From an optimization exercise on the open Yosys and OpenROAD flow, aimed at small area; shortcuts taken in it are not production practice.
In this exercise RTL edits were held to simulation tests only and were not proved equivalent to the original.
The series may have gaps, and a smaller design here may also do less where the tests do not look.

**Run 1: clock network drawn from the DEF**

Scale bar: 200 µm.
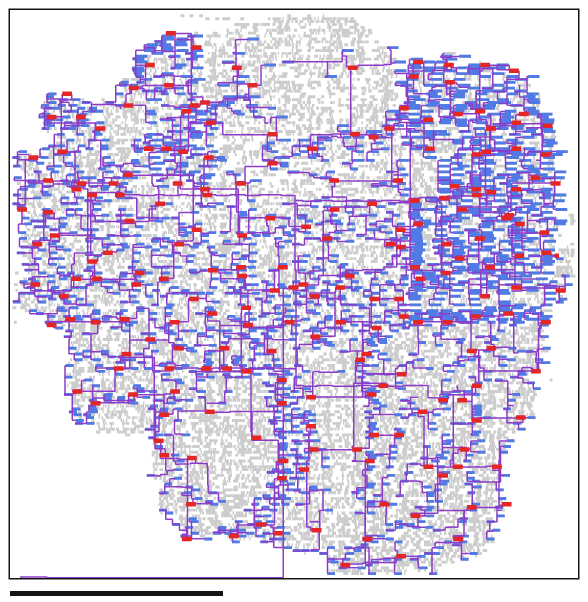
**Run 1: gate families picked out**

Scale bar: 200 µm.
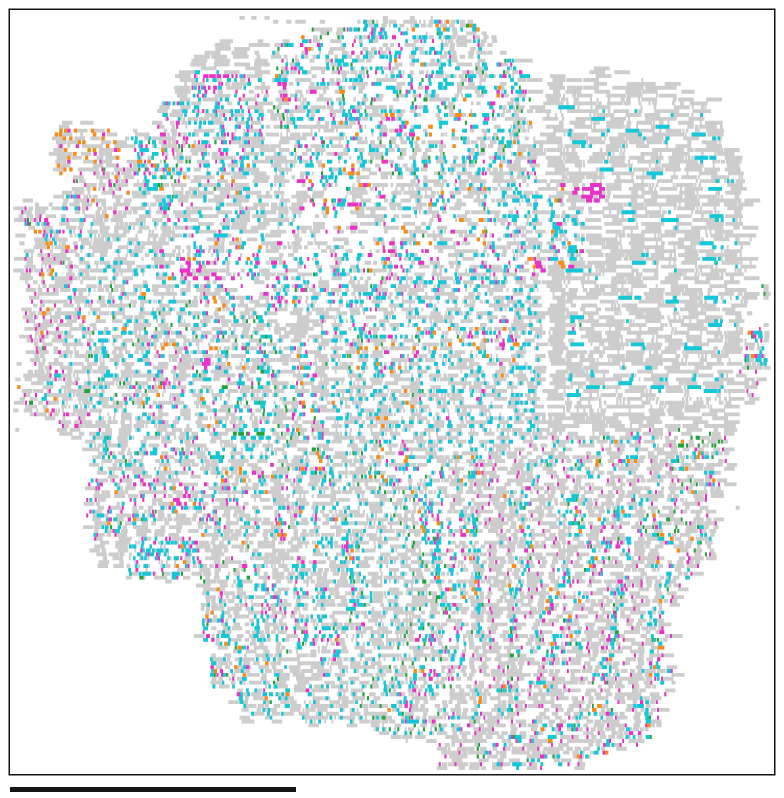
**Run 1: met3 routing**

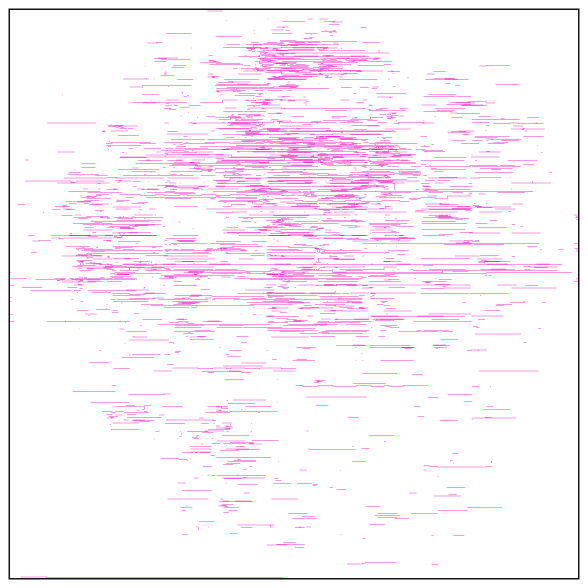
[design/flow/config.mk]
export PLATFORM = sky130hd
export DESIGN_NAME = cpu
export DESIGN_NICKNAME = cpu
export VERILOG_FILES = /design/flow/design.v
export SDC_FILE = /design/flow/constraint.sdc
export NUM_CORES = 4
export LEC_CHECK = 0
export CAP_MARGIN = 20
export CORE_MARGIN = 2
export CORE_UTILIZATION = 40
export SLEW_MARGIN = 20
[design/flow/constraint.sdc]
create_clock -name core_clock -period 12.0 [get_ports {clk}]
set_input_delay 2.4000 -clock core_clock [delete_from_list [all_inputs] [get_ports {clk}]]
set_output_delay 2.4000 -clock core_clock [all_outputs]
set_load 0.01 [all_outputs]
[design/flow/design.v]
module uart_tx (
    input  wire        clk,             
    input  wire        resetn,          
    output wire        uart_txd,        
    output wire        uart_tx_busy,    
    input  wire        uart_tx_en,      
    input  wire [ 7:0] uart_tx_data,    
    input  wire [15:0] CYCLES_PER_BIT
);
  parameter STOP_BITS = 1;
  localparam COUNT_REG_LEN = 16;
  reg txd_reg;
  reg [7:0] data_to_send;
  reg [COUNT_REG_LEN-1:0] cycle_counter;
  reg [3:0] bit_counter;
  reg [2:0] fsm_state;
  reg [2:0] n_fsm_state;
  localparam FSM_IDLE = 0;
  localparam FSM_START = 1;
  localparam FSM_SEND = 2;
  localparam FSM_STOP = 3;
  assign uart_tx_busy = fsm_state != FSM_IDLE;
  assign uart_txd     = txd_reg;
  wire next_bit = cycle_counter == CYCLES_PER_BIT;
  wire payload_done = bit_counter == 8;
  wire stop_done = bit_counter == STOP_BITS && fsm_state == FSM_STOP;
  always @(*) begin : p_n_fsm_state
    case (fsm_state)
      FSM_IDLE:  n_fsm_state = uart_tx_en ? FSM_START : FSM_IDLE;
      FSM_START: n_fsm_state = next_bit ? FSM_SEND : FSM_START;
      FSM_SEND:  n_fsm_state = payload_done ? FSM_STOP : FSM_SEND;
      FSM_STOP:  n_fsm_state = stop_done ? FSM_IDLE : FSM_STOP;
      default:   n_fsm_state = FSM_IDLE;
    endcase
  end
  integer i;
  always @(posedge clk) begin : p_data_to_send
    if (!resetn) begin
      data_to_send <= 8'b0;
      i <= 0;
    end else if (fsm_state == FSM_IDLE && uart_tx_en) begin
      data_to_send <= uart_tx_data;
    end else if (fsm_state == FSM_SEND && next_bit) begin
      data_to_send[0] <= data_to_send[1];
      data_to_send[1] <= data_to_send[2];
      data_to_send[2] <= data_to_send[3];
      data_to_send[3] <= data_to_send[4];
      data_to_send[4] <= data_to_send[5];
      data_to_send[5] <= data_to_send[6];
      data_to_send[6] <= data_to_send[7];
    end
  end
  /*verilator lint_off WIDTHTRUNC*/
  always @(posedge clk) begin : p_bit_counter
    if (!resetn) begin
      bit_counter <= 4'b0;
    end else if (fsm_state != FSM_SEND && fsm_state != FSM_STOP) begin
      bit_counter <= {COUNT_REG_LEN{1'b0}};
    end else if (fsm_state == FSM_SEND && n_fsm_state == FSM_STOP) begin
      bit_counter <= {COUNT_REG_LEN{1'b0}};
    end else if (fsm_state == FSM_STOP && next_bit) begin
      bit_counter <= bit_counter + 1'b1;
    end else if (fsm_state == FSM_SEND && next_bit) begin
      bit_counter <= bit_counter + 1'b1;
    end
  end
  /*verilator lint_on WIDTHTRUNC*/
  always @(posedge clk) begin : p_cycle_counter
    if (!resetn) begin
      cycle_counter <= {COUNT_REG_LEN{1'b0}};
    end else if (next_bit) begin
      cycle_counter <= {COUNT_REG_LEN{1'b0}};
    end else if (fsm_state == FSM_START || fsm_state == FSM_SEND || fsm_state == FSM_STOP) begin
      cycle_counter <= cycle_counter + 1'b1;
    end
  end
  always @(posedge clk) begin : p_fsm_state
    if (!resetn) begin
      fsm_state <= FSM_IDLE;
    end else begin
      fsm_state <= n_fsm_state;
    end
  end
  always @(posedge clk) begin : p_txd_reg
    if (!resetn) begin
      txd_reg <= 1'b1;
    end else if (fsm_state == FSM_IDLE) begin
      txd_reg <= 1'b1;
    end else if (fsm_state == FSM_START) begin
      txd_reg <= 1'b0;
    end else if (fsm_state == FSM_SEND) begin
      txd_reg <= data_to_send[0];
    end else if (fsm_state == FSM_STOP) begin
      txd_reg <= 1'b1;
    end
  end
endmodule
module uart_rx (
    input  wire        clk,             
    input  wire        resetn,          
    input  wire        uart_rxd,        
    input  wire        uart_rx_en,      
    output wire        uart_rx_break,   
    output wire        uart_rx_valid,   
    output reg  [ 7:0] uart_rx_data,    
    input  wire [15:0] CYCLES_PER_BIT
);
  localparam COUNT_REG_LEN = 16;
  reg rxd_reg;
  reg rxd_reg_0;
  reg [7:0] recieved_data;
  reg [COUNT_REG_LEN-1:0] cycle_counter;
  reg [3:0] bit_counter;
  reg bit_sample;
  reg [2:0] fsm_state;
  reg [2:0] n_fsm_state;
  localparam FSM_IDLE = 0;
  localparam FSM_START = 1;
  localparam FSM_RECV = 2;
  localparam FSM_STOP = 3;
  assign uart_rx_break = uart_rx_valid && ~|recieved_data;
  assign uart_rx_valid = fsm_state == FSM_STOP && n_fsm_state == FSM_IDLE;
  always @(posedge clk) begin
    if (!resetn) begin
      uart_rx_data <= 8'b0;
    end else if (fsm_state == FSM_STOP) begin
      uart_rx_data <= recieved_data;
    end
  end
  wire next_bit     = cycle_counter == CYCLES_PER_BIT ||
                        fsm_state       == FSM_STOP &&
                        cycle_counter   == {1'b0, CYCLES_PER_BIT[14:0]};
  wire payload_done = bit_counter == 8;
  always @(*) begin : p_n_fsm_state
    case (fsm_state)
      FSM_IDLE:  n_fsm_state = rxd_reg ? FSM_IDLE : FSM_START;
      FSM_START: n_fsm_state = next_bit ? FSM_RECV : FSM_START;
      FSM_RECV:  n_fsm_state = payload_done ? FSM_STOP : FSM_RECV;
      FSM_STOP:  n_fsm_state = next_bit ? FSM_IDLE : FSM_STOP;
      default:   n_fsm_state = FSM_IDLE;
    endcase
  end
  always @(posedge clk) begin : p_recieved_data
    if (!resetn) begin
      recieved_data <= 8'b0;
    end else if (fsm_state == FSM_IDLE) begin
      recieved_data <= 8'b0;
    end else if (fsm_state == FSM_RECV && next_bit) begin
      recieved_data[7] <= bit_sample;
      recieved_data[0] <= recieved_data[1];
      recieved_data[1] <= recieved_data[2];
      recieved_data[2] <= recieved_data[3];
      recieved_data[3] <= recieved_data[4];
      recieved_data[4] <= recieved_data[5];
      recieved_data[5] <= recieved_data[6];
      recieved_data[6] <= recieved_data[7];
    end
  end
  /*verilator lint_off WIDTHTRUNC*/
  always @(posedge clk) begin : p_bit_counter
    if (!resetn) begin
      bit_counter <= 4'b0;
    end else if (fsm_state != FSM_RECV) begin
      bit_counter <= {COUNT_REG_LEN{1'b0}};
    end else if (fsm_state == FSM_RECV && next_bit) begin
      bit_counter <= bit_counter + 1'b1;
    end
  end
  /*verilator lint_on WIDTHTRUNC*/
  always @(posedge clk) begin : p_bit_sample
    if (!resetn) begin
      bit_sample <= 1'b0;
    end else if (cycle_counter == {1'b0, CYCLES_PER_BIT[14:0]}) begin
      bit_sample <= rxd_reg;
    end
  end
  always @(posedge clk) begin : p_cycle_counter
    if (!resetn) begin
      cycle_counter <= {COUNT_REG_LEN{1'b0}};
    end else if (next_bit) begin
      cycle_counter <= {COUNT_REG_LEN{1'b0}};
    end else if (fsm_state == FSM_START || fsm_state == FSM_RECV || fsm_state == FSM_STOP) begin
      cycle_counter <= cycle_counter + 1'b1;
    end
  end
  always @(posedge clk) begin : p_fsm_state
    if (!resetn) begin
      fsm_state <= FSM_IDLE;
    end else begin
      fsm_state <= n_fsm_state;
    end
  end
  always @(posedge clk) begin : p_rxd_reg
    if (!resetn) begin
      rxd_reg   <= 1'b1;
      rxd_reg_0 <= 1'b1;
    end else if (uart_rx_en) begin
      rxd_reg   <= rxd_reg_0;
      rxd_reg_0 <= uart_rxd;
    end
  end
endmodule
module i2c_master (
    input logic clk,
    input logic reset,
    input logic req,
    input logic [15:0] scl_ratio,
    input  logic sda_i,
    output logic sda_o,
    output logic sda_oe,
    output logic scl,
    input  logic [ 3:0] mask,
    input  logic [ 6:0] device_addr,
    input  logic [31:0] data_in,
    output logic [31:0] data_out,
    input logic write,
    output logic busy,
    output logic valid,
    output logic [4:0] acks
);
  typedef enum {
    RESET,
    START,
    SEND_ADDR,
    SEND_CMD,
    RECV_CMD_ACK,
    RECV_FRAME,
    SEND_FRAME_ACK,
    SEND_FRAME,
    RECV_FRAME_ACK,
    STOP,
    END
  } states_t;
  states_t        state;
  logic           scl_reg;
  logic           scl_trigger;
  logic           data_trigger;
  logic           command_trigger;
  logic    [15:0] scl_counter;
  logic    [ 1:0] frame_index;
  logic    [ 1:0] next_frame_index;
  logic           has_next_index;
  logic    [ 7:0] frame;
  logic           sda_i_sync0;
  logic           sda_i_sync1;
  logic    [ 2:0] index;
  always_ff @(posedge clk) begin : scl_trigger_gen
    sda_i_sync0 <= sda_i;
    sda_i_sync1 <= sda_i_sync0;
    if (scl_trigger) begin
      scl_counter <= 0;
    end else scl_counter <= scl_counter + 1;
    if (reset == 0 || req == 1) begin
      scl_counter <= 0;
    end
  end
  logic is_sending;
  assign is_sending = (state == START || state == SEND_ADDR || state == SEND_CMD || state == RECV_CMD_ACK || state == RECV_FRAME
                        || state == SEND_FRAME_ACK || state == SEND_FRAME || state == RECV_FRAME_ACK);
  assign scl = scl_reg;
  assign scl_trigger = (scl_counter == scl_ratio);
  assign data_trigger = (is_sending && scl_counter == {1'b0, scl_ratio[15:1]} && scl_reg == 0);
  assign command_trigger = (scl_counter == {1'b0, scl_ratio[15:1]} && scl_reg == 1);
  always_ff @(posedge clk) begin
    if (scl_trigger) begin
      scl_reg <= ~scl_reg;
    end
    if (command_trigger) begin
      case (state)
        RESET: state <= START;
        RECV_FRAME: data_out[frame_index*8+index] <= sda_i_sync1;
        STOP: state <= END;
        END: state <= END;
      endcase
    end
    if (data_trigger) begin
      case (state)
        START: begin
          state <= SEND_ADDR;
          index <= 6;
          data_out <= 32'b0;
        end
        SEND_ADDR: begin
          if (index == 0) begin
            state <= SEND_CMD;
            index <= 7;
            if (mask[3] == 1) frame_index <= 3;
            else if (mask[2] == 1) frame_index <= 2;
            else if (mask[1] == 1) frame_index <= 1;
            else frame_index <= 0;
          end else index <= index - 1;
        end
        SEND_CMD: state <= RECV_CMD_ACK;
        RECV_CMD_ACK: begin
          if (write) state <= SEND_FRAME;
          else state <= RECV_FRAME;
        end
        RECV_FRAME: begin
          if (index == 0) begin
            state <= SEND_FRAME_ACK;
            index <= 7;
          end else index <= index - 1;
        end
        SEND_FRAME_ACK: begin
          state <= STOP;
          if (has_next_index) begin
            frame_index <= next_frame_index;
            state <= RECV_FRAME;
          end
        end
        SEND_FRAME: begin
          if (index == 0) begin
            state <= RECV_FRAME_ACK;
            index <= 7;
          end else index <= index - 1;
        end
        RECV_FRAME_ACK: begin
          state <= STOP;
          if (has_next_index) begin
            frame_index <= next_frame_index;
            state <= SEND_FRAME;
          end
        end
      endcase
    end
    if (reset == 0) begin
      state <= RESET;
      scl_reg <= 1;
      frame_index <= 3;
      index <= 6;
      data_out <= 32'b0;
    end else if (req == 1) begin
      state   <= RESET;
      scl_reg <= 1;
      index   <= 6;
    end
  end
  logic cmd_ack;
  logic [3:0] frame_acks;
  always_ff @(posedge clk) begin
    if (command_trigger) begin
      case (state)
        START: begin
          frame_acks <= 4'b1111;
          cmd_ack <= 1'b1;
        end
        RECV_CMD_ACK:   cmd_ack <= sda_i_sync1;
        RECV_FRAME_ACK: frame_acks[frame_index] <= sda_i_sync1;
      endcase
    end
    if (reset == 0) begin
      frame_acks <= 4'b1111;
      cmd_ack <= 1;
    end
  end
  assign acks = {cmd_ack, frame_acks};
  always_comb begin
    has_next_index   = 0;
    next_frame_index = 3;
    case (frame_index)
      3: begin
        if (mask[2] == 1) begin
          next_frame_index = 2;
          has_next_index   = 1;
        end else if (mask[1] == 1) begin
          next_frame_index = 1;
          has_next_index   = 1;
        end else if (mask[0] == 1) begin
          next_frame_index = 0;
          has_next_index   = 1;
        end
      end
      2: begin
        if (mask[1] == 1) begin
          next_frame_index = 1;
          has_next_index   = 1;
        end else if (mask[0] == 1) begin
          next_frame_index = 0;
          has_next_index   = 1;
        end
      end
      1: begin
        if (mask[0] == 1) begin
          next_frame_index = 0;
          has_next_index   = 1;
        end
      end
    endcase
  end
  always_comb begin
    sda_oe = 1;
    sda_o  = 1;
    busy   = 1;
    valid  = 0;
    frame  = data_in[frame_index*8+:8];
    case (state)
      START: begin
        sda_o = 0;
      end
      SEND_ADDR: sda_o = device_addr[index];
      SEND_CMD:  sda_o = ~write;   
      RECV_CMD_ACK: begin
        sda_oe = 0;
      end
      RECV_FRAME: begin
        sda_oe = 0;
      end
      SEND_FRAME_ACK: sda_o = 0;
      SEND_FRAME: sda_o = frame[index];
      RECV_FRAME_ACK: begin
        sda_oe = 0;
      end
      STOP: begin
        sda_o = 0;
      end
      RESET, END: begin
        busy = 0;
      end
    endcase
  end
endmodule
module spi_master (
    input logic clk,
    input logic reset,      
    input logic req,
    input logic slow_mode,  
    input  logic so,
    output logic si,
    output logic sclk,   
    output logic ce,     
    input  logic [22:0] addr,        
    input  logic [31:0] data_in,     
    input  logic [ 1:0] byte_mask,   
    output logic [31:0] data_out,    
    input  logic write,
    output logic busy,
    output logic valid
);
  typedef enum logic [2:0] {
    RESET,
    SEND_COMMAND,
    SEND_ADDR,
    WAITING,
    RECV_DATA,
    SEND_DATA,
    VALID
  } states_t;
  states_t state;
  logic       write_reg;
  logic [4:0] index;
  logic [4:0] end_index;
  logic [1:0] clk_counter;
  logic posedge_trigger;
  logic negedge_trigger;
  logic [31:0] data_sw;
  assign data_sw = {data_in[7:0], data_in[15:8], data_in[23:16], data_in[31:24]};
  always_ff @(posedge clk) begin : clock_generator
    clk_counter <= clk_counter + 1;
    posedge_trigger <= 1'b0;
    negedge_trigger <= 1'b0;
    if (slow_mode) begin
      if (clk_counter == 0) posedge_trigger <= 1;
      else if (clk_counter == 2) negedge_trigger <= 1;
    end else begin
      if (clk_counter[0] == 0) posedge_trigger <= 1;
      else negedge_trigger <= 1;
    end
    if (reset == 0) begin
      clk_counter <= 0;
    end
  end
  always_ff @(posedge clk) begin
    if (posedge_trigger) begin
      sclk <= 1;
      case (state)
        SEND_COMMAND: begin
          if (index == 0) begin
            state <= SEND_ADDR;
            index <= 23;
          end else index <= index - 1;
        end
        SEND_ADDR: begin
          if (index == 0) begin
            if (write_reg == 1'b1) state <= SEND_DATA;
            else state <= WAITING;
            index <= 31;
          end else index <= index - 1;
        end
        WAITING: state <= RECV_DATA;
        RECV_DATA, SEND_DATA: begin
          if (index == end_index) begin
            state <= VALID;
          end else index <= index - 1;
        end
        VALID: ;
        default: state <= RESET;
      endcase
    end else if (negedge_trigger) begin
      sclk <= 0;
      case (state)
        RESET: begin
          write_reg <= write;
          state <= SEND_COMMAND;
          index <= 7;
          ce <= 1'b1;
        end
        SEND_COMMAND: si <= (index[2:1] == 2'b00) && (index[0] || ~write_reg);
        RECV_DATA: data_out <= {data_out[30:0], so};
        SEND_ADDR: si <= (index == 5'd23) ? 1'b0 : addr[index];
        SEND_DATA: si <= data_sw[index];
        VALID: ce <= 1'b0;
        default: ;
      endcase
    end
    if (req == 1) begin   
      state <= RESET;
      ce <= 1'b0;
      si <= 1'b0;
    end
    if (reset == 0) begin
      write_reg <= 0;
      state <= RESET;
      ce <= 1'b0;
      index <= 7;
    end
  end
  always_comb begin
    busy  = (state != RESET) && (state != VALID);
    valid = (state == VALID);
    case (byte_mask)
      2'b00: end_index = 24;
      2'b01: end_index = 16;
      default: end_index = 0;
    endcase
  end
endmodule   
`default_nettype none
module dsmod (
	input  wire			i_rst_n,
	input  wire			i_clk,
	input  wire			i_ena_mod,
	input  wire			i_load_pre,		 
	input  wire [29:0]	i_data,
	input  wire			i_mode,			 
	input  wire [1:0]	i_osr,			 
	output wire			o_ds
);
	reg  [29:0] data_pre_r;
	reg  [37:0] data_interp_r;
	reg  [41:0] accu2_r;
	reg  [41:0] accu3_r;
	assign o_ds = i_mode ? ~accu3_r[41] : ~accu2_r[39];
	wire [29:0] diff_w = i_data - data_pre_r;
	reg  [37:0] data_step_w;
	always @(*) begin
		case (i_osr)
			2'd0:    data_step_w = {{5{diff_w[29]}}, diff_w, 3'b0};
			2'd1:    data_step_w = {{6{diff_w[29]}}, diff_w, 2'b0};
			2'd2:    data_step_w = {{7{diff_w[29]}}, diff_w, 1'b0};
			default: data_step_w = {{8{diff_w[29]}}, diff_w};
		endcase
	end
	wire [41:0] fb_w        = {o_ds ? 5'b11111 : 5'b00001, 37'b0};
	wire [41:0] accu2_nxt_w = accu2_r + {{4{data_interp_r[37]}}, data_interp_r} + fb_w;
	wire [41:0] accu3_nxt_w = accu3_r + accu2_nxt_w + fb_w;
	always @(posedge i_clk) begin
		if (!i_rst_n) begin
			accu2_r <= 42'b0;
			accu3_r <= 42'b0;
			data_pre_r <= 30'b0;
			data_interp_r <= 38'b0;
		end else if (i_ena_mod) begin
			accu2_r <= accu2_nxt_w;
			accu3_r <= accu3_nxt_w;
			if (i_load_pre) data_pre_r <= i_data;
			data_interp_r <= data_interp_r + data_step_w;
		end
	end
endmodule  
`default_nettype wire
module cordic_iterative (
    input  wire        clk_i,
    input  wire        rstn_i,
    input  wire        strb_data_valid_i,
    input  wire [29:0] Z_i,
    output wire [29:0] X_o,
    output wire [29:0] Y_o,
    output wire        strb_data_valid_o
);
  localparam [29:0] K_INIT = 30'b010011011011101001011110001101;
  reg  [29:0] x_r, y_r, z_r;
  reg  [ 4:0] shift_value;
  reg  [29:0] angle;
  always @(*) begin
    case (shift_value)
      5'd0:  angle = 30'b001000000000000000000000000000;
      5'd1:  angle = 30'b000100101110010000000101000111;
      5'd2:  angle = 30'b000010011111101100111000010111;
      5'd3:  angle = 30'b000001010001000100010001110101;
      5'd4:  angle = 30'b000000101000101100001101010001;
      5'd5:  angle = 30'b000000010100010111010111111000;
      5'd6:  angle = 30'b000000001010001011110110001000;
      5'd7:  angle = 30'b000000000101000101111100010101;
      5'd8:  angle = 30'b000000000010100010111110010101;
      5'd9:  angle = 30'b000000000001010001011111001100;
      5'd10: angle = 30'b000000000000101000101111100110;
      5'd11: angle = 30'b000000000000010100010111110011;
      5'd12: angle = 30'b000000000000001010001011111010;
      5'd13: angle = 30'b000000000000000101000101111101;
      5'd14: angle = 30'b000000000000000010100010111110;
      5'd15: angle = 30'b000000000000000001010001011111;
      5'd16: angle = 30'b000000000000000000101000110000;
      5'd17: angle = 30'b000000000000000000010100011000;
      5'd18: angle = 30'b000000000000000000001010001100;
      5'd19: angle = 30'b000000000000000000000101000110;
      5'd20: angle = 30'b000000000000000000000010100011;
      5'd21: angle = 30'b000000000000000000000001010001;
      5'd22: angle = 30'b000000000000000000000000101001;
      5'd23: angle = 30'b000000000000000000000000010100;
      5'd24: angle = 30'b000000000000000000000000001010;
      5'd25: angle = 30'b000000000000000000000000000101;
      5'd26: angle = 30'b000000000000000000000000000011;
      5'd27: angle = 30'b000000000000000000000000000001;
      5'd28: angle = 30'b000000000000000000000000000001;
      default: angle = 30'b0;
    endcase
  end
  wire        dir_up = ~z_r[29];
  wire [29:0] y_shr = $signed(y_r) >>> shift_value;
  wire [29:0] x_shr = $signed(x_r) >>> shift_value;
  wire [30:0] sum_x = {x_r[29], x_r} + {y_shr[29] ^ dir_up, y_shr ^ {30{dir_up}}} + {30'b0, dir_up};
  wire [30:0] sum_y = {y_r[29], y_r} + {x_shr[29] ^ ~dir_up, x_shr ^ {30{~dir_up}}} + {30'b0, ~dir_up};
  wire [29:0] dx = (sum_x[30] ^ sum_x[29]) ? {sum_x[30], {29{~sum_x[30]}}} : sum_x[29:0];
  wire [29:0] dy = (sum_y[30] ^ sum_y[29]) ? {sum_y[30], {29{~sum_y[30]}}} : sum_y[29:0];
  wire [29:0] dz = z_r + ((angle ^ {30{dir_up}}) + {29'b0, dir_up});
  wire z_hi = (Z_i[29:28] == 2'b01) && (Z_i[27:0] != 28'd0);   
  wire z_lo = (Z_i[29:28] == 2'b10);                            
  always @(posedge clk_i) begin
    if (!rstn_i) begin
      x_r <= 30'd0;
      y_r <= 30'd0;
      z_r <= 30'd0;
    end else if (strb_data_valid_i) begin
      x_r <= (z_hi || z_lo) ? 30'd0 : K_INIT;
      y_r <= z_hi ? K_INIT : (z_lo ? -K_INIT : 30'd0);
      z_r <= {z_hi ? 2'b00 : (z_lo ? 2'b11 : Z_i[29:28]), Z_i[27:0]};
    end else begin
      x_r <= dx;
      y_r <= dy;
      z_r <= dz;
    end
  end
  always @(posedge clk_i) begin
    if (!rstn_i || strb_data_valid_i) shift_value <= 5'd0;
    else if (shift_value != 5'd31) shift_value <= shift_value + 5'd1;
  end
  assign strb_data_valid_o = (shift_value == 5'd30);
  assign X_o = x_r;
  assign Y_o = y_r;
endmodule
`default_nettype none
module lo_gen (
	input				i_rst_n,		 
	input				i_clk,
	input				i_enable,		 
	input 		[2:0]	i_div_sel,		 
	output reg			o_lo_i,
	output reg			o_lo_q,
	output reg			o_lo_ix,
	output reg			o_lo_qx
);
	reg					lo_i_r, lo_q_r;
	reg			[3:0]	lo_ctr_r;
	wire				lo1_i_w, lo1_q_w, lo1_ix_w, lo1_qx_w;	
	localparam	[2:0]	DIV1  = 3'b000;  
	localparam	[2:0]	DIV2  = 3'b001;  
	localparam	[2:0]	DIV4  = 3'b010;  
	localparam	[2:0]	DIV8  = 3'b011;  
	localparam	[2:0]	DBG1  = 3'b100;  
	localparam	[2:0]	DBG2  = 3'b101;  
	localparam	[2:0]	DBG3  = 3'b110;  
	localparam	[2:0]	DBG4  = 3'b111;  
	always @(*) begin
		case (i_div_sel)
			DIV1: begin
				o_lo_i  = lo1_i_w;
				o_lo_q  = lo1_q_w;
				o_lo_ix = lo1_ix_w;
				o_lo_qx = lo1_qx_w;
			end
			DIV2: begin
				o_lo_i  = lo_ctr_r[1:0] == 2'b00;
				o_lo_q  = lo_ctr_r[1:0] == 2'b01; 
				o_lo_ix = lo_ctr_r[1:0] == 2'b10;
				o_lo_qx = lo_ctr_r[1:0] == 2'b11; 
			end
			DIV4: begin
				o_lo_i  = lo_ctr_r[2:1] == 2'b00;
				o_lo_q  = lo_ctr_r[2:1] == 2'b01; 
				o_lo_ix = lo_ctr_r[2:1] == 2'b10;
				o_lo_qx = lo_ctr_r[2:1] == 2'b11; 
			end
			DIV8: begin
				o_lo_i  = lo_ctr_r[3:2] == 2'b00;
				o_lo_q  = lo_ctr_r[3:2] == 2'b01; 
				o_lo_ix = lo_ctr_r[3:2] == 2'b10;
				o_lo_qx = lo_ctr_r[3:2] == 2'b11; 
			end
			DBG1: begin
				o_lo_i  = 1'b1;
				o_lo_q  = 1'b0;
				o_lo_ix = 1'b0;
				o_lo_qx = 1'b0;
			end	
			DBG2: begin
				o_lo_i  = 1'b0;
				o_lo_q  = 1'b1;
				o_lo_ix = 1'b0;
				o_lo_qx = 1'b0;
			end	
			DBG3: begin
				o_lo_i  = 1'b0;
				o_lo_q  = 1'b0;
				o_lo_ix = 1'b1;
				o_lo_qx = 1'b0;
			end	
			DBG4: begin
				o_lo_i  = 1'b0;
				o_lo_q  = 1'b0;
				o_lo_ix = 1'b0;
				o_lo_qx = 1'b1;
			end	
			default: begin
				o_lo_i  = 1'b0;
				o_lo_q  = 1'b0;
				o_lo_ix = 1'b0; 
				o_lo_qx = 1'b0;
			end
		endcase
	end
  	always @(posedge i_clk) begin
		if (!i_rst_n) begin
			lo_i_r <= 1'b0;
			lo_ctr_r <= 4'b0;
		end else begin
			if (i_enable) begin
				lo_i_r <= ~lo_i_r;
				lo_ctr_r <= lo_ctr_r + 1'b1;
			end
		end	
	end
	always @(negedge i_clk) begin
		if (!i_rst_n) begin
			lo_q_r <= 1'b0;
		end else begin
			if (i_enable) begin
				lo_q_r <= lo_i_r;
			end
		end	
	end	
  	assign lo1_i_w  =  lo_i_r & ~lo_q_r;
	assign lo1_q_w  =  lo_i_r &  lo_q_r;
	assign lo1_ix_w = ~lo_i_r &  lo_q_r;
	assign lo1_qx_w = ~lo_i_r & ~lo_q_r;
endmodule  
`default_nettype wire
module freq_generator (
    input logic        clk,
    input logic        reset_n,
    input logic [29:0] f_c,
    input logic [ 1:0] osr_level,    
    input logic [ 2:0] lo_div_sel,
    input logic        ds_mode,
    input logic        ds_invert,
    input logic start,
    output logic active,
    output logic cos_ds,
    output logic cos_ds_n,
    output logic sin_ds,
    output logic sin_ds_n,
    output logic lo_i,
    output logic lo_q,
    output logic lo_ix,
    output logic lo_qx
);
  localparam logic [7:0] CORDIC_START = 31;
  logic [ 7:0] OSR;
  logic [29:0] theta;
  logic [29:0] cosine;
  logic [29:0] sine;
  logic [29:0] X_o;
  logic [29:0] Y_o;
  logic        cordic_strb_i;
  logic        cordic_strb_o;
  logic        transmission_reset_n;
  cordic_iterative cordic (
      .clk_i(clk),
      .rstn_i(transmission_reset_n),
      .strb_data_valid_i(cordic_strb_i),
      .Z_i(theta),
      .X_o(X_o),
      .Y_o(Y_o),
      .strb_data_valid_o(cordic_strb_o)
  );
  logic       mod_ena;
  logic [7:0] fetch_ctr;
  always_ff @(posedge clk) begin
    if (!transmission_reset_n) fetch_ctr <= 8'd0;
    else if (mod_ena) fetch_ctr <= (fetch_ctr == 8'd0) ? OSR : fetch_ctr - 8'd1;
  end
  logic load_pre;
  assign load_pre = (fetch_ctr == 8'd1);
  logic cos_o_ds;
  dsmod dsmod_cos (
      .i_rst_n(transmission_reset_n),
      .i_clk(clk),
      .i_ena_mod(mod_ena),
      .i_load_pre(load_pre),
      .i_data(cosine),
      .i_mode(ds_mode),
      .i_osr(osr_level),
      .o_ds(cos_o_ds)
  );
  assign cos_ds   = cos_o_ds ^ ds_invert;
  assign cos_ds_n = ~cos_ds;
  logic sin_o_ds;
  dsmod dsmod_sin (
      .i_rst_n(transmission_reset_n),
      .i_clk(clk),
      .i_ena_mod(mod_ena),
      .i_load_pre(load_pre),
      .i_data(sine),
      .i_mode(ds_mode),
      .i_osr(osr_level),
      .o_ds(sin_o_ds)
  );
  assign sin_ds   = sin_o_ds ^ ds_invert;
  assign sin_ds_n = ~sin_ds;
  lo_gen lo_gen (
      .i_rst_n(transmission_reset_n),
      .i_clk(clk),
      .i_enable(mod_ena),
      .i_div_sel(lo_div_sel),
      .o_lo_i(lo_i),
      .o_lo_q(lo_q),
      .o_lo_ix(lo_ix),
      .o_lo_qx(lo_qx)
  );
  typedef enum logic [1:0] {
    IDLE,
    CORDIC_ONLY,   
    DSMOD_ONLY,    
    DSMOD_CORDIC   
  } transmit_state_t;
  transmit_state_t transmit_state;
  logic [7:0] transmit_counter;
  always_ff @(posedge clk) begin
    transmission_reset_n <= 1;
    if (cordic_strb_o) begin
      theta  <= theta + f_c;
      cosine <= X_o;
      sine   <= Y_o;
    end
    case (transmit_state)
      IDLE: begin
        if (start) begin
          transmit_state <= CORDIC_ONLY;
          cordic_strb_i <= 1;
          theta <= 0;
        end
      end
      CORDIC_ONLY: begin
        cordic_strb_i <= 0;
        if (cordic_strb_o) begin
          transmit_state <= DSMOD_ONLY;
          transmit_counter <= OSR;
          mod_ena <= 1;
        end
      end
      DSMOD_ONLY: begin
        transmit_counter <= transmit_counter - 1;
        if (transmit_counter <= CORDIC_START) begin
          transmit_state <= DSMOD_CORDIC;
          cordic_strb_i  <= 1;
        end
      end
      DSMOD_CORDIC: begin
        cordic_strb_i <= 0;
        if (transmit_counter == 0) begin
          transmit_counter <= OSR;
          transmit_state   <= DSMOD_ONLY;
        end else transmit_counter <= transmit_counter - 1;
      end
    endcase
    if (reset_n == 0) begin
      transmission_reset_n <= 0;
      cordic_strb_i <= 0;
      theta <= 0;
      mod_ena <= 0;
      cosine <= 30'd0;
      sine <= 30'd0;
      transmit_counter <= 255;
      transmit_state <= IDLE;
    end
  end
  always_comb begin
    case (osr_level)
      2'b00: OSR = 8'd31;
      2'b01: OSR = 8'd63;
      2'b10: OSR = 8'd127;
      default: OSR = 8'd255;
    endcase
  end
  assign active = (transmit_state == IDLE) ? 0 : 1;
endmodule
module memory #(
    parameter int CLK_FREQ,
    parameter int BAUD
) (
    input logic clk,
    input logic reset,
    input logic ce,      
    input logic spi_slow_mode,
    input logic [ 2:0] funct3,
    input logic [31:0] addr,
    input logic [31:0] datain,
    input logic        memwrite,
    output logic [31:0] dataout,
    output logic        busy,
    output logic        valid,
    input  logic so,
    output logic si,
    output logic sclk,
    output logic sram_ce,
    output logic scl,
    input  logic sda_i,
    output logic sda_o,
    output logic sda_oe,
    input  logic rx,
    output logic tx,
    output logic uart_rx_valid,
    input  logic [2:0] gpio_in,
    output logic [3:0] gpio_out,
    output logic cos_ds,
    output logic cos_ds_n,
    output logic sin_ds,
    output logic sin_ds_n,
    output logic lo_i,
    output logic lo_q,
    output logic lo_ix,
    output logic lo_qx,
    output logic intr_timer,
    output logic load_access_fault
);
localparam logic [6:0] OP_RTYPE = 7'b0110011;
localparam logic [6:0] OP_ITYPE = 7'b0010011;
localparam logic [6:0] OP_LUI = 7'b0110111;
localparam logic [6:0] OP_AUIPC = 7'b0010111;
localparam logic [6:0] OP_LW = 7'b0000011;
localparam logic [6:0] OP_SW = 7'b0100011;
localparam logic [6:0] OP_JALR = 7'b1100111;
localparam logic [6:0] OP_JAL = 7'b1101111;
localparam logic [6:0] OP_BRANCH = 7'b1100011;
localparam logic [6:0] OP_MRET = 7'b1110011;
localparam logic [6:0] OP_CSR = 7'b1110011;
localparam logic [6:0] FUNCT7_ADD = 7'b0000000;
localparam logic [2:0] FUNCT3_ADD = 3'b000;
localparam logic [6:0] FUNCT7_SUB = 7'b0100000;
localparam logic [2:0] FUNCT3_SUB = 3'b000;
localparam logic [6:0] FUNCT7_AND = 7'b0000000;
localparam logic [2:0] FUNCT3_AND = 3'b111;
localparam logic [6:0] FUNCT7_OR = 7'b0000000;
localparam logic [2:0] FUNCT3_OR = 3'b110;
localparam logic [6:0] FUNCT7_XOR = 7'b0000000;
localparam logic [2:0] FUNCT3_XOR = 3'b100;
localparam logic [6:0] FUNCT7_SLT = 7'b0000000;
localparam logic [2:0] FUNCT3_SLT = 3'b010;
localparam logic [6:0] FUNCT7_SLTU = 7'b0000000;
localparam logic [2:0] FUNCT3_SLTU = 3'b011;
localparam logic [6:0] FUNCT7_SRA = 7'b0100000;
localparam logic [2:0] FUNCT3_SRA = 3'b101;
localparam logic [6:0] FUNCT7_SRL = 7'b0000000;
localparam logic [2:0] FUNCT3_SRL = 3'b101;
localparam logic [6:0] FUNCT7_SLL = 7'b0000000;
localparam logic [2:0] FUNCT3_SLL = 3'b001;
localparam logic [2:0] FUNCT3_ADDI = 3'b000;
localparam logic [2:0] FUNCT3_ANDI = 3'b111;
localparam logic [2:0] FUNCT3_ORI = 3'b110;
localparam logic [2:0] FUNCT3_XORI = 3'b100;
localparam logic [2:0] FUNCT3_SLTI = 3'b010;
localparam logic [2:0] FUNCT3_SLTIU = 3'b011;
localparam logic [6:0] FUNCT7_SRAI = 7'b0100000;
localparam logic [2:0] FUNCT3_SRAI = 3'b101;
localparam logic [6:0] FUNCT7_SRLI = 7'b0000000;
localparam logic [2:0] FUNCT3_SRLI = 3'b101;
localparam logic [6:0] FUNCT7_SLLI = 7'b0000000;
localparam logic [2:0] FUNCT3_SLLI = 3'b001;
localparam logic [2:0] FUNCT3_MEM_B = 3'b000;
localparam logic [2:0] FUNCT3_MEM_H = 3'b001;
localparam logic [2:0] FUNCT3_MEM_W = 3'b010;
localparam logic [2:0] FUNCT3_LBU = 3'b100;
localparam logic [2:0] FUNCT3_LHU = 3'b101;
localparam logic [2:0] FUNCT3_BEQ = 3'b000;
localparam logic [2:0] FUNCT3_BNE = 3'b001;
localparam logic [2:0] FUNCT3_BLT = 3'b100;
localparam logic [2:0] FUNCT3_BGE = 3'b101;
localparam logic [2:0] FUNCT3_BLTU = 3'b110;
localparam logic [2:0] FUNCT3_BGEU = 3'b111;
localparam logic [6:0] FUNCT7_MRET = 7'b0011000;
localparam logic [2:0] FUNCT3_MRET = 3'b000;
localparam logic [2:0] FUNCT3_CSRW = 3'b001;
localparam logic [2:0] FUNCT3_CSRR = 3'b010;
  localparam logic [5:0] I2C_DEVICE_LO   = 6'h03;
  localparam logic [5:0] I2C_MASK_LO     = 6'h05;
  localparam logic [5:0] I2C_ACK_LO      = 6'h06;
  localparam logic [5:0] MTIME_LO        = 6'h08;
  localparam logic [5:0] MTIMEH_LO       = 6'h0C;
  localparam logic [5:0] MTIMECMP_LO     = 6'h10;
  localparam logic [5:0] MTIMECMPH_LO    = 6'h14;
  localparam logic [5:0] FREQ_STATUS_LO  = 6'h18;
  localparam logic [5:0] FREQ_OSR_FC_LO  = 6'h1C;
  localparam logic [5:0] FREQ_LO_DIV_LO  = 6'h20;
  localparam logic [5:0] UART_RX_STATUS_LO = 6'h21;
  localparam logic [5:0] UART_RX_DATA_LO = 6'h22;
  localparam logic [5:0] UART_RX_CPB_LO  = 6'h24;
  localparam logic [5:0] UART_TX_CPB_LO  = 6'h28;
  localparam logic [5:0] SCL_RATIO_LO    = 6'h2C;
  typedef enum logic [2:0] {
    IDLE,
    WRITING,
    READING,
    GPIO_WAIT,
    CONTROL_REG,
    VALID,
    FINISH,
    FAULT
  } states_t;
  states_t        state;
  logic    [63:0] mtime;
  logic    [63:0] mtimecmp;
  logic master_busy;
  logic sram_busy, sram_valid;
  logic i2c_req, i2c_busy, i2c_valid;
  logic [6:0] i2c_addr;
  logic [3:0] i2c_mask;
  logic [31:0] sram_dataout, i2c_dataout;
  logic [2:0] gpio_in_sync;
  logic sclk_flag;
  logic is_sram, is_periph, is_gpio_out, is_gpio_in, is_uart_tx, is_i2c_dev, is_i2c_data, is_ctrl;
  assign is_sram     = (addr[31:23] == 9'd0);
  assign is_periph   = (addr[31:6] == 26'h0020000);   
  assign is_gpio_out = is_periph && addr[5:0] == 6'h00;
  assign is_gpio_in  = is_periph && addr[5:0] == 6'h01;
  assign is_uart_tx  = is_periph && addr[5:0] == 6'h02;
  assign is_i2c_dev  = is_periph && addr[5:0] == 6'h03;
  assign is_i2c_data = is_periph && addr[5:0] == 6'h04;
  assign is_ctrl     = is_periph && addr[5:0] >= 6'h05 && addr[5:0] <= 6'h2C;
  logic tgt_sram, tgt_i2c, tgt_uart;
  assign tgt_sram = is_sram;
  assign tgt_i2c  = is_i2c_data;
  assign tgt_uart = is_uart_tx;
  logic sram_req;
  spi_master sram_master (
      .clk(clk),
      .reset(reset),
      .req(sram_req),
      .slow_mode(spi_slow_mode),
      .si(si),
      .so(so),
      .sclk(sclk),
      .ce(sram_ce),
      .addr(addr[22:0]),
      .byte_mask(funct3[1:0]),
      .data_in(datain),
      .data_out(sram_dataout),
      .write(memwrite),
      .busy(sram_busy),
      .valid(sram_valid)
  );
  logic [4:0] i2c_acks;
  localparam TARGET = 100_000;   
  localparam SCL_RATIO_DEFAULT = (CLK_FREQ / TARGET) / 2;
  logic [15:0] scl_ratio;
  i2c_master i2c_master (
      .clk(clk),
      .reset(reset),
      .req(i2c_req),
      .scl_ratio(scl_ratio),
      .sda_i(sda_i),
      .sda_o(sda_o),
      .sda_oe(sda_oe),
      .scl(scl),
      .device_addr(i2c_addr),
      .mask(i2c_mask),
      .data_in(datain),
      .data_out(i2c_dataout),
      .write(memwrite),
      .busy(i2c_busy),
      .valid(i2c_valid),
      .acks(i2c_acks)
  );
  localparam BIT_P = 1_000_000_000 * 1 / BAUD;   
  localparam CLK_P = 1_000_000_000 * 1 / CLK_FREQ;   
  localparam [15:0] CYCLES_PER_BIT_DEFAULT = 16'(BIT_P / CLK_P);
  logic uart_tx_busy;
  logic uart_tx_en;
  logic [15:0] uart_tx_cpb;
  uart_tx uart_transmitter (
      .clk(clk),
      .resetn(reset),
      .uart_txd(tx),
      .uart_tx_busy(uart_tx_busy),
      .uart_tx_en(uart_tx_en),
      .uart_tx_data(datain[7:0]),
      .CYCLES_PER_BIT(uart_tx_cpb)
  );
  logic [ 2:0] uart_rx_status;
  logic [ 7:0] uart_rx_data;
  logic [15:0] uart_rx_cpb;
  assign uart_rx_valid = uart_rx_status[2];
  uart_rx uart_receiver (
      .clk(clk),
      .resetn(reset),
      .uart_rxd(rx),
      .uart_rx_en(uart_rx_status[0]),
      .uart_rx_break(uart_rx_status[1]),
      .uart_rx_valid(uart_rx_status[2]),
      .uart_rx_data(uart_rx_data),
      .CYCLES_PER_BIT(uart_rx_cpb)
  );
  logic [ 2:0] freq_status;
  logic [31:0] osr_fc_reg;
  logic [ 4:0] ds_lo_conf;
  freq_generator freq_inst (
      .clk(clk),
      .reset_n(freq_status[0]),
      .f_c(osr_fc_reg[29:0]),
      .osr_level(osr_fc_reg[31:30]),
      .lo_div_sel(ds_lo_conf[2:0]),
      .ds_mode(ds_lo_conf[3]),
      .ds_invert(ds_lo_conf[4]),
      .start(freq_status[1]),
      .active(freq_status[2]),
      .cos_ds(cos_ds),
      .cos_ds_n(cos_ds_n),
      .sin_ds(sin_ds),
      .sin_ds_n(sin_ds_n),
      .lo_i(lo_i),
      .lo_q(lo_q),
      .lo_ix(lo_ix),
      .lo_qx(lo_qx)
  );
  always_ff @(posedge clk) begin
    mtime <= mtime + 1;
    gpio_in_sync <= gpio_in;
    if (reset == 0) begin
      state <= IDLE;
      uart_tx_en <= 0;
      mtime <= 0;
      mtimecmp <= 0;
      freq_status[1:0] <= 2'b00;
      gpio_out <= 4'd0;
      gpio_in_sync <= 3'd0;
      uart_rx_status[0] <= 1'b0;
      osr_fc_reg <= {2'b11, 30'b000001100111110101011101010101};
      uart_tx_cpb <= CYCLES_PER_BIT_DEFAULT;
      uart_rx_cpb <= CYCLES_PER_BIT_DEFAULT;
      scl_ratio <= SCL_RATIO_DEFAULT[15:0];
      sclk_flag <= 0;
      i2c_mask <= 4'b1111;
      i2c_addr <= 7'b0;
      ds_lo_conf <= 5'b00100;
    end else if (ce) begin
      state <= IDLE;
      uart_tx_en <= 0;
    end else begin
      case (state)
        IDLE: begin
          sclk_flag <= 0;
          if (is_sram) begin
            state <= memwrite ? WRITING : READING;
          end else if (is_gpio_out) begin
            if (memwrite) begin
              gpio_out <= datain[3:0];
              state <= GPIO_WAIT;
            end else begin
              dataout <= 0;
              state   <= FAULT;
            end
          end else if (is_gpio_in) begin
            if (~memwrite) begin
              dataout <= {29'b0, gpio_in_sync};
              state <= GPIO_WAIT;
            end else state <= FAULT;
          end else if (is_uart_tx) begin
            if (memwrite) begin
              uart_tx_en <= 1;
              state <= WRITING;
            end else state <= FAULT;
          end else if (is_i2c_dev || is_ctrl) begin
            state <= CONTROL_REG;
          end else if (is_i2c_data) begin
            state <= memwrite ? WRITING : READING;
          end else state <= FAULT;
        end
        READING: begin
          if (master_busy) sclk_flag <= 1;
          if (sclk_flag && ~master_busy) begin
            state <= VALID;
            if (tgt_sram) begin
              case (funct3)
                FUNCT3_MEM_B: dataout <= {24'b0, sram_dataout[7:0]};
                FUNCT3_LBU:   dataout <= {{24{sram_dataout[7]}}, sram_dataout[7:0]};
                FUNCT3_MEM_H: dataout <= {16'b0, sram_dataout[7:0], sram_dataout[15:8]};
                FUNCT3_LHU:   dataout <= {{16{sram_dataout[7]}}, sram_dataout[7:0], sram_dataout[15:8]};
                default:
                dataout <= {sram_dataout[7:0], sram_dataout[15:8], sram_dataout[23:16], sram_dataout[31:24]};
              endcase
            end else dataout <= i2c_dataout;
          end
        end
        WRITING: begin
          if (master_busy) begin
            sclk_flag <= 1;
            if (tgt_uart) uart_tx_en <= 0;
          end
          if (sclk_flag && ~master_busy) state <= FINISH;
        end
        GPIO_WAIT: state <= FINISH;
        CONTROL_REG: begin
          state <= FINISH;
          if (memwrite) begin
            case (addr[5:0])
              I2C_DEVICE_LO:     i2c_addr <= datain[6:0];
              I2C_MASK_LO:       i2c_mask <= datain[3:0];
              MTIME_LO:          mtime[31:0] <= datain;
              MTIMEH_LO:         mtime[63:32] <= datain;
              MTIMECMP_LO:       mtimecmp[31:0] <= datain;
              MTIMECMPH_LO:      mtimecmp[63:32] <= datain;
              FREQ_STATUS_LO:    freq_status[1:0] <= datain[1:0];
              FREQ_OSR_FC_LO:    osr_fc_reg <= datain;
              FREQ_LO_DIV_LO:    ds_lo_conf <= datain[4:0];
              UART_RX_STATUS_LO: uart_rx_status[0] <= datain[0];
              UART_RX_CPB_LO:    uart_rx_cpb <= datain[15:0];
              UART_TX_CPB_LO:    uart_tx_cpb <= datain[15:0];
              SCL_RATIO_LO:      scl_ratio <= datain[15:0];
              default: ;
            endcase
          end else begin
            case (addr[5:0])
              I2C_DEVICE_LO:     dataout <= {25'b0, i2c_addr};
              I2C_MASK_LO:       dataout <= {28'b0, i2c_mask};
              I2C_ACK_LO:        dataout <= {27'b0, i2c_acks};
              MTIME_LO:          dataout <= mtime[31:0];
              MTIMEH_LO:         dataout <= mtime[63:32];
              MTIMECMP_LO:       dataout <= mtimecmp[31:0];
              MTIMECMPH_LO:      dataout <= mtimecmp[63:32];
              FREQ_STATUS_LO:    dataout <= {29'b0, freq_status};
              FREQ_OSR_FC_LO:    dataout <= osr_fc_reg;
              FREQ_LO_DIV_LO:    dataout <= {27'b0, ds_lo_conf};
              UART_RX_STATUS_LO: dataout <= {29'b0, uart_rx_status};
              UART_RX_DATA_LO:   dataout <= {24'b0, uart_rx_data};
              UART_RX_CPB_LO:    dataout <= {16'b0, uart_rx_cpb};
              UART_TX_CPB_LO:    dataout <= {16'b0, uart_tx_cpb};
              SCL_RATIO_LO:      dataout <= {16'b0, scl_ratio};
              default: ;
            endcase
          end
        end
        default: ;   
      endcase
    end
  end
  logic reading_or_writing;
  assign reading_or_writing = (state == READING || state == WRITING);
  always_comb begin
    master_busy = sram_busy;
    if (tgt_i2c) master_busy = i2c_busy;
    else if (tgt_uart) master_busy = uart_tx_busy;
  end
  assign busy = (state == READING || state == WRITING || state == GPIO_WAIT || state == CONTROL_REG) ? 1'b1 : 1'b0;
  assign valid = (state == VALID) ? 1'b1 : 1'b0;
  assign i2c_req  = ~(tgt_i2c && reading_or_writing);
  assign sram_req = ~(tgt_sram && reading_or_writing);
  assign intr_timer = ($unsigned(mtime) >= $unsigned(mtimecmp)) ? 1 : 0;
  assign load_access_fault = (state == FAULT) ? 1 : 0;
endmodule   
module regs (
    input logic clk,
    input logic reset,
    input logic regwrite,
    input  logic [3:0] radr,
    input  logic [3:0] rdadr,
    input  logic [31:0] rd,
    output logic [31:0] rdata
);
  logic [31:0] registers[1:15];
  always_ff @(posedge clk) begin
    if (reset && regwrite && rdadr != 0) registers[rdadr] <= rd;
  end
  assign rdata = (radr == 4'd0) ? 32'd0 : registers[radr];
endmodule   
module alu (
    input  logic [31:0] a,                
    input  logic [31:0] b,                
    input  logic [16:0] instruction,      
    input  logic        force_add,        
    output logic [31:0] sum,
    output logic [31:0] rd,
    output logic        illegal_instruction
);
localparam logic [6:0] OP_RTYPE = 7'b0110011;
localparam logic [6:0] OP_ITYPE = 7'b0010011;
localparam logic [6:0] OP_LUI = 7'b0110111;
localparam logic [6:0] OP_AUIPC = 7'b0010111;
localparam logic [6:0] OP_LW = 7'b0000011;
localparam logic [6:0] OP_SW = 7'b0100011;
localparam logic [6:0] OP_JALR = 7'b1100111;
localparam logic [6:0] OP_JAL = 7'b1101111;
localparam logic [6:0] OP_BRANCH = 7'b1100011;
localparam logic [6:0] OP_MRET = 7'b1110011;
localparam logic [6:0] OP_CSR = 7'b1110011;
localparam logic [6:0] FUNCT7_ADD = 7'b0000000;
localparam logic [2:0] FUNCT3_ADD = 3'b000;
localparam logic [6:0] FUNCT7_SUB = 7'b0100000;
localparam logic [2:0] FUNCT3_SUB = 3'b000;
localparam logic [6:0] FUNCT7_AND = 7'b0000000;
localparam logic [2:0] FUNCT3_AND = 3'b111;
localparam logic [6:0] FUNCT7_OR = 7'b0000000;
localparam logic [2:0] FUNCT3_OR = 3'b110;
localparam logic [6:0] FUNCT7_XOR = 7'b0000000;
localparam logic [2:0] FUNCT3_XOR = 3'b100;
localparam logic [6:0] FUNCT7_SLT = 7'b0000000;
localparam logic [2:0] FUNCT3_SLT = 3'b010;
localparam logic [6:0] FUNCT7_SLTU = 7'b0000000;
localparam logic [2:0] FUNCT3_SLTU = 3'b011;
localparam logic [6:0] FUNCT7_SRA = 7'b0100000;
localparam logic [2:0] FUNCT3_SRA = 3'b101;
localparam logic [6:0] FUNCT7_SRL = 7'b0000000;
localparam logic [2:0] FUNCT3_SRL = 3'b101;
localparam logic [6:0] FUNCT7_SLL = 7'b0000000;
localparam logic [2:0] FUNCT3_SLL = 3'b001;
localparam logic [2:0] FUNCT3_ADDI = 3'b000;
localparam logic [2:0] FUNCT3_ANDI = 3'b111;
localparam logic [2:0] FUNCT3_ORI = 3'b110;
localparam logic [2:0] FUNCT3_XORI = 3'b100;
localparam logic [2:0] FUNCT3_SLTI = 3'b010;
localparam logic [2:0] FUNCT3_SLTIU = 3'b011;
localparam logic [6:0] FUNCT7_SRAI = 7'b0100000;
localparam logic [2:0] FUNCT3_SRAI = 3'b101;
localparam logic [6:0] FUNCT7_SRLI = 7'b0000000;
localparam logic [2:0] FUNCT3_SRLI = 3'b101;
localparam logic [6:0] FUNCT7_SLLI = 7'b0000000;
localparam logic [2:0] FUNCT3_SLLI = 3'b001;
localparam logic [2:0] FUNCT3_MEM_B = 3'b000;
localparam logic [2:0] FUNCT3_MEM_H = 3'b001;
localparam logic [2:0] FUNCT3_MEM_W = 3'b010;
localparam logic [2:0] FUNCT3_LBU = 3'b100;
localparam logic [2:0] FUNCT3_LHU = 3'b101;
localparam logic [2:0] FUNCT3_BEQ = 3'b000;
localparam logic [2:0] FUNCT3_BNE = 3'b001;
localparam logic [2:0] FUNCT3_BLT = 3'b100;
localparam logic [2:0] FUNCT3_BGE = 3'b101;
localparam logic [2:0] FUNCT3_BLTU = 3'b110;
localparam logic [2:0] FUNCT3_BGEU = 3'b111;
localparam logic [6:0] FUNCT7_MRET = 7'b0011000;
localparam logic [2:0] FUNCT3_MRET = 3'b000;
localparam logic [2:0] FUNCT3_CSRW = 3'b001;
localparam logic [2:0] FUNCT3_CSRR = 3'b010;
  logic [6:0] opcode;
  logic [6:0] funct7;
  logic [2:0] funct3;
  assign opcode = instruction[6:0];
  assign funct7 = instruction[16:10];
  assign funct3 = instruction[9:7];
  logic is_op, is_opi, is_branch, is_lwsw, is_sys;
  assign is_op     = (opcode == OP_RTYPE);
  assign is_opi    = (opcode == OP_ITYPE);
  assign is_branch = (opcode == OP_BRANCH);
  assign is_lwsw   = (opcode == OP_LW) || (opcode == OP_SW);
  assign is_sys    = (opcode == OP_CSR);
  logic f7_zero, f7_alt;
  assign f7_zero = (funct7 == 7'b0000000);
  assign f7_alt  = (funct7 == 7'b0100000);
  logic op_ok, opi_ok;
  assign op_ok  = f7_zero || (f7_alt && (funct3 == 3'b000 || funct3 == 3'b101));
  assign opi_ok = (funct3 == 3'b001) ? f7_zero : (funct3 == 3'b101) ? (f7_zero || f7_alt) : 1'b1;
  always_comb begin
    illegal_instruction = 1'b1;
    case (opcode)
      OP_RTYPE:  illegal_instruction = ~op_ok;
      OP_ITYPE:  illegal_instruction = ~opi_ok;
      OP_CSR:
      illegal_instruction = ~((funct3 == FUNCT3_CSRR) || (funct3 == FUNCT3_CSRW) ||
                              (funct3 == 3'b000 && funct7 == FUNCT7_MRET));
      OP_BRANCH: illegal_instruction = (funct3[2:1] == 2'b01);
      OP_JAL, OP_JALR, OP_LUI, OP_AUIPC, OP_LW, OP_SW: illegal_instruction = 1'b0;
      default:   illegal_instruction = 1'b1;
    endcase
  end
  logic is_sub;
  assign is_sub = ~force_add & (is_branch |
                  ((is_op | is_opi) & (funct3[2:1] == 2'b01)) |
                  (is_op & (funct3 == 3'b000) & funct7[5]));
  logic [32:0] sum33;
  assign sum33 = {1'b0, a} + {1'b0, b ^ {32{is_sub}}} + {32'b0, is_sub};
  assign sum   = sum33[31:0];
  logic lt_u, lt_s, eq;
  assign lt_u = ~sum33[32];
  assign lt_s = (a[31] ^ b[31]) ? a[31] : sum33[31];
  assign eq   = (sum33[31:0] == 32'd0);   
  logic is_sll;
  assign is_sll = (funct3 == 3'b001);
  logic [31:0] sh_in, sh_out, sh_r;
  always_comb begin
    for (int i = 0; i < 32; i++) sh_in[i] = is_sll ? a[31-i] : a[i];
  end
  assign sh_r = $signed({funct7[5] & ~is_sll & a[31], sh_in}) >>> b[4:0];
  always_comb begin
    for (int i = 0; i < 32; i++) sh_out[i] = is_sll ? sh_r[31-i] : sh_r[i];
  end
  logic br_taken;
  always_comb begin
    case (funct3)
      3'b000:  br_taken = eq;
      3'b001:  br_taken = ~eq;
      3'b100:  br_taken = lt_s;
      3'b101:  br_taken = ~lt_s;
      3'b110:  br_taken = lt_u;
      default: br_taken = ~lt_u;
    endcase
  end
  always_comb begin
    rd = 32'b0;
    case (opcode)
      OP_RTYPE, OP_ITYPE: begin
        if (is_op ? op_ok : opi_ok) begin
          case (funct3)
            3'b000:  rd = sum;
            3'b001:  rd = sh_out;
            3'b010:  rd = {31'b0, lt_s};
            3'b011:  rd = {31'b0, lt_u};
            3'b100:  rd = a ^ b;
            3'b101:  rd = sh_out;
            3'b110:  rd = a | b;
            default: rd = a & b;
          endcase
        end
      end
      OP_LUI:   rd = b;
      OP_AUIPC: rd = sum;
      OP_LW, OP_SW: begin
        if (funct3 == 3'b000 || funct3 == 3'b001 || funct3 == 3'b010 || funct3 == 3'b100 ||
            funct3 == 3'b101)
          rd = sum;
      end
      OP_JALR: rd = {7'b0, 2'b01, sum[22:1], 1'b0};
      OP_BRANCH: rd = {7'b0, ~br_taken, 24'b0};
      default: rd = 32'b0;
    endcase
  end
endmodule
module control (
    input logic        clk,
    input logic        reset,
    input logic [31:0] iword,
    input logic        mem_busy,
    input logic        mem_valid,
    output logic [31:0] immediate,
    output logic [ 5:0] control_flags,
    output logic        wbflag,
    output logic        memflag,
    output logic        pcflag,
    output logic        fetchflag,
    output logic        mem_ce,
    output logic        read_rs2,    
    output logic        exec,        
    input logic interrupt_pending,
    input logic [2:0] exceptions,
    output logic jump_to_isr,
    output logic mret,
    output logic csr_write
);
localparam logic [6:0] OP_RTYPE = 7'b0110011;
localparam logic [6:0] OP_ITYPE = 7'b0010011;
localparam logic [6:0] OP_LUI = 7'b0110111;
localparam logic [6:0] OP_AUIPC = 7'b0010111;
localparam logic [6:0] OP_LW = 7'b0000011;
localparam logic [6:0] OP_SW = 7'b0100011;
localparam logic [6:0] OP_JALR = 7'b1100111;
localparam logic [6:0] OP_JAL = 7'b1101111;
localparam logic [6:0] OP_BRANCH = 7'b1100011;
localparam logic [6:0] OP_MRET = 7'b1110011;
localparam logic [6:0] OP_CSR = 7'b1110011;
localparam logic [6:0] FUNCT7_ADD = 7'b0000000;
localparam logic [2:0] FUNCT3_ADD = 3'b000;
localparam logic [6:0] FUNCT7_SUB = 7'b0100000;
localparam logic [2:0] FUNCT3_SUB = 3'b000;
localparam logic [6:0] FUNCT7_AND = 7'b0000000;
localparam logic [2:0] FUNCT3_AND = 3'b111;
localparam logic [6:0] FUNCT7_OR = 7'b0000000;
localparam logic [2:0] FUNCT3_OR = 3'b110;
localparam logic [6:0] FUNCT7_XOR = 7'b0000000;
localparam logic [2:0] FUNCT3_XOR = 3'b100;
localparam logic [6:0] FUNCT7_SLT = 7'b0000000;
localparam logic [2:0] FUNCT3_SLT = 3'b010;
localparam logic [6:0] FUNCT7_SLTU = 7'b0000000;
localparam logic [2:0] FUNCT3_SLTU = 3'b011;
localparam logic [6:0] FUNCT7_SRA = 7'b0100000;
localparam logic [2:0] FUNCT3_SRA = 3'b101;
localparam logic [6:0] FUNCT7_SRL = 7'b0000000;
localparam logic [2:0] FUNCT3_SRL = 3'b101;
localparam logic [6:0] FUNCT7_SLL = 7'b0000000;
localparam logic [2:0] FUNCT3_SLL = 3'b001;
localparam logic [2:0] FUNCT3_ADDI = 3'b000;
localparam logic [2:0] FUNCT3_ANDI = 3'b111;
localparam logic [2:0] FUNCT3_ORI = 3'b110;
localparam logic [2:0] FUNCT3_XORI = 3'b100;
localparam logic [2:0] FUNCT3_SLTI = 3'b010;
localparam logic [2:0] FUNCT3_SLTIU = 3'b011;
localparam logic [6:0] FUNCT7_SRAI = 7'b0100000;
localparam logic [2:0] FUNCT3_SRAI = 3'b101;
localparam logic [6:0] FUNCT7_SRLI = 7'b0000000;
localparam logic [2:0] FUNCT3_SRLI = 3'b101;
localparam logic [6:0] FUNCT7_SLLI = 7'b0000000;
localparam logic [2:0] FUNCT3_SLLI = 3'b001;
localparam logic [2:0] FUNCT3_MEM_B = 3'b000;
localparam logic [2:0] FUNCT3_MEM_H = 3'b001;
localparam logic [2:0] FUNCT3_MEM_W = 3'b010;
localparam logic [2:0] FUNCT3_LBU = 3'b100;
localparam logic [2:0] FUNCT3_LHU = 3'b101;
localparam logic [2:0] FUNCT3_BEQ = 3'b000;
localparam logic [2:0] FUNCT3_BNE = 3'b001;
localparam logic [2:0] FUNCT3_BLT = 3'b100;
localparam logic [2:0] FUNCT3_BGE = 3'b101;
localparam logic [2:0] FUNCT3_BLTU = 3'b110;
localparam logic [2:0] FUNCT3_BGEU = 3'b111;
localparam logic [6:0] FUNCT7_MRET = 7'b0011000;
localparam logic [2:0] FUNCT3_MRET = 3'b000;
localparam logic [2:0] FUNCT3_CSRW = 3'b001;
localparam logic [2:0] FUNCT3_CSRR = 3'b010;
  logic       mem_phase;
  logic       mem_write;
  logic       reg_write;
  logic       AUIPC;
  logic       imm_as_b;
  logic       jump;
  logic [6:0] opcode;
  logic [2:0] funct3;
  logic [6:0] funct7;
  logic       pc_misaligned;
  logic       illegal_instruction;
  logic       load_access_fault;
  assign pc_misaligned       = exceptions[0];
  assign illegal_instruction = exceptions[1];
  assign load_access_fault   = exceptions[2];
  assign opcode              = iword[6:0];
  assign funct3              = iword[14:12];
  assign funct7              = iword[31:25];
  assign control_flags[0]    = mem_phase;
  assign control_flags[1]    = mem_write;
  assign control_flags[2]    = reg_write;
  assign control_flags[3]    = AUIPC;
  assign control_flags[4]    = imm_as_b;
  assign control_flags[5]    = jump;
  typedef enum logic [3:0] {
    rst,
    fetch_await,
    fetch,
    decode,
    execute,
    memory_await,
    memory,
    writeback,
    interrupt
  } states_t;
  states_t state_d, state_q;
  always_ff @(posedge clk) begin
    if (reset == 0) state_q <= rst;
    else state_q <= state_d;
  end
  always_comb begin : Delta
    state_d = state_q;
    case (state_q)
      rst: state_d = fetch_await;
      fetch_await: begin
        if (pc_misaligned) state_d = interrupt;
        else if (load_access_fault) state_d = interrupt;
        else if (mem_busy) state_d = fetch;
      end
      fetch: if (~mem_busy) state_d = decode;
      decode: state_d = execute;
      execute: begin
        if (illegal_instruction) state_d = interrupt;
        else if (mem_phase == 1) state_d = memory_await;
        else state_d = writeback;
      end
      memory_await: begin
        if (load_access_fault) state_d = interrupt;
        else if (mem_busy) state_d = memory;
      end
      memory: if (~mem_busy) state_d = writeback;
      writeback: begin
        if (interrupt_pending) state_d = interrupt;
        else state_d = fetch_await;
      end
      interrupt: state_d = fetch_await;
      default: state_d = state_q;
    endcase
  end
  imm_gen imm_gen_i (
      .iword(iword),
      .immediate(immediate)
  );
  always_comb begin
    pcflag = 0;
    memflag = 0;
    mem_ce = 1;
    wbflag = 0;
    fetchflag = 0;
    jump_to_isr = 0;
    mret = 0;
    csr_write = 0;
    read_rs2 = 0;
    exec = 0;
    case (state_q)
      fetch: begin
        mem_ce = 0;
        if (mem_valid) fetchflag = 1;
      end
      fetch_await: mem_ce = 0;
      execute: begin
        read_rs2 = 1;
        exec = 1;
      end
      memory, memory_await: begin
        memflag = 1;
        mem_ce = 0;
        read_rs2 = 1;
      end
      writeback: begin
        pcflag = 1;
        if (reg_write) wbflag = 1;
        if ({funct7, funct3, opcode} == {FUNCT7_MRET, FUNCT3_MRET, OP_MRET}) mret = 1;
        if ({funct3, opcode} == {FUNCT3_CSRW, OP_CSR}) csr_write = 1;
      end
      interrupt: jump_to_isr = 1;
      default: ;
    endcase
  end
  always_comb begin
    mem_phase = (opcode == OP_LW || opcode == OP_SW);
    mem_write = (opcode == OP_SW);
    reg_write = 1;
    AUIPC = (opcode == OP_AUIPC);
    imm_as_b = (opcode == OP_ITYPE || opcode == OP_LUI || opcode == OP_AUIPC || opcode == OP_LW ||
                opcode == OP_SW || opcode == OP_JAL || opcode == OP_JALR);
    jump = (opcode == OP_BRANCH || opcode == OP_JAL || opcode == OP_JALR);
    if (opcode == OP_BRANCH || opcode == OP_SW) reg_write = 0;
    if (opcode == OP_CSR && funct3 == FUNCT3_CSRW) reg_write = 0;
    if (opcode == OP_MRET && funct3 == FUNCT3_MRET && funct7 == FUNCT7_MRET) reg_write = 0;
  end
endmodule
module instructioncounter (
    input logic clk,
    input logic reset,
    input logic        pcflag,
    input logic        interrupt,
    input logic [ 1:0] jump,
    input logic [22:0] imm,
    input logic [22:0] pc_plus_imm,
    input logic [22:0] pc_plus4,
    input logic [22:0] isr_target,
    input logic [22:0] isr_return,
    output logic [22:0] pc_new,
    output logic pc_misaligned
);
  logic [22:0] pc_reg;
  always_ff @(posedge clk) begin
    if (interrupt) begin
      pc_reg <= isr_target;
    end else if (pcflag) begin
      case (jump)
        2'b00: pc_reg <= pc_plus_imm;   
        2'b01: pc_reg <= imm;   
        2'b10: pc_reg <= pc_plus4;   
        default: pc_reg <= isr_return;   
      endcase
    end
    if (reset == 0) pc_reg <= 0;
  end
  assign pc_new = pc_reg;
  assign pc_misaligned = (pc_reg[1:0] != 2'b00);
endmodule   
module csr (
    input logic clk,
    input logic reset,
    input  logic       intr_timer,
    input  logic       intr_ext,
    input  logic       uart_rx_valid,
    input  logic [2:0] exceptions,
    input  logic       mret,
    input  logic       enter_isr,
    output logic       interrupt_pending,
    input  logic [31:0] data_in,
    input  logic [11:0] addr,
    input  logic        write_en,
    output logic [31:0] data_out,
    input  logic [22:0] pc,
    output logic [22:0] isr_return,
    output logic [22:0] isr_target
);
  logic intr_ext_sync;
  logic timer_interrupt;
  logic external_interrupt;
  logic uart_interrupt;
  localparam [4:0] TIMER = 7;
  localparam [4:0] EXTERNAL = 11;
  localparam [4:0] UART = 16;
  logic [31:0] mstatus;   
  logic [31:0] mie;   
  logic [31:0] mtvec;   
  logic [31:0] mepc;   
  logic [31:0] mcause;   
  logic [31:0] mip;   
  logic sel_mstatus, sel_mie, sel_mtvec, sel_mepc, sel_mcause, sel_mip;
  assign sel_mstatus = (addr == 12'h300);
  assign sel_mie     = (addr == 12'h304);
  assign sel_mtvec   = (addr == 12'h305);
  assign sel_mepc    = (addr == 12'h341);
  assign sel_mcause  = (addr == 12'h342);
  assign sel_mip     = (addr == 12'h344);
  assign timer_interrupt = mstatus[3] && mie[TIMER] && mip[TIMER];
  assign external_interrupt = mstatus[3] && mie[EXTERNAL] && mip[EXTERNAL];
  assign uart_interrupt = mstatus[3] && mie[UART] && mip[UART];
  assign interrupt_pending = timer_interrupt || external_interrupt || uart_interrupt;
  assign isr_return = mepc[22:0];
  always_ff @(posedge clk) begin
    intr_ext_sync <= intr_ext;
    mip[TIMER] <= intr_timer;
    if (intr_ext_sync) mip[EXTERNAL] <= 1;
    if (uart_rx_valid) mip[UART] <= 1;
    if (enter_isr) begin
      mepc <= {9'b0, pc};
      mstatus[3] <= 0;
      if (mcause == {1'b1, 31'd11}) mip[EXTERNAL] <= 0;
    end
    if (mret) begin
      mstatus[3] <= 1;
    end
    if (write_en) begin
      if (sel_mstatus) mstatus <= data_in;
      if (sel_mie) mie <= data_in;
      if (sel_mtvec) mtvec <= data_in;
      if (sel_mepc) mepc <= data_in;
      if (sel_mcause) mcause <= data_in;
      if (sel_mip) mip <= data_in;
    end
    if (external_interrupt) mcause <= {1'b1, 31'd11};
    else if (uart_interrupt) mcause <= {1'b1, 31'd16};
    else if (timer_interrupt) mcause <= {1'b1, 31'd7};
    else if (exceptions[1]) mcause <= {1'b0, 31'd2};   
    else if (exceptions[0]) mcause <= {1'b0, 31'd0};   
    else if (exceptions[2]) mcause <= {1'b0, 31'd5};   
    if (reset == 0) begin
      mstatus <= 32'd0;   
      mie <= 32'd0;
      mtvec <= {30'b0, 2'd1};
      mepc <= 32'd0;
      mcause <= 32'd0;
      mip <= 32'd0;
      intr_ext_sync <= 0;
    end
  end
  always_comb begin
    isr_target = {mtvec[22:2] + (mcause[31] ? mcause[20:0] : 21'd0), 2'b00};
    data_out = ({32{sel_mstatus}} & mstatus) | ({32{sel_mie}} & mie) |
               ({32{sel_mtvec}} & mtvec) | ({32{sel_mepc}} & mepc) |
               ({32{sel_mcause}} & mcause) | ({32{sel_mip}} & mip);
  end
endmodule
module imm_gen (
    input  logic [31:0] iword,
    output logic [31:0] immediate
);
  always_comb begin
    case (iword[6:0])
      7'b0000011, 7'b0010011, 7'b1100111, 7'b1110011:
      immediate = {{21{iword[31]}}, iword[30:20]};   
      7'b0100011: immediate = {{21{iword[31]}}, iword[30:25], iword[11:7]};   
      7'b1100011:
      immediate = {{20{iword[31]}}, iword[7], iword[30:25], iword[11:8], 1'b0};   
      7'b0010111, 7'b0110111: immediate = {iword[31:12], 12'b0};   
      7'b1101111:
      immediate = {{12{iword[31]}}, iword[19:12], iword[20], iword[30:21], 1'b0};   
      default: immediate = 32'b0;
    endcase
  end
endmodule
module cpu #(
    parameter int CLK_FREQ = 12_000_000,
    parameter int BAUD = 115_200
) (
    input logic clk,
    input logic reset,  
    input  logic so,
    output logic si,
    output logic sclk,
    output logic sram_ce,
    input  logic sda_i,
    output logic sda_o,
    output logic sda_oe,
    output logic scl,
    input  logic rx,
    output logic tx,
    input  logic [3:0] gpio_in,   
    output logic [3:0] gpio_out,
    output logic cos_ds,
    output logic cos_ds_n,
    output logic sin_ds,
    output logic sin_ds_n,
    output logic lo_i,
    output logic lo_q,
    output logic lo_ix,
    output logic lo_qx
);
localparam logic [6:0] OP_RTYPE = 7'b0110011;
localparam logic [6:0] OP_ITYPE = 7'b0010011;
localparam logic [6:0] OP_LUI = 7'b0110111;
localparam logic [6:0] OP_AUIPC = 7'b0010111;
localparam logic [6:0] OP_LW = 7'b0000011;
localparam logic [6:0] OP_SW = 7'b0100011;
localparam logic [6:0] OP_JALR = 7'b1100111;
localparam logic [6:0] OP_JAL = 7'b1101111;
localparam logic [6:0] OP_BRANCH = 7'b1100011;
localparam logic [6:0] OP_MRET = 7'b1110011;
localparam logic [6:0] OP_CSR = 7'b1110011;
localparam logic [6:0] FUNCT7_ADD = 7'b0000000;
localparam logic [2:0] FUNCT3_ADD = 3'b000;
localparam logic [6:0] FUNCT7_SUB = 7'b0100000;
localparam logic [2:0] FUNCT3_SUB = 3'b000;
localparam logic [6:0] FUNCT7_AND = 7'b0000000;
localparam logic [2:0] FUNCT3_AND = 3'b111;
localparam logic [6:0] FUNCT7_OR = 7'b0000000;
localparam logic [2:0] FUNCT3_OR = 3'b110;
localparam logic [6:0] FUNCT7_XOR = 7'b0000000;
localparam logic [2:0] FUNCT3_XOR = 3'b100;
localparam logic [6:0] FUNCT7_SLT = 7'b0000000;
localparam logic [2:0] FUNCT3_SLT = 3'b010;
localparam logic [6:0] FUNCT7_SLTU = 7'b0000000;
localparam logic [2:0] FUNCT3_SLTU = 3'b011;
localparam logic [6:0] FUNCT7_SRA = 7'b0100000;
localparam logic [2:0] FUNCT3_SRA = 3'b101;
localparam logic [6:0] FUNCT7_SRL = 7'b0000000;
localparam logic [2:0] FUNCT3_SRL = 3'b101;
localparam logic [6:0] FUNCT7_SLL = 7'b0000000;
localparam logic [2:0] FUNCT3_SLL = 3'b001;
localparam logic [2:0] FUNCT3_ADDI = 3'b000;
localparam logic [2:0] FUNCT3_ANDI = 3'b111;
localparam logic [2:0] FUNCT3_ORI = 3'b110;
localparam logic [2:0] FUNCT3_XORI = 3'b100;
localparam logic [2:0] FUNCT3_SLTI = 3'b010;
localparam logic [2:0] FUNCT3_SLTIU = 3'b011;
localparam logic [6:0] FUNCT7_SRAI = 7'b0100000;
localparam logic [2:0] FUNCT3_SRAI = 3'b101;
localparam logic [6:0] FUNCT7_SRLI = 7'b0000000;
localparam logic [2:0] FUNCT3_SRLI = 3'b101;
localparam logic [6:0] FUNCT7_SLLI = 7'b0000000;
localparam logic [2:0] FUNCT3_SLLI = 3'b001;
localparam logic [2:0] FUNCT3_MEM_B = 3'b000;
localparam logic [2:0] FUNCT3_MEM_H = 3'b001;
localparam logic [2:0] FUNCT3_MEM_W = 3'b010;
localparam logic [2:0] FUNCT3_LBU = 3'b100;
localparam logic [2:0] FUNCT3_LHU = 3'b101;
localparam logic [2:0] FUNCT3_BEQ = 3'b000;
localparam logic [2:0] FUNCT3_BNE = 3'b001;
localparam logic [2:0] FUNCT3_BLT = 3'b100;
localparam logic [2:0] FUNCT3_BGE = 3'b101;
localparam logic [2:0] FUNCT3_BLTU = 3'b110;
localparam logic [2:0] FUNCT3_BGEU = 3'b111;
localparam logic [6:0] FUNCT7_MRET = 7'b0011000;
localparam logic [2:0] FUNCT3_MRET = 3'b000;
localparam logic [2:0] FUNCT3_CSRW = 3'b001;
localparam logic [2:0] FUNCT3_CSRR = 3'b010;
  logic mem_ce, memwrite, mem_busy, mem_valid;
  logic [31:0] mem_addr;
  logic [31:0] mem_dataout;
  logic [31:0] iword, immediate;
  logic wbflag, memflag, pcflag, fetchflag, read_rs2, exec;
  logic [5:0] control_flags;
  logic [1:0] jump;
  logic [22:0] imm;
  logic [31:0] a, b, rd;
  logic [16:0] instruction;
  logic [31:0] rd_alu, alu_comb, alu_sum;
  logic [31:0] rport, rs1_q;
  logic [22:0] pc_new;
  logic [23:0] pc_plus4;
  always_ff @(posedge clk) begin
    if (exec) rd_alu <= alu_comb;
    if (fetchflag) iword <= mem_dataout;
    if (reset == 0) iword <= 0;
  end
  always_ff @(posedge clk) rs1_q <= rport;
  logic       intr_timer;
  logic       load_access_fault;
  logic [2:0] funct3;
  logic       uart_rx_valid;
  memory #(
      .CLK_FREQ(CLK_FREQ),
      .BAUD(BAUD)
  ) memory_i (
      .clk(clk),
      .reset(reset),
      .ce(mem_ce),
      .spi_slow_mode(gpio_in[3]),
      .funct3(funct3),
      .addr(mem_addr),
      .datain(rport),
      .memwrite(memwrite),
      .dataout(mem_dataout),
      .busy(mem_busy),
      .valid(mem_valid),
      .so(so),
      .si(si),
      .rx(rx),
      .tx(tx),
      .uart_rx_valid(uart_rx_valid),
      .sclk(sclk),
      .sram_ce(sram_ce),
      .scl(scl),
      .sda_i(sda_i),
      .sda_o(sda_o),
      .sda_oe(sda_oe),
      .gpio_in(gpio_in[2:0]),
      .gpio_out(gpio_out),
      .cos_ds(cos_ds),
      .cos_ds_n(cos_ds_n),
      .sin_ds(sin_ds),
      .sin_ds_n(sin_ds_n),
      .lo_i(lo_i),
      .lo_q(lo_q),
      .lo_ix(lo_ix),
      .lo_qx(lo_qx),
      .intr_timer(intr_timer),
      .load_access_fault(load_access_fault)
  );
  assign memwrite = (memflag) ? control_flags[1] : 1'b0;
  assign mem_addr = (memflag) ? rd_alu : {9'b0, pc_new};
  assign funct3   = (memflag) ? iword[14:12] : FUNCT3_MEM_W;
  logic       jump_to_isr;
  logic       mret;
  logic       interrupt_pending;
  logic       csr_write;
  logic [2:0] exceptions;
  control control_i (
      .clk(clk),
      .reset(reset),
      .iword(iword),
      .mem_busy(mem_busy),
      .mem_valid(mem_valid),
      .immediate(immediate),
      .control_flags(control_flags),
      .wbflag(wbflag),
      .memflag(memflag),
      .pcflag(pcflag),
      .fetchflag(fetchflag),
      .mem_ce(mem_ce),
      .read_rs2(read_rs2),
      .exec(exec),
      .interrupt_pending(interrupt_pending),
      .exceptions(exceptions),
      .jump_to_isr(jump_to_isr),
      .mret(mret),
      .csr_write(csr_write)
  );
  logic [22:0] isr_return;
  logic [22:0] isr_target;
  logic [31:0] csr_dataout;
  csr csr_i (
      .clk(clk),
      .reset(reset),
      .intr_timer(intr_timer),
      .intr_ext(gpio_in[0]),
      .uart_rx_valid(uart_rx_valid),
      .exceptions(exceptions),
      .mret(mret),
      .enter_isr(jump_to_isr),
      .data_in(rport),
      .addr(iword[31:20]),
      .write_en(csr_write),
      .data_out(csr_dataout),
      .pc(pc_new),
      .isr_return(isr_return),
      .isr_target(isr_target),
      .interrupt_pending(interrupt_pending)
  );
  assign pc_plus4 = {1'b0, pc_new[22:2] + 21'd1, pc_new[1:0]};
  logic pc_misaligned;
  instructioncounter inst_i (
      .clk(clk),
      .reset(reset),
      .pcflag(pcflag),
      .interrupt(jump_to_isr),
      .jump(jump),
      .imm(imm),
      .pc_plus_imm(alu_sum[22:0]),
      .pc_plus4(pc_plus4[22:0]),
      .isr_target(isr_target),
      .isr_return(isr_return),
      .pc_new(pc_new),
      .pc_misaligned(pc_misaligned)
  );
  assign imm = rd_alu[22:0];   
  always_comb begin
    jump[0] = (control_flags[5]) ? rd_alu[23] : 1'b0;
    jump[1] = (control_flags[5]) ? rd_alu[24] : 1'b1;
    if (mret) begin
      jump = 2'b11;
    end
  end
  logic illegal_instruction;
  alu alu_i (
      .a(a),
      .b(b),
      .instruction(instruction),
      .force_add(pcflag),
      .sum(alu_sum),
      .rd(alu_comb),
      .illegal_instruction(illegal_instruction)
  );
  assign exceptions = {load_access_fault, illegal_instruction, pc_misaligned};
  assign instruction = {iword[31:25], iword[14:12], iword[6:0]};
  assign a = (control_flags[3] | pcflag) ? {9'b0, pc_new} : rs1_q;
  assign b = (control_flags[4] | pcflag) ? immediate : rport;
  always_comb begin
    rd = rd_alu;
    if (iword[6:0] == OP_JALR || iword[6:0] == OP_JAL) rd = {8'b0, pc_plus4};
    else if (iword[6:0] == OP_CSR && iword[14:12] == FUNCT3_CSRR) rd = csr_dataout;
    else if (control_flags[0]) rd = mem_dataout;
  end
  regs regs (
      .clk(clk),
      .reset(reset),
      .regwrite(wbflag),
      .radr(read_rs2 ? iword[23:20] : iword[18:15]),
      .rdadr(iword[10:7]),
      .rd(rd),
      .rdata(rport)
  );
endmodule   
localparam logic [6:0] OP_RTYPE = 7'b0110011;
localparam logic [6:0] OP_ITYPE = 7'b0010011;
localparam logic [6:0] OP_LUI = 7'b0110111;
localparam logic [6:0] OP_AUIPC = 7'b0010111;
localparam logic [6:0] OP_LW = 7'b0000011;
localparam logic [6:0] OP_SW = 7'b0100011;
localparam logic [6:0] OP_JALR = 7'b1100111;
localparam logic [6:0] OP_JAL = 7'b1101111;
localparam logic [6:0] OP_BRANCH = 7'b1100011;
localparam logic [6:0] OP_MRET = 7'b1110011;
localparam logic [6:0] OP_CSR = 7'b1110011;
localparam logic [6:0] FUNCT7_ADD = 7'b0000000;
localparam logic [2:0] FUNCT3_ADD = 3'b000;
localparam logic [6:0] FUNCT7_SUB = 7'b0100000;
localparam logic [2:0] FUNCT3_SUB = 3'b000;
localparam logic [6:0] FUNCT7_AND = 7'b0000000;
localparam logic [2:0] FUNCT3_AND = 3'b111;
localparam logic [6:0] FUNCT7_OR = 7'b0000000;
localparam logic [2:0] FUNCT3_OR = 3'b110;
localparam logic [6:0] FUNCT7_XOR = 7'b0000000;
localparam logic [2:0] FUNCT3_XOR = 3'b100;
localparam logic [6:0] FUNCT7_SLT = 7'b0000000;
localparam logic [2:0] FUNCT3_SLT = 3'b010;
localparam logic [6:0] FUNCT7_SLTU = 7'b0000000;
localparam logic [2:0] FUNCT3_SLTU = 3'b011;
localparam logic [6:0] FUNCT7_SRA = 7'b0100000;
localparam logic [2:0] FUNCT3_SRA = 3'b101;
localparam logic [6:0] FUNCT7_SRL = 7'b0000000;
localparam logic [2:0] FUNCT3_SRL = 3'b101;
localparam logic [6:0] FUNCT7_SLL = 7'b0000000;
localparam logic [2:0] FUNCT3_SLL = 3'b001;
localparam logic [2:0] FUNCT3_ADDI = 3'b000;
localparam logic [2:0] FUNCT3_ANDI = 3'b111;
localparam logic [2:0] FUNCT3_ORI = 3'b110;
localparam logic [2:0] FUNCT3_XORI = 3'b100;
localparam logic [2:0] FUNCT3_SLTI = 3'b010;
localparam logic [2:0] FUNCT3_SLTIU = 3'b011;
localparam logic [6:0] FUNCT7_SRAI = 7'b0100000;
localparam logic [2:0] FUNCT3_SRAI = 3'b101;
localparam logic [6:0] FUNCT7_SRLI = 7'b0000000;
localparam logic [2:0] FUNCT3_SRLI = 3'b101;
localparam logic [6:0] FUNCT7_SLLI = 7'b0000000;
localparam logic [2:0] FUNCT3_SLLI = 3'b001;
localparam logic [2:0] FUNCT3_MEM_B = 3'b000;
localparam logic [2:0] FUNCT3_MEM_H = 3'b001;
localparam logic [2:0] FUNCT3_MEM_W = 3'b010;
localparam logic [2:0] FUNCT3_LBU = 3'b100;
localparam logic [2:0] FUNCT3_LHU = 3'b101;
localparam logic [2:0] FUNCT3_BEQ = 3'b000;
localparam logic [2:0] FUNCT3_BNE = 3'b001;
localparam logic [2:0] FUNCT3_BLT = 3'b100;
localparam logic [2:0] FUNCT3_BGE = 3'b101;
localparam logic [2:0] FUNCT3_BLTU = 3'b110;
localparam logic [2:0] FUNCT3_BGEU = 3'b111;
localparam logic [6:0] FUNCT7_MRET = 7'b0011000;
localparam logic [2:0] FUNCT3_MRET = 3'b000;
localparam logic [2:0] FUNCT3_CSRW = 3'b001;
localparam logic [2:0] FUNCT3_CSRR = 3'b010;
[design/flow/run.sh]
#!/bin/bash
# synth_recipe.tcl (not shown) runs the flow's synth.tcl, then flattens the netlist and writes it again
# the make line also repeats each setting of config.mk as NAME=value (left out here)
make -C /OpenROAD-flow-scripts/flow DESIGN_CONFIG=/design/flow/config.mk WORK_HOME=/design/flow/orfs CLKGATE_MAP_FILE= SYNTH_SCRIPT=/design/flow/synth_recipe.tcl finish
==> summary.txt, run 1 <==
Outcome
  – Status: no timing/DRC/antenna violations

Drt
  – Met3 wire len: 35.2 mm
  – Post-route ant nets: 0
  – DRC Markers: 0
  – M1 WL: 168 mm
  – Wire length on met2: 156 mm

Hold path
  – Hold Path Class: reg2reg

Logic synthesis
  – Post-synth EDFFs: 576
  – Adder-cell share of the synthesized area: a little under a tenth
  – Synth cell count leaders: nand2_1, a21oi_1, dfxtp_1
  – Post-synthesis cell type count: 117
  – Asr flop ratio synth: 0%
  – Area fraction in compound gates after synthesis: 18.2%
  – Simple-gate share of the synthesized area: 18.2%

Timing
  – Worst slew margin: 14.7%
  – Slew Viols, Final: 0

Setup path
  – Critical path's top delay family: buffers and inverters
  – CP Capture Point: lo_ix

Floorplanning
  – Die Height: 535 µm
  – Die Area: 286000 µm²

Clock tree
  – Postcts setup bufs: 0

Placement
  – Post-DP Area: 117000 µm²

Finish
  – Fin area: 124000 µm²
  – Area occupied by multi-input gates: 66400 µm²
  – Clock buffers: 283
About 'clock network drawn from the DEF':
legend:
  clock wires:
    colour: purple
    length: 25.8 mm
  clock-net drivers:
    colour: red
    count: 211
  flip-flops:
    colour: blue
    count: 1823
flops lie: widely spread
routed clock nets: 212

About 'gate families picked out':
legend:
  aoi and oai cells:
    colour: cyan
    cells: 2889
  nor cells:
    colour: magenta
    cells: 1426
    where: widely spread
  inv cells:
    colour: green
    cells: 461
    where: widely spread
  and/or cells:
    colour: orange
    cells: 328
    where: widely spread

About 'met3 routing':
share of all routed wire: 9.3%
nets with wire on the layer: 1061

**Run 1: pin map**

Scale bar: 200 µm. Pins as bars across the die edge, other pins in grey.
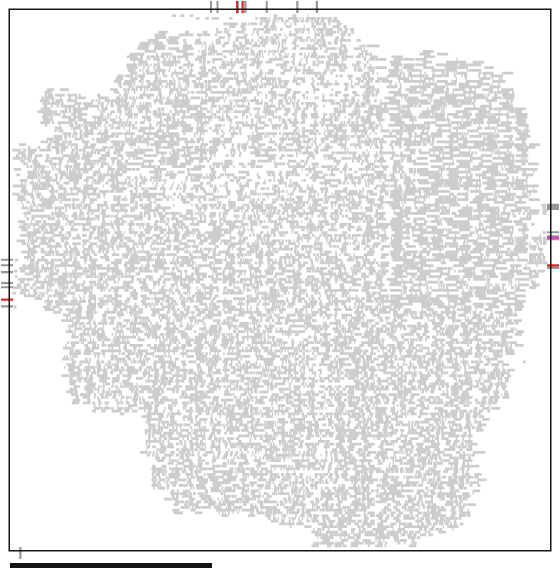

==> run 2: changes to the inputs <==
--- a/design/flow/design.v
+++ b/design/flow/design.v
@@ -13,4 +13,6 @@
   reg [7:0] data_to_send;
   reg [COUNT_REG_LEN-1:0] cycle_counter;
+  wire [COUNT_REG_LEN-1:0] cycle_counter_inc;
+  rc_inc #(.W(COUNT_REG_LEN)) u_cc_inc (.a(cycle_counter), .ci(1'b1), .s(cycle_counter_inc), .co());
   reg [3:0] bit_counter;
   reg [2:0] fsm_state;
@@ -72,5 +74,5 @@
       cycle_counter <= {COUNT_REG_LEN{1'b0}};
     end else if (fsm_state == FSM_START || fsm_state == FSM_SEND || fsm_state == FSM_STOP) begin
-      cycle_counter <= cycle_counter + 1'b1;
+      cycle_counter <= cycle_counter_inc;
     end
   end
@@ -111,4 +113,6 @@
   reg [7:0] recieved_data;
   reg [COUNT_REG_LEN-1:0] cycle_counter;
+  wire [COUNT_REG_LEN-1:0] cycle_counter_inc;
+  rc_inc #(.W(COUNT_REG_LEN)) u_cc_inc (.a(cycle_counter), .ci(1'b1), .s(cycle_counter_inc), .co());
   reg [3:0] bit_counter;
   reg bit_sample;
@@ -181,5 +185,5 @@
       cycle_counter <= {COUNT_REG_LEN{1'b0}};
     end else if (fsm_state == FSM_START || fsm_state == FSM_RECV || fsm_state == FSM_STOP) begin
-      cycle_counter <= cycle_counter + 1'b1;
+      cycle_counter <= cycle_counter_inc;
     end
   end
@@ -219,5 +223,5 @@
     output logic [4:0] acks
 );
-  typedef enum {
+  typedef enum logic [3:0] {
     RESET,
     START,
@@ -237,5 +241,6 @@
   logic           data_trigger;
   logic           command_trigger;
-  logic    [15:0] scl_counter;
+  logic    [15:0] scl_counter, scl_counter_inc;
+  rc_inc #(.W(16)) u_scl_inc (.a(scl_counter), .ci(1'b1), .s(scl_counter_inc), .co());
   logic    [ 1:0] frame_index;
   logic    [ 1:0] next_frame_index;
@@ -250,5 +255,5 @@
     if (scl_trigger) begin
       scl_counter <= 0;
-    end else scl_counter <= scl_counter + 1;
+    end else scl_counter <= scl_counter_inc;
     if (reset == 0 || req == 1) begin
       scl_counter <= 0;
@@ -324,14 +329,7 @@
       endcase
     end
-    if (reset == 0) begin
-      state <= RESET;
-      scl_reg <= 1;
-      frame_index <= 3;
-      index <= 6;
-      data_out <= 32'b0;
-    end else if (req == 1) begin
+    if (reset == 0 || req == 1) begin
       state   <= RESET;
       scl_reg <= 1;
-      index   <= 6;
     end
   end
@@ -519,8 +517,6 @@
     end
     if (reset == 0) begin
-      write_reg <= 0;
       state <= RESET;
       ce <= 1'b0;
-      index <= 7;
     end
   end
@@ -537,9 +533,9 @@
 `default_nettype none
 module dsmod (
-	input  wire			i_rst_n,
 	input  wire			i_clk,
 	input  wire			i_ena_mod,
 	input  wire			i_load_pre,		 
 	input  wire [29:0]	i_data,
+	input  wire [29:0]	i_data_nxt,		 
 	input  wire			i_mode,			 
 	input  wire [1:0]	i_osr,			 
@@ -547,36 +543,160 @@
 );
 	reg  [29:0] data_pre_r;
+	reg  [29:0] diff_r;				 
 	reg  [37:0] data_interp_r;
 	reg  [41:0] accu2_r;
 	reg  [41:0] accu3_r;
 	assign o_ds = i_mode ? ~accu3_r[41] : ~accu2_r[39];
-	wire [29:0] diff_w = i_data - data_pre_r;
+	wire [29:0] pre_nxt_w = !i_ena_mod ? 30'b0 : (i_load_pre ? i_data : data_pre_r);
+	wire [29:0] diff_nxt_w;
+	csi_add #(.W(30), .U(9)) u_diff (.a(i_data_nxt), .b(~pre_nxt_w), .ci(1'b1), .s(diff_nxt_w), .co(), .c_msb());
 	reg  [37:0] data_step_w;
 	always @(*) begin
 		case (i_osr)
-			2'd0:    data_step_w = {{5{diff_w[29]}}, diff_w, 3'b0};
-			2'd1:    data_step_w = {{6{diff_w[29]}}, diff_w, 2'b0};
-			2'd2:    data_step_w = {{7{diff_w[29]}}, diff_w, 1'b0};
-			default: data_step_w = {{8{diff_w[29]}}, diff_w};
+			2'd0:    data_step_w = {{5{diff_r[29]}}, diff_r, 3'b0};
+			2'd1:    data_step_w = {{6{diff_r[29]}}, diff_r, 2'b0};
+			2'd2:    data_step_w = {{7{diff_r[29]}}, diff_r, 1'b0};
+			default: data_step_w = {{8{diff_r[29]}}, diff_r};
 		endcase
 	end
-	wire [41:0] fb_w        = {o_ds ? 5'b11111 : 5'b00001, 37'b0};
-	wire [41:0] accu2_nxt_w = accu2_r + {{4{data_interp_r[37]}}, data_interp_r} + fb_w;
-	wire [41:0] accu3_nxt_w = accu3_r + accu2_nxt_w + fb_w;
+	wire [37:0] interp_nxt_w;
+	csi_add #(.W(38), .U(14)) u_interp (.a(data_interp_r), .b(data_step_w), .ci(1'b0), .s(interp_nxt_w), .co(), .c_msb());
+	wire [41:0] in_ext_w = {{4{data_interp_r[37]}}, data_interp_r};
+	wire [4:0] a2_hi_w;
+	rc_add #(.W(5)) u_acc2_fb (.a(accu2_r[41:37]), .b({{4{o_ds}}, 1'b1}), .ci(1'b0), .s(a2_hi_w), .co(), .c_msb());
+	wire [41:0] accu2_nxt_w;
+	csi_add #(.W(42), .U(17)) u_acc2 (.a({a2_hi_w, accu2_r[36:0]}), .b(in_ext_w), .ci(1'b0), .s(accu2_nxt_w), .co(), .c_msb());
+	wire [3:0] a3_hi_w;
+	rc_add #(.W(4)) u_acc3_fb (.a(accu3_r[41:38]), .b({{3{o_ds}}, 1'b1}), .ci(1'b0), .s(a3_hi_w), .co(), .c_msb());
+	wire [41:0] a3_w = {a3_hi_w, accu3_r[37:0]};
+	wire [41:0] cs_s_w, cs_c_w;
+	genvar i;
+	generate
+		for (i = 0; i < 42; i = i + 1) begin : g_csa
+			assign cs_s_w[i] = a3_w[i] ^ accu2_r[i] ^ in_ext_w[i];
+			assign cs_c_w[i] = (a3_w[i] & accu2_r[i]) | (in_ext_w[i] & (a3_w[i] ^ accu2_r[i]));
+		end
+	endgenerate
+	wire [41:0] accu3_nxt_w;
+	csi_add #(.W(42), .U(17)) u_acc3 (.a(cs_s_w), .b({cs_c_w[40:0], 1'b0}), .ci(1'b0), .s(accu3_nxt_w), .co(), .c_msb());
 	always @(posedge i_clk) begin
-		if (!i_rst_n) begin
+		data_pre_r <= pre_nxt_w;
+		diff_r <= diff_nxt_w;
+		if (!i_ena_mod) begin
 			accu2_r <= 42'b0;
 			accu3_r <= 42'b0;
-			data_pre_r <= 30'b0;
 			data_interp_r <= 38'b0;
-		end else if (i_ena_mod) begin
+		end else begin
 			accu2_r <= accu2_nxt_w;
 			accu3_r <= accu3_nxt_w;
-			if (i_load_pre) data_pre_r <= i_data;
-			data_interp_r <= data_interp_r + data_step_w;
+			data_interp_r <= interp_nxt_w;
 		end
 	end
 endmodule  
 `default_nettype wire
+module rc_add #(
+    parameter integer W = 8
+) (
+    input  wire [W-1:0] a,
+    input  wire [W-1:0] b,
+    input  wire         ci,
+    output wire [W-1:0] s,
+    output wire         co,
+    output wire         c_msb    
+);
+  wire [W:0] c;
+  assign c[0] = ci;
+  genvar i;
+  generate
+    for (i = 0; i < W; i = i + 1) begin : g_bit
+      wire p = a[i] ^ b[i];
+      assign s[i] = p ^ c[i];
+      assign c[i+1] = (a[i] & b[i]) | (p & c[i]);
+    end
+  endgenerate
+  assign co = c[W];
+  assign c_msb = c[W-1];
+endmodule
+module rc_inc #(
+    parameter integer W = 8
+) (
+    input  wire [W-1:0] a,
+    input  wire         ci,
+    output wire [W-1:0] s,
+    output wire         co
+);
+  wire [W:0] c;
+  assign c[0] = ci;
+  genvar i;
+  generate
+    for (i = 0; i < W; i = i + 1) begin : g_bit
+      assign s[i] = a[i] ^ c[i];
+      assign c[i+1] = a[i] & c[i];
+    end
+  endgenerate
+  assign co = c[W];
+endmodule
+module rc_dec #(
+    parameter integer W = 8
+) (
+    input  wire [W-1:0] a,
+    output wire [W-1:0] s
+);
+  wire [W:0] b;
+  assign b[0] = 1'b1;
+  genvar i;
+  generate
+    for (i = 0; i < W; i = i + 1) begin : g_bit
+      assign s[i] = a[i] ^ b[i];
+      assign b[i+1] = ~a[i] & b[i];
+    end
+  endgenerate
+endmodule
+module rc_geu #(
+    parameter integer W = 8
+) (
+    input  wire [W-1:0] a,
+    input  wire [W-1:0] b,
+    output wire         ge
+);
+  wire [W:0] c;
+  assign c[0] = 1'b1;
+  genvar i;
+  generate
+    for (i = 0; i < W; i = i + 1) begin : g_bit
+      assign c[i+1] = (a[i] & ~b[i]) | ((a[i] | ~b[i]) & c[i]);
+    end
+  endgenerate
+  assign ge = c[W];
+endmodule
+module csi_add #(
+    parameter integer W = 16,
+    parameter integer U = 8
+) (
+    input  wire [W-1:0] a,
+    input  wire [W-1:0] b,
+    input  wire         ci,
+    output wire [W-1:0] s,
+    output wire         co,
+    output wire         c_msb
+);
+  localparam integer K = W - U;
+  wire          cl, cml_unused;
+  wire [U-1:0]  s0;
+  wire          co0, cm0;
+  rc_add #(.W(K)) u_lo (.a(a[K-1:0]), .b(b[K-1:0]), .ci(ci), .s(s[K-1:0]), .co(cl), .c_msb(cml_unused));
+  rc_add #(.W(U)) u_hi (.a(a[W-1:K]), .b(b[W-1:K]), .ci(1'b0), .s(s0), .co(co0), .c_msb(cm0));
+  wire [U:0] all_ones;
+  assign all_ones[0] = 1'b1;
+  genvar i;
+  generate
+    for (i = 0; i < U; i = i + 1) begin : g_inc
+      assign all_ones[i+1] = all_ones[i] & s0[i];
+      assign s[K+i] = s0[i] ^ (cl & all_ones[i]);
+    end
+  endgenerate
+  assign co    = co0 | (cl & all_ones[U]);
+  assign c_msb = cm0 | (cl & all_ones[U-1]);
+endmodule
 module cordic_iterative (
     input  wire        clk_i,
@@ -629,24 +749,26 @@
   wire [29:0] y_shr = $signed(y_r) >>> shift_value;
   wire [29:0] x_shr = $signed(x_r) >>> shift_value;
-  wire [30:0] sum_x = {x_r[29], x_r} + {y_shr[29] ^ dir_up, y_shr ^ {30{dir_up}}} + {30'b0, dir_up};
-  wire [30:0] sum_y = {y_r[29], y_r} + {x_shr[29] ^ ~dir_up, x_shr ^ {30{~dir_up}}} + {30'b0, ~dir_up};
-  wire [29:0] dx = (sum_x[30] ^ sum_x[29]) ? {sum_x[30], {29{~sum_x[30]}}} : sum_x[29:0];
-  wire [29:0] dy = (sum_y[30] ^ sum_y[29]) ? {sum_y[30], {29{~sum_y[30]}}} : sum_y[29:0];
-  wire [29:0] dz = z_r + ((angle ^ {30{dir_up}}) + {29'b0, dir_up});
+  wire [29:0] sx, sy;
+  wire        cox, cmx, coy, cmy;
+  csi_add #(.W(30), .U(12)) u_x (.a(x_r), .b(y_shr ^ {30{dir_up}}), .ci(dir_up), .s(sx), .co(cox), .c_msb(cmx));
+  csi_add #(.W(30), .U(12)) u_y (.a(y_r), .b(x_shr ^ {30{~dir_up}}), .ci(~dir_up), .s(sy), .co(coy), .c_msb(cmy));
+  wire [29:0] dx = (cox ^ cmx) ? {x_r[29], {29{~x_r[29]}}} : sx;
+  wire [29:0] dy = (coy ^ cmy) ? {y_r[29], {29{~y_r[29]}}} : sy;
+  wire [29:0] dz;
+  csi_add #(.W(30), .U(7)) u_z (.a(z_r), .b(angle ^ {30{dir_up}}), .ci(dir_up), .s(dz), .co(), .c_msb());
   wire z_hi = (Z_i[29:28] == 2'b01) && (Z_i[27:0] != 28'd0);   
   wire z_lo = (Z_i[29:28] == 2'b10);                            
   always @(posedge clk_i) begin
+    if (strb_data_valid_i) z_r <= {z_hi ? 2'b00 : (z_lo ? 2'b11 : Z_i[29:28]), Z_i[27:0]};
+    else z_r <= dz;
     if (!rstn_i) begin
       x_r <= 30'd0;
       y_r <= 30'd0;
-      z_r <= 30'd0;
     end else if (strb_data_valid_i) begin
       x_r <= (z_hi || z_lo) ? 30'd0 : K_INIT;
       y_r <= z_hi ? K_INIT : (z_lo ? -K_INIT : 30'd0);
-      z_r <= {z_hi ? 2'b00 : (z_lo ? 2'b11 : Z_i[29:28]), Z_i[27:0]};
     end else begin
       x_r <= dx;
       y_r <= dy;
-      z_r <= dz;
     end
   end
@@ -661,5 +783,4 @@
 `default_nettype none
 module lo_gen (
-	input				i_rst_n,		 
 	input				i_clk,
 	input				i_enable,		 
@@ -670,5 +791,6 @@
 	output reg			o_lo_qx
 );
-	reg					lo_i_r, lo_q_r;
+	reg					lo_q_r;
+	wire				lo_i_r;
 	reg			[3:0]	lo_ctr_r;
 	wire				lo1_i_w, lo1_q_w, lo1_ix_w, lo1_qx_w;	
@@ -740,22 +862,17 @@
 	end
   	always @(posedge i_clk) begin
-		if (!i_rst_n) begin
-			lo_i_r <= 1'b0;
+		if (!i_enable) begin
 			lo_ctr_r <= 4'b0;
 		end else begin
-			if (i_enable) begin
-				lo_i_r <= ~lo_i_r;
-				lo_ctr_r <= lo_ctr_r + 1'b1;
-			end
-		end	
+			lo_ctr_r <= lo_ctr_r + 1'b1;
+		end
 	end
+	assign lo_i_r = lo_ctr_r[0];
 	always @(negedge i_clk) begin
-		if (!i_rst_n) begin
+		if (!i_enable) begin
 			lo_q_r <= 1'b0;
 		end else begin
-			if (i_enable) begin
-				lo_q_r <= lo_i_r;
-			end
-		end	
+			lo_q_r <= lo_i_r;
+		end
 	end	
   	assign lo1_i_w  =  lo_i_r & ~lo_q_r;
@@ -787,6 +904,6 @@
   logic [ 7:0] OSR;
   logic [29:0] theta;
-  logic [29:0] cosine;
-  logic [29:0] sine;
+  logic [29:0] cosine, cosine_nxt;
+  logic [29:0] sine, sine_nxt;
   logic [29:0] X_o;
   logic [29:0] Y_o;
@@ -804,8 +921,9 @@
   );
   logic       mod_ena;
-  logic [7:0] fetch_ctr;
+  logic [7:0] fetch_ctr, fetch_ctr_dec;
+  rc_dec #(.W(8)) u_fetch_dec (.a(fetch_ctr), .s(fetch_ctr_dec));
   always_ff @(posedge clk) begin
-    if (!transmission_reset_n) fetch_ctr <= 8'd0;
-    else if (mod_ena) fetch_ctr <= (fetch_ctr == 8'd0) ? OSR : fetch_ctr - 8'd1;
+    if (!mod_ena) fetch_ctr <= 8'd0;
+    else fetch_ctr <= (fetch_ctr == 8'd0) ? OSR : fetch_ctr_dec;
   end
   logic load_pre;
@@ -813,9 +931,9 @@
   logic cos_o_ds;
   dsmod dsmod_cos (
-      .i_rst_n(transmission_reset_n),
       .i_clk(clk),
       .i_ena_mod(mod_ena),
       .i_load_pre(load_pre),
       .i_data(cosine),
+      .i_data_nxt(cosine_nxt),
       .i_mode(ds_mode),
       .i_osr(osr_level),
@@ -826,9 +944,9 @@
   logic sin_o_ds;
   dsmod dsmod_sin (
-      .i_rst_n(transmission_reset_n),
       .i_clk(clk),
       .i_ena_mod(mod_ena),
       .i_load_pre(load_pre),
       .i_data(sine),
+      .i_data_nxt(sine_nxt),
       .i_mode(ds_mode),
       .i_osr(osr_level),
@@ -838,5 +956,4 @@
   assign sin_ds_n = ~sin_ds;
   lo_gen lo_gen (
-      .i_rst_n(transmission_reset_n),
       .i_clk(clk),
       .i_enable(mod_ena),
@@ -854,12 +971,15 @@
   } transmit_state_t;
   transmit_state_t transmit_state;
-  logic [7:0] transmit_counter;
+  logic [7:0] transmit_counter, transmit_counter_dec;
+  rc_dec #(.W(8)) u_tc_dec (.a(transmit_counter), .s(transmit_counter_dec));
+  logic [29:0] theta_nxt;
+  csi_add #(.W(30), .U(5)) u_theta (.a(theta), .b(f_c), .ci(1'b0), .s(theta_nxt), .co(), .c_msb());
+  assign cosine_nxt = cordic_strb_o ? X_o : cosine;
+  assign sine_nxt   = cordic_strb_o ? Y_o : sine;
   always_ff @(posedge clk) begin
     transmission_reset_n <= 1;
-    if (cordic_strb_o) begin
-      theta  <= theta + f_c;
-      cosine <= X_o;
-      sine   <= Y_o;
-    end
+    cosine <= cosine_nxt;
+    sine   <= sine_nxt;
+    if (cordic_strb_o) theta <= theta_nxt;
     case (transmit_state)
       IDLE: begin
@@ -879,6 +999,6 @@
       end
       DSMOD_ONLY: begin
-        transmit_counter <= transmit_counter - 1;
-        if (transmit_counter <= CORDIC_START) begin
+        transmit_counter <= transmit_counter_dec;
+        if (transmit_counter[7:5] == 3'b000) begin   
           transmit_state <= DSMOD_CORDIC;
           cordic_strb_i  <= 1;
@@ -890,5 +1010,5 @@
           transmit_counter <= OSR;
           transmit_state   <= DSMOD_ONLY;
-        end else transmit_counter <= transmit_counter - 1;
+        end else transmit_counter <= transmit_counter_dec;
       end
     endcase
@@ -898,7 +1018,4 @@
       theta <= 0;
       mod_ena <= 0;
-      cosine <= 30'd0;
-      sine <= 30'd0;
-      transmit_counter <= 255;
       transmit_state <= IDLE;
     end
@@ -1151,6 +1268,12 @@
       .lo_qx(lo_qx)
   );
+  logic [63:0] mtime_inc;
+  logic [3:0] mtime_blk_ci;
+  assign mtime_blk_ci = {&mtime[47:0], &mtime[31:0], &mtime[15:0], 1'b1};
+  for (genvar g = 0; g < 4; g++) begin : g_mtime_inc
+    rc_inc #(.W(16)) u_inc (.a(mtime[16*g+15:16*g]), .ci(mtime_blk_ci[g]), .s(mtime_inc[16*g+15:16*g]), .co());
+  end
   always_ff @(posedge clk) begin
-    mtime <= mtime + 1;
+    mtime <= mtime_inc;
     gpio_in_sync <= gpio_in;
     if (reset == 0) begin
@@ -1167,5 +1290,4 @@
       uart_rx_cpb <= CYCLES_PER_BIT_DEFAULT;
       scl_ratio <= SCL_RATIO_DEFAULT[15:0];
-      sclk_flag <= 0;
       i2c_mask <= 4'b1111;
       i2c_addr <= 7'b0;
@@ -1283,5 +1405,5 @@
   assign i2c_req  = ~(tgt_i2c && reading_or_writing);
   assign sram_req = ~(tgt_sram && reading_or_writing);
-  assign intr_timer = ($unsigned(mtime) >= $unsigned(mtimecmp)) ? 1 : 0;
+  assign intr_timer = (mtime >= mtimecmp);
   assign load_access_fault = (state == FAULT) ? 1 : 0;
 endmodule   
@@ -1299,6 +1421,9 @@
     if (reset && regwrite && rdadr != 0) registers[rdadr] <= rd;
   end
-  assign rdata = (radr == 4'd0) ? 32'd0 : registers[radr];
-endmodule   
+  always_comb begin
+    rdata = 32'd0;
+    for (int i = 1; i < 16; i++) rdata = rdata | ({32{radr == 4'(i)}} & registers[i]);
+  end
+endmodule
 module alu (
     input  logic [31:0] a,                
@@ -1403,11 +1528,10 @@
                   ((is_op | is_opi) & (funct3[2:1] == 2'b01)) |
                   (is_op & (funct3 == 3'b000) & funct7[5]));
-  logic [32:0] sum33;
-  assign sum33 = {1'b0, a} + {1'b0, b ^ {32{is_sub}}} + {32'b0, is_sub};
-  assign sum   = sum33[31:0];
+  logic carry;
+  csi_add #(.W(32), .U(13)) u_add (.a(a), .b(b ^ {32{is_sub}}), .ci(is_sub), .s(sum), .co(carry), .c_msb());
   logic lt_u, lt_s, eq;
-  assign lt_u = ~sum33[32];
-  assign lt_s = (a[31] ^ b[31]) ? a[31] : sum33[31];
-  assign eq   = (sum33[31:0] == 32'd0);   
+  assign lt_u = ~carry;
+  assign lt_s = (a[31] ^ b[31]) ? a[31] : sum[31];
+  assign eq   = (sum == 32'd0);   
   logic is_sll;
   assign is_sll = (funct3 == 3'b001);
@@ -1736,4 +1860,8 @@
   assign interrupt_pending = timer_interrupt || external_interrupt || uart_interrupt;
   assign isr_return = mepc[22:0];
+  logic [20:0] isr_sum;
+  rc_add #(.W(21)) u_isr (.a(mtvec[22:2]), .b(mcause[31] ? mcause[20:0] : 21'd0), .ci(1'b0),
+                          .s(isr_sum), .co(), .c_msb());
+  assign isr_target = {isr_sum, 2'b00};
   always_ff @(posedge clk) begin
     intr_ext_sync <= intr_ext;
@@ -1774,5 +1902,4 @@
   end
   always_comb begin
-    isr_target = {mtvec[22:2] + (mcause[31] ? mcause[20:0] : 21'd0), 2'b00};
     data_out = ({32{sel_mstatus}} & mstatus) | ({32{sel_mie}} & mie) |
                ({32{sel_mtvec}} & mtvec) | ({32{sel_mepc}} & mepc) |
@@ -1996,5 +2123,8 @@
       .interrupt_pending(interrupt_pending)
   );
-  assign pc_plus4 = {1'b0, pc_new[22:2] + 21'd1, pc_new[1:0]};
+  logic [20:0] pc_inc;
+  logic        pc_inc_co;
+  rc_inc #(.W(21)) u_pc_inc (.a(pc_new[22:2]), .ci(1'b1), .s(pc_inc), .co(pc_inc_co));
+  assign pc_plus4 = {pc_inc_co, pc_inc, pc_new[1:0]};
   logic pc_misaligned;
   instructioncounter inst_i (
--- a/design/flow/config.mk
+++ b/design/flow/config.mk
@@ -6,6 +6,9 @@
 export NUM_CORES = 4
 export LEC_CHECK = 0
+export ABC_AREA = 1
 export CAP_MARGIN = 20
 export CORE_MARGIN = 2
 export CORE_UTILIZATION = 40
+export CTS_CLUSTER_DIAMETER = 100
+export CTS_CLUSTER_SIZE = 20
 export SLEW_MARGIN = 20
**Run 2: pin map**

Scale bar: 200 µm. Pins as bars across the die edge, other pins in grey.
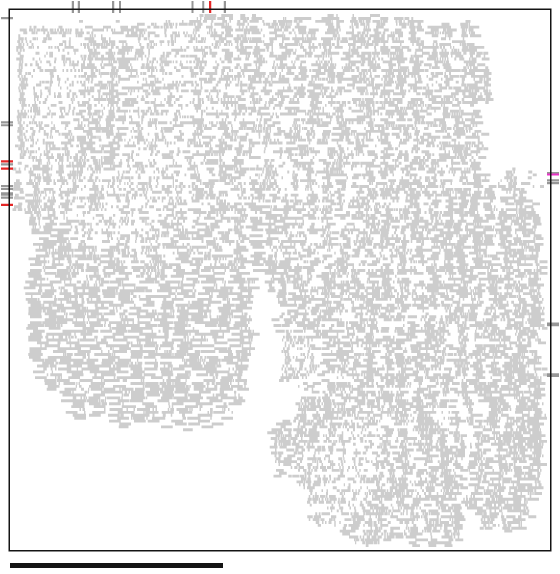
legend:
  `gpio_in`:
    colour: red
    pins: 4
    direction: input
    edge: 3 left, 1 top
  `lo_ix`:
    colour: magenta
    pins: 1
    direction: output
    edge: right

**Run 2: gate families picked out**

Scale bar: 200 µm.
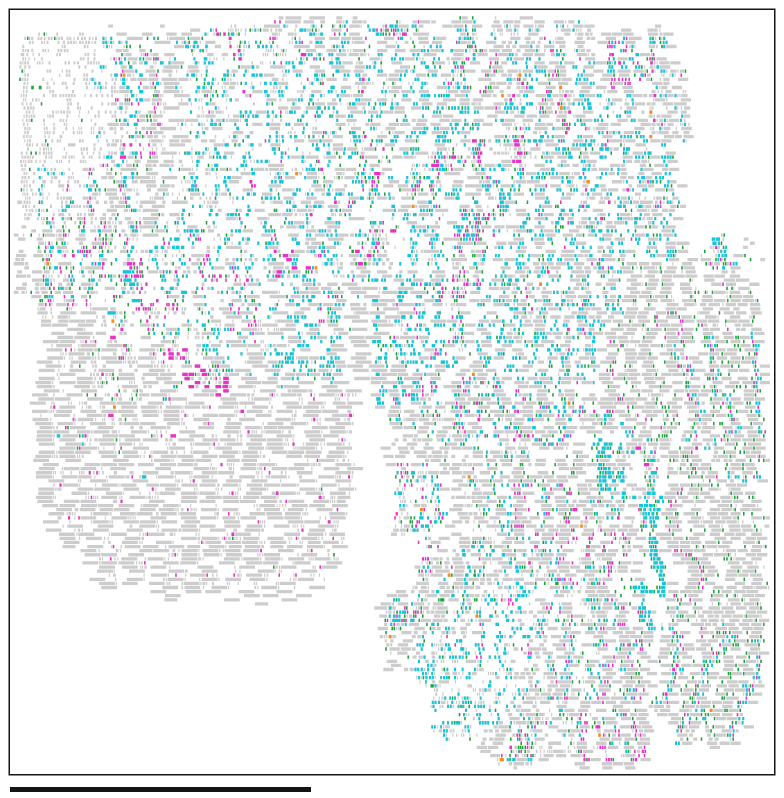
legend:
  aoi and oai cells:
    colour: cyan
    cells: 2657
  inv cells:
    colour: green
    cells: 1514
    where: widely spread
  and/or cells:
    colour: orange
    cells: 26
    where: widely spread
  nor cells:
    colour: magenta
    cells: 1058
    where: widely spread

==> summary.txt, run 2 <==
Floorplanning
  – Die Height: 507 µm (was 535 µm)
  – Core Area: 251000 µm² (was 280000 µm²)
  – Die Area: 257000 µm² (was 286000 µm²)
  – Die width: 507 µm (was 535 µm)
  – Starting Density: 40.3% (about the same)

Logic synthesis
  – Post-synth EDFFs: 596 (was 576)
  – Area fraction in compound gates after synthesis: 15.5% (was 18.2%)
  – Most frequent cell after synthesis: nand2_1 (unchanged)
  – Simple-gate share of the synthesized area: 16.6% (was 18.2%)
  – Asr flop ratio synth: 0% (unchanged)
  – Syn Inst Count: 11.9k (was 13.3k)
  – Area leader, netlist: dfxtp_1 (unchanged)
  – #FFs+latches synth: 1854 (was 1823)
  – Adder-cell share of the synthesized area: 14.6% (was 9.25%)
  – Post-synthesis cell type count: 73 (was 117)
  – Synth cell count leaders: nand2_1, inv_1, dfxtp_1 (was nand2_1, a21oi_1, dfxtp_1)
  – Synth top area cells: dfxtp_1, edfxtp_1, fa_1 (was dfxtp_1, edfxtp_1, ha_1)
  – Syn_area_per_cell: 8.48 µm² (was 8.47 µm²)
  – Largest family of logic cells by synthesized area: simple AND/OR/NAND/NOR gates (unchanged)

Finish
  – Antenna diodes: 17 (was 11)
  – Clock buffers: 143 (was 283)
  – Area growth, synth to finish: 8.87% (was 10.3%)
  – Fin area: 110000 µm² (was 124000 µm²)
  – Non-Filler Instances: 15.3k (was 16.9k)
  – Commonest non-fill, non-tap cells in the layout: nand2_1, inv_1, dfxtp_1 (was nand2_1, a21oi_1, dfxtp_1)
  – Area occupied by multi-input gates: 50700 µm² (was 66400 µm²)
  – Biggest Area Class: multi-input combinational cells (unchanged)

Setup path
  – Critical Path Start: control_i.state_q[3]$_SDFFE_PN0P_ (was memory_i.freq_inst.lo_gen.lo_q_r$_SDFFE_NN0P_)
  – Critical path's top delay family: adder cells (was buffers and inverters)
  – CP required: 12560 ps (was 9600 ps)
  – CP max stage delay: 430 ps (was 580 ps)
  – CP Capture Point: rd_alu[24]$_DFFE_PP_ (was lo_ix)
  – Critical path fanouts, max: 9 (was 4)
  – FF-to-FF End: rd_alu[24]$_DFFE_PP_ (unchanged)

Drt
  – Wire length on met2: 159 mm (was 156 mm)
  – Routed len/inst: 24.0 µm (was 22.4 µm)
  – M1 WL: 153 mm (was 168 mm)
  – DRC Markers: 0 (unchanged)
  – Post-route ant nets: 0 (unchanged)
  – Met3 wire len: 35.7 mm (was 35.2 mm)
  – WL final: 366 mm (was 378 mm)

Outcome
  – Status: no timing/DRC/antenna violations (unchanged)

Hold path
  – Hold depth: 0 (unchanged)
  – Hold Path Class: reg2reg (unchanged)

Timing
  – Max Clk Rate: about 0.086 GHz
  – Slew Viols, Final: 0 (unchanged)
  – Worst slew margin: 17.9% (was 14.7%)

Clock tree
  – Postcts setup bufs: 0 (unchanged)
  – CTS tree: yes (unchanged)
  – Clk slew on worst S/H paths: 90 ps (was 60 ps)

Job
  – Max-capacitance violation count: 0 (unchanged)

Placement
  – Post-DP Area: 106000 µm² (was 117000 µm²)

Global routing
  – Met2 usage: 42.4% (was 37.5%)
  – Initial antenna violation count: 25 (was 27)
**Run 2: met3 routing**

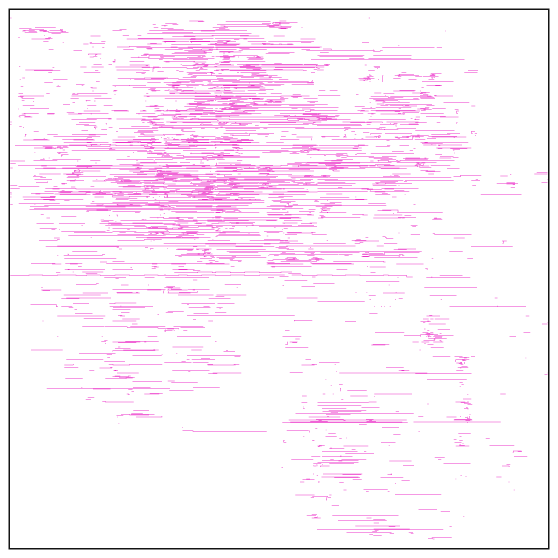
longest straight run: 196 µm
share of all routed wire: 9.8%

**Run 2: clock network drawn from the DEF**

Scale bar: 200 µm.
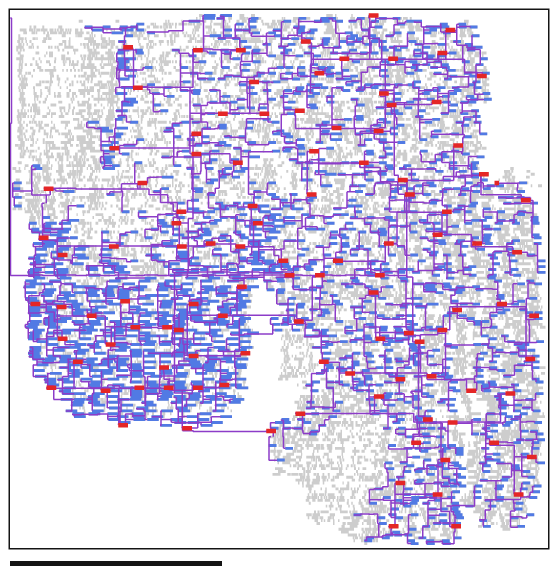
clk_skew: 78.2 ps
later-pin clock latency in the skew report: 810 ps

==> run 3: changes to the inputs <==
--- a/design/flow/design.v
+++ b/design/flow/design.v
@@ -217,5 +217,8 @@
     input  logic [ 6:0] device_addr,
     input  logic [31:0] data_in,
-    output logic [31:0] data_out,
+    output logic        rx_we,       
+    output logic [ 4:0] rx_pos,      
+    output logic        rx_clr,      
+    output logic        rx_bit,
     input logic write,
     output logic busy,
@@ -274,5 +277,4 @@
       case (state)
         RESET: state <= START;
-        RECV_FRAME: data_out[frame_index*8+index] <= sda_i_sync1;
         STOP: state <= END;
         END: state <= END;
@@ -284,5 +286,4 @@
           state <= SEND_ADDR;
           index <= 6;
-          data_out <= 32'b0;
         end
         SEND_ADDR: begin
@@ -334,4 +335,8 @@
     end
   end
+  assign rx_we  = command_trigger && (state == RECV_FRAME);
+  assign rx_pos = {frame_index, index};
+  assign rx_clr = data_trigger && (state == START);
+  assign rx_bit = sda_i_sync1;
   logic cmd_ack;
   logic [3:0] frame_acks;
@@ -430,5 +435,6 @@
     input  logic [31:0] data_in,     
     input  logic [ 1:0] byte_mask,   
-    output logic [31:0] data_out,    
+    output logic        rx_we,       
+    output logic [ 4:0] rx_index,    
     input  logic write,
     output logic busy,
@@ -504,5 +510,4 @@
         end
         SEND_COMMAND: si <= (index[2:1] == 2'b00) && (index[0] || ~write_reg);
-        RECV_DATA: data_out <= {data_out[30:0], so};
         SEND_ADDR: si <= (index == 5'd23) ? 1'b0 : addr[index];
         SEND_DATA: si <= data_sw[index];
@@ -521,4 +526,6 @@
     end
   end
+  assign rx_we    = negedge_trigger && !posedge_trigger && (state == RECV_DATA);
+  assign rx_index = index;
   always_comb begin
     busy  = (state != RESET) && (state != VALID);
@@ -550,5 +557,5 @@
 	wire [29:0] pre_nxt_w = !i_ena_mod ? 30'b0 : (i_load_pre ? i_data : data_pre_r);
 	wire [29:0] diff_nxt_w;
-	csi_add #(.W(30), .U(9)) u_diff (.a(i_data_nxt), .b(~pre_nxt_w), .ci(1'b1), .s(diff_nxt_w), .co(), .c_msb());
+	csi_add #(.W(30), .U(11)) u_diff (.a(i_data_nxt), .b(~pre_nxt_w), .ci(1'b1), .s(diff_nxt_w), .co(), .c_msb());
 	reg  [37:0] data_step_w;
 	always @(*) begin
@@ -561,10 +568,10 @@
 	end
 	wire [37:0] interp_nxt_w;
-	csi_add #(.W(38), .U(14)) u_interp (.a(data_interp_r), .b(data_step_w), .ci(1'b0), .s(interp_nxt_w), .co(), .c_msb());
+	csi_add #(.W(38), .U(16)) u_interp (.a(data_interp_r), .b(data_step_w), .ci(1'b0), .s(interp_nxt_w), .co(), .c_msb());
 	wire [41:0] in_ext_w = {{4{data_interp_r[37]}}, data_interp_r};
 	wire [4:0] a2_hi_w;
 	rc_add #(.W(5)) u_acc2_fb (.a(accu2_r[41:37]), .b({{4{o_ds}}, 1'b1}), .ci(1'b0), .s(a2_hi_w), .co(), .c_msb());
 	wire [41:0] accu2_nxt_w;
-	csi_add #(.W(42), .U(17)) u_acc2 (.a({a2_hi_w, accu2_r[36:0]}), .b(in_ext_w), .ci(1'b0), .s(accu2_nxt_w), .co(), .c_msb());
+	csi_add #(.W(42), .U(19)) u_acc2 (.a({a2_hi_w, accu2_r[36:0]}), .b(in_ext_w), .ci(1'b0), .s(accu2_nxt_w), .co(), .c_msb());
 	wire [3:0] a3_hi_w;
 	rc_add #(.W(4)) u_acc3_fb (.a(accu3_r[41:38]), .b({{3{o_ds}}, 1'b1}), .ci(1'b0), .s(a3_hi_w), .co(), .c_msb());
@@ -579,5 +586,5 @@
 	endgenerate
 	wire [41:0] accu3_nxt_w;
-	csi_add #(.W(42), .U(17)) u_acc3 (.a(cs_s_w), .b({cs_c_w[40:0], 1'b0}), .ci(1'b0), .s(accu3_nxt_w), .co(), .c_msb());
+	csi_add #(.W(42), .U(18)) u_acc3 (.a(cs_s_w), .b({cs_c_w[40:0], 1'b0}), .ci(1'b0), .s(accu3_nxt_w), .co(), .c_msb());
 	always @(posedge i_clk) begin
 		data_pre_r <= pre_nxt_w;
@@ -974,5 +981,5 @@
   rc_dec #(.W(8)) u_tc_dec (.a(transmit_counter), .s(transmit_counter_dec));
   logic [29:0] theta_nxt;
-  csi_add #(.W(30), .U(5)) u_theta (.a(theta), .b(f_c), .ci(1'b0), .s(theta_nxt), .co(), .c_msb());
+  csi_add #(.W(30), .U(7)) u_theta (.a(theta), .b(f_c), .ci(1'b0), .s(theta_nxt), .co(), .c_msb());
   assign cosine_nxt = cordic_strb_o ? X_o : cosine;
   assign sine_nxt   = cordic_strb_o ? Y_o : sine;
@@ -1161,5 +1168,6 @@
   logic [6:0] i2c_addr;
   logic [3:0] i2c_mask;
-  logic [31:0] sram_dataout, i2c_dataout;
+  logic       sram_rx_we, i2c_rx_we, i2c_rx_clr, i2c_rx_bit;
+  logic [4:0] sram_rx_index, i2c_rx_pos;
   logic [2:0] gpio_in_sync;
   logic sclk_flag;
@@ -1190,5 +1198,6 @@
       .byte_mask(funct3[1:0]),
       .data_in(datain),
-      .data_out(sram_dataout),
+      .rx_we(sram_rx_we),
+      .rx_index(sram_rx_index),
       .write(memwrite),
       .busy(sram_busy),
@@ -1211,5 +1220,8 @@
       .mask(i2c_mask),
       .data_in(datain),
-      .data_out(i2c_dataout),
+      .rx_we(i2c_rx_we),
+      .rx_pos(i2c_rx_pos),
+      .rx_clr(i2c_rx_clr),
+      .rx_bit(i2c_rx_bit),
       .write(memwrite),
       .busy(i2c_busy),
@@ -1328,16 +1340,18 @@
         READING: begin
           if (master_busy) sclk_flag <= 1;
+          if (tgt_sram && sram_rx_we) dataout[{~sram_rx_index[4:3], sram_rx_index[2:0]}] <= so;
+          if (tgt_i2c && i2c_rx_clr) dataout <= 32'b0;
+          if (tgt_i2c && i2c_rx_we) dataout[i2c_rx_pos] <= i2c_rx_bit;
           if (sclk_flag && ~master_busy) begin
             state <= VALID;
             if (tgt_sram) begin
               case (funct3)
-                FUNCT3_MEM_B: dataout <= {24'b0, sram_dataout[7:0]};
-                FUNCT3_LBU:   dataout <= {{24{sram_dataout[7]}}, sram_dataout[7:0]};
-                FUNCT3_MEM_H: dataout <= {16'b0, sram_dataout[7:0], sram_dataout[15:8]};
-                FUNCT3_LHU:   dataout <= {{16{sram_dataout[7]}}, sram_dataout[7:0], sram_dataout[15:8]};
-                default:
-                dataout <= {sram_dataout[7:0], sram_dataout[15:8], sram_dataout[23:16], sram_dataout[31:24]};
+                FUNCT3_MEM_B: dataout[31:8] <= 24'b0;
+                FUNCT3_LBU:   dataout[31:8] <= {24{dataout[7]}};
+                FUNCT3_MEM_H: dataout[31:16] <= 16'b0;
+                FUNCT3_LHU:   dataout[31:16] <= {16{dataout[15]}};
+                default: ;
               endcase
-            end else dataout <= i2c_dataout;
+            end
           end
         end
**Run 3: gate families picked out**

Scale bar: 200 µm.
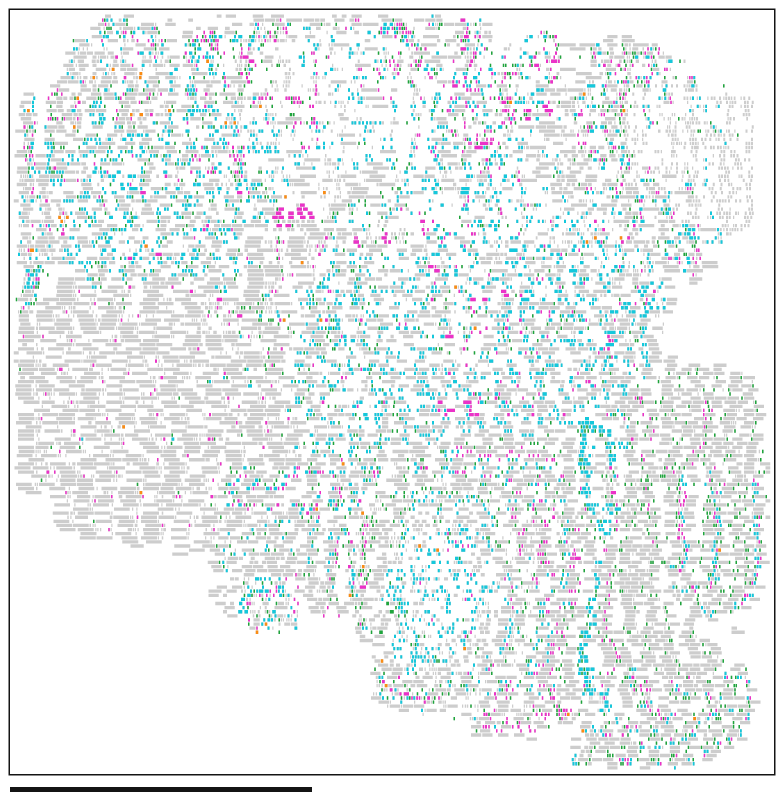
Non-Filler Instances: 15.4k
most common cell after layout, fill and taps aside: nand2_1
fraction of area in multi-input gates: 46.8%

**Run 3: clock network drawn from the DEF**

Scale bar: 200 µm.
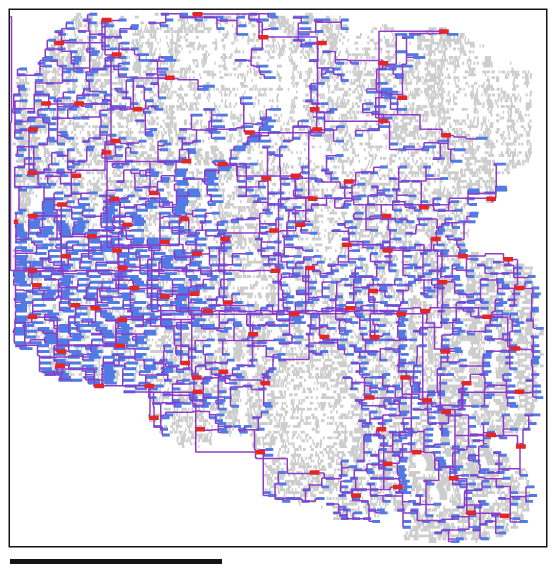
clk_skew: 72.1 ps
later-pin clock latency in the skew report: 820 ps

==> summary.txt, run 3 <==
Outcome
  – Status: no timing/DRC/antenna violations (unchanged)

Finish
  – Area occupied by multi-input gates: 51400 µm² (was 50700 µm²)
  – Fin area: 110000 µm² (about the same)
  – Antenna diodes: 17 (unchanged)
  – Area growth, synth to finish: 8.94% (was 8.87%)
  – Clock buffers: 145 (was 143)
  – Commonest non-fill, non-tap cells in the layout: nand2_1, inv_1, dfxtp_1 (unchanged)

Setup path
  – CP Capture Point: rd_alu[24]$_DFFE_PP_ (unchanged)
  – CP max stage delay: 410 ps (was 430 ps)
  – Critical path fanouts, max: 11 (was 9)
  – Critical Path Start: control_i.state_q[2]$_SDFFE_PN0P_ (was control_i.state_q[3]$_SDFFE_PN0P_)
  – Critical path's top delay family: adder cells (unchanged)
  – FF-to-FF End: rd_alu[24]$_DFFE_PP_ (unchanged)

Global routing
  – Initial antenna violation count: 31 (was 25)
  – Met2 usage: 41.0% (was 42.4%)

Logic synthesis
  – Synth cell count leaders: nand2_1, inv_1, dfxtp_1 (unchanged)
  – Synth top area cells: dfxtp_1, edfxtp_1, fa_1 (unchanged)
  – Syn Inst Count: 12.1k (was 11.9k)
  – #FFs+latches synth: 1790 (was 1854)
  – Post-synth EDFFs: 564 (was 596)
  – Post-synthesis cell type count: 78 (was 73)
  – Area fraction in compound gates after synthesis: 15.2% (was 15.5%)
  – Most frequent cell after synthesis: nand2_1 (unchanged)
  – Adder-cell share of the synthesized area: 14.7% (was 14.6%)
  – Largest family of logic cells by synthesized area: simple AND/OR/NAND/NOR gates (unchanged)
  – Asr flop ratio synth: 0% (unchanged)
  – Area leader, netlist: dfxtp_1 (unchanged)
  – Simple-gate share of the synthesized area: 17.9% (was 16.6%)

Clock tree
  – Clk slew on worst S/H paths: 90 ps (about the same)
  – CTS tree: yes (unchanged)
  – Postcts setup bufs: 3 (was 0)

Hold path
  – Hold depth: 0 (unchanged)

Drt
  – WL final: 370 mm (was 366 mm)
  – Routed len/inst: 24.0 µm (about the same)
  – Met3 wire len: 39.3 mm (was 35.7 mm)
  – Wire length on met2: 154 mm (was 159 mm)
  – M1 WL: 159 mm (was 153 mm)

Timing
  – Slew Viols, Final: 0 (unchanged)
  – Max Clk Rate: 0.0867 GHz (was 0.0862 GHz)

Job
  – Max-capacitance violation count: 0 (unchanged)

Floorplanning
  – Core Area: 251000 µm² (about the same)
  – Die Area: 256000 µm² (was 257000 µm²)
  – Starting Density: 40.1% (was 40.3%)

Placement
  – Post-DP Area: 106000 µm² (about the same)
**Run 3: met3 routing**

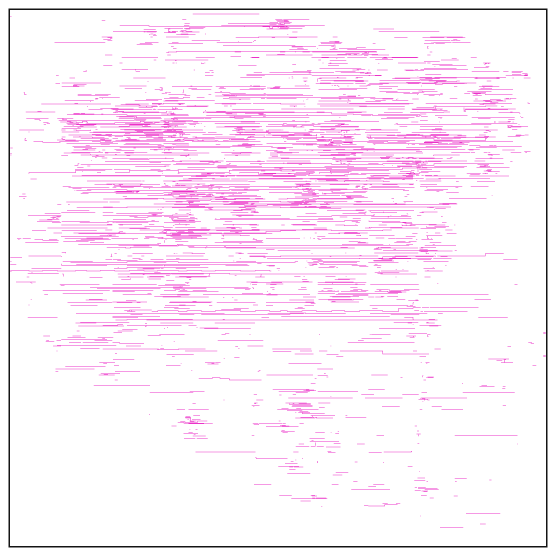
share of all routed wire: 11%
nets with wire on the layer: 1172

**Run 3: pin map**

Scale bar: 200 µm. Pins as bars across the die edge, other pins in grey.
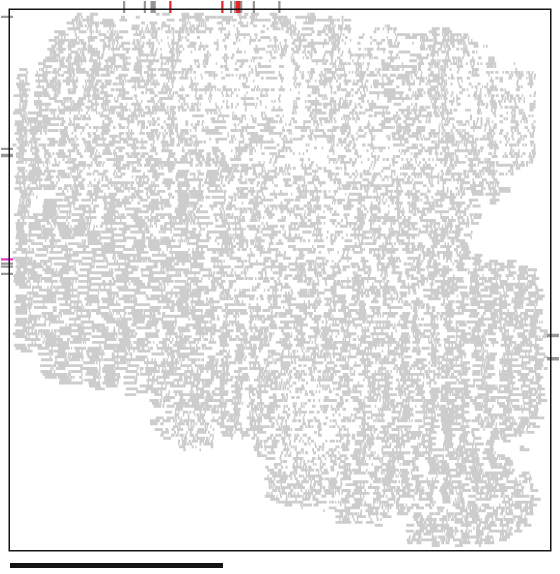
die width: 506 µm
I/O Buffers: 27

==> run 4: changes to the inputs <==
--- a/design/flow/design.v
+++ b/design/flow/design.v
@@ -718,39 +718,36 @@
   reg  [29:0] x_r, y_r, z_r;
   reg  [ 4:0] shift_value;
-  reg  [29:0] angle;
-  always @(*) begin
-    case (shift_value)
-      5'd0:  angle = 30'b001000000000000000000000000000;
-      5'd1:  angle = 30'b000100101110010000000101000111;
-      5'd2:  angle = 30'b000010011111101100111000010111;
-      5'd3:  angle = 30'b000001010001000100010001110101;
-      5'd4:  angle = 30'b000000101000101100001101010001;
-      5'd5:  angle = 30'b000000010100010111010111111000;
-      5'd6:  angle = 30'b000000001010001011110110001000;
-      5'd7:  angle = 30'b000000000101000101111100010101;
-      5'd8:  angle = 30'b000000000010100010111110010101;
-      5'd9:  angle = 30'b000000000001010001011111001100;
-      5'd10: angle = 30'b000000000000101000101111100110;
-      5'd11: angle = 30'b000000000000010100010111110011;
-      5'd12: angle = 30'b000000000000001010001011111010;
-      5'd13: angle = 30'b000000000000000101000101111101;
-      5'd14: angle = 30'b000000000000000010100010111110;
-      5'd15: angle = 30'b000000000000000001010001011111;
-      5'd16: angle = 30'b000000000000000000101000110000;
-      5'd17: angle = 30'b000000000000000000010100011000;
-      5'd18: angle = 30'b000000000000000000001010001100;
-      5'd19: angle = 30'b000000000000000000000101000110;
-      5'd20: angle = 30'b000000000000000000000010100011;
-      5'd21: angle = 30'b000000000000000000000001010001;
-      5'd22: angle = 30'b000000000000000000000000101001;
-      5'd23: angle = 30'b000000000000000000000000010100;
-      5'd24: angle = 30'b000000000000000000000000001010;
-      5'd25: angle = 30'b000000000000000000000000000101;
-      5'd26: angle = 30'b000000000000000000000000000011;
-      5'd27: angle = 30'b000000000000000000000000000001;
-      5'd28: angle = 30'b000000000000000000000000000001;
-      default: angle = 30'b0;
-    endcase
-  end
+  localparam [899:0] ATAN_TABLE = {
+    30'b000000000000000000000000000000,
+    30'b000000000000000000000000000001,
+    30'b000000000000000000000000000001,
+    30'b000000000000000000000000000011,
+    30'b000000000000000000000000000101,
+    30'b000000000000000000000000001010,
+    30'b000000000000000000000000010100,
+    30'b000000000000000000000000101001,
+    30'b000000000000000000000001010001,
+    30'b000000000000000000000010100011,
+    30'b000000000000000000000101000110,
+    30'b000000000000000000001010001100,
+    30'b000000000000000000010100011000,
+    30'b000000000000000000101000110000,
+    30'b000000000000000001010001011111,
+    30'b000000000000000010100010111110,
+    30'b000000000000000101000101111101,
+    30'b000000000000001010001011111010,
+    30'b000000000000010100010111110011,
+    30'b000000000000101000101111100110,
+    30'b000000000001010001011111001100,
+    30'b000000000010100010111110010101,
+    30'b000000000101000101111100010101,
+    30'b000000001010001011110110001000,
+    30'b000000010100010111010111111000,
+    30'b000000101000101100001101010001,
+    30'b000001010001000100010001110101,
+    30'b000010011111101100111000010111,
+    30'b000100101110010000000101000111,
+    30'b001000000000000000000000000000};
+  wire [29:0] angle = (shift_value < 5'd30) ? ATAN_TABLE[shift_value*30 +: 30] : 30'd0;
   wire        dir_up = ~z_r[29];
   wire [29:0] y_shr = $signed(y_r) >>> shift_value;
@@ -763,5 +760,5 @@
   wire [29:0] dy = (coy ^ cmy) ? {y_r[29], {29{~y_r[29]}}} : sy;
   wire [29:0] dz;
-  csi_add #(.W(30), .U(7)) u_z (.a(z_r), .b(angle ^ {30{dir_up}}), .ci(dir_up), .s(dz), .co(), .c_msb());
+  csi_add #(.W(30), .U(11)) u_z (.a(z_r), .b(angle ^ {30{dir_up}}), .ci(dir_up), .s(dz), .co(), .c_msb());
   wire z_hi = (Z_i[29:28] == 2'b01) && (Z_i[27:0] != 28'd0);   
   wire z_lo = (Z_i[29:28] == 2'b10);                            
@@ -1614,4 +1611,5 @@
     output logic        read_rs2,    
     output logic        exec,        
+    output logic        dec,         
     input logic interrupt_pending,
     input logic [2:0] exceptions,
@@ -1762,4 +1760,5 @@
     read_rs2 = 0;
     exec = 0;
+    dec = 0;
     case (state_q)
       fetch: begin
@@ -1768,4 +1767,5 @@
       end
       fetch_await: mem_ce = 0;
+      decode: dec = 1;
       execute: begin
         read_rs2 = 1;
@@ -1878,39 +1878,43 @@
                           .s(isr_sum), .co(), .c_msb());
   assign isr_target = {isr_sum, 2'b00};
+  logic [31:0] din_r;
+  assign din_r = reset ? data_in : 32'd0;
+  logic we_mstatus, we_mie, we_mtvec, we_mepc, we_mcause, we_mip;
+  assign we_mstatus = ~reset | (write_en & sel_mstatus);
+  assign we_mie     = ~reset | (write_en & sel_mie);
+  assign we_mtvec   = ~reset | (write_en & sel_mtvec);
+  assign we_mepc    = ~reset | (write_en & sel_mepc);
+  assign we_mcause  = ~reset | (write_en & sel_mcause);
+  assign we_mip     = ~reset | (write_en & sel_mip);
+  logic mcause_set;
+  logic [31:0] mcause_val;
+  always_comb begin
+    mcause_set = 1'b1;
+    mcause_val = 32'd0;
+    if (external_interrupt) mcause_val = {1'b1, 31'd11};
+    else if (uart_interrupt) mcause_val = {1'b1, 31'd16};
+    else if (timer_interrupt) mcause_val = {1'b1, 31'd7};
+    else if (exceptions[1]) mcause_val = {1'b0, 31'd2};   
+    else if (exceptions[0]) mcause_val = {1'b0, 31'd0};   
+    else if (exceptions[2]) mcause_val = {1'b0, 31'd5};   
+    else mcause_set = 1'b0;
+  end
   always_ff @(posedge clk) begin
-    intr_ext_sync <= intr_ext;
-    mip[TIMER] <= intr_timer;
-    if (intr_ext_sync) mip[EXTERNAL] <= 1;
-    if (uart_rx_valid) mip[UART] <= 1;
-    if (enter_isr) begin
-      mepc <= {9'b0, pc};
-      mstatus[3] <= 0;
-      if (mcause == {1'b1, 31'd11}) mip[EXTERNAL] <= 0;
-    end
-    if (mret) begin
-      mstatus[3] <= 1;
-    end
-    if (write_en) begin
-      if (sel_mstatus) mstatus <= data_in;
-      if (sel_mie) mie <= data_in;
-      if (sel_mtvec) mtvec <= data_in;
-      if (sel_mepc) mepc <= data_in;
-      if (sel_mcause) mcause <= data_in;
-      if (sel_mip) mip <= data_in;
-    end
-    if (external_interrupt) mcause <= {1'b1, 31'd11};
-    else if (uart_interrupt) mcause <= {1'b1, 31'd16};
-    else if (timer_interrupt) mcause <= {1'b1, 31'd7};
-    else if (exceptions[1]) mcause <= {1'b0, 31'd2};   
-    else if (exceptions[0]) mcause <= {1'b0, 31'd0};   
-    else if (exceptions[2]) mcause <= {1'b0, 31'd5};   
-    if (reset == 0) begin
-      mstatus <= 32'd0;   
-      mie <= 32'd0;
-      mtvec <= {30'b0, 2'd1};
-      mepc <= 32'd0;
-      mcause <= 32'd0;
-      mip <= 32'd0;
-      intr_ext_sync <= 0;
+    intr_ext_sync <= reset & intr_ext;
+    if (we_mstatus) mstatus <= din_r;
+    else if (mret) mstatus[3] <= 1'b1;
+    else if (enter_isr) mstatus[3] <= 1'b0;
+    if (we_mie) mie <= din_r;
+    if (we_mtvec) mtvec <= {din_r[31:1], din_r[0] | ~reset};
+    if (we_mepc) mepc <= din_r;
+    else if (enter_isr) mepc <= {9'b0, pc};
+    if (reset && mcause_set) mcause <= mcause_val;
+    else if (we_mcause) mcause <= din_r;
+    if (we_mip) mip <= din_r;
+    else begin
+      mip[TIMER] <= intr_timer;
+      if (enter_isr && mcause == {1'b1, 31'd11}) mip[EXTERNAL] <= 1'b0;
+      else if (intr_ext_sync) mip[EXTERNAL] <= 1'b1;
+      if (uart_rx_valid) mip[UART] <= 1'b1;
     end
   end
@@ -2028,5 +2032,5 @@
   logic [31:0] mem_dataout;
   logic [31:0] iword, immediate;
-  logic wbflag, memflag, pcflag, fetchflag, read_rs2, exec;
+  logic wbflag, memflag, pcflag, fetchflag, read_rs2, exec, dec;
   logic [5:0] control_flags;
   logic [1:0] jump;
@@ -2035,13 +2039,13 @@
   logic [16:0] instruction;
   logic [31:0] rd_alu, alu_comb, alu_sum;
-  logic [31:0] rport, rs1_q;
+  logic [31:0] rport;
   logic [22:0] pc_new;
   logic [23:0] pc_plus4;
   always_ff @(posedge clk) begin
     if (exec) rd_alu <= alu_comb;
+    else if (dec) rd_alu <= rport;
     if (fetchflag) iword <= mem_dataout;
     if (reset == 0) iword <= 0;
   end
-  always_ff @(posedge clk) rs1_q <= rport;
   logic       intr_timer;
   logic       load_access_fault;
@@ -2110,4 +2114,5 @@
       .read_rs2(read_rs2),
       .exec(exec),
+      .dec(dec),
       .interrupt_pending(interrupt_pending),
       .exceptions(exceptions),
@@ -2176,5 +2181,5 @@
   assign exceptions = {load_access_fault, illegal_instruction, pc_misaligned};
   assign instruction = {iword[31:25], iword[14:12], iword[6:0]};
-  assign a = (control_flags[3] | pcflag) ? {9'b0, pc_new} : rs1_q;
+  assign a = (control_flags[3] | pcflag) ? {9'b0, pc_new} : rd_alu;
   assign b = (control_flags[4] | pcflag) ? immediate : rport;
   always_comb begin
**Run 4: gate families picked out**

Scale bar: 200 µm.
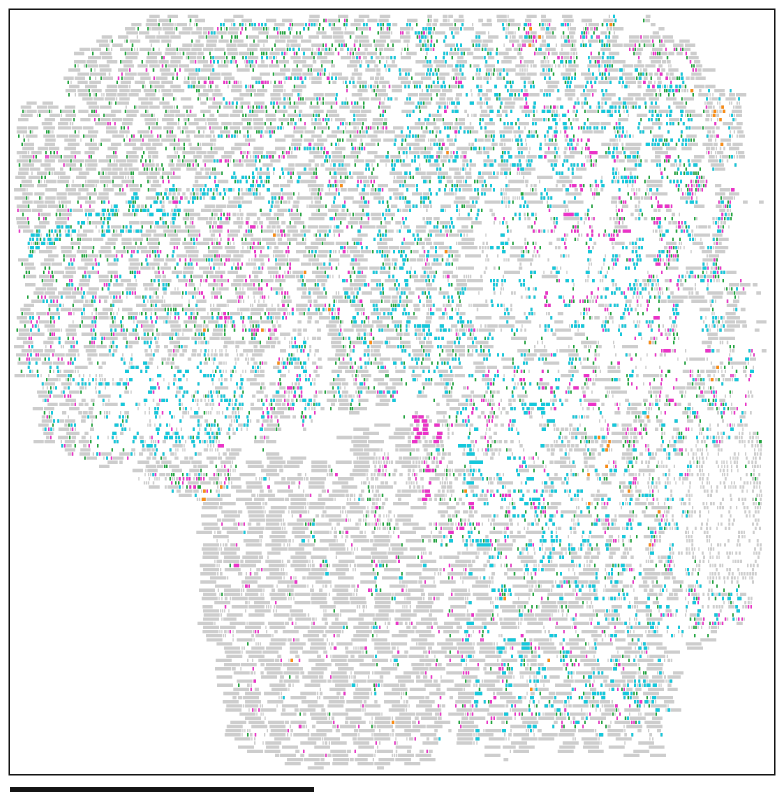
fraction of area in multi-input gates: 45.4%
Non-Filler Instances: 15.1k

**Run 4: met3 routing**

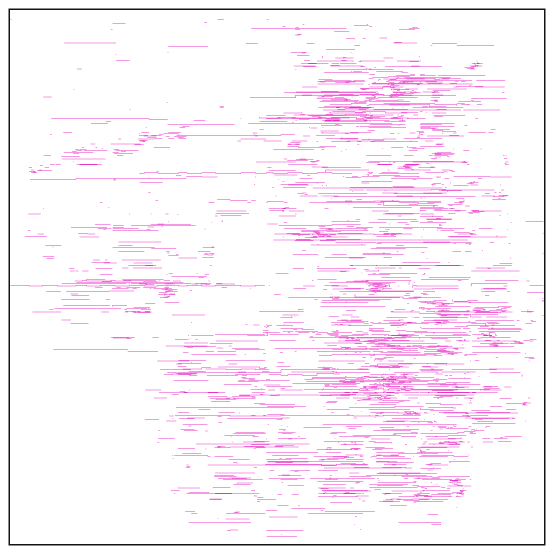
share of all routed wire: 8.4%
wire length on this layer: 31.2 mm
nets with wire on the layer: 1052

**Run 4: pin map**

Scale bar: 200 µm. Pins as bars across the die edge, other pins in grey.
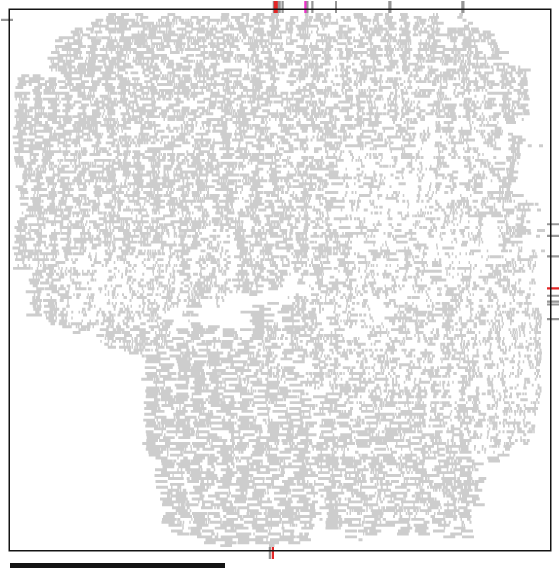
legend:
  `gpio_in`:
    colour: red
    pins: 4
    direction: input
    edge: 2 top, 1 bottom, 1 right
  `lo_ix`:
    colour: magenta
    pins: 1
    direction: output
    edge: top
all pins by edge: 17 top, 8 right, 2 bottom, 1 left

**Run 4: clock network drawn from the DEF**

Scale bar: 200 µm.
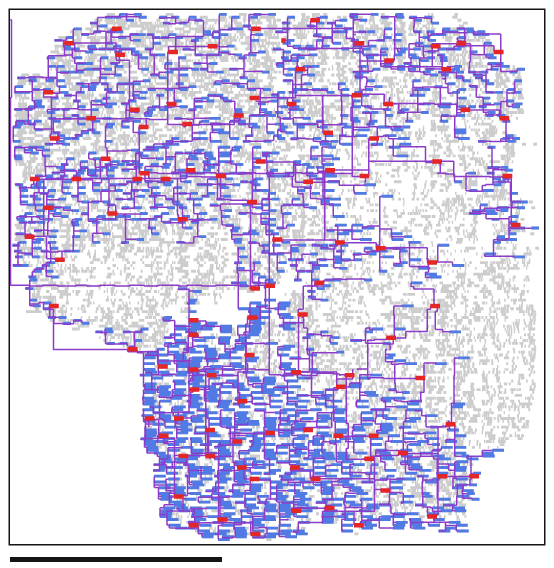
later-pin clock latency in the skew report: 830 ps
clk_skew: 78.9 ps

==> summary.txt, run 4 <==
Clock tree
  – CTS tree: yes (unchanged)
  – Postcts setup bufs: 1 (was 3)
  – Clk slew on worst S/H paths: 90 ps (about the same)

Floorplanning
  – Starting Density: 40.2% (was 40.1%)
  – Core Area: 248000 µm² (was 251000 µm²)
  – Die Area: 253000 µm² (was 256000 µm²)
  – Die width: 503 µm (was 506 µm)
  – Die Height: 503 µm (was 506 µm)

Finish
  – Seq. cell area: 42200 µm² (was 41500 µm²)
  – Clock buffers: 147 (was 145)
  – Core Util, Final: 44.1% (was 43.7%)
  – Biggest Area Class: multi-input combinational cells (unchanged)
  – Antenna diodes: 9 (was 17)
  – Most common cell after layout, fill and taps aside: nand2_1 (unchanged)
  – Commonest non-fill, non-tap cells in the layout: nand2_1, inv_1, o21ai_0 (was nand2_1, inv_1, dfxtp_1)

Setup path
  – Critical path's top delay family: adder cells (unchanged)
  – Critical Path Start: control_i.state_q[3]$_SDFFE_PN0P_ (was control_i.state_q[2]$_SDFFE_PN0P_)
  – CP max stage delay: 400 ps (was 410 ps)
  – Worst Path Arrival: 12120 ps (was 12100 ps)
  – CP Capture Point: rd_alu[24]$_DFFE_PP_ (unchanged)
  – CP required: 12580 ps (was 12570 ps)

Placement
  – I/O Buffers: 27 (unchanged)
  – Post-DP Area: 106000 µm² (about the same)

Drt
  – Met3 wire len: 31.2 mm (was 39.3 mm)
  – M1 WL: 149 mm (was 159 mm)
  – Wire length on met2: 165 mm (was 154 mm)
  – DR top layer: met5 (unchanged)
  – Post-route ant nets: 0 (unchanged)
  – DRC Markers: 0 (unchanged)
  – Routed len/inst: 24.5 µm (was 24.0 µm)
  – WL final: 369 mm (was 370 mm)

Logic synthesis
  – #FFs+latches synth: 1731 (was 1790)
  – Asr flop ratio synth: 0% (unchanged)
  – Synth cell count leaders: nand2_1, inv_1, o21ai_0 (was nand2_1, inv_1, dfxtp_1)
  – Post-synth EDFFs: 755 (was 564)
  – Post-synthesis mux area share: 0.272% (was 0.387%)
  – Area fraction in compound gates after synthesis: 14.6% (was 15.2%)
  – Adder-cell share of the synthesized area: 14.8% (was 14.7%)
  – Syn Inst Count: 11.7k (was 12.1k)
  – Area leader, netlist: edfxtp_1 (was dfxtp_1)
  – Syn_area_per_cell: 8.54 µm² (was 8.32 µm²)
  – Simple-gate share of the synthesized area: 17.4% (was 17.9%)

Hold path
  – Hold Path Class: reg2reg (unchanged)
  – Hold depth: 0 (unchanged)

Timing
  – Max Clk Rate: 0.0866 GHz (was 0.0867 GHz)
  – Slew Viols, Final: 0 (unchanged)

Global routing
  – Met2 usage: 45.4% (was 41.0%)
  – Initial antenna violation count: 22 (was 31)

Outcome
  – Status: no timing/DRC/antenna violations (unchanged)

Job
  – Max-capacitance violation count: 0 (unchanged)
==> run 5: changes to the inputs <==
--- a/design/flow/design.v
+++ b/design/flow/design.v
@@ -557,5 +557,5 @@
 	wire [29:0] pre_nxt_w = !i_ena_mod ? 30'b0 : (i_load_pre ? i_data : data_pre_r);
 	wire [29:0] diff_nxt_w;
-	csi_add #(.W(30), .U(11)) u_diff (.a(i_data_nxt), .b(~pre_nxt_w), .ci(1'b1), .s(diff_nxt_w), .co(), .c_msb());
+	csi_add #(.W(30), .U(14)) u_diff (.a(i_data_nxt), .b(~pre_nxt_w), .ci(1'b1), .s(diff_nxt_w), .co(), .c_msb());
 	reg  [37:0] data_step_w;
 	always @(*) begin
@@ -568,10 +568,10 @@
 	end
 	wire [37:0] interp_nxt_w;
-	csi_add #(.W(38), .U(16)) u_interp (.a(data_interp_r), .b(data_step_w), .ci(1'b0), .s(interp_nxt_w), .co(), .c_msb());
+	csi_add #(.W(38), .U(19)) u_interp (.a(data_interp_r), .b(data_step_w), .ci(1'b0), .s(interp_nxt_w), .co(), .c_msb());
 	wire [41:0] in_ext_w = {{4{data_interp_r[37]}}, data_interp_r};
 	wire [4:0] a2_hi_w;
 	rc_add #(.W(5)) u_acc2_fb (.a(accu2_r[41:37]), .b({{4{o_ds}}, 1'b1}), .ci(1'b0), .s(a2_hi_w), .co(), .c_msb());
 	wire [41:0] accu2_nxt_w;
-	csi_add #(.W(42), .U(19)) u_acc2 (.a({a2_hi_w, accu2_r[36:0]}), .b(in_ext_w), .ci(1'b0), .s(accu2_nxt_w), .co(), .c_msb());
+	csi_add #(.W(42), .U(22)) u_acc2 (.a({a2_hi_w, accu2_r[36:0]}), .b(in_ext_w), .ci(1'b0), .s(accu2_nxt_w), .co(), .c_msb());
 	wire [3:0] a3_hi_w;
 	rc_add #(.W(4)) u_acc3_fb (.a(accu3_r[41:38]), .b({{3{o_ds}}, 1'b1}), .ci(1'b0), .s(a3_hi_w), .co(), .c_msb());
@@ -586,5 +586,5 @@
 	endgenerate
 	wire [41:0] accu3_nxt_w;
-	csi_add #(.W(42), .U(18)) u_acc3 (.a(cs_s_w), .b({cs_c_w[40:0], 1'b0}), .ci(1'b0), .s(accu3_nxt_w), .co(), .c_msb());
+	csi_add #(.W(42), .U(21)) u_acc3 (.a(cs_s_w), .b({cs_c_w[40:0], 1'b0}), .ci(1'b0), .s(accu3_nxt_w), .co(), .c_msb());
 	always @(posedge i_clk) begin
 		data_pre_r <= pre_nxt_w;
@@ -755,10 +755,10 @@
   wire [29:0] sx, sy;
   wire        cox, cmx, coy, cmy;
-  csi_add #(.W(30), .U(12)) u_x (.a(x_r), .b(y_shr ^ {30{dir_up}}), .ci(dir_up), .s(sx), .co(cox), .c_msb(cmx));
-  csi_add #(.W(30), .U(12)) u_y (.a(y_r), .b(x_shr ^ {30{~dir_up}}), .ci(~dir_up), .s(sy), .co(coy), .c_msb(cmy));
+  csi_add #(.W(30), .U(15)) u_x (.a(x_r), .b(y_shr ^ {30{dir_up}}), .ci(dir_up), .s(sx), .co(cox), .c_msb(cmx));
+  csi_add #(.W(30), .U(15)) u_y (.a(y_r), .b(x_shr ^ {30{~dir_up}}), .ci(~dir_up), .s(sy), .co(coy), .c_msb(cmy));
   wire [29:0] dx = (cox ^ cmx) ? {x_r[29], {29{~x_r[29]}}} : sx;
   wire [29:0] dy = (coy ^ cmy) ? {y_r[29], {29{~y_r[29]}}} : sy;
   wire [29:0] dz;
-  csi_add #(.W(30), .U(11)) u_z (.a(z_r), .b(angle ^ {30{dir_up}}), .ci(dir_up), .s(dz), .co(), .c_msb());
+  csi_add #(.W(30), .U(13)) u_z (.a(z_r), .b(angle ^ {30{dir_up}}), .ci(dir_up), .s(dz), .co(), .c_msb());
   wire z_hi = (Z_i[29:28] == 2'b01) && (Z_i[27:0] != 28'd0);   
   wire z_lo = (Z_i[29:28] == 2'b10);                            
@@ -978,5 +978,5 @@
   rc_dec #(.W(8)) u_tc_dec (.a(transmit_counter), .s(transmit_counter_dec));
   logic [29:0] theta_nxt;
-  csi_add #(.W(30), .U(7)) u_theta (.a(theta), .b(f_c), .ci(1'b0), .s(theta_nxt), .co(), .c_msb());
+  csi_add #(.W(30), .U(9)) u_theta (.a(theta), .b(f_c), .ci(1'b0), .s(theta_nxt), .co(), .c_msb());
   assign cosine_nxt = cordic_strb_o ? X_o : cosine;
   assign sine_nxt   = cordic_strb_o ? Y_o : sine;
@@ -1540,5 +1540,5 @@
                   (is_op & (funct3 == 3'b000) & funct7[5]));
   logic carry;
-  csi_add #(.W(32), .U(13)) u_add (.a(a), .b(b ^ {32{is_sub}}), .ci(is_sub), .s(sum), .co(carry), .c_msb());
+  csi_add #(.W(32), .U(15)) u_add (.a(a), .b(b ^ {32{is_sub}}), .ci(is_sub), .s(sum), .co(carry), .c_msb());
   logic lt_u, lt_s, eq;
   assign lt_u = ~carry;
**Run 5: clock network drawn from the DEF**

Scale bar: 200 µm.
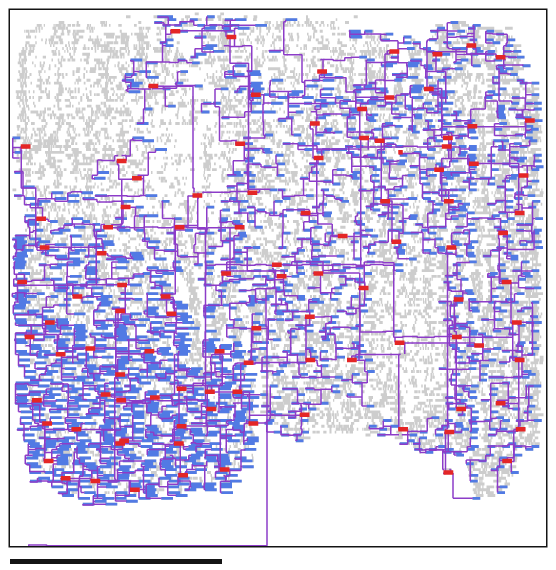
legend:
  clock wires:
    colour: purple
    length: 22.8 mm
  clock-net drivers:
    colour: red
    count: 104
  flip-flops:
    colour: blue
    count: 1731
flops lie: widely spread
routed clock nets: 105

**Run 5: gate families picked out**

Scale bar: 200 µm.
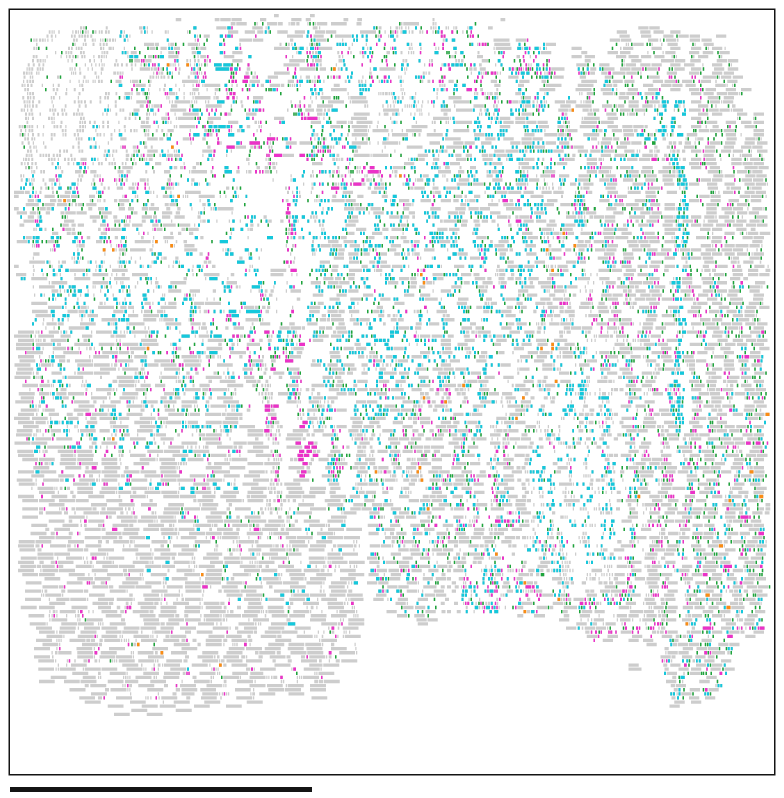
fraction of area in multi-input gates: 46.0%
Non-Filler Instances: 15.2k

==> summary.txt, run 5 <==
Outcome
  – Status: no timing/DRC/antenna violations (unchanged)

Finish
  – Biggest Area Class: multi-input combinational cells (unchanged)
  – Fin area: 109000 µm² (was 110000 µm²)
  – Antenna diodes: 10 (was 9)
  – Area occupied by multi-input gates: 50100 µm² (was 49800 µm²)
  – Seq. cell area: 42200 µm² (about the same)

Floorplanning
  – Die width: 506 µm (was 503 µm)
  – Die Height: 506 µm (was 503 µm)
  – Die Area: 256000 µm² (was 253000 µm²)
  – Core Area: 251000 µm² (was 248000 µm²)

Timing
  – Worst slew margin: 17.8% (was 23.5%)
  – Max Clk Rate: 0.0873 GHz (was 0.0866 GHz)
  – Clk_skew: 108 ps (was 78.9 ps)

Setup path
  – Worst Path Arrival: 12070 ps (was 12120 ps)
  – Critical Path Start: control_i.state_q[0]$_SDFFE_PN0P_ (was control_i.state_q[3]$_SDFFE_PN0P_)
  – Critical path fanouts, max: 11 (was 8)
  – CP max stage delay: 450 ps (was 400 ps)
  – CP required: 12620 ps (was 12580 ps)
  – CP Capture Point: rd_alu[24]$_DFFE_PP_ (unchanged)
  – Critical path's top delay family: adder cells (unchanged)

Logic synthesis
  – Largest family of logic cells by synthesized area: simple AND/OR/NAND/NOR gates (unchanged)
  – Post-synthesis cell type count: 79 (was 83)
  – Adder-cell share of the synthesized area: 14.7% (was 14.8%)
  – Area fraction in compound gates after synthesis: 14.3% (was 14.6%)
  – Post-synthesis mux area share: 0.239% (was 0.272%)
  – Syn Inst Count: 11.8k (was 11.7k)
  – Synth cell count leaders: nand2_1, inv_1, o21ai_0 (unchanged)
  – Area leader, netlist: edfxtp_1 (unchanged)
  – Asr flop ratio synth: 0% (unchanged)
  – Syn_area_per_cell: 8.51 µm² (was 8.54 µm²)
  – Synth top area cells: edfxtp_1, dfxtp_1, fa_1 (unchanged)
  – Post-synth EDFFs: 755 (unchanged)
  – #FFs+latches synth: 1731 (unchanged)
  – Simple-gate share of the synthesized area: 18.0% (was 17.4%)

Placement
  – Post-DP Area: 105000 µm² (was 106000 µm²)

Drt
  – M1 WL: 150 mm (was 149 mm)
  – DRC Markers: 0 (unchanged)
  – DR top layer: met5 (unchanged)
  – Wire length on met2: 179 mm (was 165 mm)
  – Initial DRC count: 8897 (was 9626)
  – Routed len/inst: 25.2 µm (was 24.5 µm)
  – WL final: 382 mm (was 369 mm)
  – Met3 wire len: 27.3 mm (was 31.2 mm)
  – Post-route ant nets: 0 (unchanged)

Clock tree
  – Later-pin clock latency in the skew report: 880 ps (was 830 ps)
  – CTS tree: yes (unchanged)
  – Postcts setup bufs: 0 (was 1)
  – Clk slew on worst S/H paths: 110 ps (was 90 ps)

Job
  – Max-capacitance violation count: 0 (unchanged)

Hold path
  – Hold depth: 0 (unchanged)
  – Hold Path Class: reg2reg (unchanged)

Global routing
  – Initial antenna violation count: 22 (unchanged)
**Run 5: pin map**

Scale bar: 200 µm. Pins as bars across the die edge, other pins in grey.
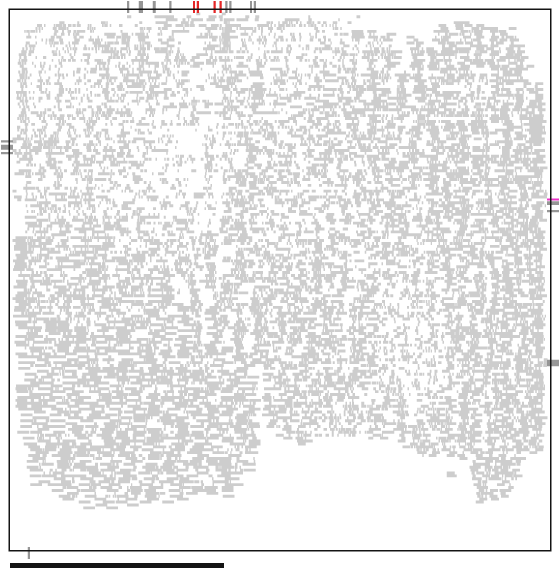
legend:
  `lo_ix`:
    colour: magenta
    pins: 1
    direction: output
    edge: right
  `gpio_in`:
    colour: red
    pins: 4
    direction: input
    edge: top
all pins by edge: 14 top, 8 right, 5 left, 1 bottom

**Run 5: met3 routing**

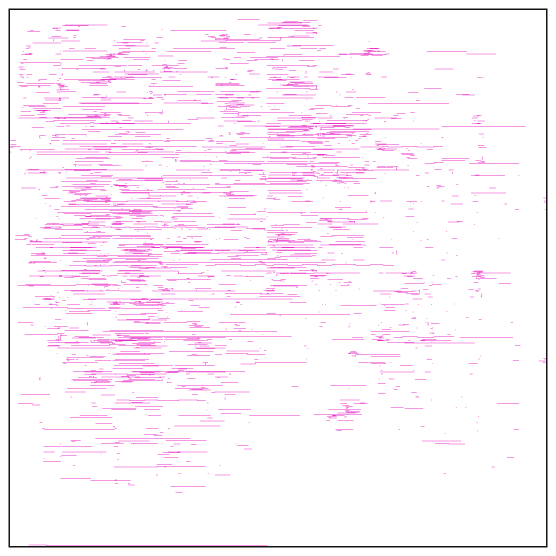
wire length on this layer: 27.3 mm
share of all routed wire: 7.1%

==> run 6: changes to the inputs <==
--- a/design/flow/design.v
+++ b/design/flow/design.v
@@ -1290,16 +1290,5 @@
       uart_tx_en <= 0;
       mtime <= 0;
-      mtimecmp <= 0;
-      freq_status[1:0] <= 2'b00;
-      gpio_out <= 4'd0;
       gpio_in_sync <= 3'd0;
-      uart_rx_status[0] <= 1'b0;
-      osr_fc_reg <= {2'b11, 30'b000001100111110101011101010101};
-      uart_tx_cpb <= CYCLES_PER_BIT_DEFAULT;
-      uart_rx_cpb <= CYCLES_PER_BIT_DEFAULT;
-      scl_ratio <= SCL_RATIO_DEFAULT[15:0];
-      i2c_mask <= 4'b1111;
-      i2c_addr <= 7'b0;
-      ds_lo_conf <= 5'b00100;
     end else if (ce) begin
       state <= IDLE;
@@ -1313,5 +1302,4 @@
           end else if (is_gpio_out) begin
             if (memwrite) begin
-              gpio_out <= datain[3:0];
               state <= GPIO_WAIT;
             end else begin
@@ -1365,17 +1353,6 @@
           if (memwrite) begin
             case (addr[5:0])
-              I2C_DEVICE_LO:     i2c_addr <= datain[6:0];
-              I2C_MASK_LO:       i2c_mask <= datain[3:0];
               MTIME_LO:          mtime[31:0] <= datain;
               MTIMEH_LO:         mtime[63:32] <= datain;
-              MTIMECMP_LO:       mtimecmp[31:0] <= datain;
-              MTIMECMPH_LO:      mtimecmp[63:32] <= datain;
-              FREQ_STATUS_LO:    freq_status[1:0] <= datain[1:0];
-              FREQ_OSR_FC_LO:    osr_fc_reg <= datain;
-              FREQ_LO_DIV_LO:    ds_lo_conf <= datain[4:0];
-              UART_RX_STATUS_LO: uart_rx_status[0] <= datain[0];
-              UART_RX_CPB_LO:    uart_rx_cpb <= datain[15:0];
-              UART_TX_CPB_LO:    uart_tx_cpb <= datain[15:0];
-              SCL_RATIO_LO:      scl_ratio <= datain[15:0];
               default: ;
             endcase
@@ -1405,4 +1382,23 @@
     end
   end
+  localparam logic [31:0] OSR_FC_DEFAULT = {2'b11, 30'b000001100111110101011101010101};
+  logic        ctl_wr;
+  logic [31:0] d_rst;
+  assign ctl_wr = reset && !ce && (state == CONTROL_REG) && memwrite;
+  assign d_rst  = reset ? datain : 32'd0;
+  always_ff @(posedge clk) begin
+    if (!reset || (ctl_wr && addr[5:0] == I2C_DEVICE_LO)) i2c_addr <= d_rst[6:0];
+    if (!reset || (ctl_wr && addr[5:0] == I2C_MASK_LO)) i2c_mask <= reset ? datain[3:0] : 4'b1111;
+    if (!reset || (ctl_wr && addr[5:0] == MTIMECMP_LO)) mtimecmp[31:0] <= d_rst;
+    if (!reset || (ctl_wr && addr[5:0] == MTIMECMPH_LO)) mtimecmp[63:32] <= d_rst;
+    if (!reset || (ctl_wr && addr[5:0] == FREQ_STATUS_LO)) freq_status[1:0] <= d_rst[1:0];
+    if (!reset || (ctl_wr && addr[5:0] == FREQ_OSR_FC_LO)) osr_fc_reg <= reset ? datain : OSR_FC_DEFAULT;
+    if (!reset || (ctl_wr && addr[5:0] == FREQ_LO_DIV_LO)) ds_lo_conf <= reset ? datain[4:0] : 5'b00100;
+    if (!reset || (ctl_wr && addr[5:0] == UART_RX_STATUS_LO)) uart_rx_status[0] <= d_rst[0];
+    if (!reset || (ctl_wr && addr[5:0] == UART_RX_CPB_LO)) uart_rx_cpb <= reset ? datain[15:0] : CYCLES_PER_BIT_DEFAULT;
+    if (!reset || (ctl_wr && addr[5:0] == UART_TX_CPB_LO)) uart_tx_cpb <= reset ? datain[15:0] : CYCLES_PER_BIT_DEFAULT;
+    if (!reset || (ctl_wr && addr[5:0] == SCL_RATIO_LO)) scl_ratio <= reset ? datain[15:0] : SCL_RATIO_DEFAULT[15:0];
+    if (!reset || (!ce && state == IDLE && is_gpio_out && memwrite)) gpio_out <= d_rst[3:0];
+  end
   logic reading_or_writing;
   assign reading_or_writing = (state == READING || state == WRITING);
**Run 6: met3 routing**

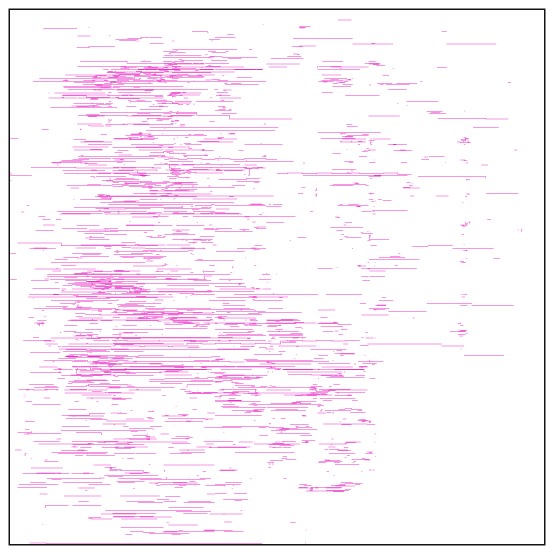
longest straight run: 203 µm
main direction: horizontal

**Run 6: clock network drawn from the DEF**

Scale bar: 200 µm.
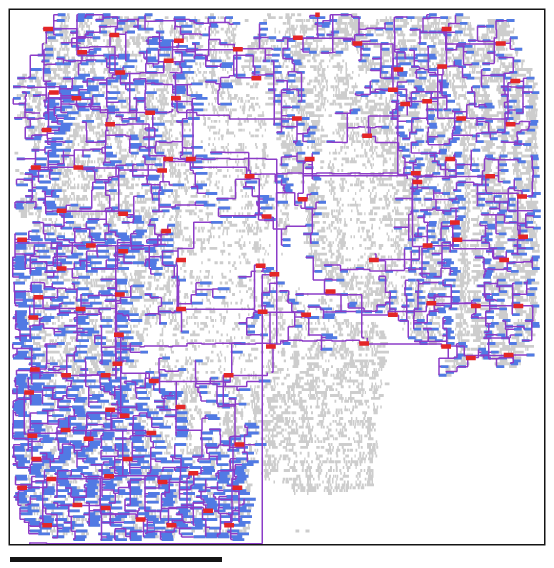
later-pin clock latency in the skew report: 880 ps
clk_skew: 133 ps

==> summary.txt, run 6 <==
Outcome
  – Status: no timing/DRC/antenna violations (unchanged)

Floorplanning
  – Die Area: 254000 µm² (was 256000 µm²)
  – Die width: 504 µm (was 506 µm)
  – Core Area: 248000 µm² (was 251000 µm²)
  – Die Height: 504 µm (was 506 µm)

Finish
  – Area growth, synth to finish: 8.66% (was 8.15%)
  – Biggest Area Class: multi-input combinational cells (unchanged)
  – Clock buffers: 144 (was 159)

Drt
  – DRC Markers: 0 (unchanged)
  – Wire length on met2: 167 mm (was 179 mm)
  – Met3 wire len: 31.4 mm (was 27.3 mm)
  – M1 WL: 154 mm (was 150 mm)

Timing
  – Worst slew margin: 16.2% (was 17.8%)

Logic synthesis
  – Synth top area cells: edfxtp_1, dfxtp_1, fa_1 (unchanged)
  – Most frequent cell after synthesis: nand2_1 (unchanged)
  – Area leader, netlist: edfxtp_1 (unchanged)
  – Syn Inst Count: 11.4k (was 11.8k)
  – Syn_area_per_cell: 8.78 µm² (was 8.51 µm²)
  – Adder-cell share of the synthesized area: 14.8% (was 14.7%)
  – Simple-gate share of the synthesized area: 18.1% (was 18.0%)
  – Post-synthesis cell type count: 75 (was 79)
  – Area fraction in compound gates after synthesis: 12.7% (was 14.3%)

Setup path
  – Critical path's top delay family: adder cells (unchanged)
  – Worst Path Arrival: 12010 ps (was 12070 ps)
  – Critical path fanouts, max: 11 (unchanged)
  – FF-to-FF End: rd_alu[24]$_DFFE_PP_ (unchanged)

Clock tree
  – Postcts setup bufs: 0 (unchanged)
  – CTS tree: yes (unchanged)
  – Clk slew on worst S/H paths: 100 ps (was 110 ps)

Hold path
  – Hold Path Class: reg2reg (unchanged)
**Run 6: gate families picked out**

Scale bar: 200 µm.
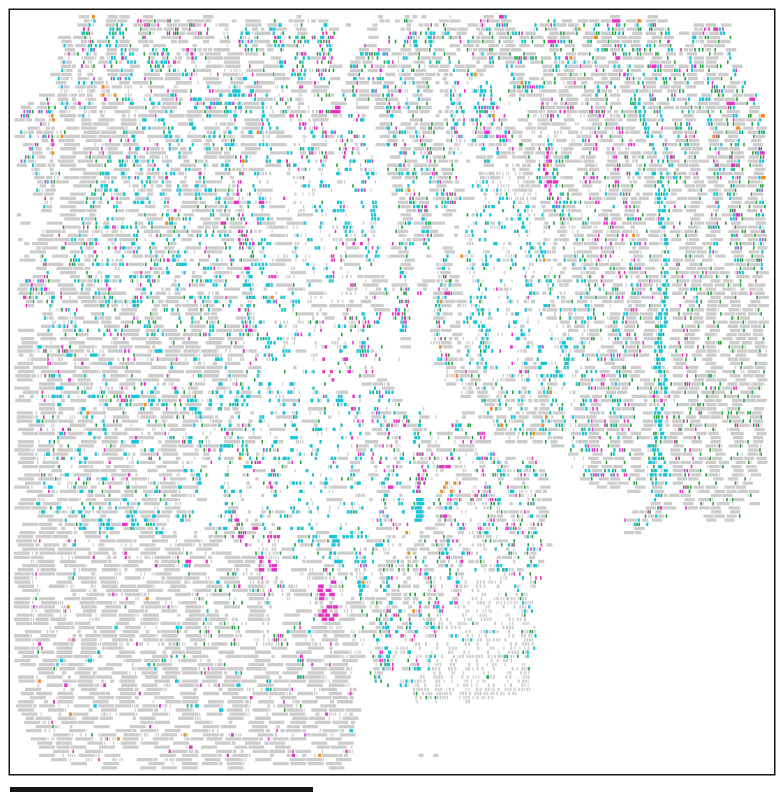
fraction of area in multi-input gates: 44.6%
Non-Filler Instances: 14.7k

**Run 6: pin map**

Scale bar: 200 µm. Pins as bars across the die edge, other pins in grey.
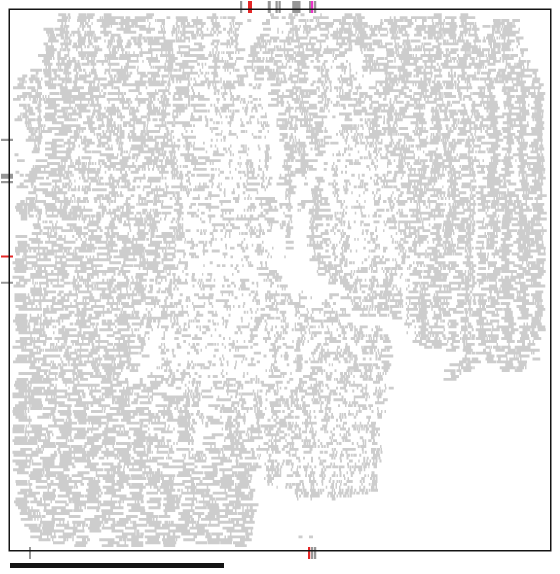
legend:
  `gpio_in`:
    colour: red
    pins: 4
    direction: input
    edge: 2 top, 1 left, 1 bottom
  `lo_ix`:
    colour: magenta
    pins: 1
    direction: output
    edge: top
all pins by edge: 17 top, 7 left, 4 bottom

==> run 7: changes to the inputs <==
--- a/design/flow/config.mk
+++ b/design/flow/config.mk
@@ -9,5 +9,5 @@
 export CAP_MARGIN = 20
 export CORE_MARGIN = 2
-export CORE_UTILIZATION = 40
+export CORE_UTILIZATION = 50
 export CTS_CLUSTER_DIAMETER = 100
 export CTS_CLUSTER_SIZE = 20
**Run 7: met3 routing**

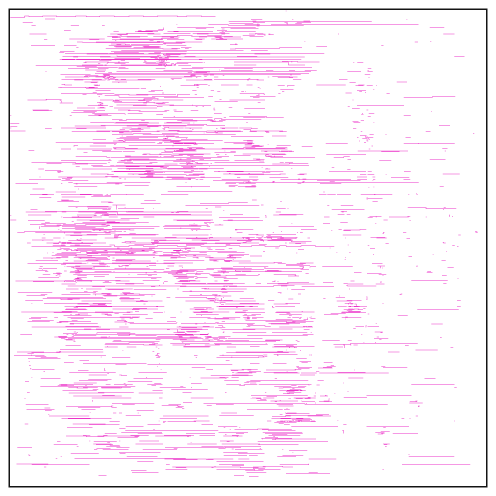
WL final: 367 mm
GR Util met3: 6.69%
vias after detailed routing: 82.9k

**Run 7: pin map**

Scale bar: 100 µm. Pins as bars across the die edge, other pins in grey.
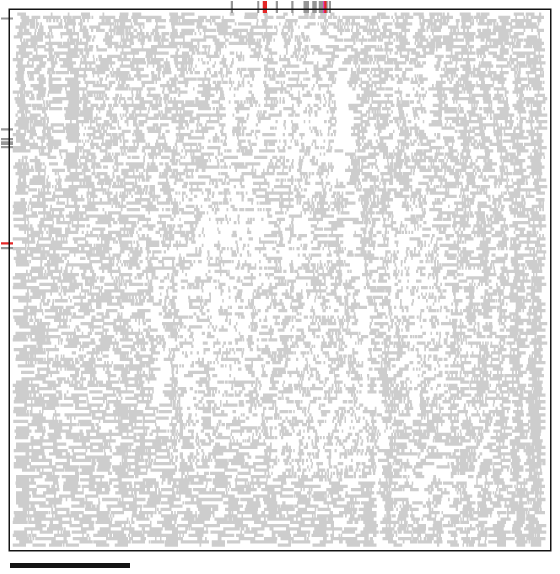
die width: 451 µm
Die Height: 451 µm

**Run 7: gate families picked out**

Scale bar: 100 µm.
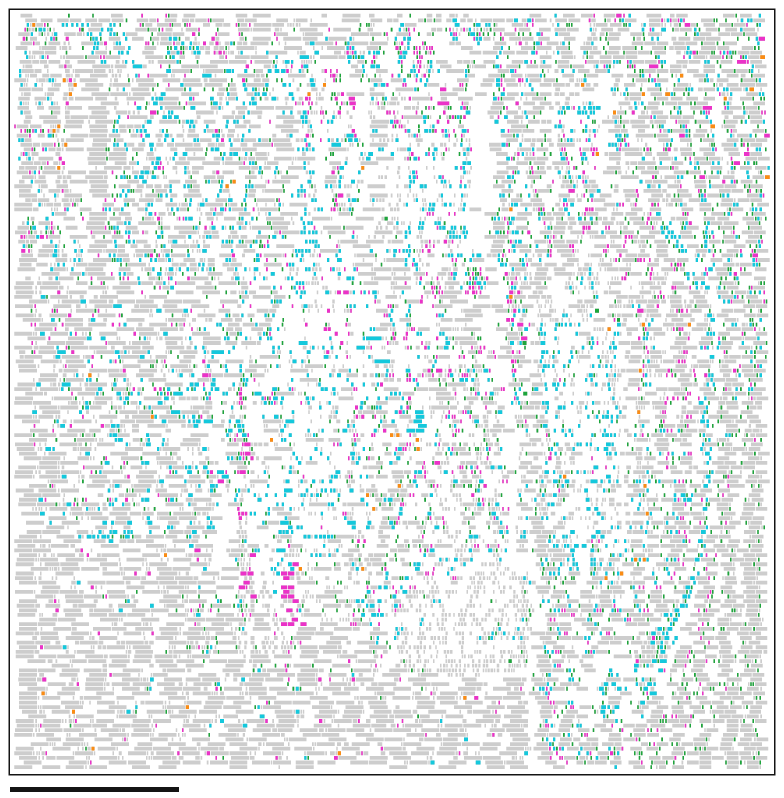
Non-Filler Instances: 14.1k
fraction of area in multi-input gates: 45.0%

**Run 7: clock network drawn from the DEF**

Scale bar: 100 µm.
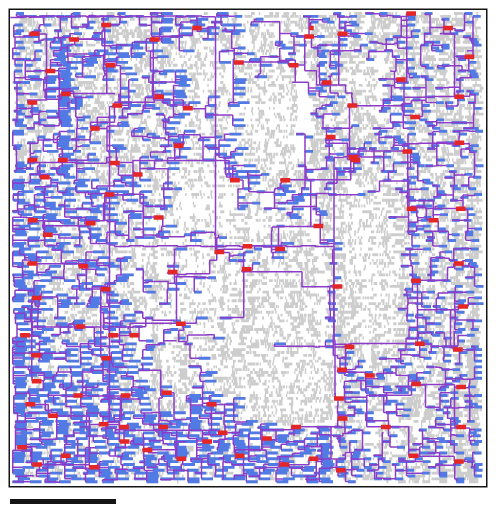
legend:
  flip-flops:
    colour: blue
    count: 1731
  clock-net drivers:
    colour: red
    count: 106
  clock wires:
    colour: purple
    length: 21.6 mm
routed clock nets: 107
flops lie: widely spread

==> summary.txt, run 7 <==
Timing
  – Max Clk Rate: 0.0879 GHz (was 0.0869 GHz)
  – Worst slew margin: 21.9% (was 16.2%)
  – Slew Viols, Final: 0 (unchanged)

Drt
  – Wire length on met2: 165 mm (was 167 mm)
  – Post-route ant nets: 0 (unchanged)
  – M1 WL: 146 mm (was 154 mm)
  – Met3 wire len: 34.2 mm (was 31.4 mm)
  – Initial DRC count: 10.1k (was 9275)
  – DR top layer: met5 (unchanged)

Placement
  – I/O Buffers: 27 (unchanged)
  – Post-DP Area: 104000 µm² (was 105000 µm²)

Outcome
  – Status: no timing/DRC/antenna violations (unchanged)

Logic synthesis
  – Post-synthesis cell type count: 75 (unchanged)
  – Post-synthesis mux area share: 0.262% (unchanged)
  – Post-synth EDFFs: 922 (unchanged)
  – Adder-cell share of the synthesized area: 14.8% (unchanged)
  – #FFs+latches synth: 1731 (unchanged)
  – Synth top area cells: edfxtp_1, dfxtp_1, fa_1 (unchanged)
  – Area leader, netlist: edfxtp_1 (unchanged)
  – Area fraction in compound gates after synthesis: 12.7% (unchanged)
  – Simple-gate share of the synthesized area: 18.1% (unchanged)
  – Most frequent cell after synthesis: nand2_1 (unchanged)
  – Syn_area_per_cell: 8.78 µm² (unchanged)

Finish
  – Clock buffers: 145 (was 144)
  – Most common cell after layout, fill and taps aside: nand2_1 (unchanged)
  – Seq. cell area: 43900 µm² (about the same)
  – Fin area: 108000 µm² (about the same)
  – Biggest Area Class: multi-input combinational cells (unchanged)
  – Area occupied by multi-input gates: 48500 µm² (was 48400 µm²)

Setup path
  – CP Capture Point: rd_alu[24]$_DFFE_PP_ (unchanged)
  – CP max stage delay: 420 ps (was 440 ps)
  – FF-to-FF End: rd_alu[24]$_DFFE_PP_ (unchanged)
  – Critical path fanouts, max: 11 (unchanged)
  – CP required: 12530 ps (was 12510 ps)
  – Worst Path Arrival: 11910 ps (was 12010 ps)
  – Critical Path Start: control_i.state_q[2]$_SDFFE_PN0P_ (was control_i.state_q[1]$_SDFFE_PN0P_)

Job
  – Max-capacitance violation count: 0 (unchanged)

Clock tree
  – Later-pin clock latency in the skew report: 830 ps (was 880 ps)
  – Clk slew on worst S/H paths: 90 ps (was 100 ps)
  – Postcts setup bufs: 0 (unchanged)

Hold path
  – Hold Path Class: reg2reg (unchanged)

Floorplanning
  – Die Area: 203000 µm² (was 254000 µm²)

Global routing
  – Initial antenna violation count: 14 (unchanged)
==> run 8: changes to the inputs <==
--- a/design/flow/design.v
+++ b/design/flow/design.v
@@ -557,5 +557,5 @@
 	wire [29:0] pre_nxt_w = !i_ena_mod ? 30'b0 : (i_load_pre ? i_data : data_pre_r);
 	wire [29:0] diff_nxt_w;
-	csi_add #(.W(30), .U(14)) u_diff (.a(i_data_nxt), .b(~pre_nxt_w), .ci(1'b1), .s(diff_nxt_w), .co(), .c_msb());
+	csi_add #(.W(30), .U(11)) u_diff (.a(i_data_nxt), .b(~pre_nxt_w), .ci(1'b1), .s(diff_nxt_w), .co(), .c_msb());
 	reg  [37:0] data_step_w;
 	always @(*) begin
@@ -568,10 +568,10 @@
 	end
 	wire [37:0] interp_nxt_w;
-	csi_add #(.W(38), .U(19)) u_interp (.a(data_interp_r), .b(data_step_w), .ci(1'b0), .s(interp_nxt_w), .co(), .c_msb());
+	csi_add #(.W(38), .U(16)) u_interp (.a(data_interp_r), .b(data_step_w), .ci(1'b0), .s(interp_nxt_w), .co(), .c_msb());
 	wire [41:0] in_ext_w = {{4{data_interp_r[37]}}, data_interp_r};
 	wire [4:0] a2_hi_w;
 	rc_add #(.W(5)) u_acc2_fb (.a(accu2_r[41:37]), .b({{4{o_ds}}, 1'b1}), .ci(1'b0), .s(a2_hi_w), .co(), .c_msb());
 	wire [41:0] accu2_nxt_w;
-	csi_add #(.W(42), .U(22)) u_acc2 (.a({a2_hi_w, accu2_r[36:0]}), .b(in_ext_w), .ci(1'b0), .s(accu2_nxt_w), .co(), .c_msb());
+	csi_add #(.W(42), .U(19)) u_acc2 (.a({a2_hi_w, accu2_r[36:0]}), .b(in_ext_w), .ci(1'b0), .s(accu2_nxt_w), .co(), .c_msb());
 	wire [3:0] a3_hi_w;
 	rc_add #(.W(4)) u_acc3_fb (.a(accu3_r[41:38]), .b({{3{o_ds}}, 1'b1}), .ci(1'b0), .s(a3_hi_w), .co(), .c_msb());
@@ -586,5 +586,5 @@
 	endgenerate
 	wire [41:0] accu3_nxt_w;
-	csi_add #(.W(42), .U(21)) u_acc3 (.a(cs_s_w), .b({cs_c_w[40:0], 1'b0}), .ci(1'b0), .s(accu3_nxt_w), .co(), .c_msb());
+	csi_add #(.W(42), .U(18)) u_acc3 (.a(cs_s_w), .b({cs_c_w[40:0], 1'b0}), .ci(1'b0), .s(accu3_nxt_w), .co(), .c_msb());
 	always @(posedge i_clk) begin
 		data_pre_r <= pre_nxt_w;
@@ -755,10 +755,10 @@
   wire [29:0] sx, sy;
   wire        cox, cmx, coy, cmy;
-  csi_add #(.W(30), .U(15)) u_x (.a(x_r), .b(y_shr ^ {30{dir_up}}), .ci(dir_up), .s(sx), .co(cox), .c_msb(cmx));
-  csi_add #(.W(30), .U(15)) u_y (.a(y_r), .b(x_shr ^ {30{~dir_up}}), .ci(~dir_up), .s(sy), .co(coy), .c_msb(cmy));
+  csi_add #(.W(30), .U(12)) u_x (.a(x_r), .b(y_shr ^ {30{dir_up}}), .ci(dir_up), .s(sx), .co(cox), .c_msb(cmx));
+  csi_add #(.W(30), .U(12)) u_y (.a(y_r), .b(x_shr ^ {30{~dir_up}}), .ci(~dir_up), .s(sy), .co(coy), .c_msb(cmy));
   wire [29:0] dx = (cox ^ cmx) ? {x_r[29], {29{~x_r[29]}}} : sx;
   wire [29:0] dy = (coy ^ cmy) ? {y_r[29], {29{~y_r[29]}}} : sy;
   wire [29:0] dz;
-  csi_add #(.W(30), .U(13)) u_z (.a(z_r), .b(angle ^ {30{dir_up}}), .ci(dir_up), .s(dz), .co(), .c_msb());
+  csi_add #(.W(30), .U(11)) u_z (.a(z_r), .b(angle ^ {30{dir_up}}), .ci(dir_up), .s(dz), .co(), .c_msb());
   wire z_hi = (Z_i[29:28] == 2'b01) && (Z_i[27:0] != 28'd0);   
   wire z_lo = (Z_i[29:28] == 2'b10);                            
@@ -978,5 +978,5 @@
   rc_dec #(.W(8)) u_tc_dec (.a(transmit_counter), .s(transmit_counter_dec));
   logic [29:0] theta_nxt;
-  csi_add #(.W(30), .U(9)) u_theta (.a(theta), .b(f_c), .ci(1'b0), .s(theta_nxt), .co(), .c_msb());
+  csi_add #(.W(30), .U(7)) u_theta (.a(theta), .b(f_c), .ci(1'b0), .s(theta_nxt), .co(), .c_msb());
   assign cosine_nxt = cordic_strb_o ? X_o : cosine;
   assign sine_nxt   = cordic_strb_o ? Y_o : sine;
@@ -1536,5 +1536,5 @@
                   (is_op & (funct3 == 3'b000) & funct7[5]));
   logic carry;
-  csi_add #(.W(32), .U(15)) u_add (.a(a), .b(b ^ {32{is_sub}}), .ci(is_sub), .s(sum), .co(carry), .c_msb());
+  csi_add #(.W(32), .U(13)) u_add (.a(a), .b(b ^ {32{is_sub}}), .ci(is_sub), .s(sum), .co(carry), .c_msb());
   logic lt_u, lt_s, eq;
   assign lt_u = ~carry;
--- a/design/flow/config.mk
+++ b/design/flow/config.mk
@@ -9,5 +9,5 @@
 export CAP_MARGIN = 20
 export CORE_MARGIN = 2
-export CORE_UTILIZATION = 50
+export CORE_UTILIZATION = 40
 export CTS_CLUSTER_DIAMETER = 100
 export CTS_CLUSTER_SIZE = 20
**Run 8: pin map**

Scale bar: 200 µm. Pins as bars across the die edge, other pins in grey.
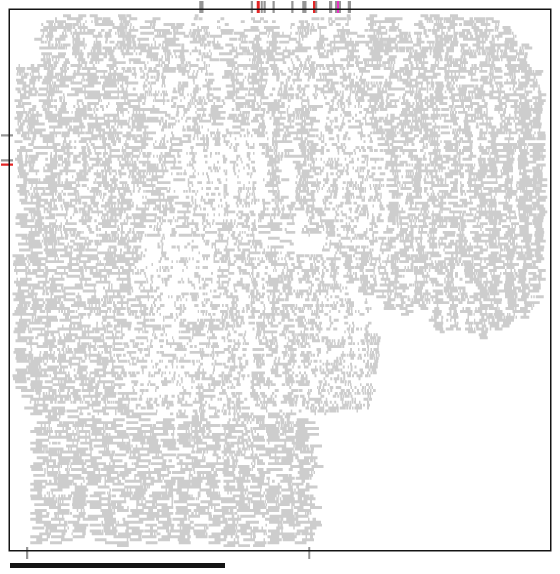
legend:
  `lo_ix`:
    colour: magenta
    pins: 1
    direction: output
    edge: top
  `gpio_in`:
    colour: red
    pins: 4
    direction: input
    edge: 3 top, 1 left
all pins by edge: 23 top, 3 left, 2 bottom

**Run 8: clock network drawn from the DEF**

Scale bar: 200 µm.
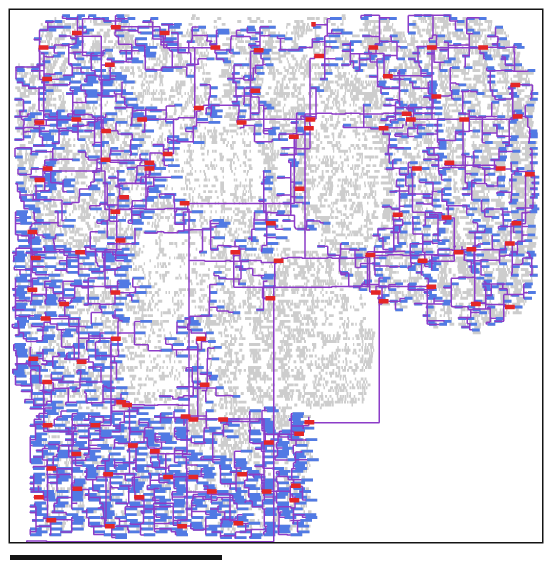
clk_skew: 114 ps

**Run 8: gate families picked out**

Scale bar: 200 µm.
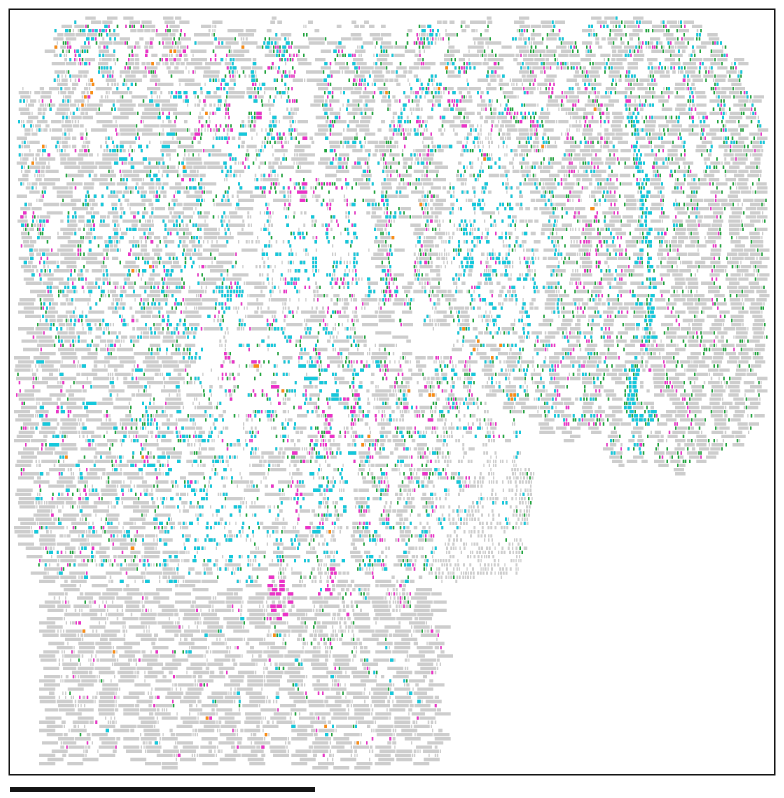
legend:
  inv cells:
    colour: green
    cells: 1584
  and/or cells:
    colour: orange
    cells: 51
  aoi and oai cells:
    colour: cyan
    cells: 1986
  nor cells:
    colour: magenta
    cells: 1109
    where: widely spread

**Run 8: met3 routing**

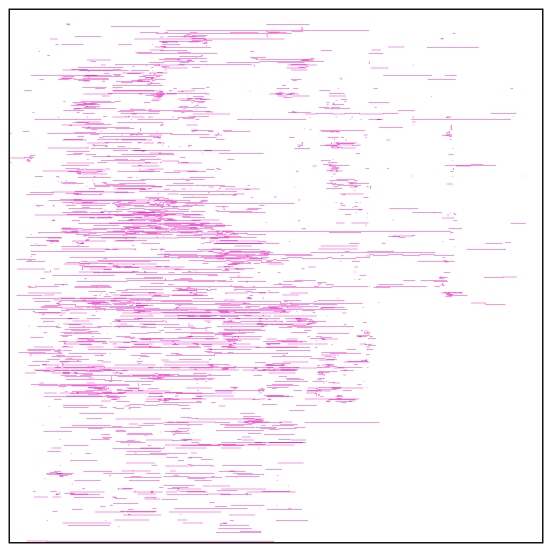
share of all routed wire: 9.0%
wire length on this layer: 31.8 mm

==> summary.txt, run 8 <==
Finish
  – Area growth, synth to finish: 10.2% (was 8.02%)
  – Non-Filler Instances: 14.7k (was 14.1k)
  – Clock buffers: 157 (was 145)
  – Seq. cell area: 43900 µm² (about the same)
  – Biggest Area Class: multi-input combinational cells (unchanged)

Setup path
  – CP required: 12520 ps (was 12530 ps)
  – Critical path fanouts, max: 8 (was 11)
  – Critical Path Start: control_i.state_q[2]$_SDFFE_PN0P_ (unchanged)
  – CP max stage delay: 410 ps (was 420 ps)
  – CP Capture Point: rd_alu[0]$_DFFE_PP_ (was rd_alu[24]$_DFFE_PP_)

Logic synthesis
  – #FFs+latches synth: 1731 (unchanged)
  – Syn Inst Count: 11.3k (was 11.4k)
  – Asr flop ratio synth: 0% (unchanged)
  – Synth cell count leaders: nand2_1, inv_1, o21ai_0 (unchanged)

Job
  – Max-capacitance violation count: 0 (unchanged)

Drt
  – DRC Markers: 0 (unchanged)
  – DR top layer: met5 (unchanged)
  – WL final: 354 mm (was 367 mm)
  – Met3 wire len: 31.8 mm (was 34.2 mm)
  – Routed len/inst: 24.0 µm (was 26.1 µm)

Placement
  – I/O Buffers: 27 (unchanged)

Floorplanning
  – Core Area: 246000 µm² (was 199000 µm²)

Outcome
  – Status: no timing/DRC/antenna violations (unchanged)
